What follows belongs to an exercise in optimizing a design on an open flow for small area, a short achievable clock period and few clock cycles; a production flow would make more cautious choices.
Only simulation tests tie the RTL to the original design; equivalence was not proved.
The series may have gaps, and a smaller design here may also do less where the tests do not look.

`run.sh`:
```
#!/bin/bash
# synth_recipe.tcl (not shown) runs the flow's synth.tcl, then flattens the netlist and writes it again
# the make line also repeats each setting of config.mk as NAME=value (left out here)
make -C /OpenROAD-flow-scripts/flow DESIGN_CONFIG=/design/flow/config.mk WORK_HOME=/design/flow/orfs CLKGATE_MAP_FILE= SYNTH_SCRIPT=/design/flow/synth_recipe.tcl finish
```
`config.mk`:
```
export PLATFORM = sky130hd
export DESIGN_NAME = cpu
export DESIGN_NICKNAME = cpu
export VERILOG_FILES = /design/flow/design.v
export SDC_FILE = /design/flow/constraint.sdc
export NUM_CORES = 4
export LEC_CHECK = 0
export CAP_MARGIN = 20
export CORE_MARGIN = 2
export CORE_UTILIZATION = 40
export SLEW_MARGIN = 20
```
`constraint.sdc`:
```
create_clock -name core_clock -period 22.0 [get_ports {clk}]
set_input_delay 4.4000 -clock core_clock [delete_from_list [all_inputs] [get_ports {clk}]]
set_output_delay 4.4000 -clock core_clock [all_outputs]
set_load 0.01 [all_outputs]
```
`design.v`:
```
module Registrador (
    input  wire        Clk,
    input  wire        Reset,
    input  wire        Load,
    input  wire [31:0] Entrada,
    output reg  [31:0] Saida
);
    always @(posedge Clk or posedge Reset) begin
        if (Reset)
            Saida <= 32'd0;
        else if (Load)
            Saida <= Entrada;
    end
endmodule
module Instr_Reg (
    input  wire        Clk,
    input  wire        Reset,
    input  wire        Load_ir,
    input  wire [31:0] Entrada,
    output reg  [5:0]  Instr31_26,
    output reg  [4:0]  Instr25_21,
    output reg  [4:0]  Instr20_16,
    output reg  [15:0] Instr15_0
);
    always @(posedge Clk or posedge Reset) begin
        if (Reset) begin
            Instr31_26 <= 6'd0;
            Instr25_21 <= 5'd0;
            Instr20_16 <= 5'd0;
            Instr15_0  <= 16'd0;
        end else if (Load_ir) begin
            Instr31_26 <= Entrada[31:26];
            Instr25_21 <= Entrada[25:21];
            Instr20_16 <= Entrada[20:16];
            Instr15_0  <= Entrada[15:0];
        end
    end
endmodule
module Banco_reg (
    input  wire        Clk,
    input  wire        Reset,
    input  wire        RegWrite,
    input  wire [4:0]  ReadReg1,
    input  wire [4:0]  ReadReg2,
    input  wire [4:0]  WriteReg,
    input  wire [31:0] WriteData,
    output wire [31:0] ReadData1,
    output wire [31:0] ReadData2
);
    reg [31:0] Cluster [0:31];
    integer i;
    assign ReadData1 = Cluster[ReadReg1];
    assign ReadData2 = Cluster[ReadReg2];
    always @(posedge Clk or posedge Reset) begin
        if (Reset) begin
            for (i = 0; i < 32; i = i + 1)
                Cluster[i] <= 32'd0;
        end else if (RegWrite) begin
            Cluster[WriteReg] <= WriteData;
        end
    end
endmodule
module RegDesloc (
    input  wire        Clk,
    input  wire        Reset,
    input  wire [2:0]  Shift,
    input  wire [4:0]  N,
    input  wire [31:0] Entrada,
    output wire [31:0] Saida
);
    reg [31:0] temp;
    reg [4:0]  n_shift;
    assign Saida = temp;
    always @(posedge Clk or posedge Reset) begin
        if (Reset) begin
            temp <= 32'd0;
        end else begin
            case (Shift)
                3'b001: temp <= Entrada;
                3'b010: temp <= temp << n_shift;
                3'b011: temp <= temp >> n_shift;
                3'b100: temp <= $signed(temp) >>> n_shift;
                3'b101: temp <= (temp >> n_shift) | (temp << (6'd32 - {1'b0, n_shift}));
                3'b110: temp <= (temp << n_shift) | (temp >> (6'd32 - {1'b0, n_shift}));
                default: temp <= temp;
            endcase
        end
    end
    always @(posedge Clk) begin
        if (Shift == 3'b001)
            n_shift <= N;
    end
endmodule
module ula32 (
    input  wire [31:0] A,
    input  wire [31:0] B,
    input  wire [2:0]  Seletor,
    output reg  [31:0] S,
    output wire        Overflow,
    output wire        Negativo,
    output wire        z,
    output wire        Igual,
    output wire        Maior,
    output wire        Menor
);
    reg  [31:0] novo_B;
    reg  [31:0] soma_temp;
    reg  [31:0] carry_temp;
    reg         c;
    integer     k;
    always @(*) begin
        case (Seletor)
            3'b001:  novo_B = B;
            3'b100:  novo_B = 32'd1;
            default: novo_B = ~B;
        endcase
        c = Seletor[1];
        for (k = 0; k < 32; k = k + 1) begin
            soma_temp[k]  = A[k] ^ novo_B[k] ^ c;
            carry_temp[k] = (c & (A[k] | novo_B[k])) | (A[k] & novo_B[k]);
            c = carry_temp[k];
        end
    end
    always @(*) begin
        case (Seletor)
            3'b000:  S = A;
            3'b001:  S = soma_temp;
            3'b010:  S = soma_temp;
            3'b011:  S = A & B;
            3'b110:  S = A ^ B;
            3'b101:  S = ~A;
            3'b100:  S = soma_temp;
            default: S = 32'd0;
        endcase
    end
    assign Negativo = S[31];
    assign z        = (S == 32'd0);
    assign Overflow = carry_temp[31] ^ carry_temp[30];
    assign Igual    = (soma_temp == 32'd0) ? ~Overflow : 1'b0;
    assign Maior    = ((~soma_temp[31] & ~Overflow) | (Overflow & ~A[31])) & ~Igual;
    assign Menor    = (soma_temp[31] & ~Overflow) | (Overflow & A[31]);
endmodule
module concat_IPC(
    input   wire    [27:0]   Data_Instr,  
    input   wire    [31:0]   Data_PC,  
    output  wire    [31:0]   Data_out
);
    assign Data_out = {Data_PC[31:28], Data_Instr};
endmodule
module concat_inst(
    input   wire    [4:0]   Instr_25_21,  
    input   wire    [4:0]   Instr_20_16,  
    input   wire    [15:0]  Instr_15_0,  
    output  wire    [25:0]  Data_out
);
    assign Data_out = {Instr_25_21, Instr_20_16, Instr_15_0};
endmodule
module shift_left16(
    input   wire    [15:0]  Data_in,  
    output  wire    [31:0]  Data_out
);
    assign Data_out     =   Data_in << 16;
endmodule
module shift_left2(
    input   wire    [31:0]  Data_in,  
    output  wire    [31:0]  Data_out
);
    assign Data_out     =   Data_in << 2;
endmodule
module shift_left26(
    input   wire    [25:0]  Data_in,  
    output  wire    [27:0]  Data_out
);
    assign Data_out     =   {Data_in, 2'b0};
endmodule
module sign_extend16_32(
    input wire  [15:0] Data_in,      
    output wire [31:0] Data_out
);
    assign Data_out = (Data_in[15]) ? {{16{1'b1}}, Data_in} : {{16{1'b0}}, Data_in};
endmodule
module sign_extend1_32(
    input wire         Data_in,      
    output wire [31:0] Data_out
);
    assign Data_out = {31'b0, Data_in};
endmodule
module load_size (
    input   wire       [1:0]  LSCtrl,
    input   wire       [31:0] Data_MDR, 
    output  reg       [31:0] Data_out
);
    always @ (*) begin
        case(LSCtrl)
            2'b01: Data_out     =   Data_MDR;                     
            2'b10: Data_out     =   {16'b0, Data_MDR[15:0]};     
            2'b11: Data_out     =   {24'b0, Data_MDR[7:0]};      
            default: Data_out   =   Data_MDR;
        endcase
    end
endmodule
module store_size(
    input   wire       [1:0]  SSCtrl,
    input   wire       [31:0] Data_MDR,
    input   wire       [31:0] Data_B,
    output  reg       [31:0] Data_out
);
    always @ (*) begin
        case(SSCtrl)
            2'b01:  Data_out    =   Data_B;                              
            2'b10:  Data_out    =   {Data_MDR[31:16], Data_B[15:0]};      
            2'b11:  Data_out    =   {Data_MDR[31:8], Data_B[7:0]};        
            default: Data_out   =   Data_B;
        endcase
    end
endmodule
module mux_Except(
    input   wire    [1:0]       ExcptCtrl,
    output  wire    [31:0]      Data_out    
);
    parameter OPCODE    = 32'd253;
    parameter Overflow  = 32'd254;
    parameter Div0      = 32'd255;
    wire [31:0] out1;
    assign out1     =   (ExcptCtrl[0]) ? Overflow : OPCODE;      
    assign Data_out =   (ExcptCtrl[1]) ? Div0 : out1;          
endmodule
module mux_HI (
    input   wire    HISrc,
    input   wire    [31:0]  Data_0,      
    input   wire    [31:0]  Data_1,      
    output  wire    [31:0]  Data_out
);
    assign  Data_out    =   (HISrc) ? Data_1  :   Data_0;
endmodule
module mux_IorD (
    input wire  [2:0] selector,          
    input wire  [31:0] Data_0,       
    input wire  [31:0] Data_1,       
    input wire  [31:0] Data_2,       
    input wire  [31:0] Data_3,       
    input wire  [31:0] Data_4,       
    input wire  [31:0] Data_5,       
    output wire [31:0] Data_out      
);
    wire [31:0] out1, out2, out3, out4;
    assign out1 = (selector[0]) ? Data_1 : Data_0;
    assign out2 = (selector[0]) ? Data_3 : Data_2;
    assign out3 = (selector[1]) ? out2 : out1;
    assign out4 = (selector[1]) ? Data_5 : Data_4;
    assign Data_out = (selector[2]) ? out4 : out3;
endmodule
module mux_LO (
    input   wire    LOSrc,
    input   wire    [31:0]  Data_0,      
    input   wire    [31:0]  Data_1,      
    output  wire    [31:0]  Data_out
);
assign  Data_out    =   (LOSrc) ? Data_1  :   Data_0;
endmodule
module mux_LdA (
    input   wire    LoadAMem,
    input   wire    [31:0]  Data_0,      
    input   wire    [31:0]  Data_1,      
    output  wire    [31:0]  Data_out
);
assign  Data_out    =   (LoadAMem) ? Data_1  :   Data_0;
endmodule
module mux_LdB (
    input   wire    LoadBMem,
    input   wire    [31:0]  Data_0,      
    input   wire    [31:0]  Data_1,      
    output  wire    [31:0]  Data_out
);
assign  Data_out    =   (LoadBMem) ? Data_1  :   Data_0;
endmodule
module mux_Sa (
    input wire  [1:0] selector,     
    input wire  [31:0] Data_0,       
    input wire  [15:0] Data_1,       
    input wire  [31:0] Data_2,        
    output wire [4:0] Data_out      
);
    wire [4:0] out;
    assign out = (selector[0]) ? Data_1[10:6] : Data_0[4:0];
    assign Data_out = (selector[1]) ? Data_2[4:0] : out;
endmodule
module mux_Src(
    input   wire    SHIFTSrc,
    input   wire    [31:0]  Data_0,      
    input   wire    [31:0]  Data_1,      
    output   wire    [31:0]  Data_out
);
    assign  Data_out    =   (SHIFTSrc) ? Data_1  :   Data_0;
endmodule
module mux_aluA(
    input wire [1:0] ALUSrcA,
    input wire [31:0] Data_0,  
    input wire [31:0] Data_1,  
    input wire [31:0] Data_2,  
    output wire [31:0] Data_out
);
    wire [31:0] out1;
    assign out1 = (ALUSrcA[0]) ? Data_1 : Data_0;
    assign Data_out = (ALUSrcA[1]) ? Data_2 : out1;
endmodule
module mux_aluB(
    input wire [1:0] ALUSrcB,
    input wire [31:0] Data_0,  
    input wire [31:0] Data_2,  
    input wire [31:0] Data_3,  
    output wire [31:0] Data_out
);
    parameter four = 32'd4;
    wire [31:0] out1;
    wire [31:0] out2;
    assign out1 = (ALUSrcB[0]) ? four : Data_0;
    assign out2 = (ALUSrcB[0]) ? Data_3 : Data_2;
    assign Data_out = (ALUSrcB[1]) ? out2 : out1;
endmodule
module mux_pc(
    input wire [1:0] PCSrc, 
    input wire [31:0] Data_0,  
    input wire [31:0] Data_1,  
    input wire [31:0] Data_2,  
    input wire [31:0] Data_3,  
    output wire [31:0] Data_out      
);
    wire [31:0] out1, out2;
    assign out1 = (PCSrc[0]) ? Data_1 : Data_0;
    assign out2 = (PCSrc[0]) ? Data_3 : Data_2;
    assign Data_out = (PCSrc[1]) ? out2 : out1;
endmodule
module mux_wd(
    input wire [3:0] DataSrc, 
    input wire [31:0] Data_0,  
    input wire [31:0] Data_1,  
    input wire [31:0] Data_2,  
    input wire [31:0] Data_3,  
    input wire [31:0] Data_5,  
    input wire [31:0] Data_6,  
    input wire [31:0] Data_7,  
    input wire [31:0] Data_8,  
    output wire [31:0] Data_out
);
    wire [31:0] out1, out2, out3, out4, out5, out6, out7;
    parameter spAddr = 32'd227;
    assign out1 = (DataSrc[0]) ? Data_1 : Data_0;
    assign out2 = (DataSrc[0]) ? Data_3 : Data_2;
    assign out3 = (DataSrc[0]) ? Data_5 : spAddr;
    assign out4 = (DataSrc[0]) ? Data_7 : Data_6;
    assign out5 = (DataSrc[1]) ? out2 : out1;
    assign out6 = (DataSrc[1]) ? out4 : out3;
    assign out7 = (DataSrc[2]) ? out6 : out5;
    assign Data_out = (DataSrc[3]) ? Data_8 : out7;
endmodule
module mux_wr(
    input wire [1:0] Selector,
    input wire [4:0] Data_0,  
    input wire [15:0] Data_3,  
    output wire [4:0] Data_out
);
    wire [31:0] out1, out2;
    parameter sp = 5'd29;
    parameter ra = 5'd31;
    assign out1 = (Selector[0]) ? sp : Data_0;
    assign out2 = (Selector[0]) ? Data_3[15:11] : ra;
    assign Data_out = (Selector[1]) ? out2 : out1;
endmodule
module control_unit(
    input wire clk,
    input wire reset,
    input wire overflow,
    input wire EQ,
    input wire GT,
    input wire zero,
    input wire NG,
    input wire DivZero,
    input wire [5:0] OPCODE,
    input wire [5:0] funct,
    output reg [2:0] ALUOp,
    output reg [2:0] SHIFTOp,
    output reg [1:0] SSCtrl,
    output reg [1:0] LSCtrl,
    output reg       MultCtrl,
    output reg       DivCtrl,
    output reg [2:0] IorD, 
    output reg [1:0] EXCPCtrl,
    output reg [1:0] RegDst,
    output reg [3:0] DataSrc,
    output reg       LoadAMem,
    output reg       LoadBMem,
    output reg [1:0] SHIFTAmt,
    output reg       SHIFTSrc,
    output reg [1:0] ALUSrcA,
    output reg [1:0] ALUSrcB, 
    output reg       LOSrc,
    output reg       HISrc,
    output reg [1:0] PCSrc,
    output reg PCWrite,
    output reg MemWrite,
    output reg IRWrite,
    output reg RegWrite,
    output reg ALUOutWrite,
    output reg EPCWrite,
    output reg HILOWrite,
    output reg RegAWrite,
    output reg RegBWrite,
    output reg MDRWrite
);
parameter FETCH1            = 7'd0;
parameter FETCH2            = 7'd1;
parameter FETCH3            = 7'd2;
parameter DECODE1           = 7'd3;
parameter DECODE2           = 7'd4;
parameter EXECUTE           = 7'd5;
parameter ALUOUTRT          = 7'd9;
parameter ALUOUTRD          = 7'd10;
parameter SHIFTENDRD        = 7'd11;
parameter SHIFTENDRT        = 7'd12;
parameter EXCEPTOPCODE1     = 7'd20;
parameter EXCEPTOVERFLOW1   = 7'd21;
parameter EXCEPTOVERFLOW2   = 7'd22;
parameter EXCEPTOPCODE2     = 7'd23;
parameter ENDEXCEPT1        = 7'd24;
parameter ENDEXCEPT2        = 7'd25;
parameter ENDEXCEPT3        = 7'd26;
parameter SLLM2     = 7'd30;
parameter SLLM3     = 7'd31;
parameter SLLM4     = 7'd32;
parameter SLLM5     = 7'd33;
parameter SLLM6     = 7'd34;
parameter ADDM2     = 7'd35;
parameter ADDM3     = 7'd36;
parameter ADDM4     = 7'd37;
parameter ADDM5     = 7'd38;
parameter JAL2      = 7'd39;
parameter JAL3      = 7'd40;
parameter SB2       = 7'd41;
parameter LW2       = 7'd42;
parameter LW3       = 7'd43;
parameter LW4       = 7'd44;
parameter LH2       = 7'd45;
parameter LH3       = 7'd46;
parameter LH4       = 7'd47;
parameter LB2       = 7'd48; 
parameter LB3       = 7'd49; 
parameter LB4       = 7'd50;  
parameter SLLV2     = 7'd51; 
parameter SRAV2     = 7'd52; 
parameter SLL2      = 7'd53;  
parameter SRL2      = 7'd54;
parameter SRA2      = 7'd55;
parameter BEQ2      = 7'd56;
parameter BNE2      = 7'd57;
parameter BLE2      = 7'd58;
parameter BGT2      = 7'd59;
parameter SB3       = 7'd60;
parameter SB4       = 7'd61;
parameter SB5       = 7'd62;
parameter SW2       = 7'd63;
parameter SW3       = 7'd64;
parameter SW4       = 7'd65;
parameter SW5       = 7'd66;
parameter SH2       = 7'd67;
parameter SH3       = 7'd68;
parameter SH4       = 7'd69;
parameter SH5       = 7'd70;
parameter LB5       = 7'd71;
parameter LB6       = 7'd72;
parameter END       = 7'd100;  
parameter OPCODEZero = 6'd0;
parameter ADD         = 6'h20;
parameter AND         = 6'h24;
parameter DIV         = 6'h1a;
parameter MULT        = 6'h18;
parameter JR          = 6'h8;
parameter MFHI        = 6'h10;
parameter MFLO        = 6'h12;
parameter SLL         = 6'h0;
parameter SLLV        = 6'h4;
parameter SLT         = 6'h2a;
parameter SRA         = 6'h3;
parameter SRAV        = 6'h7;
parameter SRL         = 6'h2;
parameter SUB         = 6'h22;
parameter BREAK       = 6'hD;
parameter RTE         = 6'h13;
parameter ADDM        = 6'h5;
parameter ADDI      = 6'h8;
parameter ADDIU     = 6'h9;
parameter BEQ       = 6'h4;
parameter BNE       = 6'h5;
parameter BLE       = 6'h6;
parameter BGT       = 6'h7;
parameter SLLM      = 6'h1;
parameter LB        = 6'h20;
parameter LH        = 6'h21;
parameter LUI       = 6'hF;
parameter LW        = 6'h23;
parameter SB        = 6'h28;
parameter SH        = 6'h29;
parameter SLTI      = 6'hA;
parameter SW        = 6'h2a;
parameter J     = 6'h2;
parameter JAL   = 6'h3;
reg[6:0] CURRSTATE;
always @(posedge clk) begin
    if(reset == 1'b1) begin
      PCWrite      <= 0;
      MemWrite     <= 0;
      IRWrite      <= 0;
      RegWrite     <= 1;   
      ALUOutWrite  <= 0;
      EPCWrite     <= 0;
      HILOWrite    <= 0;
      RegAWrite    <= 0; 
      RegBWrite    <= 0; 
      MDRWrite     <= 0;
      ALUOp        <= 3'b000;
      SHIFTOp      <= 3'b000;
      SSCtrl       <= 2'b00;
      LSCtrl       <= 2'b00;
      MultCtrl     <= 0;
      DivCtrl      <= 0;
      IorD         <= 3'd0;
      EXCPCtrl     <= 2'd0;
      RegDst       <= 2'd1;    
      DataSrc      <= 4'd4;  
      LoadAMem     <= 0;
      LoadBMem     <= 0;
      SHIFTAmt     <= 2'd0;
      SHIFTSrc     <= 0;
      ALUSrcA      <= 2'd0;
      ALUSrcB      <= 2'd0;
      LOSrc        <= 0;
      HISrc        <= 0;
      PCSrc        <= 2'd0;
      CURRSTATE <= FETCH1;        
    end
    else begin
        case(CURRSTATE)
            FETCH1: begin
                RegWrite    <= 0;
                RegDst      <= 2'd0;  
                DataSrc     <= 4'd0;  
                IorD        <= 3'd0;  
                MemWrite    <= 0;  
                ALUSrcA     <= 2'd0;  
                ALUOp       <= 3'b001;  
                ALUSrcB     <= 2'd1;  
                CURRSTATE <= FETCH2;             
            end
            FETCH2: begin
                PCSrc       <= 2'd0;  
                PCWrite     <= 1;
                CURRSTATE <= FETCH3;  
            end
            FETCH3: begin
                PCWrite     <= 0;
                LSCtrl      <= 0;
                SSCtrl      <= 0;
                IRWrite     <= 1;
                CURRSTATE <= DECODE1;
            end
            DECODE1: begin  
                IRWrite     <= 0;
                ALUSrcA     <= 2'd0;  
                ALUSrcB     <= 2'd3;  
                ALUOp       <= 3'b001;  
                ALUOutWrite <= 1;
                CURRSTATE <= DECODE2; 
            end
            DECODE2: begin  
                LoadAMem    <= 0;
                LoadBMem    <= 0;
                RegAWrite   <= 1;  
                RegBWrite   <= 1;  
                ALUOutWrite <= 0;
                CURRSTATE <= EXECUTE;
            end
            EXECUTE: begin
                RegAWrite <= 0;
                RegBWrite <= 0; 
                case(OPCODE)
                    OPCODEZero: begin 
                        case(funct)
                                ADD: begin  
                                    ALUSrcA <= 2'd2;  
                                    ALUSrcB <= 2'd0;  
                                    ALUOp <= 3'b001;  
                                    ALUOutWrite <= 1;
                                    CURRSTATE <= ALUOUTRD;
                                end
                                AND: begin  
                                    ALUSrcA <= 2'd2;  
                                    ALUSrcB <= 2'd0;  
                                    ALUOp <= 3'b011;  
                                    ALUOutWrite <= 1;
                                    CURRSTATE <= ALUOUTRD;
                                end
                                DIV: begin
                                end
                                MULT: begin
                                end
                                JR: begin   
                                    ALUSrcA <= 2'd2;  
                                    ALUOp <= 3'b000;  
                                    PCSrc <= 2'd0;
                                    PCWrite <= 1;
                                    CURRSTATE <= END;
                                end
                                MFHI: begin  
                                    DataSrc <= 4'd2;  
                                    RegDst <=  2'd3;  
                                    RegWrite <= 1;
                                    CURRSTATE <= END;
                                end 
                                MFLO: begin  
                                    DataSrc <= 4'd3;  
                                    RegDst <=  2'd3;  
                                    RegWrite <= 1;
                                    CURRSTATE <= END; 
                                end
                                SLL: begin  
                                    SHIFTSrc <= 0;  
                                    SHIFTAmt <= 2'd1;  
                                    SHIFTOp <= 3'b001;  
                                    CURRSTATE <= SLL2;
                                end
                                SLLV: begin  
                                    SHIFTSrc <= 1;  
                                    SHIFTAmt <= 2'd0;  
                                    SHIFTOp <= 3'b001;  
                                    CURRSTATE <= SLLV2;
                                end  
                                SLT: begin  
                                    ALUSrcA <= 2'd2;  
                                    ALUSrcB <= 2'd0;  
                                    ALUOp <= 3'b111;  
                                    DataSrc <= 4'd6;  
                                    RegDst <= 2'd3;  
                                    RegWrite <= 1;
                                    CURRSTATE <= END;
                                end                                                                                                      
                                SRA: begin  
                                    SHIFTSrc <= 0 ;  
                                    SHIFTAmt <= 2'd1;  
                                    SHIFTOp <= 3'b001;  
                                    CURRSTATE <= SRA2;
                                end  
                                SRAV: begin    
                                    SHIFTSrc <= 1;  
                                    SHIFTAmt <= 2'd0;  
                                    SHIFTOp <= 3'b001;  
                                    CURRSTATE <= SRAV2;
                                end  
                                SRL: begin  
                                    SHIFTSrc <= 0;  
                                    SHIFTAmt <= 2'd1;  
                                    SHIFTOp <= 3'b001;  
                                    CURRSTATE <= SRL2;
                                end
                                SUB: begin
                                    ALUSrcA <= 2'd2;  
                                    ALUSrcB <= 2'd0;  
                                    ALUOp <= 3'b010;  
                                    ALUOutWrite <= 1;
                                    CURRSTATE <= ALUOUTRD;
                                end
                                BREAK: begin  
                                    ALUSrcA <= 2'd1;  
                                    ALUSrcB <= 2'd1;  
                                    ALUOp <= 3'b010;  
                                    PCSrc <= 2'd0;
                                    PCWrite <= 1;
                                    CURRSTATE <= END;
                                end
                                RTE: begin  
                                    PCSrc <= 2'd3;  
                                    PCWrite <= 1;
                                    CURRSTATE <= END;
                                end
                                ADDM: begin  
                                    IorD <= 3'd5;  
                                    MDRWrite <= 1;
                                    CURRSTATE <= ADDM2;     
                                end 
                        endcase
                    end
                    J: begin 
                        PCSrc <= 2'd2;  
                        PCWrite <= 1;
                        CURRSTATE <= END;
                    end 
                    JAL: begin
                        ALUSrcA <= 2'd0;  
                        ALUOp <= 3'b000;  
                        ALUOutWrite <= 1; 
                        CURRSTATE <= JAL2;                        
                    end                   
                    ADDI: begin  
                        ALUSrcA <= 2'd2;  
                        ALUSrcB <= 2'd2;  
                        ALUOp <= 3'b001;  
                        ALUOutWrite <= 1;
                        CURRSTATE <= ALUOUTRT;
                    end
                    ADDIU: begin  
                        ALUSrcA <= 2'd2;  
                        ALUSrcB <= 2'd2;  
                        ALUOp <= 3'b001;  
                        ALUOutWrite <= 1;
                        CURRSTATE <= ALUOUTRT;
                    end
                    BEQ: begin
                        ALUSrcA <= 2'd2;  
                        ALUSrcB <= 2'd0;  
                        ALUOp <= 3'b111;  
                        CURRSTATE <= BEQ2;
                    end
                    BNE: begin
                        ALUSrcA <= 2'd2;  
                        ALUSrcB <= 2'd0;  
                        ALUOp <= 3'b111;  
                        CURRSTATE <= BNE2;
                    end
                    BLE: begin
                        ALUSrcA <= 2'd2;  
                        ALUSrcB <= 2'd0;  
                        ALUOp <= 3'b111;  
                        CURRSTATE <= BLE2;
                    end
                    BGT: begin
                        ALUSrcA <= 2'd2;  
                        ALUSrcB <= 2'd0;  
                        ALUOp <= 3'b111;  
                        CURRSTATE <= BGT2;
                    end
                    SLLM: begin   
                        ALUSrcA <= 2'd2;  
                        ALUSrcB <= 2'd2;  
                        ALUOp <= 3'b001;  
                        ALUOutWrite <= 1;
                        IorD <= 3'd3;
                        CURRSTATE <= SLLM2; 
                    end
                    LB: begin
                        ALUSrcA    <= 2'd2;   
                        ALUSrcB    <= 2'd2;   
                        ALUOp      <= 3'b001;    
                        IorD       <=  3'd2;   
                        MemWrite   <= 0;
                        CURRSTATE  <= LB2;
                    end
                    LH: begin
                        LoadAMem   <= 0;      
                        ALUSrcA    <= 2'd2;   
                        ALUSrcB    <= 2'd2;   
                        ALUOp      <= 3'b001;    
                        IorD       <= 3'd2;   
                        MemWrite   <= 0;
                        CURRSTATE  <= LH2;
                    end
                    LUI: begin
                        DataSrc <= 4'd5;    
                        RegDst <= 2'd0;      
                        RegWrite <= 1;
                        CURRSTATE <= END;
                    end
                    LW: begin
                        LoadAMem   <= 0;      
                        ALUSrcA    <= 2'd2;   
                        ALUSrcB    <= 2'd2;   
                        ALUOp      <= 3'b001;    
                        IorD       <= 3'd2;   
                        MemWrite   <= 0;
                        CURRSTATE  <= LW2;
                    end
                    SB: begin
                        LoadAMem    <= 0;
                        ALUSrcA     <= 2'd2;  
                        ALUSrcB     <= 2'd2;  
                        ALUOp       <= 3'b001;  
                        ALUOutWrite <= 1;
                        CURRSTATE   <= SB2;
                    end
                    SH: begin
                        LoadAMem    <= 0;
                        ALUSrcA     <= 2'd2;  
                        ALUSrcB     <= 2'd2;  
                        ALUOp       <= 3'b001;  
                        ALUOutWrite <= 1;
                        CURRSTATE   <= SH2;
                    end
                    SLTI: begin  
                        ALUSrcA  <= 2'd2;    
                        ALUSrcB  <= 2'd2;    
                        ALUOp    <= 3'b111;   
                        DataSrc  <= 4'd6;  
                        RegDst   <= 2'd0;    
                        RegWrite <= 1;  
                        CURRSTATE <= END;
                    end
                    SW: begin  
                        ALUSrcA     <= 2'd2;  
                        ALUSrcB     <= 2'd2;  
                        ALUOp       <= 3'b001;  
                        ALUOutWrite <= 1;
                        CURRSTATE   <= SW2;
                    end
                    default: begin  
                        CURRSTATE <= EXCEPTOPCODE1;
                    end
                endcase
            end
            ALUOUTRD: begin
                RegWrite <= 1;
                ALUOutWrite <= 0;
                RegDst <= 2'd3;  
                DataSrc <= 4'd0;  
                CURRSTATE <= END; 
            end
            ALUOUTRT: begin
                RegWrite <= 1;
                ALUOutWrite <= 0;
                RegDst <= 2'd0;  
                DataSrc <= 4'd0;  
                CURRSTATE <= END; 
            end
            ADDM2: begin  
                MDRWrite <= 0;
                LoadBMem <= 1;
                RegBWrite <= 1;
                CURRSTATE <= ADDM3;
            end
            ADDM3: begin  
                LoadBMem <= 0;
                RegBWrite <= 0;
                IorD <= 3'd5;  
                MDRWrite <= 1;
                CURRSTATE <= ADDM4;
            end
            ADDM4: begin  
                MDRWrite <= 0;
                LoadAMem <= 1;
                RegAWrite <= 1;
                CURRSTATE <= ADDM5;
            end
            ADDM5: begin  
                LoadAMem <= 0;
                ALUSrcA <= 2'd2;  
                ALUSrcB <= 2'd0;  
                ALUOp <= 3'b001;  
                ALUOutWrite <= 1;
                CURRSTATE <= ALUOUTRD;
            end
            JAL2: begin
                ALUOutWrite <= 0;
                DataSrc <= 4'd0;  
                RegDst <= 2'd2;  
                RegWrite <= 1;
                CURRSTATE <= JAL3;
            end
            JAL3: begin
                RegWrite <= 0;
                PCSrc <= 2'd2; 
                PCWrite <= 1;
                CURRSTATE <= END;
            end
            BEQ2: begin
                if (EQ == 1) begin
                    PCSrc <= 2'd1;
                    PCWrite <= 1;                
                end    
                CURRSTATE <= END;
            end
            BNE2: begin
                if (EQ == 0) begin
                    PCSrc <= 2'd1;
                    PCWrite <= 1;                                    
                end
                CURRSTATE <= END;
            end
            BLE2: begin
                if(GT == 0) begin
                    PCSrc <= 2'd1;
                    PCWrite <= 1;                    
                end
                CURRSTATE <= END;
            end
            BGT2: begin
                if(GT == 1) begin
                    PCSrc <= 2'd1;
                    PCWrite <= 1;
                end
                CURRSTATE <= END;
            end
            SLLM2: begin  
                MDRWrite <= 1;
                CURRSTATE <= SLLM3;
            end
            SLLM3: begin
                MDRWrite <= 0;
                CURRSTATE <= SLLM4;           
            end
            SLLM4: begin  
                SHIFTAmt <= 2'd2;  
                SHIFTSrc <= 0;  
                SHIFTOp <= 3'b001;  
                CURRSTATE <= SLLM5;
            end
            SLLM5: begin  
                SHIFTOp <= 3'b010; 
                CURRSTATE <= SHIFTENDRT;
            end
            LB2: begin
                MemWrite <= 0;     
                CURRSTATE <= LB3;  
            end
            LB3: begin
                MemWrite <= 0;
                CURRSTATE <= LB4;
            end
            LB4: begin
                MemWrite <= 0;
                CURRSTATE <= LB5;
            end
            LB5: begin
                MDRWrite <= 1;
                CURRSTATE <= LB6;
            end
            LB6: begin
                LSCtrl       <= 2'b11;     
                DataSrc      <= 4'd1;   
                RegDst       <= 2'd0;     
                RegWrite     <= 1;
                CURRSTATE <= END;
            end
            LH2: begin
                MDRWrite <= 1;
                CURRSTATE  <= LH3;
            end
            LH3: begin
                CURRSTATE  <= LH4;
            end
            LH4: begin
                LSCtrl <= 2'd2;  
                RegWrite <= 1;
                RegDst  <= 2'd0;
                DataSrc <= 4'd1;
                CURRSTATE  <= END;
            end
            LW2: begin
                MDRWrite <= 1;   
                CURRSTATE <= LW3;  
            end
            LW3: begin
                CURRSTATE <= LW4;
            end
            LW4: begin
                MDRWrite <= 0;    
                MDRWrite <= 0;
                LSCtrl <= 2'd1;  
                RegWrite <= 1;
                DataSrc <= 4'd1;
                RegDst <= 2'd0;
                CURRSTATE <= END;
            end
            SLLV2: begin
                SHIFTOp <= 3'b010;
                CURRSTATE <= SHIFTENDRD;
            end
            SRAV2: begin
                SHIFTOp <= 3'b100;
                CURRSTATE <= SHIFTENDRD;
            end 
            SLL2: begin
                SHIFTOp <= 3'b010;
                CURRSTATE <= SHIFTENDRD;
            end
            SRL2: begin
                SHIFTOp <= 3'b011;
                CURRSTATE <= SHIFTENDRD;                
            end
            SRA2: begin
                SHIFTOp <= 3'b100;
                CURRSTATE <= SHIFTENDRD;
            end
            SB2: begin
                MemWrite <= 0;
                IorD <= 2'd2;     
                MDRWrite <= 1;
                CURRSTATE <= SB3;
            end
            SB3: begin
                CURRSTATE <= SB4;
            end
            SB4: begin
                CURRSTATE <= SB5;
            end
            SB5: begin
                MemWrite <= 1;
                SSCtrl <= 2'b11;  
                CURRSTATE <= END;
            end
            SW2: begin  
                MemWrite <= 1;
                IorD <= 2'd3;     
                MDRWrite <= 1;
                CURRSTATE <= SW3;
            end
            SW3: begin 
                MemWrite <= 1;
                SSCtrl <= 2'b01;  
                CURRSTATE <= END;
            end
            SH2: begin
                MemWrite <= 0;
                IorD <= 2'd2;     
                MDRWrite <= 1;
                CURRSTATE <= SH3;
            end
            SH3: begin
                CURRSTATE <= SH4;
            end
            SH4: begin
                CURRSTATE <= SH5;
            end
            SH5: begin
                MemWrite <= 1;
                SSCtrl <= 2'b10;  
                CURRSTATE <= END;
            end
            SHIFTENDRT: begin
                DataSrc <= 4'd7;
                RegDst <= 2'd0;  
                RegWrite <= 1;
                CURRSTATE <= END;
            end
            SHIFTENDRD: begin
                DataSrc <= 4'd7;
                RegDst <= 2'd3;  
                RegWrite <= 1;
                CURRSTATE <= END;
            end
            EXCEPTOPCODE1 : begin  
                ALUSrcA     <= 2'd0;  
                ALUSrcB     <= 2'd1;  
                ALUOp       <= 3'b10;  
                EPCWrite    <= 1;
                CURRSTATE <= EXCEPTOPCODE2;
            end
            EXCEPTOPCODE2 : begin
                IorD      <= 3'd1;
                MemWrite  <= 0;
                CURRSTATE <= ENDEXCEPT1;
            end
            EXCEPTOVERFLOW1 : begin
                ALUSrcA   <= 2'd0;
                ALUSrcB   <= 2'd1;
                ALUOp     <= 3'b10;   
                EPCWrite  <= 1;
                CURRSTATE <= EXCEPTOVERFLOW2;
            end
            EXCEPTOVERFLOW2 : begin
                IorD      <= 3'd1;
                MemWrite  <= 0;
                CURRSTATE <= ENDEXCEPT1;
            end
            ENDEXCEPT1 : begin
                CURRSTATE <= ENDEXCEPT2;
            end
            ENDEXCEPT2 : begin
                CURRSTATE <= ENDEXCEPT3;
            end
            ENDEXCEPT3 : begin
                PCWrite     <= 1;
                MDRWrite    <= 1;
                EXCPCtrl    <= 0;
                LSCtrl      <= 2'b11;
                PCSrc       <= 2'd1;
                CURRSTATE <= END;
            end
            END: begin  
                PCWrite      <= 0;
                MemWrite     <= 0;
                IRWrite      <= 0;
                RegWrite     <= 0;   
                ALUOutWrite  <= 0;
                EPCWrite     <= 0;
                HILOWrite    <= 0;
                RegAWrite    <= 0; 
                RegBWrite    <= 0; 
                MDRWrite     <= 0;
                ALUOp        <= 3'b000;
                SHIFTOp      <= 3'b000;
                SSCtrl       <= 2'b00;
                LSCtrl       <= 2'b00;
                MultCtrl     <= 0;
                DivCtrl      <= 0;
                IorD         <= 3'b000;
                EXCPCtrl     <= 2'b00;
                RegDst       <= 2'b00;    
                DataSrc      <= 4'b0000;  
                LoadAMem     <= 0;
                LoadBMem     <= 0;
                SHIFTAmt     <= 2'b00;
                SHIFTSrc     <= 0;
                ALUSrcA      <= 2'b00;
                ALUSrcB      <= 2'b00;
                LOSrc        <= 0;
                HISrc        <= 0;
                PCSrc        <= 2'b00;
                CURRSTATE <= FETCH1;        
            end
        endcase
    end
end
endmodule
module cpu (
    input wire clk,
    input wire reset,
    output wire [31:0] mem_addr,
    output wire [31:0] mem_wdata,
    output wire        mem_we,
    input  wire [31:0] mem_rdata
);
    wire overflow;
    wire EQ;
    wire GT;
    wire zero;
    wire NG; 
    wire LT;  
    wire [2:0] IorD; 
    wire [1:0] EXCPCtrl;
    wire [1:0] RegDst;
    wire [3:0] DataSrc;
    wire LoadAMem;
    wire LoadBMem;
    wire [1:0] SHIFTAmt;
    wire SHIFTSrc;
    wire [1:0] ALUSrcA;
    wire [1:0] ALUSrcB; 
    wire LOSrc;
    wire HISrc;
    wire [1:0] PCSrc;
    wire [2:0] SHIFTOp;
    wire [2:0] ALUOp;
    wire [1:0]  LSCtrl;
    wire [1:0]  SSCtrl; 
    wire PCWrite;
    wire MemWrite;
    wire IRWrite;
    wire RegWrite;
    wire ALUOutWrite;
    wire EPCWrite;
    wire HILOWrite;
    wire RegAWrite;
    wire RegBWrite;
    wire MDRWrite;
    wire  MultCtrl;
    wire  DivCtrl;
    wire  DivZero;
    wire [31:0] MUXIorDOut;
    wire [4:0] MUXRegDstOut;
    wire [31:0] MUXDataSrcOut;
    wire [31:0] MUXEXCPOut;
    wire [31:0] MUXLoadAOut;
    wire [31:0] MUXLoadBOut;
    wire [31:0] MUXALUSrcAOut;
    wire [31:0] MUXALUSrcBOut;
    wire [31:0] MUXLOOut;
    wire [31:0] MUXHIOut;
    wire [4:0] MUXSHIFTAmtOut;
    wire [31:0] MUXSHIFTSrcOut;
    wire [31:0] MUXPCSrcOut;
    wire [31:0] PCOut;
    wire [31:0] HIOut;
    wire [31:0] LOOut;
    wire [31:0] AOut;
    wire [31:0] BOut;
    wire [31:0] ALUOutOut;
    wire [31:0] MDROut;
    wire [31:0] EPCOut;
    wire [5:0] OPCODE;
    wire [4:0] RS;
    wire [4:0] RT;
    wire [15:0] IMMEDIATE;
    wire [31:0] ReadData1Out;  
    wire [31:0] ReadData2Out;  
    wire [31:0] MEMOut;
    wire [31:0] SSOut;  
    wire [31:0] LSOut;  
    wire [31:0] SL16Out;  
    wire [27:0] SL26_28Out;  
    wire [31:0] SL2Out;  
    wire [31:0] SE1_32Out;  
    wire [31:0] SE16_32Out;  
    wire [31:0] SHIFTRegOut;
    wire [31:0] ALUResult;
    wire [31:0]  MultHOut;
    wire [31:0]  MultLOut;
    wire [31:0]  DivHOut;
    wire [31:0]  DivLOut;
    wire [25:0] ConcatINSTOut;
    wire [31:0] ConcatIPCOut;
    Registrador PC_ (
        clk,
        reset,
        PCWrite,
        MUXPCSrcOut,
        PCOut
    );
    Registrador MDR_(
        clk,
        reset,
        MDRWrite,
        MEMOut,
        MDROut
    );
    Registrador HI_(
        clk,
        reset,
        HILOWrite,
        MUXHIOut,
        HIOut        
    );
    Registrador LO_(
        clk,
        reset,
        HILOWrite,
        MUXLOOut,
        LOOut        
    );
    Registrador A_(
        clk,
        reset,
        RegAWrite,   
        MUXLoadAOut,
        AOut
    );
    Registrador B_(
        clk,
        reset,
        RegBWrite,   
        MUXLoadBOut,
        BOut
    );
    Registrador ALUOut_(
        clk,
        reset,
        ALUOutWrite,
        ALUResult,
        ALUOutOut
    );
    Registrador EPC_(
        clk,
        reset,
        EPCWrite,
        ALUResult,
        EPCOut
    );
    RegDesloc SHIFTReg_(
        clk,
        reset,
        SHIFTOp,
        MUXSHIFTAmtOut,
        MUXSHIFTSrcOut,
        SHIFTRegOut
    );
    ula32 ALU_(
        MUXALUSrcAOut,
        MUXALUSrcBOut,
        ALUOp,
        ALUResult,
        overflow,
        NG,
        zero,
        EQ,
        GT,
        LT
    );
    assign mem_addr  = MUXIorDOut;
    assign mem_wdata = SSOut;
    assign mem_we    = MemWrite;
    assign MEMOut    = mem_rdata;
    Instr_Reg IR_(
        clk,
        reset,
        IRWrite,
        MEMOut,
        OPCODE,
        RS,
        RT,
        IMMEDIATE
    );
    Banco_reg REGS_(
        clk,
        reset,
        RegWrite,
        RS,
        RT,
        MUXRegDstOut,
        MUXDataSrcOut,
        ReadData1Out,
        ReadData2Out
    );
    load_size LSize_(
        LSCtrl,
        MDROut,
        LSOut
    );
    store_size SSize_(
        SSCtrl,
        MDROut,
        BOut,
        SSOut
    );
    assign MultHOut = 32'd0;
    assign MultLOut = 32'd0;
    assign DivHOut  = 32'd0;
    assign DivLOut  = 32'd0;
    assign DivZero  = 1'b0;
    concat_inst concat_inst_(
         RS,
         RT,
         IMMEDIATE,
         ConcatINSTOut
    );
    concat_IPC concat_IPC_(
        SL26_28Out,
        PCOut,
        ConcatIPCOut
    );
    shift_left26 shift_left26_(
        ConcatINSTOut,
        SL26_28Out
    );
    shift_left16 shift_left16_(
        IMMEDIATE,
        SL16Out
    );
    shift_left2 shift_left2_(
        SE16_32Out,
        SL2Out   
    );
     sign_extend1_32 sign_extend1_32_(
         LT,
         SE1_32Out
     );
     sign_extend16_32 sign_extend16_32_(
         IMMEDIATE,
         SE16_32Out
     );
    mux_IorD mux_IorD_( 
        IorD, 
        PCOut,
        MUXEXCPOut,
        ALUResult,
        ALUOutOut,
        AOut,
        BOut,
        MUXIorDOut
    );
    mux_Except mux_Except_(
        EXCPCtrl,
        MUXEXCPOut
    );
    mux_LO mux_LO_(
        LOSrc,
        MultLOut,
        DivLOut,
        MUXLOOut
    );
    mux_HI mux_HI_( 
        HISrc,
        MultHOut,
        DivHOut,
        MUXHIOut
    );
    mux_wr mux_WR_(
        RegDst,
        RT,
        IMMEDIATE,
        MUXRegDstOut 
    );
    mux_wd mux_WD_(
        DataSrc,
        ALUOutOut,
        LSOut,
        HIOut,
        LOOut,
        SL16Out,
        SE1_32Out,  
        SHIFTRegOut,
        PCOut,
        MUXDataSrcOut 
    );
    mux_LdA mux_LdA_( 
        LoadAMem,
        ReadData1Out,
        MDROut,
        MUXLoadAOut
    );
    mux_LdB mux_LdB_( 
        LoadBMem,
        ReadData2Out,
        MDROut,
        MUXLoadBOut
    );
    mux_Sa mux_Sa_(
        SHIFTAmt,
        BOut,
        IMMEDIATE,
        MDROut,
        MUXSHIFTAmtOut
    );
    mux_Src mux_Src_( 
        SHIFTSrc,
        BOut,
        AOut,
        MUXSHIFTSrcOut
    );
    mux_aluA mux_aluA_(
        ALUSrcA,
        PCOut,
        PCOut,
        AOut,
        MUXALUSrcAOut
    );
    mux_aluB mux_aluB_(
        ALUSrcB,
        BOut,
        SE16_32Out,
        SL2Out,
        MUXALUSrcBOut      
    );
    mux_pc mux_pc_( 
        PCSrc,
        ALUResult,
        ALUOutOut,
        ConcatIPCOut,
        EPCOut,
        MUXPCSrcOut
    );
    control_unit control_unit_(
        clk,
        reset,
        overflow,
        EQ,
        GT,
        zero,
        NG,
        DivZero,
        OPCODE,
        IMMEDIATE[5:0],  
        ALUOp,
        SHIFTOp,
        SSCtrl,
        LSCtrl,
        MultCtrl,
        DivCtrl,
        IorD,
        EXCPCtrl,
        RegDst,
        DataSrc,
        LoadAMem,
        LoadBMem,
        SHIFTAmt,
        SHIFTSrc,
        ALUSrcA,
        ALUSrcB,
        LOSrc,
        HISrc,
        PCSrc,
        PCWrite,
        MemWrite,
        IRWrite,
        RegWrite,
        ALUOutWrite,
        EPCWrite,
        HILOWrite,
        RegAWrite,   
        RegBWrite,   
        MDRWrite
    );
endmodule          
```
**Run 1: the metal 3 layer**

Bar = 100 um.
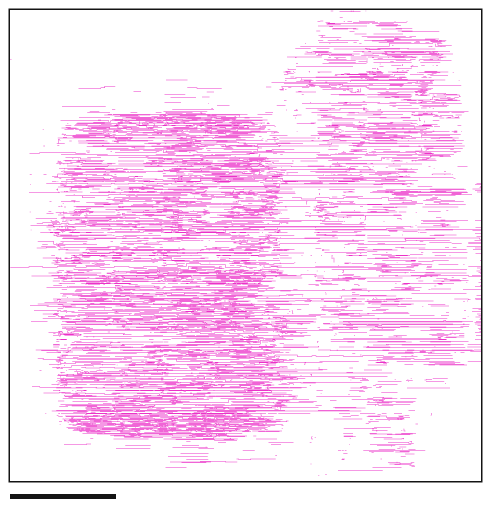
The layer carries 69.0 mm of wire. 1299 nets have wire on it. The longest straight run is 281 um. The wires run mostly horizontal. The layer holds 16% of the routed length.

**Run 1: finished layout with every layer on**

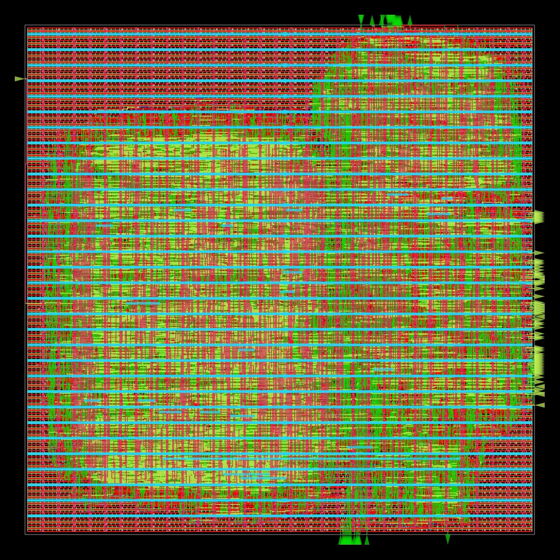
Die Ht: 446 um
DIE AREA: 199000 um2
fin util: 44.8%

==> results.py, run 1 <==
metrics = {
    "outcome": {
        "outcome": "finished clean",
    },
    "clock_tree": {
        "cts_hold_buf": 0,
        "postCtsSetupBuffers": 0,
        "clock-root-buffer": "clkbuf_16",
        "ctsResizeCount": 0,
        "cts_buffers": 154,
    },
    "worst_setup_path": {
        "critPathKind": "register to output pin",
        "worstReg2RegStart": "control_unit_.ALUOp[2]",
        "worstSetupStartpoint": "control_unit_.ALUOp[2]",
        "crit_top_cell": "fa_1",
        "r2r-end": "control_unit_.PCSrc[0]",
        "crit_path_start_kind": "register",
        "reg2regPathDepth": 48,
    },
    "layout": {
        "instances_no_fill": 11300,
        "multiInputGateArea_um2": 41900,
        "fin_area_um2": 87200,
        "final-seq-area_um2": 33100,
        "final_nets": 8751,
    },
    "drt": {
        "via_per_inst": 7.10,
        "drt-met1-wl_um": 153000,
        "drc": 0,
        "wl_met3_um": 69000,
        "dr.pass1.iters": 11,
    },
    "yosys": {
        "seq_area_frac_synth_pct": 42.3,
        "async_reset_ff_share_pct": 96.3,
        "synth_xor_area_share_pct": 0.189,
        "synthTopCellsByCount": "dfrtp_1, nand2_1, a21oi_1",
        "synth.most_common_cell": "dfrtp_1",
        "synth_compound_area_share_pct": 25.9,
        "synth_edf_count": 5,
        "synthSimpleGateAreaFrac_pct": 15.8,
        "synth.area.top_cells": "dfrtp_1, a22oi_1, a21oi_1, nand2_1, nor2_1",
    },
    "sta": {
        "setup_violations": 0,
        "rsz0062_at_grt": "false",
        "finClkSkew_ns": 0.0676,
        "period_needed_ns": 19.81,
        "setup_ws_ns": 2.19,
        "holdWs_ns": 0.499,
        "clock.fmax_ghz": 0.0505,
        "final-max-slew-violation-count": 0,
    },
    "worst_hold_path": {
        "min-delay-start": "control_unit_.MemWrite",
        "hold_class": "register to register",
    },
    "placement": {
        "dp_hpwl_um": 255000,
        "dp.cells": 11000,
        "port-buffer-count": 98,
        "pre_cts_slack_ns": 3.24,
    },
    "global_routing": {
        "grt_usage_pct": 41.9,
        "grt_pass1_wl_um": 592000,
        "grt_max_degree": 160,
    },
    "die": {
        "ios": 99,
        "num_rows": 162,
    },
    "flow_run": {
        "max-cap-violations": 0,
    },
}
Testbench counts for the RTL of run 1, summed over its fixed seeds: cycles 147,840.
**Run 1: placement by cell class**

Bar = 100 um.
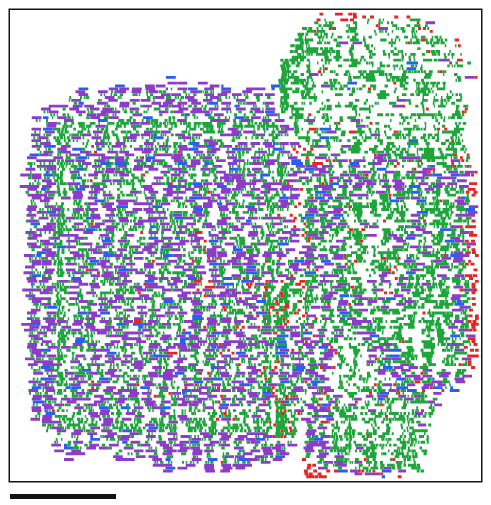
Key: purple = flip-flops [cells 1329]; blue = clock drivers and dummy loads [cells 283]; green = all other logic [cells 6776]; red = other buffers and delay cells [cells 390]

[run 1: state kept, by name (all words and copies together) (netlist names), 3 cells and up]
signal,cells
A_.Saida,32
SHIFTReg_.n_shift,5
ALUOut_.Saida,32
B_.Saida,32
IR_.Instr25_21,5
MDR_.Saida,32
IR_.Instr20_16,5
control_unit_.CURRSTATE,7
IR_.Instr15_0,16
SHIFTReg_.temp,32
control_unit_.SHIFTOp,3
control_unit_.IorD,3
control_unit_.DataSrc,3
control_unit_.ALUOp,3
EPC_.Saida,32
IR_.Instr31_26,6
PC_.Saida,32
REGS_.Cluster,1024
[run 1: critical path: cells and delay by family (launching register included)]
| kind | cells | cell delay (ns) |
|---|---|---|
| fa+ha+maj | 32 | 10.93 |
| compound gates | 6 | 1.39 |
| buf+inv | 7 | 0.98 |
| flops | 1 | 0.64 |
| simple gates | 3 | 0.50 |
| mux | 1 | 0.17 |
[run 1: routing by layer]
| layer | vias to the layer above | track usage (%) |
|---|---|---|
| met2 | 7110 | 56.5 |
| met1 | 39100 | 52.9 |
| li1 | 32200 | - |
| met4 | 42 | 29.1 |
| met5 | - | 0 |
| met3 | 2123 | 19.0 |
[run 1: cell usage in the layout (no fill, tap or decap), types with 24 or more instances in the layout]
master	n
a21o_1	31
inv_1	59
clkbuf_8	35
nor3_1	107
nor2b_1	65
a21oi_1	1038
ha_1	33
nand3_1	78
fa_1	33
mux4_2	76
o22a_1	24
nand2b_1	55
o22ai_1	75
nor2_1	987
a31oi_1	41
clkdlybuf4s50_1	98
dfxtp_1	28
mux2i_1	226
nor2_4	62
clkbuf_16	156
nor4_1	78
buf_4	280
o21ai_0	583
o211ai_1	26
clkbuf_1	30
a211oi_1	82
nand2_1	1095
a22oi_1	951
and3_1	54
a221o_1	67
diode_2	26
mux2_2	293
a21oi_2	24
dfrtp_1	1280
nand4_1	81
o221ai_1	28
[run 1: final cells by class]
type                            count  share of cell area [%]
Timing Repair Buffer              390                    3.78
Sequential cell                  1329                    37.9
Tap cell                         2542                    3.65
Multi-Input combinational cell   6708                    48.1
Clock inverter                     62                    1.04
Antenna cell                       26                  0.0746
Clock buffer                      221                    5.16
Inverter                           68                   0.300
## Run 2: files that changed since run 1, shown whole
==> design.v <==
module cpu (
    input  wire        clk,
    input  wire        reset,
    output wire [31:0] mem_addr,
    output wire [31:0] mem_wdata,
    output wire        mem_we,
    input  wire [31:0] mem_rdata
);
    reg  [31:0] ma;                  
    reg  [31:0] wd;                  
    reg         we;                  
    reg         isf0, isf1, isf2;    
    reg  [31:0] fpc;                 
    reg  [31:0] npc;                 
    reg  [31:0] ir;
    reg         irv;
    reg         l1v, l2v, l3v;
    reg  [4:0]  l1r, l2r, l3r;
    reg  [1:0]  l1t, l2t, l3t;       
    reg  [1:0]  rmw;                 
    reg  [31:0] rf [0:31];           
    reg  [31:0] rv;                  
    assign mem_addr  = ma;
    assign mem_wdata = wd;
    assign mem_we    = we;
    wire [5:0]  op  = ir[31:26];
    wire [4:0]  rs  = ir[25:21];
    wire [4:0]  rt  = ir[20:16];
    wire [4:0]  rd  = ir[15:11];
    wire [4:0]  sh  = ir[10:6];
    wire [5:0]  fn  = ir[5:0];
    wire [15:0] imm = ir[15:0];
    wire [31:0] sext = {{16{imm[15]}}, imm};
    wire rtype  = (op == 6'h00);
    wire r_add  = rtype & (fn == 6'h20);
    wire r_sub  = rtype & (fn == 6'h22);
    wire r_and  = rtype & (fn == 6'h24);
    wire r_slt  = rtype & (fn == 6'h2A);
    wire r_sll  = rtype & (fn == 6'h00);
    wire r_srl  = rtype & (fn == 6'h02);
    wire r_sra  = rtype & (fn == 6'h03);
    wire r_sllv = rtype & (fn == 6'h04);
    wire r_srav = rtype & (fn == 6'h07);
    wire r_jr   = rtype & (fn == 6'h08);
    wire r_brk  = rtype & (fn == 6'h0D);
    wire i_addi = (op == 6'h08) | (op == 6'h09);
    wire i_slti = (op == 6'h0A);
    wire i_lui  = (op == 6'h0F);
    wire i_ld   = (op == 6'h23) | (op == 6'h21) | (op == 6'h20);
    wire i_sw   = (op == 6'h2A);
    wire i_sp   = (op == 6'h29) | (op == 6'h28);     
    wire i_br   = (op[5:2] == 4'b0001);              
    wire i_j    = (op == 6'h02);
    wire i_jal  = (op == 6'h03);
    wire r_shift = r_sll | r_srl | r_sra | r_sllv | r_srav;
    wire w_rd    = r_add | r_sub | r_and | r_slt | r_shift;
    wire w_rt    = i_addi | i_slti | i_lui;
    wire writes  = w_rd | w_rt | i_jal;
    wire [4:0] dest = w_rd ? rd : (w_rt ? rt : 5'd31);
    wire uses_rs = ~(i_j | i_jal);
    wire uses_rt = rtype | i_br | i_sw | i_sp;
    wire d_wr    = writes | i_ld;
    wire [4:0] d_dest = i_ld ? rt : dest;
    wire [31:0] ra = rv[rs] ? rf[rs] : ((rs == 5'd29) ? 32'd227 : 32'd0);
    wire [31:0] rb = rv[rt] ? rf[rt] : ((rt == 5'd29) ? 32'd227 : 32'd0);
    wire hz1 = l1v & ((uses_rs & (rs == l1r)) | (uses_rt & (rt == l1r)) | (d_wr & (d_dest == l1r)));
    wire hz2 = l2v & ((uses_rs & (rs == l2r)) | (uses_rt & (rt == l2r)) | (d_wr & (d_dest == l2r)));
    wire hz3 = l3v & (writes | (uses_rs & (rs == l3r)) | (uses_rt & (rt == l3r)));
    wire e_ok = irv & ~hz1 & ~hz2 & ~hz3 & ~r_brk & (rmw == 2'd0);
    wire rmw_end = (rmw == 2'd3);
    wire use_imm = i_addi | i_slti | i_ld | i_sw | i_sp;
    wire do_sub  = r_sub | r_slt | i_slti | i_br;
    wire [31:0] bop = use_imm ? sext : rb;
    wire [31:0] sum = ra + (do_sub ? ~bop : bop) + {31'd0, do_sub};
    wire lt = (ra[31] ^ bop[31]) ? ra[31] : sum[31];
    wire eq = (ra == rb);
    wire [31:0] shv = (r_sllv | r_srav) ? ra : rb;
    wire [4:0]  sha = (r_sllv | r_srav) ? rb[4:0] : sh;
    wire        sh_left  = r_sll | r_sllv;
    wire        sh_arith = r_sra | r_srav;
    wire [31:0] shl = shv << sha;
    wire signed [31:0] sra = $signed(shv) >>> sha;
    wire [31:0] shr = sh_arith ? sra : (shv >> sha);
    wire [31:0] shres = sh_left ? shl : shr;
    reg [31:0] res;
    always @(*) begin
        if (r_and)               res = ra & rb;
        else if (r_slt | i_slti) res = {31'd0, lt};
        else if (i_lui)          res = {imm, 16'd0};
        else if (r_shift)        res = shres;
        else if (i_jal)          res = npc;
        else                     res = sum;
    end
    reg taken;
    always @(*) begin
        case (op[1:0])
            2'b00: taken = eq;           
            2'b01: taken = ~eq;          
            2'b10: taken = lt | eq;      
            default: taken = ~(lt | eq);  
        endcase
    end
    wire [31:0] btgt = npc + {sext[29:0], 2'b00};
    wire [31:0] jtgt = {npc[31:28], ir[25:0], 2'b00};
    wire [31:0] tgt  = r_jr ? ra : ((i_j | i_jal) ? jtgt : btgt);
    wire redirect = e_ok & ((i_br & taken) | i_j | i_jal | r_jr);
    wire consume  = (e_ok & ~i_sp) | rmw_end;
    wire memop    = (e_ok & (i_ld | i_sw | i_sp)) | rmw_end;
    wire ir_free  = ~irv | consume;
    wire drop     = isf2 & ~redirect & ~ir_free;
    wire kill     = redirect | drop;
    wire [31:0] fa  = redirect ? tgt : (drop ? npc : fpc);
    wire [31:0] fa4 = fa + 32'd4;
    reg [31:0] ldata;
    always @(*) begin
        case (l3t)
            2'd2:    ldata = mem_rdata;
            2'd1:    ldata = {16'd0, mem_rdata[15:0]};
            default: ldata = {24'd0, mem_rdata[7:0]};
        endcase
    end
    wire        wen   = l3v | (e_ok & writes);
    wire [4:0]  waddr = l3v ? l3r : dest;
    wire [31:0] wdat  = l3v ? ldata : res;
    always @(posedge clk) begin
        if (wen) rf[waddr] <= wdat;
    end
    always @(posedge clk or posedge reset) begin
        if (reset) rv <= 32'd0;
        else if (wen) rv[waddr] <= 1'b1;
    end
    always @(posedge clk or posedge reset) begin
        if (reset) begin
            ma   <= 32'd0;
            we   <= 1'b0;
            isf0 <= 1'b1;
            isf1 <= 1'b0;
            isf2 <= 1'b0;
            fpc  <= 32'd4;
            npc  <= 32'd4;
            irv  <= 1'b0;
            l1v  <= 1'b0;
            l2v  <= 1'b0;
            l3v  <= 1'b0;
            rmw  <= 2'd0;
        end else begin
            ma   <= memop ? sum : fa;
            we   <= (e_ok & i_sw) | rmw_end;
            fpc  <= memop ? fa : fa4;
            npc  <= redirect ? fa4 : (consume ? npc + 32'd4 : npc);
            isf0 <= ~memop;
            isf1 <= isf0 & ~kill;
            isf2 <= isf1 & ~kill;
            if (isf2 & ~redirect & ir_free) irv <= 1'b1;
            else if (consume)               irv <= 1'b0;
            l1v  <= e_ok & i_ld;
            l2v  <= l1v;
            l3v  <= l2v;
            if (e_ok & i_sp)  rmw <= 2'd1;
            else if (rmw != 2'd0) rmw <= rmw + 2'd1;
        end
    end
    always @(posedge clk) begin
        if (isf2 & ~redirect & ir_free) ir <= mem_rdata;
        l1r <= rt;
        l1t <= op[1] ? 2'd2 : (op[0] ? 2'd1 : 2'd0);
        l2r <= l1r;  l2t <= l1t;
        l3r <= l2r;  l3t <= l2t;
        if (e_ok & (i_sw | i_sp))  wd <= rb;
        else if (rmw_end)          wd <= op[0] ? {mem_rdata[31:16], wd[15:0]}    
                                               : {mem_rdata[31:8],  wd[7:0]};    
    end
endmodule
**Run 2: finished layout with every layer on**

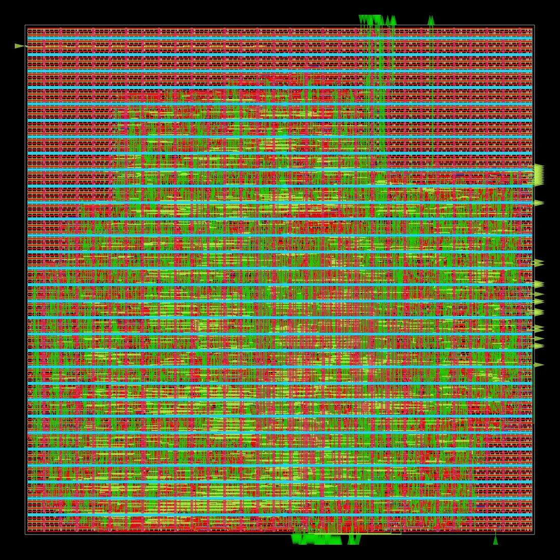
Die Ht: 422 um
Non-Filler Instances: 7306

**Run 2: selected gate families**

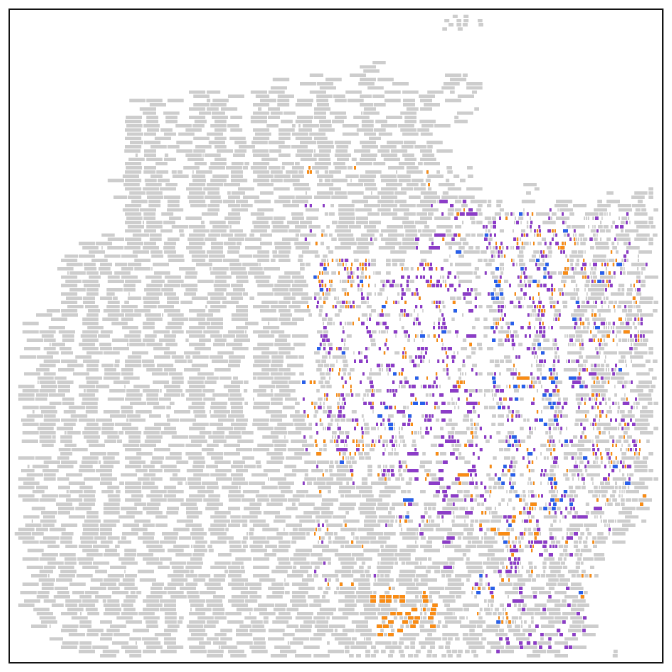
Key: blue = AND-OR and OR-AND gates [cells 102, most used a21o_1]; orange = NOR gates [cells 408, most used nor2_1]; purple = inverting AOI/OAI gates [cells 749, most used a21oi_1]

==> results.py, run 2 <==
metrics = {
    "drt": {
        "via_per_inst": 6.50,
        "vias": 47500,
        "drc": 0,
        "dr.pass1.iters": 8,
    },
    "sta": {
        "finClkSkew_ns": 0.0561,
        "period_needed_ns": 10.05,
        "final-max-slew-violation-count": 0,
        "rsz0062_at_grt": "false",
        "setup_violations": 0,
    },
    "layout": {
        "largest-register": "rf",
        "fin_area_um2": 78800,
        "largest_reg_flops": 1024,
        "final_common_cell": "edfxtp_1",
        "final_cell_mix": "edfxtp_1, mux4_2, nand2_1",
    },
    "global_routing": {
        "grt_usage_pct": 27.5,
        "grt_pass1_wl_um": 350000,
        "overflow": 0,
    },
    "worst_setup_path": {
        "crit_path_start_kind": "register",
        "critPathKind": "register to register",
        "crit_top_cell": "mux2i_1",
    },
    "worst_hold_path": {
        "hold_class": "register to register",
    },
    "yosys": {
        "synth.area.top_cells": "edfxtp_1, mux4_2, dfrtp_1, mux2i_1, nand2_1",
        "synth_edf_count": 1088,
        "async_reset_ff_share_pct": 11.0,
        "synth.most_common_cell": "edfxtp_1",
        "seq_area_frac_synth_pct": 52.7,
        "synthTopCellsByCount": "edfxtp_1, mux4_2, nand2_1",
    },
    "placement": {
        "dp.cells": 7060,
        "dp_hpwl_um": 155000,
    },
    "clock_tree": {
        "cts_max_level": 4,
        "cts_hold_buf": 0,
        "ctsResizeCount": 0,
        "clock-root-buffer": "clkbuf_16",
        "cts_buffers": 137,
    },
    "outcome": {
        "outcome": "finished clean",
    },
    "die": {
        "die-area_um2": 178000,
        "num_rows": 153,
        "ios": 99,
    },
}
Testbench counts for the RTL of run 2, summed over its fixed seeds: cycles 31,730.
run 2: worst paths after layout:
check,end,depth (start not counted),slack (ns),start
min reg2reg,l2t[0],0,0.33,l1t[0]
max in group asynchronous,ma[3],3,16.42,reset
max reg2reg,npc[16],30,11.95,register
min in group asynchronous,rv[17],2,4.05,reset
max,npc[16],30,11.95,register
min,l2t[0],0,0.33,l1t[0]
run 2: logic make-up (layout without fill, tap and decap cells):
logic type	after synthesis	in the layout	share of synthesized area, %
flip-flops	1257	1257	52.7
AND/OR/NAND/NOR	1003	1003	6.61
multiplexers	1000	1000	26.1
AO/OA/AOI/OAI	851	851	7.83
buffers and inverters	388	579	2.63
XOR/XNOR	186	186	2.33
adder cells (fa/ha/maj)	103	103	1.87
other	0	2	0
run 2: layout make-up:
class	count	area, um2	area share [%]
multi-input cells	3143	31900	40.4
flip-flops and latches	1257	36800	46.7
well taps	2325	2910	3.69
inverters	41	161	0.205
repair buffers	296	2510	3.19
clock inverters	76	935	1.19
diodes	2	5.00	0.00635
clock buffers	166	3620	4.60
run 2: worst max-delay path, delay by kind of cell (launching register included):
family                     cells  cell delay, ns
adders and majority gates      2            0.67
muxes                          6            2.35
buffers and inverters          5            1.76
AOI/OAI and AO/OA              8            2.15
xor gates and xnor gates       1            0.09
and+or+nand+nor                8            1.85
DFF                            1            0.90
run 2: per-stage QoR:
stage	utilization [%]	setup slack [ns]	hold slack [ns]
after CTS	45.3	11.98	0.331
after detailed placement	42.7	12.03	0.312
after global routing	45.4	11.04	0.332
after floorplan	-	13.91	0.310
final	45.4	11.95	0.327
after global placement	42.7	12.03	0.313
run 2: metal layers:
metal / up-vias / global-route usage (%) / wire length, um
met5: - / 0 / 0
met4: 0 / 12.1 / 12200
met3: 503 / 5.26 / 23300
met2: 2716 / 42.6 / 115000
met1: 24800 / 37.7 / 97700
li1: 19500 / - / -
==> run 3: changes to the inputs <==
--- a/design.v
+++ b/design.v
@@ -12,6 +12,7 @@
     reg         isf0, isf1, isf2;    
-    reg  [31:0] fpc;                 
-    reg  [31:0] npc;                 
+    reg  [31:0] fsave;               
+    reg  [31:0] pc;                  
     reg  [31:0] ir;
     reg         irv;
+    reg         boot;                
     reg         l1v, l2v, l3v;
@@ -20,2 +21,4 @@
     reg  [1:0]  rmw;                 
+    reg         rmwh;                
+    reg  [31:0] da;                  
     reg  [31:0] rf [0:31];           
@@ -68,4 +71,7 @@
     wire hz3 = l3v & (writes | (uses_rs & (rs == l3r)) | (uses_rt & (rt == l3r)));
-    wire e_ok = irv & ~hz1 & ~hz2 & ~hz3 & ~r_brk & (rmw == 2'd0);
     wire rmw_end = (rmw == 2'd3);
+    wire e_mem   = i_ld | i_sw | i_sp;
+    wire e_ctl   = i_br | i_j | i_jal | r_jr;
+    wire hzm     = ((rmw != 2'd0) & e_mem) | (rmw_end & e_ctl);
+    wire e_ok = irv & ~hz1 & ~hz2 & ~hz3 & ~hzm & ~r_brk;
     wire use_imm = i_addi | i_slti | i_ld | i_sw | i_sp;
@@ -84,2 +90,5 @@
     wire [31:0] shres = sh_left ? shl : shr;
+    wire [31:0] pc4 = pc + 32'd4;
+    wire [31:0] pc8 = pc + 32'd8;
+    wire [3:0]  pc8h = pc8[31:28];
     reg [31:0] res;
@@ -90,3 +99,3 @@
         else if (r_shift)        res = shres;
-        else if (i_jal)          res = npc;
+        else if (i_jal)          res = pc4;
         else                     res = sum;
@@ -102,13 +111,17 @@
     end
-    wire [31:0] btgt = npc + {sext[29:0], 2'b00};
-    wire [31:0] jtgt = {npc[31:28], ir[25:0], 2'b00};
-    wire [31:0] tgt  = r_jr ? ra : ((i_j | i_jal) ? jtgt : btgt);
-    wire redirect = e_ok & ((i_br & taken) | i_j | i_jal | r_jr);
-    wire consume  = (e_ok & ~i_sp) | rmw_end;
-    wire memop    = (e_ok & (i_ld | i_sw | i_sp)) | rmw_end;
+    wire [31:0] btgt = pc4 + {sext[29:0], 2'b00};
+    wire [31:0] jtgt = {pc4[31:28], ir[25:0], 2'b00};
+    wire [31:0] tgt  = r_jr ? ra : btgt;
+    wire redirect = e_ok & ((i_br & taken) | r_jr);
+    wire consume  = e_ok;
+    wire memop    = e_ok & e_mem;
     wire ir_free  = ~irv | consume;
+    wire ir_load  = isf2 & ~redirect & ir_free;
     wire drop     = isf2 & ~redirect & ~ir_free;
-    wire kill     = redirect | drop;
-    wire [31:0] fa  = redirect ? tgt : (drop ? npc : fpc);
-    wire [31:0] fa4 = fa + 32'd4;
+    wire pj       = ir_load & (mem_rdata[31:27] == 5'b00001);
+    wire [3:0]  pjh = irv ? pc8h : pc4[31:28];           
+    wire [31:0] pjt = {pjh, mem_rdata[25:0], 2'b00};
+    wire kill     = redirect | drop | pj;
+    wire [31:0] fpc = isf0 ? ma + 32'd4 : fsave;
+    wire [31:0] fa  = redirect ? tgt : (pj ? pjt : (drop ? pc4 : fpc));
     reg [31:0] ldata;
@@ -127,4 +140,4 @@
     end
-    always @(posedge clk or posedge reset) begin
-        if (reset) rv <= 32'd0;
+    always @(posedge clk) begin
+        if (boot)     rv <= 32'd0;
         else if (wen) rv[waddr] <= 1'b1;
@@ -138,5 +151,4 @@
             isf2 <= 1'b0;
-            fpc  <= 32'd4;
-            npc  <= 32'd4;
             irv  <= 1'b0;
+            boot <= 1'b1;
             l1v  <= 1'b0;
@@ -146,11 +158,10 @@
         end else begin
-            ma   <= memop ? sum : fa;
+            ma   <= rmw_end ? da : (memop ? sum : fa);
             we   <= (e_ok & i_sw) | rmw_end;
-            fpc  <= memop ? fa : fa4;
-            npc  <= redirect ? fa4 : (consume ? npc + 32'd4 : npc);
-            isf0 <= ~memop;
+            isf0 <= ~(memop | rmw_end);
             isf1 <= isf0 & ~kill;
             isf2 <= isf1 & ~kill;
-            if (isf2 & ~redirect & ir_free) irv <= 1'b1;
-            else if (consume)               irv <= 1'b0;
+            if (ir_load)      irv <= 1'b1;
+            else if (consume) irv <= 1'b0;
+            boot <= 1'b0;
             l1v  <= e_ok & i_ld;
@@ -163,3 +174,9 @@
     always @(posedge clk) begin
-        if (isf2 & ~redirect & ir_free) ir <= mem_rdata;
+        fsave <= fa;
+        if (boot)          pc <= 32'd0;
+        else if (redirect) pc <= tgt;
+        else if (consume)  pc <= (i_j | i_jal) ? jtgt : pc4;
+        if (ir_load) begin
+            ir  <= mem_rdata;
+        end
         l1r <= rt;
@@ -168,5 +185,9 @@
         l3r <= l2r;  l3t <= l2t;
+        if (e_ok & i_sp) begin
+            da   <= sum;
+            rmwh <= op[0];
+        end
         if (e_ok & (i_sw | i_sp))  wd <= rb;
-        else if (rmw_end)          wd <= op[0] ? {mem_rdata[31:16], wd[15:0]}    
-                                               : {mem_rdata[31:8],  wd[7:0]};    
+        else if (rmw_end)          wd <= rmwh ? {mem_rdata[31:16], wd[15:0]}    
+                                              : {mem_rdata[31:8],  wd[7:0]};    
     end
==> flow/run.sh (new file) <==
#!/bin/bash
# Own layout flow: the standard synthesis unchanged, then the standard
# layout with a larger setup-slack margin for ORFS's repair_timing, so that the
# layout is optimised for a clock well below the 22 ns it is signed off at.
# Each step's full output goes to a log file in the work folder.
set -euo pipefail
bash standard.sh synth > synth.log 2>&1
bash standard.sh SETUP_SLACK_MARGIN=16 finish > layout.log 2>&1
==> standard.sh (new file) <==
#!/bin/bash
# synth_recipe.tcl (not shown) runs the flow's synth.tcl, then flattens the netlist and writes it again
# the make line also repeats each setting of config.mk as NAME=value (left out here)
make -C /OpenROAD-flow-scripts/flow DESIGN_CONFIG=/design/flow/config.mk WORK_HOME=/design/flow/orfs CLKGATE_MAP_FILE= SYNTH_SCRIPT=/design/flow/synth_recipe.tcl "${@:-finish}"
removed: run.sh
**Run 3: finished layout with every layer on**

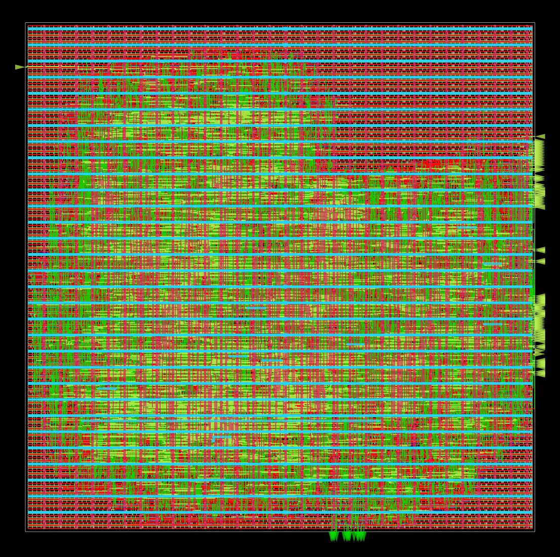
DIE AREA: 185000 um2
fin util: 48.7%
Die Ht: 430 um
Final Cell Area: 87900 um2

**Run 3: the metal 3 layer**

Bar = 100 um.
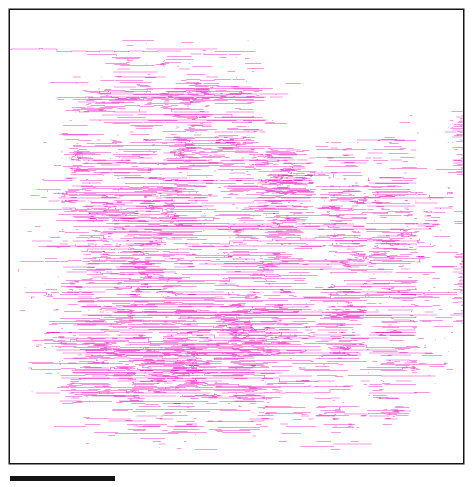
1244 nets have wire on it. The layer holds 14% of the routed length.

==> results.py, run 3 <==
metrics = {
    "worst_setup_path": {
        "crit_path_start_kind": "register",
        "reg2regPathDepth": 26,
        "r2r-end": "rf[23][30]",
        "crit_family": "compound AO/OA/AOI/OAI gates",
        "critPathKind": "register to register",
    },
    "drt": {
        "via_per_inst": 6.97,
    },
    "sta": {
        "period_needed_ns": 6.34,
        "setup_ws_ns": 15.66,
        "holdWs_ns": 0.327,
        "clock.fmax_ghz": 0.158,
        "setup_violations": 0,
    },
    "flow_run": {
        "max-cap-violations": 0,
    },
    "die": {
        "num_rows": 156,
    },
    "outcome": {
        "outcome": "finished clean",
    },
    "worst_hold_path": {
        "min-delay-start": "l2t[0]",
        "hold_class": "register to register",
        "holdPathEnd": "l3t[0]",
    },
    "layout": {
        "largest_reg_flops": 1024,
        "final_common_cell": "edfxtp_1",
        "largest-register": "rf",
    },
    "yosys": {
        "synth.most_common_cell": "edfxtp_1",
        "synthTopCellsByCount": "edfxtp_1, mux2i_1, nand2_1",
        "synth_edf_count": 1121,
        "seq_area_frac_synth_pct": 51.5,
    },
    "global_routing": {
        "grt_pass1_wl_um": 450000,
        "grt_max_degree": 66,
    },
    "clock_tree": {
        "cts_buffers": 143,
    },
    "placement": {
        "port-buffer-count": 98,
    },
}
Testbench counts for the RTL of run 3, summed over its fixed seeds: cycles 29,288.
==> run 3: changes by cell type in the layout (fill, tap and decap cells not counted), sizes merged, moves of 37 or more <==
cell,before,now
a22oi,17,221
buf,198,518
clkdlybuf4s50,98,28
dfrtp,135,41
dfxtp,31,127
dlygate4sd2,0,50
inv,45,118
mux2i,260,461
mux4,644,396
nand2,358,427
nand3,70,145
nand4,31,68
nor2,279,384
o22ai,20,61
==> run 3: metrics by stage <==
step | cells | util [%]
floorplan | 5764 | -
global placement | 8021 | 42.6
detailed placement | 8022 | 42.6
CTS | 8521 | 47.5
global route | 8635 | 48.7
finish | 8640 | 48.7
==> run 3: layer usage <==
layer | part of all wire [%] | track usage [%]
met5 | 0.11 | 0
met2 | 43 | 52.9
met3 | 14 | 10.6
met1 | 35 | 43.7
met4 | 7.7 | 20.9
==> run 3: worst max path at each step <==
stage | startpoint | endpoint | slack, ns | depth (start not counted)
floorplan | register | rf[0][28] | 16.00 | 25
global placement | register | rf[13][30] | 12.44 | 22
detailed placement | register | rf[14][30] | 12.48 | 22
CTS | register | rf[21][30] | 15.79 | 26
global route | register | rf[21][30] | 15.64 | 26
finish | register | rf[23][30] | 15.66 | 26
==> run 3: logic make-up (layout without fill, tap and decap cells) <==
family	Yosys count	count (layout)	share of synthesized area (%)
XOR/XNOR	176	176	2.13
adder cells (fa/ha/maj)	104	104	1.81
multiplexers	917	917	19.7
AND/OR/NAND/NOR	1410	1418	9.21
buffers and inverters	535	1018	3.16
other	1	6	0.00518
flip-flops	1291	1291	51.5
AO/OA/AOI/OAI	1330	1340	12.5
==> run 3: area by class of cell <==
type	instances	area [um2]
Fill cell	15700	92500
Sequential cell	1291	37300
Multi-Input combinational cell	3956	35100
Timing Repair Buffer	642	7330
Clock buffer	177	3740
Tap cell	2370	2970
Clock inverter	85	920
Inverter	114	465
Antenna cell	5	12.5
==> run 3: what timing repair did <==
item	4_1_cts	5_1_grt
pin swaps	58	67
hold endpoints to repair	0	0
endpoints found under the setup margin	1391	1253
gates cloned	47	27
setup buffers	190	85
gates resized for setup	440	219
==> run 4: changes to the inputs <==
--- a/design.v
+++ b/design.v
@@ -20,2 +20,3 @@
     reg  [1:0]  l1t, l2t, l3t;       
+    reg  [1:0]  sk;                  
     reg  [1:0]  rmw;                 
@@ -86,6 +87,12 @@
     wire        sh_arith = r_sra | r_srav;
-    wire [31:0] shl = shv << sha;
-    wire signed [31:0] sra = $signed(shv) >>> sha;
-    wire [31:0] shr = sh_arith ? sra : (shv >> sha);
-    wire [31:0] shres = sh_left ? shl : shr;
+    function [31:0] rev(input [31:0] x);
+        integer k;
+        begin
+            for (k = 0; k < 32; k = k + 1) rev[k] = x[31-k];
+        end
+    endfunction
+    wire [31:0] shx  = sh_left ? rev(shv) : shv;
+    wire        shf  = sh_arith & shv[31];
+    wire [63:0] shy  = {{32{shf}}, shx} >> sha;
+    wire [31:0] shres = sh_left ? rev(shy[31:0]) : shy[31:0];
     wire [31:0] pc4 = pc + 32'd4;
@@ -114,3 +121,8 @@
     wire [31:0] tgt  = r_jr ? ra : btgt;
-    wire redirect = e_ok & ((i_br & taken) | r_jr);
+    wire [1:0] nfl  = {1'b0, isf2} + {1'b0, isf1} + {1'b0, isf0};    
+    wire short_br   = (imm[15:2] == 14'd0) & (imm[1:0] != 2'd0) & (imm[1:0] < nfl);
+    wire btaken     = e_ok & i_br & taken;
+    wire skip       = btaken & short_br;
+    wire redirect   = (btaken & ~short_br) | (e_ok & r_jr);
+    wire skipping   = skip | (sk != 2'd0);           
     wire consume  = e_ok;
@@ -118,4 +130,4 @@
     wire ir_free  = ~irv | consume;
-    wire ir_load  = isf2 & ~redirect & ir_free;
-    wire drop     = isf2 & ~redirect & ~ir_free;
+    wire ir_load  = isf2 & ~redirect & ~skipping & ir_free;
+    wire drop     = isf2 & ~redirect & ~skipping & ~ir_free;
     wire pj       = ir_load & (mem_rdata[31:27] == 5'b00001);
@@ -157,3 +169,6 @@
             rmw  <= 2'd0;
+            sk   <= 2'd0;
         end else begin
+            if (skip)            sk <= imm[1:0] - {1'b0, isf2};
+            else if (isf2 & (sk != 2'd0)) sk <= sk - 2'd1;
             ma   <= rmw_end ? da : (memop ? sum : fa);
@@ -176,3 +191,3 @@
         if (boot)          pc <= 32'd0;
-        else if (redirect) pc <= tgt;
+        else if (redirect | skip) pc <= tgt;
         else if (consume)  pc <= (i_j | i_jal) ? jtgt : pc4;
**Run 4: selected gate families**

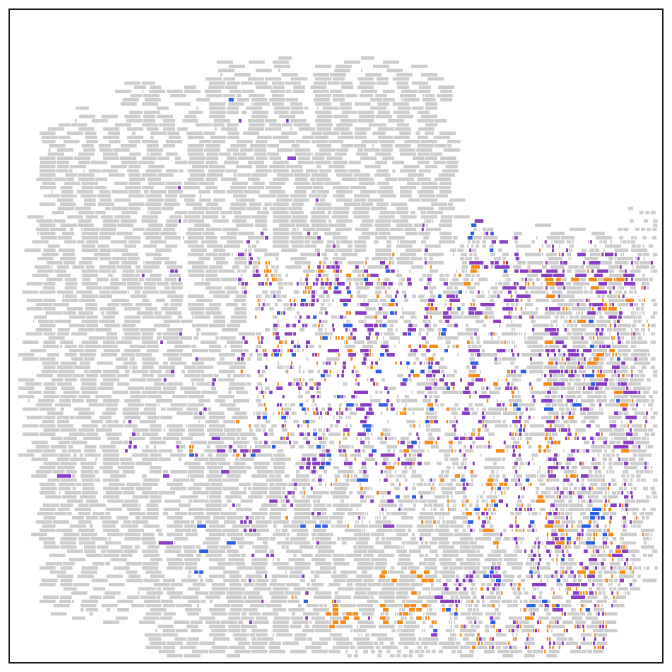
Key: purple = inverting AOI/OAI gates [cells 840, most used a21oi_1]; orange = NOR gates [cells 500, most used nor2_1]; blue = AND-OR and OR-AND gates [cells 115, most used a21o_1]

**Run 4: finished layout with every layer on**

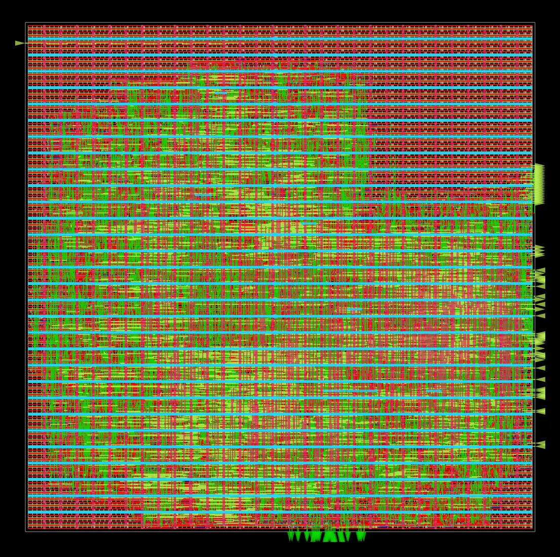
Final Cell Area: 88600 um2
Die Ht: 424 um
fin util: 50.4%

==> results.py, run 4 <==
metrics = {
    "sta": {
        "rsz0062_at_grt": "true",
        "final-max-slew-violation-count": 3,
        "clock.fmax_ghz": 0.152,
        "setup_violations": 0,
        "period_needed_ns": 6.60,
    },
    "worst_hold_path": {
        "hold_class": "register to register",
    },
    "outcome": {
        "outcome": "finished with violations",
        "failed_checks": "capacitance limit, slew limit",
    },
    "worst_setup_path": {
        "crit_path_start_kind": "register",
        "worstReg2RegStart": "pc[2]",
        "reg2regPathDepth": 17,
        "critPathKind": "register to register",
    },
    "layout": {
        "final_nets": 5674,
        "largest_reg_flops": 1024,
        "final_common_cell": "edfxtp_1",
        "instances_no_fill": 7993,
        "largest-register": "rf",
    },
    "yosys": {
        "synth_edf_count": 1121,
        "synth.most_common_cell": "edfxtp_1",
        "synth_xor_area_share_pct": 2.37,
        "synthMuxAreaShare_pct": 23.8,
        "synth.area.top_cells": "edfxtp_1, mux4_2, dfxtp_1, mux2i_1, nand2_1",
        "synth_compound_area_share_pct": 8.60,
        "synthAdderAreaFrac_pct": 1.94,
    },
    "placement": {
        "dp.cells": 7346,
    },
    "clock_tree": {
        "cts_buffers": 142,
        "clock-root-buffer": "clkbuf_16",
    },
    "die": {
        "num_rows": 154,
        "die-area_um2": 180000,
    },
    "global_routing": {
        "grt_usage_pct": 33.8,
    },
    "flow_run": {
        "max-cap-violations": 1,
    },
}
Testbench counts for the RTL of run 4, summed over its fixed seeds: cycles 28,911.
## run 4: cell types whose count changed in the layout (fill, tap and decap cells not counted), moves of 40 or more
cell     delta
nor2_1     -40
mux4_2    +187
nand3_1    -69
o21ai_0    -86
o21ai_1    +47
a22oi_1   -195
mux2i_1   -221
nand4_1    -46
a21oi_1    -50
## run 4: through the flow
| step | hold slack [ns] | setup WS, ns |
|---|---|---|
| after floorplan | 0.310 | 15.67 |
| after global placement | 0.311 | 12.03 |
| after detailed placement | 0.314 | 12.22 |
| after CTS | 0.328 | 15.58 |
| after global routing | 0.334 | 15.41 |
| final | 0.329 | 15.40 |
## run 4: worst min-delay path by stage
stage,depth (start not counted),start,slack [ns],endpoint
after floorplan,0,l1t[0],0.31,l2t[0]
after global placement,0,l2t[1],0.31,l3t[1]
after detailed placement,0,l1t[1],0.31,l2t[1]
after CTS,0,l1t[1],0.33,l2t[1]
after global routing,0,l1t[1],0.33,l2t[1]
final,0,l2t[0],0.33,l3t[0]
## run 4: routing by layer
metal,share of wire [%],track usage (%),vias up
li1,-,-,21300
met1,36,44.3,28200
met2,43,49.2,4348
met3,13,10.2,933
met4,7.4,20.5,12
met5,0.031,0,-
## run 4: area by class of cell
class | count | area [um2]
well taps | 2340 | 2930
flip-flops and latches | 1293 | 37400
inverters | 99 | 390
fillers | 14700 | 87100
multi-input cells | 3322 | 34900
repair buffers | 675 | 8360
clock inverters | 85 | 965
clock buffers | 169 | 3710
diodes | 10 | 25.0
## run 4: critical path: cells and delay by family, from the launching register on
kind / cells / cell delay [ns]
compound gates: 10 / 3.81
flops: 1 / 0.68
fa+ha+maj: 1 / 0.34
simple gates: 2 / 0.50
xor+xnor: 2 / 0.77
buf+inv: 2 / 0.39
## run 4: what timing repair did
item	CTS	global route
gates cloned	95	14
hold buffers	0	0
pin swaps	185	127
resized for setup	741	203
endpoints found under the setup margin	1520	1593
setup buffers	203	67
==> run 5: changes to the inputs <==
--- a/design.v
+++ b/design.v
@@ -76,3 +76,3 @@
     wire hzm     = ((rmw != 2'd0) & e_mem) | (rmw_end & e_ctl);
-    wire e_ok = irv & ~hz1 & ~hz2 & ~hz3 & ~hzm & ~r_brk;
+    wire e_ok = irv & ~hz1 & ~hz2 & ~hz3 & ~hzm;
     wire use_imm = i_addi | i_slti | i_ld | i_sw | i_sp;
@@ -120,3 +120,3 @@
     wire [31:0] jtgt = {pc4[31:28], ir[25:0], 2'b00};
-    wire [31:0] tgt  = r_jr ? ra : btgt;
+    wire [31:0] tgt  = r_jr ? ra : (r_brk ? pc : btgt);    
     wire [1:0] nfl  = {1'b0, isf2} + {1'b0, isf1} + {1'b0, isf0};    
@@ -125,3 +125,3 @@
     wire skip       = btaken & short_br;
-    wire redirect   = (btaken & ~short_br) | (e_ok & r_jr);
+    wire redirect   = (btaken & ~short_br) | (e_ok & (r_jr | r_brk));
     wire skipping   = skip | (sk != 2'd0);           
--- a/config.mk
+++ b/config.mk
@@ -7,5 +7,5 @@
 export LEC_CHECK = 0
-export CAP_MARGIN = 20
+export CAP_MARGIN = 30
 export CORE_MARGIN = 2
 export CORE_UTILIZATION = 40
-export SLEW_MARGIN = 20
+export SLEW_MARGIN = 30
**Run 5: signal metal coverage by tile**

The die is cut into 21 by 21 equal tiles; dark purple is low, yellow is high, scaled to the fullest tile. Values are wire area over tile area, all layers added.
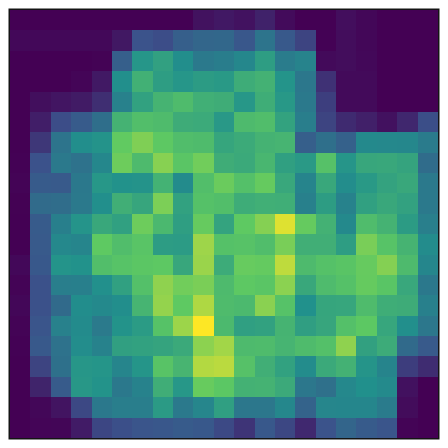
47% of the tiles are over half the peak. The fullest tile reaches 0.74. The emptiest ninth of the die: upper right. 14% of the tiles are nearly empty. The mean over all tiles is 0.32.

**Run 5: the metal 3 layer**

Bar = 100 um.
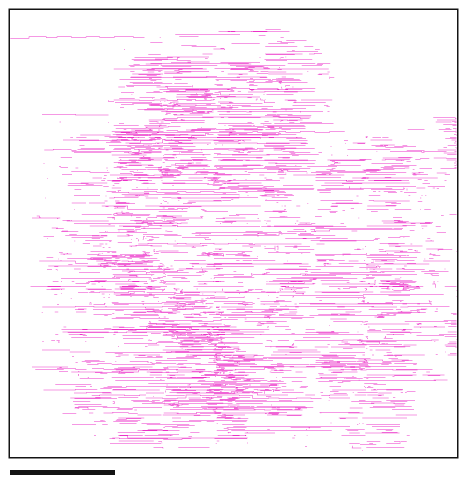
The wires run mostly horizontal. 1060 nets have wire on it.

==> results.py, run 5 <==
metrics = {
    "outcome": {
        "outcome": "finished clean",
    },
    "worst_setup_path": {
        "worst-path-buf-inv": 6,
        "critPathKind": "register to register",
        "crit_path_start_kind": "register",
        "crit_top_cell": "buf_4",
    },
    "worst_hold_path": {
        "hold_class": "register to register",
    },
    "clock_tree": {
        "cts_max_level": 4,
        "clock-root-buffer": "clkbuf_16",
        "cts_hold_buf": 0,
    },
    "yosys": {
        "synth.most_common_cell": "edfxtp_1",
        "synth.area.top_cells": "edfxtp_1, mux4_2, mux2i_1, dfxtp_1, nor2_1",
        "synthSimpleGateAreaFrac_pct": 8.59,
        "synthTopCellsByCount": "edfxtp_1, mux4_2, nor2_1",
        "async_reset_ff_share_pct": 3.48,
        "seq_area_frac_synth_pct": 52.8,
        "synth_top_family_by_area": "multiplexers",
        "synthAdderAreaFrac_pct": 1.93,
        "synthMuxAreaShare_pct": 20.1,
    },
    "drt": {
        "drc": 0,
        "dr.pass1.iters": 6,
        "via_per_inst": 6.82,
    },
    "sta": {
        "clock.fmax_ghz": 0.157,
        "period_needed_ns": 6.38,
        "setup_violations": 0,
        "finClkSkew_ns": 0.0696,
        "rsz0062_at_grt": "true",
    },
    "global_routing": {
        "grt_usage_pct": 34.7,
        "grt_pass1_wl_um": 434000,
    },
    "die": {
        "die_h_um": 424,
        "die-area_um2": 180000,
    },
    "layout": {
        "diodes": 0,
        "largest-register": "rf",
        "final_cell_mix": "edfxtp_1, mux4_2, buf_4",
        "num-fill-cells": 15000,
        "fin_area_um2": 87700,
    },
    "flow_run": {
        "max-cap-violations": 0,
    },
    "placement": {
        "port-buffer-count": 98,
    },
}
Testbench counts for the RTL of run 5, summed over its fixed seeds: cycles 28,911.
[run 5: final cells by class]
cell class	instances	area, um2	area share, %
multi-input combinational	3627	34000	38.8
sequential	1293	37400	42.6
clock buffer	182	3850	4.40
tap	2340	2930	3.34
clock inverter	85	897	1.02
inverter	85	319	0.364
timing repair buffer	700	8260	9.43
[run 5: logic make-up (layout without fill, tap and decap cells)]
| kind of cell | Yosys count | in the layout |
|---|---|---|
| compound gates | 1158 | 1167 |
| other cells | 1 | 1 |
| xor+xnor | 186 | 186 |
| flops | 1293 | 1293 |
| fa+ha+maj | 107 | 107 |
| mux | 854 | 854 |
| simple gates | 1310 | 1312 |
| buf+inv | 481 | 1052 |
[run 5: worst paths after layout]
check / endpoint / slack, ns / depth (start not counted) / startpoint
max: ma[15] / 15.62 / 22 / register
min: l2t[0] / 0.32 / 0 / l1t[0]
max reg2reg: ma[15] / 15.62 / 22 / register
min reg2reg: l2t[0] / 0.32 / 0 / l1t[0]
max in group asynchronous: ma[22] / 17.35 / 3 / reset
min in group asynchronous: ma[0] / 4.07 / 3 / reset
[run 5: metal layers]
metal | vias to the layer above | track usage (%) | part of all wire (%)
met4 | 20 | 21.7 | 8.0
met3 | 1044 | 8.74 | 12
li1 | 22500 | - | -
met1 | 28800 | 44.4 | 36
met5 | - | 0 | 0.043
met2 | 4346 | 52.8 | 44
[run 5: what timing repair did]
item / 4_1_cts / 5_1_grt
endpoints found under the setup margin: 1447 / 1336
buffers inserted: 206 / 114
resized for setup: 603 / 206
cloned: 53 / 17
pin swaps: 118 / 134
[run 5: metrics by stage]
step / setup WS, ns / cells / hold slack, ns
after CTS: 15.76 / 8181 / 0.313
after global placement: 12.08 / 7651 / 0.313
after floorplan: 15.72 / 5390 / 0.310
after detailed placement: 12.10 / 7655 / 0.319
final: 15.62 / 8312 / 0.322
after global routing: 15.67 / 8312 / 0.333
==> run 6: changes to the inputs <==
--- a/config.mk
+++ b/config.mk
@@ -10,2 +10,3 @@
 export CORE_UTILIZATION = 40
+export CTS_BUF_LIST = sky130_fd_sc_hd__clkbuf_8
 export SLEW_MARGIN = 30
**Run 6: selected gate families**

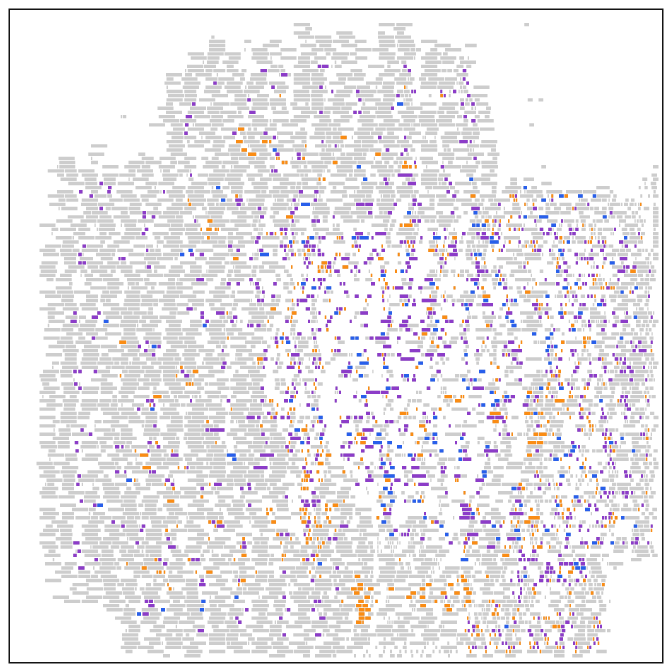
Key: purple = inverting AOI/OAI gates [cells 966, most used a21oi_1]; blue = AND-OR and OR-AND gates [cells 200, most used a21o_1]; orange = NOR gates [cells 629, most used nor2_1]

**Run 6: signal metal coverage by tile**

The die is cut into 21 by 21 equal tiles; dark purple is low, yellow is high, scaled to the fullest tile. Values are wire area over tile area, all layers added.
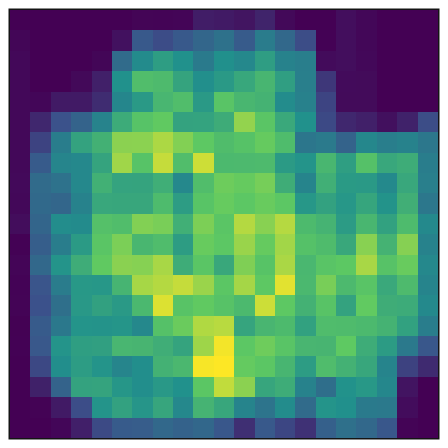
13% of the tiles are nearly empty. The fullest tile reaches 0.71. 52% of the tiles are over half the peak.

==> results.py, run 6 <==
metrics = {
    "yosys": {
        "synth_edf_count": 1121,
        "synth.most_common_cell": "edfxtp_1",
        "async_reset_ff_share_pct": 3.48,
        "synth.area.top_cells": "edfxtp_1, mux4_2, mux2i_1, dfxtp_1, nor2_1",
        "syn_avg_cell_area_um2": 13.1,
        "synthTopCellsByCount": "edfxtp_1, mux4_2, nor2_1",
        "seq_area_frac_synth_pct": 52.8,
        "synth_cell_types": 90,
    },
    "worst_hold_path": {
        "min-delay-start": "l2t[1]",
        "holdPathStages": 0,
        "holdPathEnd": "l3t[1]",
        "hold_class": "register to register",
    },
    "die": {
        "ios": 99,
        "die-area_um2": 180000,
        "die_h_um": 424,
        "num_rows": 154,
    },
    "worst_setup_path": {
        "reg2regPathDepth": 20,
        "critPathKind": "register to register",
        "crit_cells": 20,
        "crit_family": "simple AND/OR/NAND/NOR gates",
        "reg2reg_setup_slack_ns": 15.41,
        "worst-path-buf-inv": 4,
    },
    "layout": {
        "multiInputGateArea_um2": 34300,
        "final_cell_mix": "edfxtp_1, mux4_2, buf_4",
        "largest-register": "rf",
        "largest_reg_flops": 1024,
        "final-seq-area_um2": 37400,
    },
    "drt": {
        "vias": 57500,
        "drt-initial-drc-count": 8763,
        "via_per_inst": 6.78,
        "drc": 0,
    },
    "sta": {
        "period_needed_ns": 6.60,
        "finClkSkew_ns": 0.124,
        "rsz0062_at_grt": "true",
        "setup_violations": 0,
        "final-max-slew-violation-count": 0,
        "clock.fmax_ghz": 0.152,
    },
    "global_routing": {
        "grt_usage_pct": 35.0,
        "grt_max_degree": 63,
        "grt_pass1_wl_um": 438000,
    },
    "flow_run": {
        "max-cap-violations": 0,
    },
    "clock_tree": {
        "clock-root-buffer": "clkbuf_8",
        "cts_buffers": 212,
        "cts_hold_buf": 0,
    },
    "outcome": {
        "outcome": "finished clean",
    },
    "placement": {
        "dp_hpwl_um": 193000,
        "port-buffer-count": 98,
    },
}
run 6: cell counts after synthesis:
No cell type changed its count.
run 6: worst max path at each step:
stage / start / to / slack [ns]
global placement: register / register / 12.08
finish: register / ma[6] / 15.41
CTS: ma[22] / mem_addr[22] / 15.78
detailed placement: register / register / 12.10
floorplan: mem_rdata[30] / ma[15] / 15.72
global route: register / ma[15] / 15.57
run 6: area by class of cell:
type	instances	area share, %
Clock inverter	168	1.15
Sequential cell	1293	42.5
Multi-Input combinational cell	3629	39.0
Clock buffer	221	3.46
Tap cell	2340	3.33
Timing Repair Buffer	740	10.2
Antenna cell	9	0.0256
Inverter	85	0.363
run 6: logic make-up (layout without fill, tap and decap cells):
logic type               after synthesis  in the layout  synth area share, %
AO/OA/AOI/OAI                       1158           1166                 11.3
buffers and inverters                481           1214                 2.94
flip-flops                          1293           1293                 52.8
AND/OR/NAND/NOR                     1310           1315                 8.59
XOR/XNOR                             186            186                 2.31
adder cells (fa/ha/maj)              107            107                 1.93
multiplexers                         854            854                 20.1
other                                  1             10              0.00531
run 6: through the flow:
stage	instance area [um2]	hold slack [ns]	utilization, %	cells	setup WS (ns)
5_1_grt	88000	0.329	50.0	8480	15.57
2_1_floorplan	70900	0.310	-	5390	15.72
3_3_place_gp	75100	0.313	42.7	7651	12.08
6_report	88000	0.327	50.0	8485	15.41
3_5_place_dp	75300	0.319	42.8	7655	12.10
4_1_cts	85600	0.329	48.7	8363	15.78
run 6: timing repair:
| action | in CTS | in global routing |
|---|---|---|
| setup buffers | 259 | 78 |
| gates resized for setup | 839 | 208 |
| gates cloned | 60 | 34 |
| pin swaps | 147 | 142 |
| endpoints found under the setup margin | 1447 | 1353 |
run 6: routing by layer:
metal / wire length [um] / GRT usage [%] / vias to the layer above
met3: 40800 / 9.26 / 1066
met4: 25100 / 22.9 / 10
li1: - / - / 22800
met5: 70 / 0 / -
met1: 116000 / 44.6 / 29200
met2: 144000 / 52.7 / 4550
==> run 7: changes to the inputs <==
--- a/design.v
+++ b/design.v
@@ -67,4 +67,7 @@
     wire [4:0] d_dest = i_ld ? rt : dest;
-    wire [31:0] ra = rv[rs] ? rf[rs] : ((rs == 5'd29) ? 32'd227 : 32'd0);
-    wire [31:0] rb = rv[rt] ? rf[rt] : ((rt == 5'd29) ? 32'd227 : 32'd0);
+    wire [4:0]  ars = mem_rdata[25:21];
+    wire [4:0]  art = mem_rdata[20:16];
+    wire [31:0] pra = rv[ars] ? rf[ars] : ((ars == 5'd29) ? 32'd227 : 32'd0);
+    wire [31:0] prb = rv[art] ? rf[art] : ((art == 5'd29) ? 32'd227 : 32'd0);
+    reg  [31:0] ra, rb;
     wire hz1 = l1v & ((uses_rs & (rs == l1r)) | (uses_rt & (rt == l1r)) | (d_wr & (d_dest == l1r)));
@@ -195,2 +198,7 @@
             ir  <= mem_rdata;
+            ra  <= (wen & (waddr == ars)) ? wdat : pra;
+            rb  <= (wen & (waddr == art)) ? wdat : prb;
+        end else begin
+            if (wen & (waddr == rs)) ra <= wdat;
+            if (wen & (waddr == rt)) rb <= wdat;
         end
--- a/config.mk
+++ b/config.mk
@@ -10,3 +10,2 @@
 export CORE_UTILIZATION = 40
-export CTS_BUF_LIST = sky130_fd_sc_hd__clkbuf_8
 export SLEW_MARGIN = 30
**Run 7: the metal 3 layer**

Bar = 100 um.
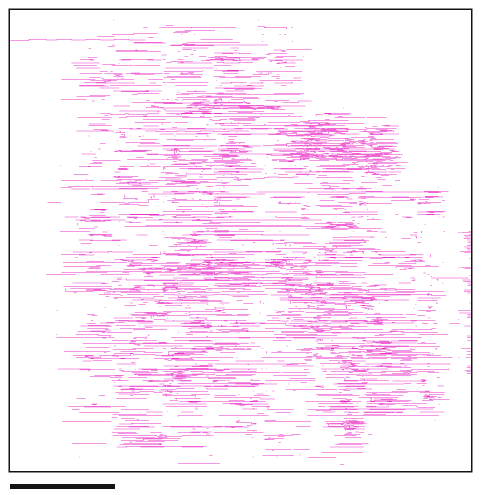
915 nets have wire on it. The layer holds 12% of the routed length.

**Run 7: placement by cell class**

Bar = 100 um.
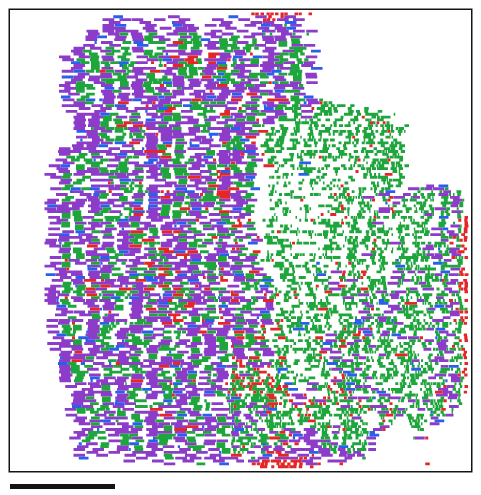
Key: red = other buffers and delay cells [cells 455]; green = all other logic [cells 3505]; purple = flip-flops [cells 1347]; blue = clock drivers and dummy loads [cells 261]

==> results.py, run 7 <==
metrics = {
    "sta": {
        "final-max-slew-violation-count": 0,
        "period_needed_ns": 6.18,
        "finClkSkew_ns": 0.0391,
        "rsz0062_at_grt": "true",
    },
    "clock_tree": {
        "cts_max_level": 4,
        "clock-root-buffer": "clkbuf_16",
    },
    "die": {
        "ios": 99,
        "die_h_um": 438,
    },
    "yosys": {
        "synth.area.top_cells": "edfxtp_1, mux4_2, mux2i_1, dfxtp_1, mux2_2",
        "synth.most_common_cell": "edfxtp_1",
        "synth_edf_count": 1185,
        "seq_area_frac_synth_pct": 51.9,
        "async_reset_ff_share_pct": 3.34,
    },
    "layout": {
        "final_common_cell": "edfxtp_1",
        "final_nets": 5597,
        "final_cell_mix": "edfxtp_1, mux4_2, mux2i_1",
        "largest_reg_flops": 1024,
        "largest-register": "rf",
        "num-fill-cells": 15900,
    },
    "worst_setup_path": {
        "critPathKind": "primary input to register",
    },
    "placement": {
        "port-buffer-count": 98,
        "pre_cts_slack_ns": 12.72,
    },
    "global_routing": {
        "grt_pass1_wl_um": 425000,
        "grt_max_degree": 69,
    },
    "worst_hold_path": {
        "hold_class": "register to register",
    },
    "drt": {
        "via_per_inst": 6.89,
        "drt-initial-drc-count": 8563,
    },
    "outcome": {
        "outcome": "finished clean",
    },
}
Testbench counts for the RTL of run 7, summed over its fixed seeds: cycles 28,911.
## run 7: cell type report
class	instances	area, um2	area share, %
Inverter	102	419	0.471
Timing Repair Buffer	455	5970	6.70
Tap cell	2495	3120	3.51
Clock buffer	190	3910	4.39
Sequential cell	1347	39100	43.9
Antenna cell	7	17.5	0.0197
Multi-Input combinational cell	3394	35600	40.0
Timing Repair inverter	9	67.6	0.0759
Clock inverter	71	885	0.994
## run 7: timing repair
item | 4_1_cts | 5_1_grt
hold buffers | 0 | 0
setup endpoints to repair | 1097 | 630
buffers inserted | 72 | 28
gates resized for setup | 343 | 136
cloned | 65 | 15
pin swaps | 26 | 38
## run 7: path summary, 6_finish.rpt
kind | cells past startpoint | from | endpoint | slack (ns)
max | 10 | mem_rdata[16] | rb[19] | 15.82
min | 0 | l1t[1] | l2t[1] | 0.33
max reg2reg | 15 | ir[30] | ra[14] | 15.93
min reg2reg | 0 | l1t[1] | l2t[1] | 0.33
max in group asynchronous | 2 | reset | ma[8] | 17.46
min in group asynchronous | 2 | reset | ma[24] | 4.03
## run 7: metrics by stage
step	hold slack (ns)	cell area, um2	instances	util (%)
detailed placement	0.314	79700	7621	42.6
finish	0.326	89000	8070	47.6
global placement	0.311	79500	7617	42.5
CTS	0.327	87800	8019	46.9
floorplan	0.310	76300	5256	-
global route	0.331	89000	8063	47.5
## run 7: worst max-delay path: stages
cell and delay, ns:
buf_16 0.12, buf_8 0.13, mux4_2 0.50, mux4_2 0.53, mux2i_4 0.22, buf_8 0.15, buf_12 0.14, buf_16 0.21
nor2_1 0.07, mux2_4 0.26
## run 7: cells by family after synthesis
| group | synth area share [%] |
|---|---|
| and+or+nand+nor | 6.58 |
| muxes | 26.0 |
| adders and majority gates | 1.84 |
| other | 0.00499 |
| AOI/OAI and AO/OA | 8.55 |
| buffers and inverters | 2.78 |
| DFF | 51.9 |
| xor gates and xnor gates | 2.26 |
## run 7: routing by layer
metal / share of wire, % / GRT usage, %
met4: 7.6 / 20.3
met5: 0.022 / 0
met2: 44 / 47.7
met1: 36 / 40.9
met3: 12 / 8.19
==> run 8: changes to the inputs <==
--- a/design.v
+++ b/design.v
@@ -29,2 +29,66 @@
     assign mem_we    = we;
+    function [32:0] dec(input [31:0] w);
+        reg [5:0] o, f;
+        reg rtype, r_add, r_sub, r_and, r_slt, r_sll, r_srl, r_sra, r_sllv, r_srav, r_jr, r_brk;
+        reg i_addi, i_slti, i_lui, i_ld, i_sw, i_sp, i_br, i_j, i_jal;
+        reg r_shift, w_rd, w_rt, writes, i_mem;
+        reg [4:0] dest;
+        begin
+            o = w[31:26];
+            f = w[5:0];
+            rtype  = (o == 6'h00);
+            r_add  = rtype & (f == 6'h20);
+            r_sub  = rtype & (f == 6'h22);
+            r_and  = rtype & (f == 6'h24);
+            r_slt  = rtype & (f == 6'h2A);
+            r_sll  = rtype & (f == 6'h00);
+            r_srl  = rtype & (f == 6'h02);
+            r_sra  = rtype & (f == 6'h03);
+            r_sllv = rtype & (f == 6'h04);
+            r_srav = rtype & (f == 6'h07);
+            r_jr   = rtype & (f == 6'h08);
+            r_brk  = rtype & (f == 6'h0D);
+            i_addi = (o == 6'h08) | (o == 6'h09);
+            i_slti = (o == 6'h0A);
+            i_lui  = (o == 6'h0F);
+            i_ld   = (o == 6'h23) | (o == 6'h21) | (o == 6'h20);
+            i_sw   = (o == 6'h2A);
+            i_sp   = (o == 6'h29) | (o == 6'h28);     
+            i_br   = (o[5:2] == 4'b0001);             
+            i_j    = (o == 6'h02);
+            i_jal  = (o == 6'h03);
+            r_shift = r_sll | r_srl | r_sra | r_sllv | r_srav;
+            w_rd   = r_add | r_sub | r_and | r_slt | r_shift;
+            w_rt   = i_addi | i_slti | i_lui;
+            writes = w_rd | w_rt | i_jal;
+            dest   = w_rd ? w[15:11] : (w_rt ? w[20:16] : 5'd31);
+            i_mem  = i_ld | i_sw | i_sp;
+            dec[0]     = r_and;
+            dec[1]     = r_slt | i_slti;
+            dec[2]     = r_sllv | r_srav;               
+            dec[3]     = r_sll | r_sllv;                
+            dec[4]     = r_sra | r_srav;                
+            dec[5]     = r_jr;
+            dec[6]     = r_brk;
+            dec[7]     = i_lui;
+            dec[8]     = i_ld;
+            dec[9]     = i_sw;
+            dec[10]    = i_sp;
+            dec[11]    = i_br;
+            dec[12]    = i_j | i_jal;
+            dec[13]    = i_jal;
+            dec[14]    = r_shift;
+            dec[15]    = writes;
+            dec[20:16] = dest;
+            dec[21]    = ~(i_j | i_jal);                
+            dec[22]    = rtype | i_br | i_sw | i_sp;    
+            dec[23]    = writes | i_ld;                 
+            dec[28:24] = i_ld ? w[20:16] : dest;        
+            dec[29]    = i_addi | i_slti | i_mem;       
+            dec[30]    = r_sub | r_slt | i_slti | i_br;  
+            dec[31]    = i_mem;
+            dec[32]    = i_br | i_j | i_jal | r_jr;
+        end
+    endfunction
+    reg  [32:0] ctl;
     wire [5:0]  op  = ir[31:26];
@@ -32,37 +96,30 @@
     wire [4:0]  rt  = ir[20:16];
-    wire [4:0]  rd  = ir[15:11];
     wire [4:0]  sh  = ir[10:6];
-    wire [5:0]  fn  = ir[5:0];
     wire [15:0] imm = ir[15:0];
     wire [31:0] sext = {{16{imm[15]}}, imm};
-    wire rtype  = (op == 6'h00);
-    wire r_add  = rtype & (fn == 6'h20);
-    wire r_sub  = rtype & (fn == 6'h22);
-    wire r_and  = rtype & (fn == 6'h24);
-    wire r_slt  = rtype & (fn == 6'h2A);
-    wire r_sll  = rtype & (fn == 6'h00);
-    wire r_srl  = rtype & (fn == 6'h02);
-    wire r_sra  = rtype & (fn == 6'h03);
-    wire r_sllv = rtype & (fn == 6'h04);
-    wire r_srav = rtype & (fn == 6'h07);
-    wire r_jr   = rtype & (fn == 6'h08);
-    wire r_brk  = rtype & (fn == 6'h0D);
-    wire i_addi = (op == 6'h08) | (op == 6'h09);
-    wire i_slti = (op == 6'h0A);
-    wire i_lui  = (op == 6'h0F);
-    wire i_ld   = (op == 6'h23) | (op == 6'h21) | (op == 6'h20);
-    wire i_sw   = (op == 6'h2A);
-    wire i_sp   = (op == 6'h29) | (op == 6'h28);     
-    wire i_br   = (op[5:2] == 4'b0001);              
-    wire i_j    = (op == 6'h02);
-    wire i_jal  = (op == 6'h03);
-    wire r_shift = r_sll | r_srl | r_sra | r_sllv | r_srav;
-    wire w_rd    = r_add | r_sub | r_and | r_slt | r_shift;
-    wire w_rt    = i_addi | i_slti | i_lui;
-    wire writes  = w_rd | w_rt | i_jal;
-    wire [4:0] dest = w_rd ? rd : (w_rt ? rt : 5'd31);
-    wire uses_rs = ~(i_j | i_jal);
-    wire uses_rt = rtype | i_br | i_sw | i_sp;
-    wire d_wr    = writes | i_ld;
-    wire [4:0] d_dest = i_ld ? rt : dest;
+    wire r_and   = ctl[0];
+    wire slt_any = ctl[1];
+    wire sh_var  = ctl[2];
+    wire sh_left = ctl[3];
+    wire sh_arith= ctl[4];
+    wire r_jr    = ctl[5];
+    wire r_brk   = ctl[6];
+    wire i_lui   = ctl[7];
+    wire i_ld    = ctl[8];
+    wire i_sw    = ctl[9];
+    wire i_sp    = ctl[10];
+    wire i_br    = ctl[11];
+    wire i_jj    = ctl[12];
+    wire i_jal   = ctl[13];
+    wire r_shift = ctl[14];
+    wire writes  = ctl[15];
+    wire [4:0] dest = ctl[20:16];
+    wire uses_rs = ctl[21];
+    wire uses_rt = ctl[22];
+    wire d_wr    = ctl[23];
+    wire [4:0] d_dest = ctl[28:24];
+    wire use_imm = ctl[29];
+    wire do_sub  = ctl[30];
+    wire e_mem   = ctl[31];
+    wire e_ctl   = ctl[32];
     wire [4:0]  ars = mem_rdata[25:21];
@@ -76,8 +133,4 @@
     wire rmw_end = (rmw == 2'd3);
-    wire e_mem   = i_ld | i_sw | i_sp;
-    wire e_ctl   = i_br | i_j | i_jal | r_jr;
     wire hzm     = ((rmw != 2'd0) & e_mem) | (rmw_end & e_ctl);
     wire e_ok = irv & ~hz1 & ~hz2 & ~hz3 & ~hzm;
-    wire use_imm = i_addi | i_slti | i_ld | i_sw | i_sp;
-    wire do_sub  = r_sub | r_slt | i_slti | i_br;
     wire [31:0] bop = use_imm ? sext : rb;
@@ -86,6 +139,4 @@
     wire eq = (ra == rb);
-    wire [31:0] shv = (r_sllv | r_srav) ? ra : rb;
-    wire [4:0]  sha = (r_sllv | r_srav) ? rb[4:0] : sh;
-    wire        sh_left  = r_sll | r_sllv;
-    wire        sh_arith = r_sra | r_srav;
+    wire [31:0] shv = sh_var ? ra : rb;
+    wire [4:0]  sha = sh_var ? rb[4:0] : sh;
     function [31:0] rev(input [31:0] x);
@@ -106,3 +157,3 @@
         if (r_and)               res = ra & rb;
-        else if (r_slt | i_slti) res = {31'd0, lt};
+        else if (slt_any)        res = {31'd0, lt};
         else if (i_lui)          res = {imm, 16'd0};
@@ -195,5 +246,6 @@
         else if (redirect | skip) pc <= tgt;
-        else if (consume)  pc <= (i_j | i_jal) ? jtgt : pc4;
+        else if (consume)  pc <= i_jj ? jtgt : pc4;
         if (ir_load) begin
             ir  <= mem_rdata;
+            ctl <= dec(mem_rdata);
             ra  <= (wen & (waddr == ars)) ? wdat : pra;
--- a/config.mk
+++ b/config.mk
@@ -10,2 +10,3 @@
 export CORE_UTILIZATION = 40
+export CTS_BUF_LIST = sky130_fd_sc_hd__clkbuf_8
 export SLEW_MARGIN = 30
**Run 8: the metal 3 layer**

Bar = 100 um.
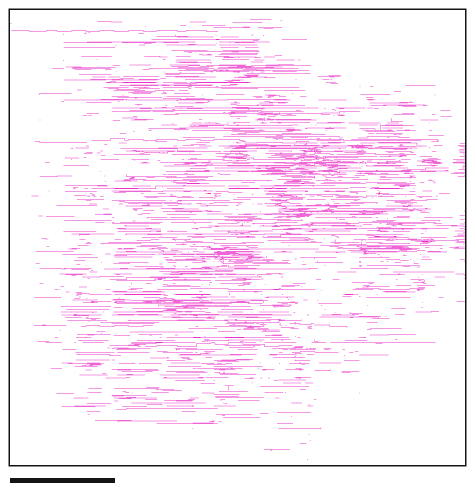
The layer carries 32.8 mm of wire. The layer holds 11% of the routed length. The wires run mostly horizontal.

**Run 8: signal metal coverage by tile**

The die is cut into 22 by 22 equal tiles; dark purple is low, yellow is high, scaled to the fullest tile. Values are wire area over tile area, all layers added.
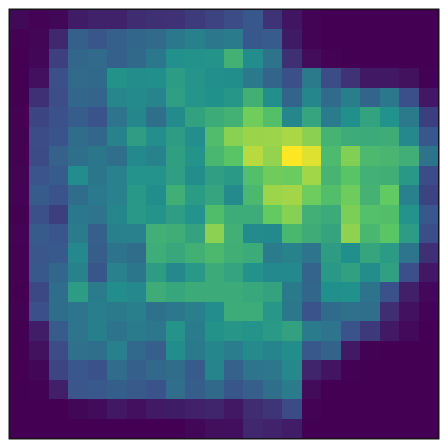
27% of the tiles are over half the peak. The fullest tile reaches 0.79. The densest ninth of the die: center.

==> results.py, run 8 <==
metrics = {
    "outcome": {
        "outcome": "finished clean",
    },
    "yosys": {
        "synth_top_family_by_area": "multiplexers",
        "synth_edf_count": 1214,
        "synth.area.top_cells": "edfxtp_1, mux4_2, dfxtp_1, mux2i_1, ha_1",
        "synth_cell_types": 98,
        "async_reset_ff_share_pct": 3.27,
        "synth_xor_area_share_pct": 2.46,
    },
    "layout": {
        "final_cell_mix": "edfxtp_1, mux4_2, nand2_1",
        "num-fill-cells": 15800,
        "final-seq-area_um2": 39900,
        "multiInputGateArea_um2": 32400,
    },
    "worst_setup_path": {
        "critPathKind": "primary input to register",
        "reg2regPathDepth": 14,
        "crit_family": "compound AO/OA/AOI/OAI gates",
    },
    "sta": {
        "setup_violations": 0,
        "final-max-slew-violation-count": 0,
        "rsz0062_at_grt": "true",
    },
    "die": {
        "die-area_um2": 187000,
    },
    "drt": {
        "drc": 0,
        "drt-initial-drc-count": 7424,
    },
    "placement": {
        "port-buffer-count": 98,
    },
    "global_routing": {
        "overflow": 0,
        "grt_max_degree": 97,
    },
    "worst_hold_path": {
        "holdPathStages": 0,
    },
    "clock_tree": {
        "cts_buffers": 230,
        "clock-root-buffer": "clkbuf_8",
    },
}
Testbench counts for the RTL of run 8, summed over its fixed seeds: cycles 28,911.
==> run 8: layer usage <==
metal / up-vias / GRT usage (%) / part of all wire, %
met4: 16 / 18.4 / 7.0
met3: 885 / 7.38 / 11
li1: 20500 / - / -
met1: 26600 / 38.2 / 36
met2: 3558 / 47.0 / 46
met5: - / 0 / 0.042
==> run 8: final cells by class <==
class / instances / share of cell area [%]
Sequential cell: 1376 / 47.4
Multi-Input combinational cell: 3086 / 38.4
Timing Repair Buffer: 350 / 4.51
Clock buffer: 239 / 3.90
Tap cell: 2385 / 3.54
Clock inverter: 191 / 1.57
Inverter: 96 / 0.553
Timing Repair inverter: 11 / 0.0979
Antenna cell: 17 / 0.0504
==> run 8: timing repair <==
item | in CTS | in global routing
setup buffers | 28 | 32
cloned | 28 | 12
hold buffers | 0 | 0
pin swaps | 5 | 7
resized for setup | 380 | 57
endpoints found under the setup margin | 367 | 413
==> run 8: worst min path at each step <==
| stage | endpoint | slack [ns] | start |
|---|---|---|---|
| finish | l3t[0] | 0.33 | l2t[0] |
| global route | l2t[1] | 0.34 | l1t[1] |
| CTS | l3t[1] | 0.33 | l2t[1] |
| detailed placement | l2t[1] | 0.31 | l1t[1] |
| global placement | l3t[1] | 0.31 | l2t[1] |
| floorplan | l2t[0] | 0.31 | l1t[0] |
==> run 8: stage by stage <==
stage | cell area, um2 | setup slack (ns) | hold WS [ns]
finish | 84300 | 15.86 | 0.327
CTS | 83600 | 15.82 | 0.329
global placement | 77600 | 12.57 | 0.311
detailed placement | 77900 | 12.54 | 0.312
global route | 84300 | 15.84 | 0.338
floorplan | 74500 | 15.39 | 0.310
==> run 8: worst reg2reg max path, stage by stage, from the launching register on <==
cell and delay, ns:
edfxtp_1 0.68, mux2i_2 0.41, mux2i_1 0.30, fa_1 0.26, nor2b_1 0.07, o21a_1 0.18, o21ai_0 0.23, a21boi_0 0.33
o311ai_0 0.57, a21oi_1 0.23, a211oi_1 0.78, xnor2_1 0.28, nor2_1 0.28, o31a_2 0.50, clkinvlp_4 0.44
==> run 9: changes to the inputs <==
--- a/config.mk
+++ b/config.mk
@@ -10,3 +10,2 @@
 export CORE_UTILIZATION = 40
-export CTS_BUF_LIST = sky130_fd_sc_hd__clkbuf_8
 export SLEW_MARGIN = 30
**Run 9: the metal 3 layer**

Bar = 100 um.
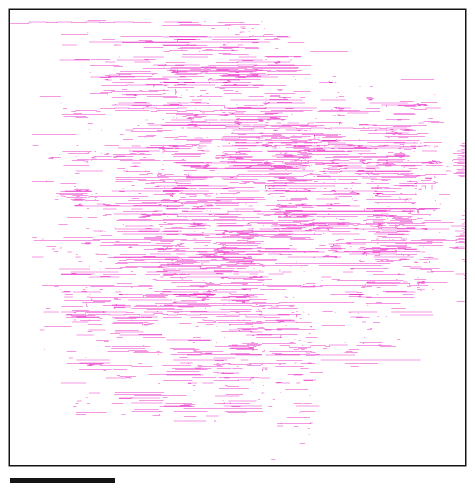
The layer holds 11% of the routed length. The longest straight run is 153 um. The wires run mostly horizontal. The layer carries 33.6 mm of wire.

**Run 9: finished layout with every layer on**

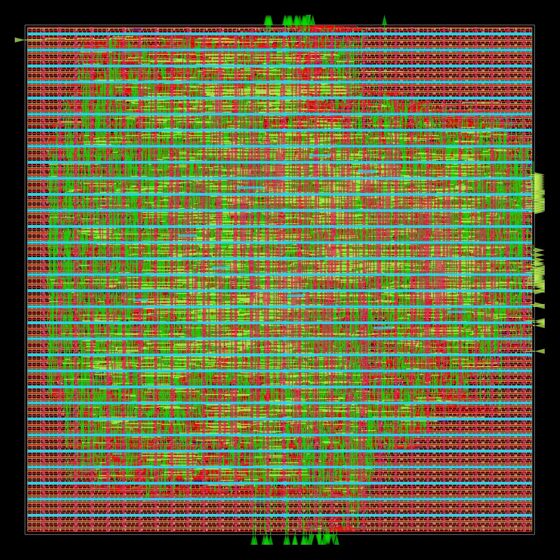
Non-Filler Instances: 7627
fin util: 47.1%

==> results.py, run 9 <==
metrics = {
    "sta": {
        "rsz0062_at_grt": "true",
        "final-max-slew-violation-count": 0,
        "clock.fmax_ghz": 0.164,
    },
    "drt": {
        "drc": 0,
        "drt-met1-wl_um": 104000,
        "drt-initial-drc-count": 7623,
        "vias": 51800,
        "dr.pass1.iters": 6,
    },
    "worst_setup_path": {
        "r2r-end": "rf[16][21]",
        "endpoint": "rb[22]",
        "critPathKind": "primary input to register",
        "reg2reg_setup_slack_ns": 16.01,
        "worstReg2RegStart": "rb[6]",
        "reg2regPathDepth": 13,
    },
    "placement": {
        "dpl_cell_area_um2": 77900,
        "port-buffer-count": 98,
        "dp.cells": 7204,
        "dp_hpwl_um": 169000,
    },
    "global_routing": {
        "grt_max_degree": 67,
        "grt_usage_pct": 30.9,
        "grt_pass1_wl_um": 400000,
    },
    "yosys": {
        "async_reset_ff_share_pct": 3.27,
        "synth.most_common_cell": "edfxtp_1",
        "synth.area.top_cells": "edfxtp_1, mux4_2, dfxtp_1, mux2i_1, ha_1",
        "synth_cell_types": 98,
    },
    "layout": {
        "fin_area_um2": 86000,
        "reg_top3": "rf x1024, ctl x33",
        "largest-register": "rf",
        "final_nets": 5248,
    },
    "worst_hold_path": {
        "min-delay-start": "l2t[1]",
        "hold_class": "register to register",
    },
    "outcome": {
        "outcome": "finished clean",
    },
    "die": {
        "ios": 99,
    },
}
==> run 9: cell counts after synthesis <==
Identical to the previous run, type by type.
==> run 9: worst min path at each step <==
stage	end	slack (ns)	cells past startpoint
floorplan	l2t[0]	0.31	0
global placement	l3t[1]	0.31	0
detailed placement	l2t[1]	0.31	0
CTS	l3t[1]	0.32	0
global route	l3t[1]	0.33	0
finish	l3t[1]	0.32	0
==> run 9: worst max-delay path, cell delays in order <==
cell and delay [ns]:
buf_16 0.11, buf_12 0.13, mux4_2 0.51, mux4_2 0.54, mux2i_4 0.19, buf_12 0.18, buf_16 0.18, buf_12 0.15
nor3_2 0.04, a21o_1 0.17
==> run 9: stage by stage <==
stage	setup WS [ns]
6_report	15.91
4_1_cts	15.95
3_5_place_dp	12.54
5_1_grt	15.88
2_1_floorplan	15.39
3_3_place_gp	12.57
==> run 9: layer usage <==
metal	vias up	global-route usage, %
met1	26700	38.7
met2	3693	47.7
met3	905	8.18
met5	-	0
li1	20400	-
met4	18	19.7
==> run 9: area by class of cell <==
class,count,area [um2]
diodes,13,32.5
clock buffers,183,4040
clock inverters,94,1060
fillers,15500,96500
inverters,96,450
multi-input cells,3086,32500
flip-flops and latches,1376,39900
well taps,2385,2980
repair buffers,381,4870
repair inverters,13,97.6
==> run 9: kinds of logic after synthesis <==
group | after synthesis | share of synthesized area (%)
flip-flops | 1376 | 54.5
AND/OR/NAND/NOR | 957 | 6.08
multiplexers | 937 | 24.8
AO/OA/AOI/OAI | 873 | 7.82
buffers and inverters | 462 | 2.45
XOR/XNOR | 206 | 2.46
adder cells (fa/ha/maj) | 108 | 1.88
other | 1 | 0.00512
==> run 9: timing repair <==
item                                    4_1_cts  5_1_grt
pin swaps                                     7       17
cloned                                       48       16
setup buffers                                48       20
gates resized for setup                     248       62
endpoints found under the setup margin      593      330
hold endpoints to repair                      0        0
==> run 10: changes to the inputs <==
--- a/flow/run.sh
+++ b/flow/run.sh
@@ -7,2 +7,2 @@
 bash standard.sh synth > synth.log 2>&1
-bash standard.sh SETUP_SLACK_MARGIN=16 finish > layout.log 2>&1
+bash standard.sh SETUP_SLACK_MARGIN=15 finish > layout.log 2>&1
--- a/config.mk
+++ b/config.mk
@@ -10,2 +10,3 @@
 export CORE_UTILIZATION = 40
+export CTS_BUF_LIST = sky130_fd_sc_hd__clkbuf_8
 export SLEW_MARGIN = 30
**Run 10: finished layout with every layer on**

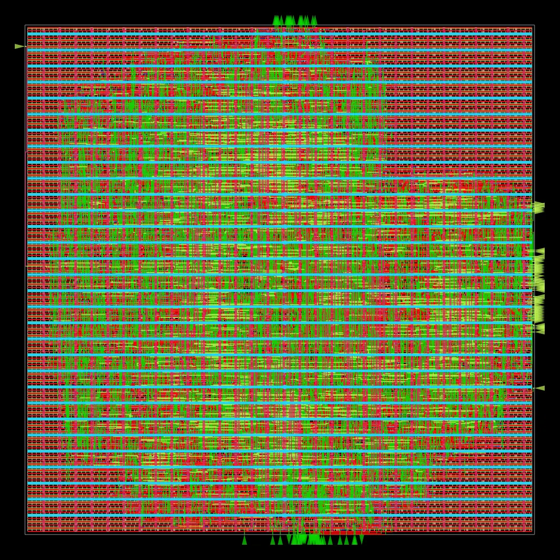
Final Cell Area: 82100 um2
num rows: 157

**Run 10: signal metal coverage by tile**

The die is cut into 22 by 22 equal tiles; dark purple is low, yellow is high, scaled to the fullest tile. Values are wire area over tile area, all layers added.
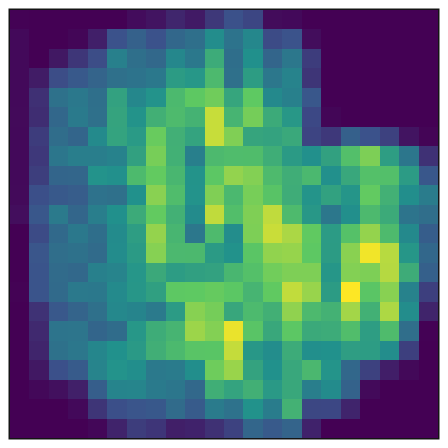
39% of the tiles are over half the peak. The fullest tile reaches 0.59. The mean over all tiles is 0.23. The densest ninth of the die: center. The emptiest ninth of the die: upper right. 17% of the tiles are nearly empty.

==> results.py, run 10 <==
metrics = {
    "placement": {
        "dpl_cell_area_um2": 77400,
        "port-buffer-count": 98,
        "dp_hpwl_um": 160000,
    },
    "worst_setup_path": {
        "crit_path_top_delay_cell": "clkdlybuf4s50_1",
        "slowest_delay_ns": 0.87,
        "path_cells": "clkdlybuf4s50_1, clkinv_8, mux4_2, mux2i_4, buf_6, nor2_1, nor2_1, nor2_1, a21o_1",
        "crit_path_start_kind": "primary input",
        "crit_family": "buffers and inverters",
        "worst-path-buf-inv": 3,
        "crit_top_cell": "nor2_1",
    },
    "sta": {
        "final-max-slew-violation-count": 0,
        "rsz0062_at_grt": "false",
        "setup_ws_ns": 15.05,
        "period_needed_ns": 6.95,
        "clock.fmax_ghz": 0.144,
    },
    "layout": {
        "largest_class": "sequential cells",
        "seq_cells": 1376,
        "num-fill-cells": 15900,
        "instances_no_fill": 7607,
        "nonClkBufAreaFrac_pct": 2.70,
        "nMultiInputCombCells": 3082,
        "multi_input_area_share_pct": 39.1,
        "largest-register": "rf",
        "clockNetworkAreaShare_pct": 5.44,
        "sh_seq_area_pct": 48.7,
        "final_cell_mix": "edfxtp_1, mux4_2, nand2_1",
        "final-seq-area_um2": 39900,
        "diodes": 11,
        "buffers": 240,
    },
    "yosys": {
        "synth_xor_area_share_pct": 2.46,
        "synthMuxAreaShare_pct": 24.8,
        "seq_area_frac_synth_pct": 54.5,
        "synthTopCellsByCount": "edfxtp_1, mux4_2, nor2_1",
        "synth.area.top_cells": "edfxtp_1, mux4_2, dfxtp_1, mux2i_1, ha_1",
        "synthAdderAreaFrac_pct": 1.88,
        "synth_top_family_by_area": "multiplexers",
        "synth_compound_area_share_pct": 7.82,
        "synth_cell_types": 98,
        "synth_edf_count": 1214,
    },
    "die": {
        "die_h_um": 432,
    },
    "outcome": {
        "outcome": "finished clean",
    },
    "drt": {
        "vias": 49200,
        "dr.pass1.iters": 8,
    },
    "global_routing": {
        "grt_max_degree": 89,
        "grt_usage_pct": 27.7,
    },
    "flow_run": {
        "max-cap-violations": 0,
    },
    "clock_tree": {
        "clock-root-buffer": "clkbuf_8",
    },
    "worst_hold_path": {
        "hold_class": "register to register",
    },
}
==> run 10: cell count changes in the layout (fill, tap and decap cells not counted), moves of 13 or more <==
cell	previous run	this run
clkbuf_8	3	241
clkbuf_16	167	0
inv_1	73	156
clkdlybuf4s50_1	15	90
dlygate4sd2_1	64	0
buf_4	177	124
buf_16	46	1
o21ai_0	148	189
clkinv_1	28	60
o21ai_1	48	17
clkbuf_1	24	0
buf_12	26	5
clkinvlp_4	22	3
bufbuf_16	14	1
==> run 10: timing repair <==
item                                    CTS  global route
buffers inserted                          0             1
endpoints found under the hold margin     0             0
hold buffers                              0             0
gates resized for setup                  15            17
cloned                                    1             0
endpoints found under the setup margin   38            77
==> run 10: final timing paths <==
kind	depth (start not counted)	to	from	slack, ns
hold reg to reg	0	l2t[1]	l1t[1]	0.30
min in group asynchronous	3	ma[25]	reset	3.92
setup / recovery	9	rb[0]	mem_rdata[18]	15.05
setup reg to reg	20	ra[10]	ctl[29]	15.34
max in group asynchronous	3	l3v	reset	17.55
hold / removal	0	l2t[1]	l1t[1]	0.30
==> run 10: layer usage <==
| layer | vias to the layer above | GRT usage (%) | routed length, um |
|---|---|---|---|
| li1 | 20200 | - | - |
| met5 | - | 0 | 0 |
| met2 | 2880 | 44.1 | 122000 |
| met1 | 25500 | 36.2 | 99400 |
| met4 | 0 | 13.5 | 13700 |
| met3 | 581 | 5.80 | 24400 |
==> run 10: kinds of logic after synthesis <==
kind of cell | after synthesis
DFF | 1376
and+or+nand+nor | 957
muxes | 937
AOI/OAI and AO/OA | 873
buffers and inverters | 462
xor gates and xnor gates | 206
adders and majority gates | 108
other | 1
==> run 10: stage by stage <==
step | util [%] | hold slack (ns)
2_1_floorplan | - | 0.310
3_3_place_gp | 42.4 | 0.311
3_5_place_dp | 42.4 | 0.312
4_1_cts | 44.9 | 0.307
5_1_grt | 45.0 | 0.326
6_report | 45.0 | 0.300
==> run 11: changes to the inputs <==
--- a/flow/run.sh
+++ b/flow/run.sh
@@ -7,2 +7,2 @@
 bash standard.sh synth > synth.log 2>&1
-bash standard.sh SETUP_SLACK_MARGIN=15 finish > layout.log 2>&1
+bash standard.sh SETUP_SLACK_MARGIN=16 finish > layout.log 2>&1
--- a/config.mk
+++ b/config.mk
@@ -9,4 +9,5 @@
 export CORE_MARGIN = 2
-export CORE_UTILIZATION = 40
+export CORE_UTILIZATION = 50
 export CTS_BUF_LIST = sky130_fd_sc_hd__clkbuf_8
+export PLACE_DENSITY = 0.7
 export SLEW_MARGIN = 30
**Run 11: finished layout with every layer on**

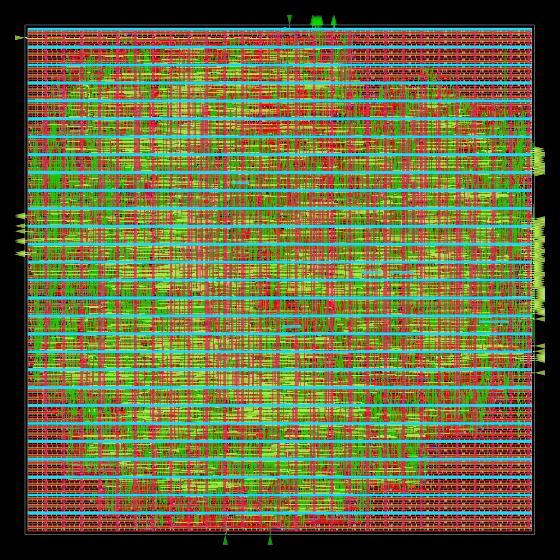
final wirelength: 272000 um
num rows: 140

**Run 11: the metal 3 layer**

Bar = 100 um.
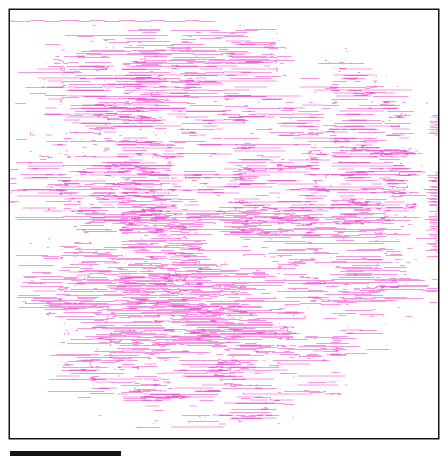
The layer holds 14% of the routed length. The longest straight run is 200 um.

==> results.py, run 11 <==
metrics = {
    "outcome": {
        "outcome": "finished clean",
    },
    "yosys": {
        "syn_avg_cell_area_um2": 14.9,
        "synthMuxAreaShare_pct": 24.8,
        "synth.most_common_cell": "edfxtp_1",
        "synth_xor_area_share_pct": 2.46,
        "synth_edf_count": 1214,
        "synthTopCellsByCount": "edfxtp_1, mux4_2, nor2_1",
        "synth.area.top_cells": "edfxtp_1, mux4_2, dfxtp_1, mux2i_1, ha_1",
        "synthAdderAreaFrac_pct": 1.88,
        "async_reset_ff_share_pct": 3.27,
        "synth_compound_area_share_pct": 7.82,
        "seq_area_frac_synth_pct": 54.5,
        "synth_top_family_by_area": "multiplexers",
    },
    "clock_tree": {
        "cts_max_level": 4,
        "clock-root-buffer": "clkbuf_8",
        "cts_buffers": 217,
    },
    "die": {
        "ios": 99,
        "die-area_um2": 150000,
        "die_h_um": 387,
    },
    "layout": {
        "final_nets": 5269,
        "reg_top3": "rf x1024, ctl x33",
        "largest-register": "rf",
        "final_cell_mix": "edfxtp_1, mux4_2, nand2_1",
        "postLayoutCoreUtil_pct": 57.2,
    },
    "drt": {
        "drt-initial-drc-count": 8544,
        "drc": 0,
        "dr.pass1.iters": 7,
        "vias": 52000,
        "via_per_inst": 7.18,
    },
    "global_routing": {
        "grt_max_degree": 81,
        "overflow": 0,
    },
    "worst_hold_path": {
        "holdPathStages": 0,
        "hold_class": "register to register",
        "min-delay-start": "l1t[0]",
    },
    "worst_setup_path": {
        "slowest_delay_ns": 0.75,
        "worstSetupStartpoint": "mem_rdata[6]",
        "path_cells": "clkdlybuf4s50_1, a222oi_1, o21a_2, clkinvlp_4",
        "crit_family": "compound AO/OA/AOI/OAI gates",
        "worstReg2RegStart": "rb[2]",
        "critPathKind": "primary input to register",
        "worst-path-buf-inv": 2,
    },
    "placement": {
        "port-buffer-count": 98,
        "dpl_cell_area_um2": 77000,
        "pre_cts_slack_ns": 12.78,
        "dp_hpwl_um": 158000,
    },
    "sta": {
        "period_needed_ns": 6.08,
        "clock.fmax_ghz": 0.164,
        "setup_violations": 0,
        "setup_ws_ns": 15.92,
        "rsz0062_at_grt": "true",
    },
}
==> run 11: per-stage QoR <==
step,hold slack [ns],cells
2_1_floorplan,0.310,4920
3_3_place_gp,0.313,6716
3_5_place_dp,0.314,6717
4_1_cts,0.335,7197
5_1_grt,0.347,7232
6_report,0.333,7241
==> run 11: timing repair <==
action / in CTS / in global routing
pin swaps: 6 / 8
resized for setup: 379 / 47
endpoints found under the setup margin: 665 / 350
gates cloned: 29 / 14
setup buffers: 46 / 18
==> run 11: final cells by class <==
type | instances | area (um2)
Clock inverter | 177 | 1240
Sequential cell | 1376 | 39900
Timing Repair inverter | 10 | 77.6
Inverter | 96 | 453
Tap cell | 1917 | 2400
Timing Repair Buffer | 341 | 3710
Fill cell | 11100 | 62200
Multi-Input combinational cell | 3085 | 32400
Clock buffer | 228 | 3140
Antenna cell | 11 | 27.5
==> run 11: path summary, 6_finish.rpt <==
path	endpoint	slack, ns
max	rf[2][6]	15.92
min in group asynchronous	irv	3.82
min	l2t[0]	0.33
min reg2reg	l2t[0]	0.33
max reg2reg	rf[11][21]	15.98
max in group asynchronous	ma[8]	17.66
==> run 11: logic make-up after synthesis <==
| family | Yosys count |
|---|---|
| compound gates | 873 |
| xor+xnor | 206 |
| fa+ha+maj | 108 |
| buf+inv | 462 |
| flops | 1376 |
| mux | 937 |
| other cells | 1 |
| simple gates | 957 |
==> run 11: per-layer routing <==
layer / up-vias / wire length, um / GRT usage [%]
met2: 4413 / 121000 / 52.5
met5: - / 70 / 0
met1: 26200 / 95300 / 46.9
li1: 20400 / - / -
met3: 879 / 38500 / 10.2
met4: 10 / 17700 / 20.1
==> run 12: changes to the inputs <==
--- a/flow/run.sh
+++ b/flow/run.sh
@@ -7,2 +7,2 @@
 bash standard.sh synth > synth.log 2>&1
-bash standard.sh SETUP_SLACK_MARGIN=16 finish > layout.log 2>&1
+bash standard.sh SETUP_SLACK_MARGIN=16.5 finish > layout.log 2>&1
--- a/config.mk
+++ b/config.mk
@@ -9,5 +9,3 @@
 export CORE_MARGIN = 2
-export CORE_UTILIZATION = 50
-export CTS_BUF_LIST = sky130_fd_sc_hd__clkbuf_8
-export PLACE_DENSITY = 0.7
+export CORE_UTILIZATION = 40
 export SLEW_MARGIN = 30
**Run 12: selected gate families**

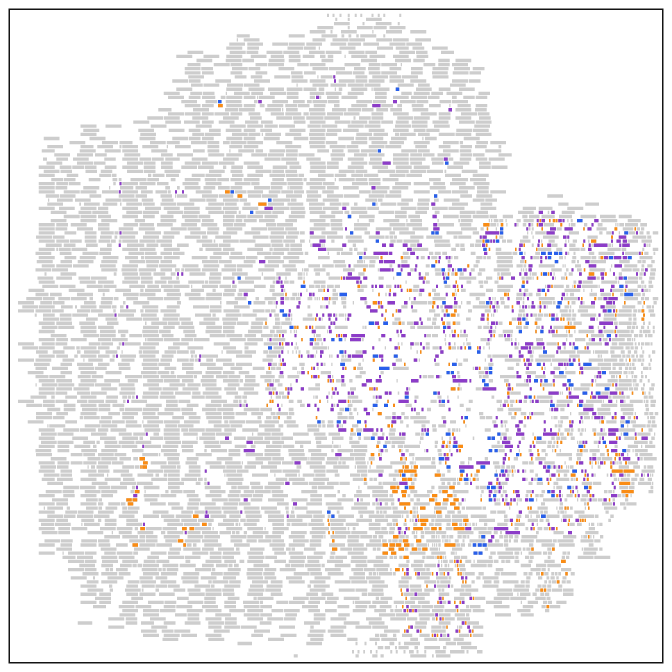
Key: blue = AND-OR and OR-AND gates [cells 159, most used a21o_1]; orange = NOR gates [cells 439, most used nor2_1]; purple = inverting AOI/OAI gates [cells 718, most used a21oi_1]

**Run 12: signal metal coverage by tile**

The die is cut into 22 by 22 equal tiles; dark purple is low, yellow is high, scaled to the fullest tile. Values are wire area over tile area, all layers added.
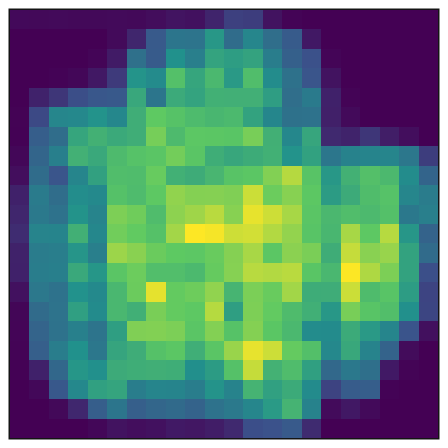
47% of the tiles are over half the peak. The mean over all tiles is 0.29. The densest ninth of the die: center. The emptiest ninth of the die: upper right. 17% of the tiles are nearly empty.

==> results.py, run 12 <==
metrics = {
    "worst_setup_path": {
        "path_cells": "buf_16, buf_16, mux4_2, mux4_2, mux2i_4, buf_12, buf_12, buf_16, or3_1, o21ai_1",
        "crit_path_top_delay_cell": "mux4_2",
        "critPathKind": "primary input to register",
        "crit_top_cell": "buf_16",
        "worst-path-buf-inv": 5,
        "reg2regPathDepth": 15,
        "crit_family": "multiplexers",
        "reg2reg_setup_slack_ns": 16.40,
        "slowest_delay_ns": 0.52,
    },
    "layout": {
        "final_nets": 5387,
        "multiInputGateArea_um2": 33500,
        "final-seq-area_um2": 39900,
        "reg_top3": "rf x1024, ctl x33",
        "instances_no_fill": 7764,
        "final_common_cell": "edfxtp_1",
        "largest-register": "rf",
        "postLayoutCoreUtil_pct": 48.5,
        "fin_area_um2": 88600,
        "largest_reg_flops": 1024,
        "final_cell_mix": "edfxtp_1, mux4_2, nand2_1",
    },
    "sta": {
        "clock.fmax_ghz": 0.165,
        "setup_ws_ns": 15.94,
        "setup_violations": 0,
        "rsz0062_at_grt": "true",
    },
    "clock_tree": {
        "cts_max_level": 4,
        "clock-root-buffer": "clkbuf_16",
        "cts_buffers": 151,
    },
    "yosys": {
        "synth.most_common_cell": "edfxtp_1",
        "synthTopCellsByCount": "edfxtp_1, mux4_2, nor2_1",
        "syn_avg_cell_area_um2": 14.9,
        "seq_area_frac_synth_pct": 54.5,
        "async_reset_ff_share_pct": 3.27,
        "synth.area.top_cells": "edfxtp_1, mux4_2, dfxtp_1, mux2i_1, ha_1",
        "synth_edf_count": 1214,
    },
    "global_routing": {
        "grt_usage_pct": 31.8,
        "overflow": 0,
    },
    "outcome": {
        "outcome": "finished clean",
    },
    "worst_hold_path": {
        "hold_class": "register to register",
        "holdPathEnd": "l3t[0]",
        "min-delay-start": "l2t[0]",
    },
    "drt": {
        "drt-initial-drc-count": 8316,
        "via_per_inst": 6.80,
        "wl_um": 302000,
        "drc": 0,
    },
    "placement": {
        "dp_hpwl_um": 172000,
        "dp.cells": 7203,
        "port-buffer-count": 98,
    },
    "die": {
        "num_rows": 157,
        "ios": 99,
    },
    "flow_run": {
        "max-cap-violations": 0,
    },
}
run 12: changes by cell type in the layout (fill, tap and decap cells not counted), sizes merged, moves of 3 or more:
cell	previous run	this run
clkbuf	239	202
dlygate4sd2	0	4
buf	292	468
inv	145	97
nand2b	25	28
bufbuf	14	18
clkinv	107	55
clkdlybuf4s50	23	9
clkinvlp	19	31
run 12: cell families after synthesis:
logic type / Yosys count / synth area share [%]
adders and majority gates: 108 / 1.88
buffers and inverters: 462 / 2.45
and+or+nand+nor: 957 / 6.08
xor gates and xnor gates: 206 / 2.46
AOI/OAI and AO/OA: 873 / 7.82
other: 1 / 0.00512
DFF: 1376 / 54.5
muxes: 937 / 24.8
run 12: area by class of cell:
type / count / area share (%)
Inverter: 96 / 0.525
Clock buffer: 192 / 4.50
Clock inverter: 83 / 1.14
Tap cell: 2385 / 3.37
Timing Repair inverter: 18 / 0.171
Antenna cell: 12 / 0.0339
Timing Repair Buffer: 510 / 7.36
Multi-Input combinational cell: 3092 / 37.8
Sequential cell: 1376 / 45.1
run 12: worst max-delay path by stage:
stage,startpoint,end,slack [ns]
after floorplan,mem_rdata[21],ra[0],15.39
after global placement,mem_rdata[21],ra[23],12.77
after detailed placement,mem_rdata[16],rb[27],12.77
after CTS,mem_rdata[16],rb[27],16.04
after global routing,mem_rdata[21],ra[27],15.98
final,mem_rdata[21],ra[31],15.94
run 12: layer usage:
layer | track usage, % | vias up | wire length [um]
li1 | - | 20700 | -
met3 | 6.76 | 881 | 34100
met2 | 47.5 | 3887 | 134000
met5 | 0 | - | 100
met4 | 21.3 | 8 | 24200
met1 | 41.8 | 27300 | 110000
run 12: timing repair:
item                                    4_1_cts  5_1_grt
pin swaps                                    92       57
endpoints found under the hold margin         0        0
hold buffers                                  0        0
gates cloned                                 81       13
endpoints found under the setup margin      891      731
gates resized for setup                     695      115
setup buffers                               137       42
run 12: worst reg2reg max path, delay by kind of cell, from the launching register on:
family	cells	cell delay [ns]
simple gates	8	2.76
compound gates	3	0.83
xor+xnor	1	0.19
flops	1	0.75
buf+inv	2	0.46
fa+ha+maj	1	0.37
==> run 13: changes to the inputs <==
--- a/design.v
+++ b/design.v
@@ -24,2 +24,5 @@
     reg  [31:0] da;                  
+    reg  [4:0]  rmw_rs;              
+    reg  [11:0] rmw_imm;             
+    reg         rmw_ok;              
     reg  [31:0] rf [0:31];           
@@ -133,3 +136,6 @@
     wire rmw_end = (rmw == 2'd3);
-    wire hzm     = ((rmw != 2'd0) & e_mem) | (rmw_end & e_ctl);
+    wire [11:0] rmw_d = imm[11:0] - rmw_imm;
+    wire rmw_ovl = (rmw_d >= 12'hFFD) | (rmw_d <= 12'h001);
+    wire ld_ok   = i_ld & rmw_ok & (rs == rmw_rs) & ~rmw_ovl & ~rmw_end;
+    wire hzm     = (((rmw != 2'd0) & e_mem) & ~ld_ok) | (rmw_end & e_ctl);
     wire e_ok = irv & ~hz1 & ~hz2 & ~hz3 & ~hzm;
@@ -261,4 +267,9 @@
         if (e_ok & i_sp) begin
-            da   <= sum;
-            rmwh <= op[0];
+            da      <= sum;
+            rmwh    <= op[0];
+            rmw_rs  <= rs;
+            rmw_imm <= imm[11:0];
+            rmw_ok  <= 1'b1;
+        end else if (wen & (waddr == rmw_rs)) begin
+            rmw_ok  <= 1'b0;
         end
--- a/flow/run.sh
+++ b/flow/run.sh
@@ -7,2 +7,2 @@
 bash standard.sh synth > synth.log 2>&1
-bash standard.sh SETUP_SLACK_MARGIN=16.5 finish > layout.log 2>&1
+bash standard.sh SETUP_SLACK_MARGIN=16 finish > layout.log 2>&1
--- a/config.mk
+++ b/config.mk
@@ -9,3 +9,5 @@
 export CORE_MARGIN = 2
-export CORE_UTILIZATION = 40
+export CORE_UTILIZATION = 50
+export CTS_BUF_LIST = sky130_fd_sc_hd__clkbuf_8
+export PLACE_DENSITY = 0.7
 export SLEW_MARGIN = 30
**Run 13: the metal 3 layer**

Bar = 100 um.
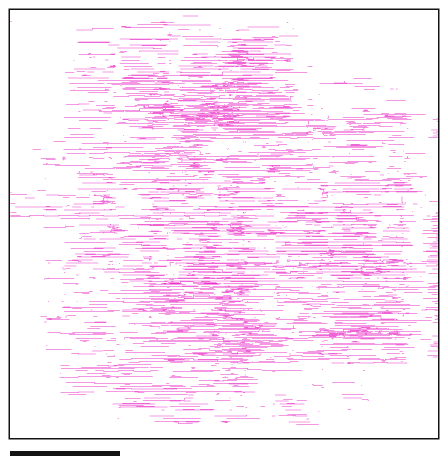
The longest straight run is 163 um. The wires run mostly horizontal. 913 nets have wire on it. The layer holds 13% of the routed length. The layer carries 34.3 mm of wire.

**Run 13: finished layout with every layer on**

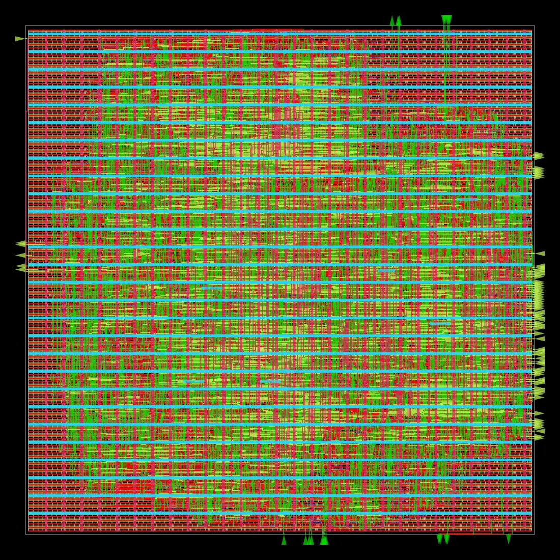
Die Ht: 390 um
final wirelength: 258000 um
io pins: 99
Final Cell Area: 84800 um2
fin util: 57.4%

==> results.py, run 13 <==
metrics = {
    "die": {
        "num_rows": 141,
        "die-area_um2": 152000,
    },
    "worst_setup_path": {
        "crit_path_top_delay_cell": "edfxtp_1",
        "critPathKind": "register to output pin",
        "path_cells": "buf_2",
        "slowest_delay_ns": 0.54,
        "worst-path-buf-inv": 1,
    },
    "yosys": {
        "synthAdderAreaFrac_pct": 2.06,
        "synthMuxAreaShare_pct": 25.5,
        "synth_top_family_by_area": "multiplexers",
        "syn_avg_cell_area_um2": 14.9,
        "synth.most_common_cell": "edfxtp_1",
        "async_reset_ff_share_pct": 3.23,
        "synth_xor_area_share_pct": 2.68,
        "synth_edf_count": 1231,
    },
    "sta": {
        "setup_violations": 0,
        "final-max-slew-violation-count": 0,
        "clock.fmax_ghz": 0.163,
        "finClkSkew_ns": 0.0648,
        "rsz0062_at_grt": "true",
        "period_needed_ns": 6.14,
    },
    "drt": {
        "vias": 51300,
        "wl_met3_um": 34300,
        "drc": 0,
        "via_per_inst": 7.00,
        "dr_wl_met2_um": 116000,
        "top_layer_used": "met5",
    },
    "placement": {
        "dp_hpwl_um": 148000,
        "port-buffer-count": 98,
    },
    "layout": {
        "num-fill-cells": 11300,
        "largest_reg_flops": 1024,
        "final_cell_mix": "edfxtp_1, mux4_2, nor2_1",
        "final_common_cell": "edfxtp_1",
        "reg_top3": "rf x1024, ctl x33",
        "final_nets": 5367,
    },
    "global_routing": {
        "overflow": 0,
        "grt_pass1_wl_um": 361000,
        "grt_max_degree": 64,
    },
    "worst_hold_path": {
        "hold_class": "register to register",
    },
    "clock_tree": {
        "clock-root-buffer": "clkbuf_8",
        "cts_hold_buf": 0,
        "cts_max_level": 4,
    },
    "outcome": {
        "outcome": "finished clean",
    },
    "flow_run": {
        "max-cap-violations": 0,
    },
}
Testbench counts for the RTL of run 13, summed over its fixed seeds: cycles 28,638.
[run 13: cell families (layout without fill, tap and decap cells)]
family | Yosys count | count (layout)
other cells | 1 | 3
buf+inv | 459 | 862
xor+xnor | 228 | 228
simple gates | 1008 | 1010
fa+ha+maj | 120 | 120
compound gates | 767 | 767
mux | 1018 | 1018
flops | 1394 | 1394
[run 13: cell type report]
class	instances	area [um2]	share of cell area [%]
Timing Repair Buffer	332	3740	4.41
Inverter	109	474	0.559
Tap cell	1930	2410	2.85
Timing Repair inverter	8	60.1	0.0708
Antenna cell	2	5.00	0.00590
Multi-Input combinational cell	3144	33200	39.1
Clock inverter	181	1250	1.47
Clock buffer	232	3190	3.77
Sequential cell	1394	40500	47.7
[run 13: stage by stage]
| stage | setup slack (ns) | utilization [%] | std cells | instance area [um2] |
|---|---|---|---|---|
| floorplan | 15.20 | - | 4995 | 75900 |
| global placement | 13.26 | 52.9 | 6807 | 78200 |
| CTS | 15.81 | 56.8 | 7287 | 84000 |
| finish | 15.86 | 57.4 | 7332 | 84800 |
| detailed placement | 13.19 | 52.9 | 6810 | 78300 |
| global route | 15.83 | 57.4 | 7331 | 84800 |
[run 13: worst paths after layout]
path | slack [ns] | startpoint | to | cells after the start
setup / recovery | 15.86 | wd[1] | mem_wdata[1] | 1
hold / removal | 0.33 | l2t[0] | l3t[0] | 0
setup reg to reg | 16.07 | rb[12] | ra[0] | 16
hold reg to reg | 0.33 | l2t[0] | l3t[0] | 0
max in group asynchronous | 17.68 | reset | ma[15] | 2
min in group asynchronous | 3.84 | reset | ma[23] | 2
[run 13: metal layers]
| layer | vias to the layer above | GRT usage [%] |
|---|---|---|
| li1 | 20600 | - |
| met1 | 25900 | 44.0 |
| met2 | 4000 | 51.1 |
| met3 | 801 | 8.60 |
| met4 | 12 | 18.0 |
| met5 | - | 0 |
[run 13: repair_timing]
action | in CTS | in global routing
resized for setup | 446 | 78
cloned | 23 | 14
pin swaps | 4 | 5
endpoints found under the setup margin | 1160 | 1076
hold endpoints to repair | 0 | 0
buffers inserted | 41 | 27
==> run 14: changes to the inputs <==
--- a/config.mk
+++ b/config.mk
@@ -9,5 +9,5 @@
 export CORE_MARGIN = 2
-export CORE_UTILIZATION = 50
+export CORE_UTILIZATION = 60
 export CTS_BUF_LIST = sky130_fd_sc_hd__clkbuf_8
-export PLACE_DENSITY = 0.7
+export PLACE_DENSITY = 0.8
 export SLEW_MARGIN = 30
**Run 14: selected gate families**

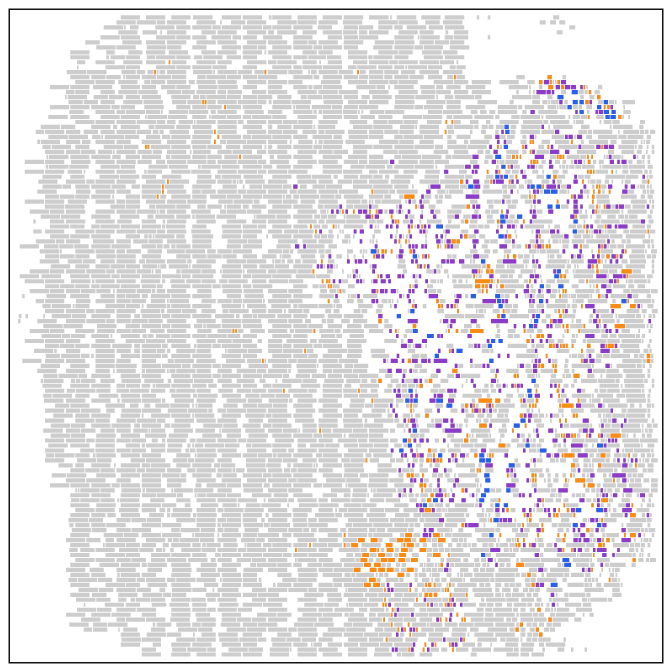
Key: purple = inverting AOI/OAI gates [cells 664, most used a21oi_1]; blue = AND-OR and OR-AND gates [cells 103, most used a21o_1]; orange = NOR gates [cells 483, most used nor2_1]

**Run 14: the metal 3 layer**

Bar = 100 um.
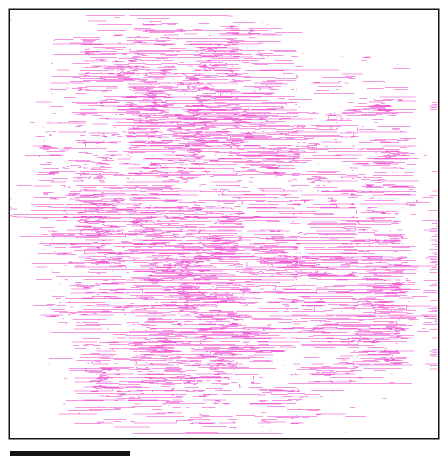
The layer carries 41.3 mm of wire. The wires run mostly horizontal. The longest straight run is 150 um. 1203 nets have wire on it.

==> results.py, run 14 <==
metrics = {
    "die": {
        "die_h_um": 356,
        "num_rows": 129,
    },
    "layout": {
        "largest-register": "rf",
        "reg_top3": "rf x1024, ctl x33",
        "final_nets": 5358,
        "largest_reg_flops": 1024,
    },
    "outcome": {
        "outcome": "finished clean",
    },
    "yosys": {
        "synth_edf_count": 1231,
        "async_reset_ff_share_pct": 3.23,
        "seq_area_frac_synth_pct": 54.3,
        "synthTopCellsByCount": "edfxtp_1, mux4_2, nor2_1",
        "synth.most_common_cell": "edfxtp_1",
        "synth.area.top_cells": "edfxtp_1, mux4_2, mux2i_1, dfxtp_1, ha_1",
    },
    "global_routing": {
        "grt_max_degree": 65,
    },
    "drt": {
        "vias": 53400,
        "drt-initial-drc-count": 9542,
        "drc": 0,
    },
    "sta": {
        "holdWs_ns": 0.328,
        "rsz0062_at_grt": "true",
        "clock.fmax_ghz": 0.164,
    },
    "worst_setup_path": {
        "crit_family": "flip-flops",
        "critPathKind": "register to output pin",
        "crit_path_top_delay_cell": "edfxtp_1",
        "slowest_delay_ns": 0.52,
        "crit_path_start_kind": "register",
        "worst-path-buf-inv": 1,
    },
    "worst_hold_path": {
        "hold_class": "register to register",
    },
    "placement": {
        "pre_cts_slack_ns": 12.33,
    },
    "clock_tree": {
        "cts_buffers": 219,
        "cts_max_level": 4,
    },
}
[run 14: cell counts after synthesis]
Identical to the previous run, type by type.
[run 14: worst paths after layout]
kind / from / end / depth (start not counted)
worst max-delay path: wd[1] / mem_wdata[1] / 1
worst min-delay path: l2t[1] / l3t[1] / 0
worst max register to register: ir[0] / rb[1] / 18
worst min register to register: l2t[1] / l3t[1] / 0
max in group asynchronous: reset / ma[9] / 2
min in group asynchronous: reset / ma[21] / 2
[run 14: repair_timing]
item	4_1_cts	5_1_grt
buffers inserted	45	26
pin swaps	4	7
resized for setup	423	71
cloned	29	5
setup endpoints to repair	1584	1430
hold buffers	0	0
[run 14: area by class of cell]
cell class / instances / area [um2] / area share, %
antenna: 12 / 30.0 / 0.0356
clock buffer: 223 / 3070 / 3.64
clock inverter: 189 / 1310 / 1.55
inverter: 109 / 448 / 0.532
multi-input combinational: 3144 / 33200 / 39.4
sequential: 1394 / 40500 / 48.0
tap: 1637 / 2050 / 2.43
timing repair buffer: 331 / 3620 / 4.30
timing repair inverter: 5 / 40.0 / 0.0475
[run 14: stage by stage]
| stage | cell area [um2] | std cells | utilization [%] |
|---|---|---|---|
| finish | 84300 | 7044 | 68.2 |
| global route | 84200 | 7034 | 68.2 |
| detailed placement | 77900 | 6512 | 63.1 |
| global placement | 77800 | 6509 | 63.0 |
| CTS | 83600 | 6998 | 67.7 |
| floorplan | 75900 | 4995 | - |
[run 14: metal layers]
| layer | global-route usage, % | up-vias | wire, um |
|---|---|---|---|
| met1 | 52.5 | 26200 | 85300 |
| met4 | 28.7 | 6 | 21200 |
| met2 | 62.8 | 5347 | 121000 |
| li1 | - | 20600 | - |
| met5 | 0 | - | 46 |
| met3 | 13.7 | 1287 | 41300 |
[run 14: kinds of logic (layout without fill, tap and decap cells)]
logic type      Yosys count  after routing  share of synthesized area, %
flops                  1394           1394                          54.3
mux                    1018           1018                          25.5
simple gates           1008           1010                          6.39
compound gates          767            767                          6.67
buf+inv                 459            857                          2.42
xor+xnor                228            228                          2.68
fa+ha+maj               120            120                          2.06
other cells               1             13                       0.00504

==> notes/layouts.md <==
Pictures saved along the way, in no particular order.

The metal 3 layer.
Bar = 100 um.
Plate I
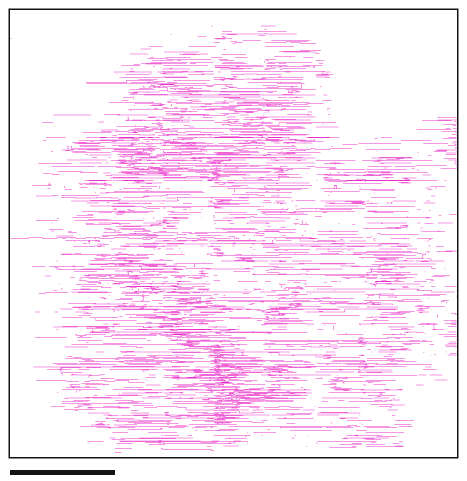
Plate II
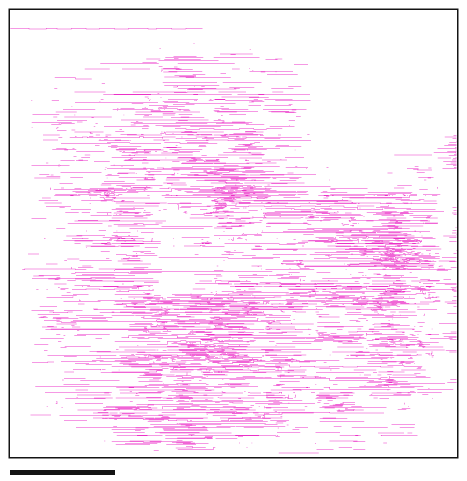
Plate III
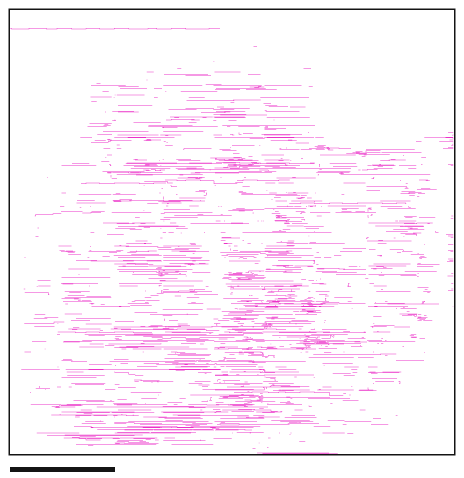
Plate III -> run 2
Plate I -> run 6
Plate II -> run 4

[port drivers added, routing unchanged]
How much do the figures lean on ideal ports? The routed layouts below were timed once more, with nothing changed but the port constraints. Step 1: set_driving_cell puts a clkbuf_16 on clk and a buf_2 on each other input, an assumption about the parent block. Step 2 adds t to the input delays and takes it off the output delays; t is the mean of the earliest and latest rising clock arrival at the registers after step 1. Input paths then give back, and output paths get back, about the clock's delay inside the block. Three values: ideal ports, drivers, drivers and shift; two values: the first two.
run	t, ns	setup WS [ns]	worst hold slack (ns)	cell pins on the clock port's net
run 1	0.909	2.192 / 2.103 / 3.012	0.499 / 0.499 / 0.499	1
run 2	0.869	11.950 / 11.950 / 11.950	0.327 / 0.327 / 0.327	1
run 3	0.906	15.656 / 15.656 / 15.074	0.327 / 0.327 / 0.327	1
run 4	0.898	15.405 / 15.405 / 14.722	0.329 / 0.329 / 0.329	1
run 5	0.911	15.623 / 15.623 / 14.996	0.322 / 0.322 / 0.322	1
run 6	1.083	15.405 / 15.405 / 14.725	0.327 / 0.327 / 0.327	1
run 7	0.901	15.820 / 15.577 / 14.675	0.326 / 0.326 / 0.326	1
run 8	1.066	15.857 / 15.778 / 14.841	0.327 / 0.327 / 0.327	1
run 9	0.882	15.910 / 15.752 / 14.870	0.322 / 0.322 / 0.322	1
run 10	1.041	15.051 / 15.101 / 14.060	0.300 / 0.300 / 0.300	1
run 11	1.052	15.917 / 15.816 / 14.764	0.333 / 0.333 / 0.333	1
run 12	0.911	15.944 / 15.675 / 14.764	0.327 / 0.327 / 0.327	1
run 13	1.044	15.861 / 15.788 / 14.806	0.329 / 0.329 / 0.329	1
run 14	1.050	15.890 / 15.700 / 14.650	0.328 / 0.328 / 0.328	1
The setup slack of run 14, which loses most, moves by -0.190 ns with the drivers and by -1.240 ns with both steps.
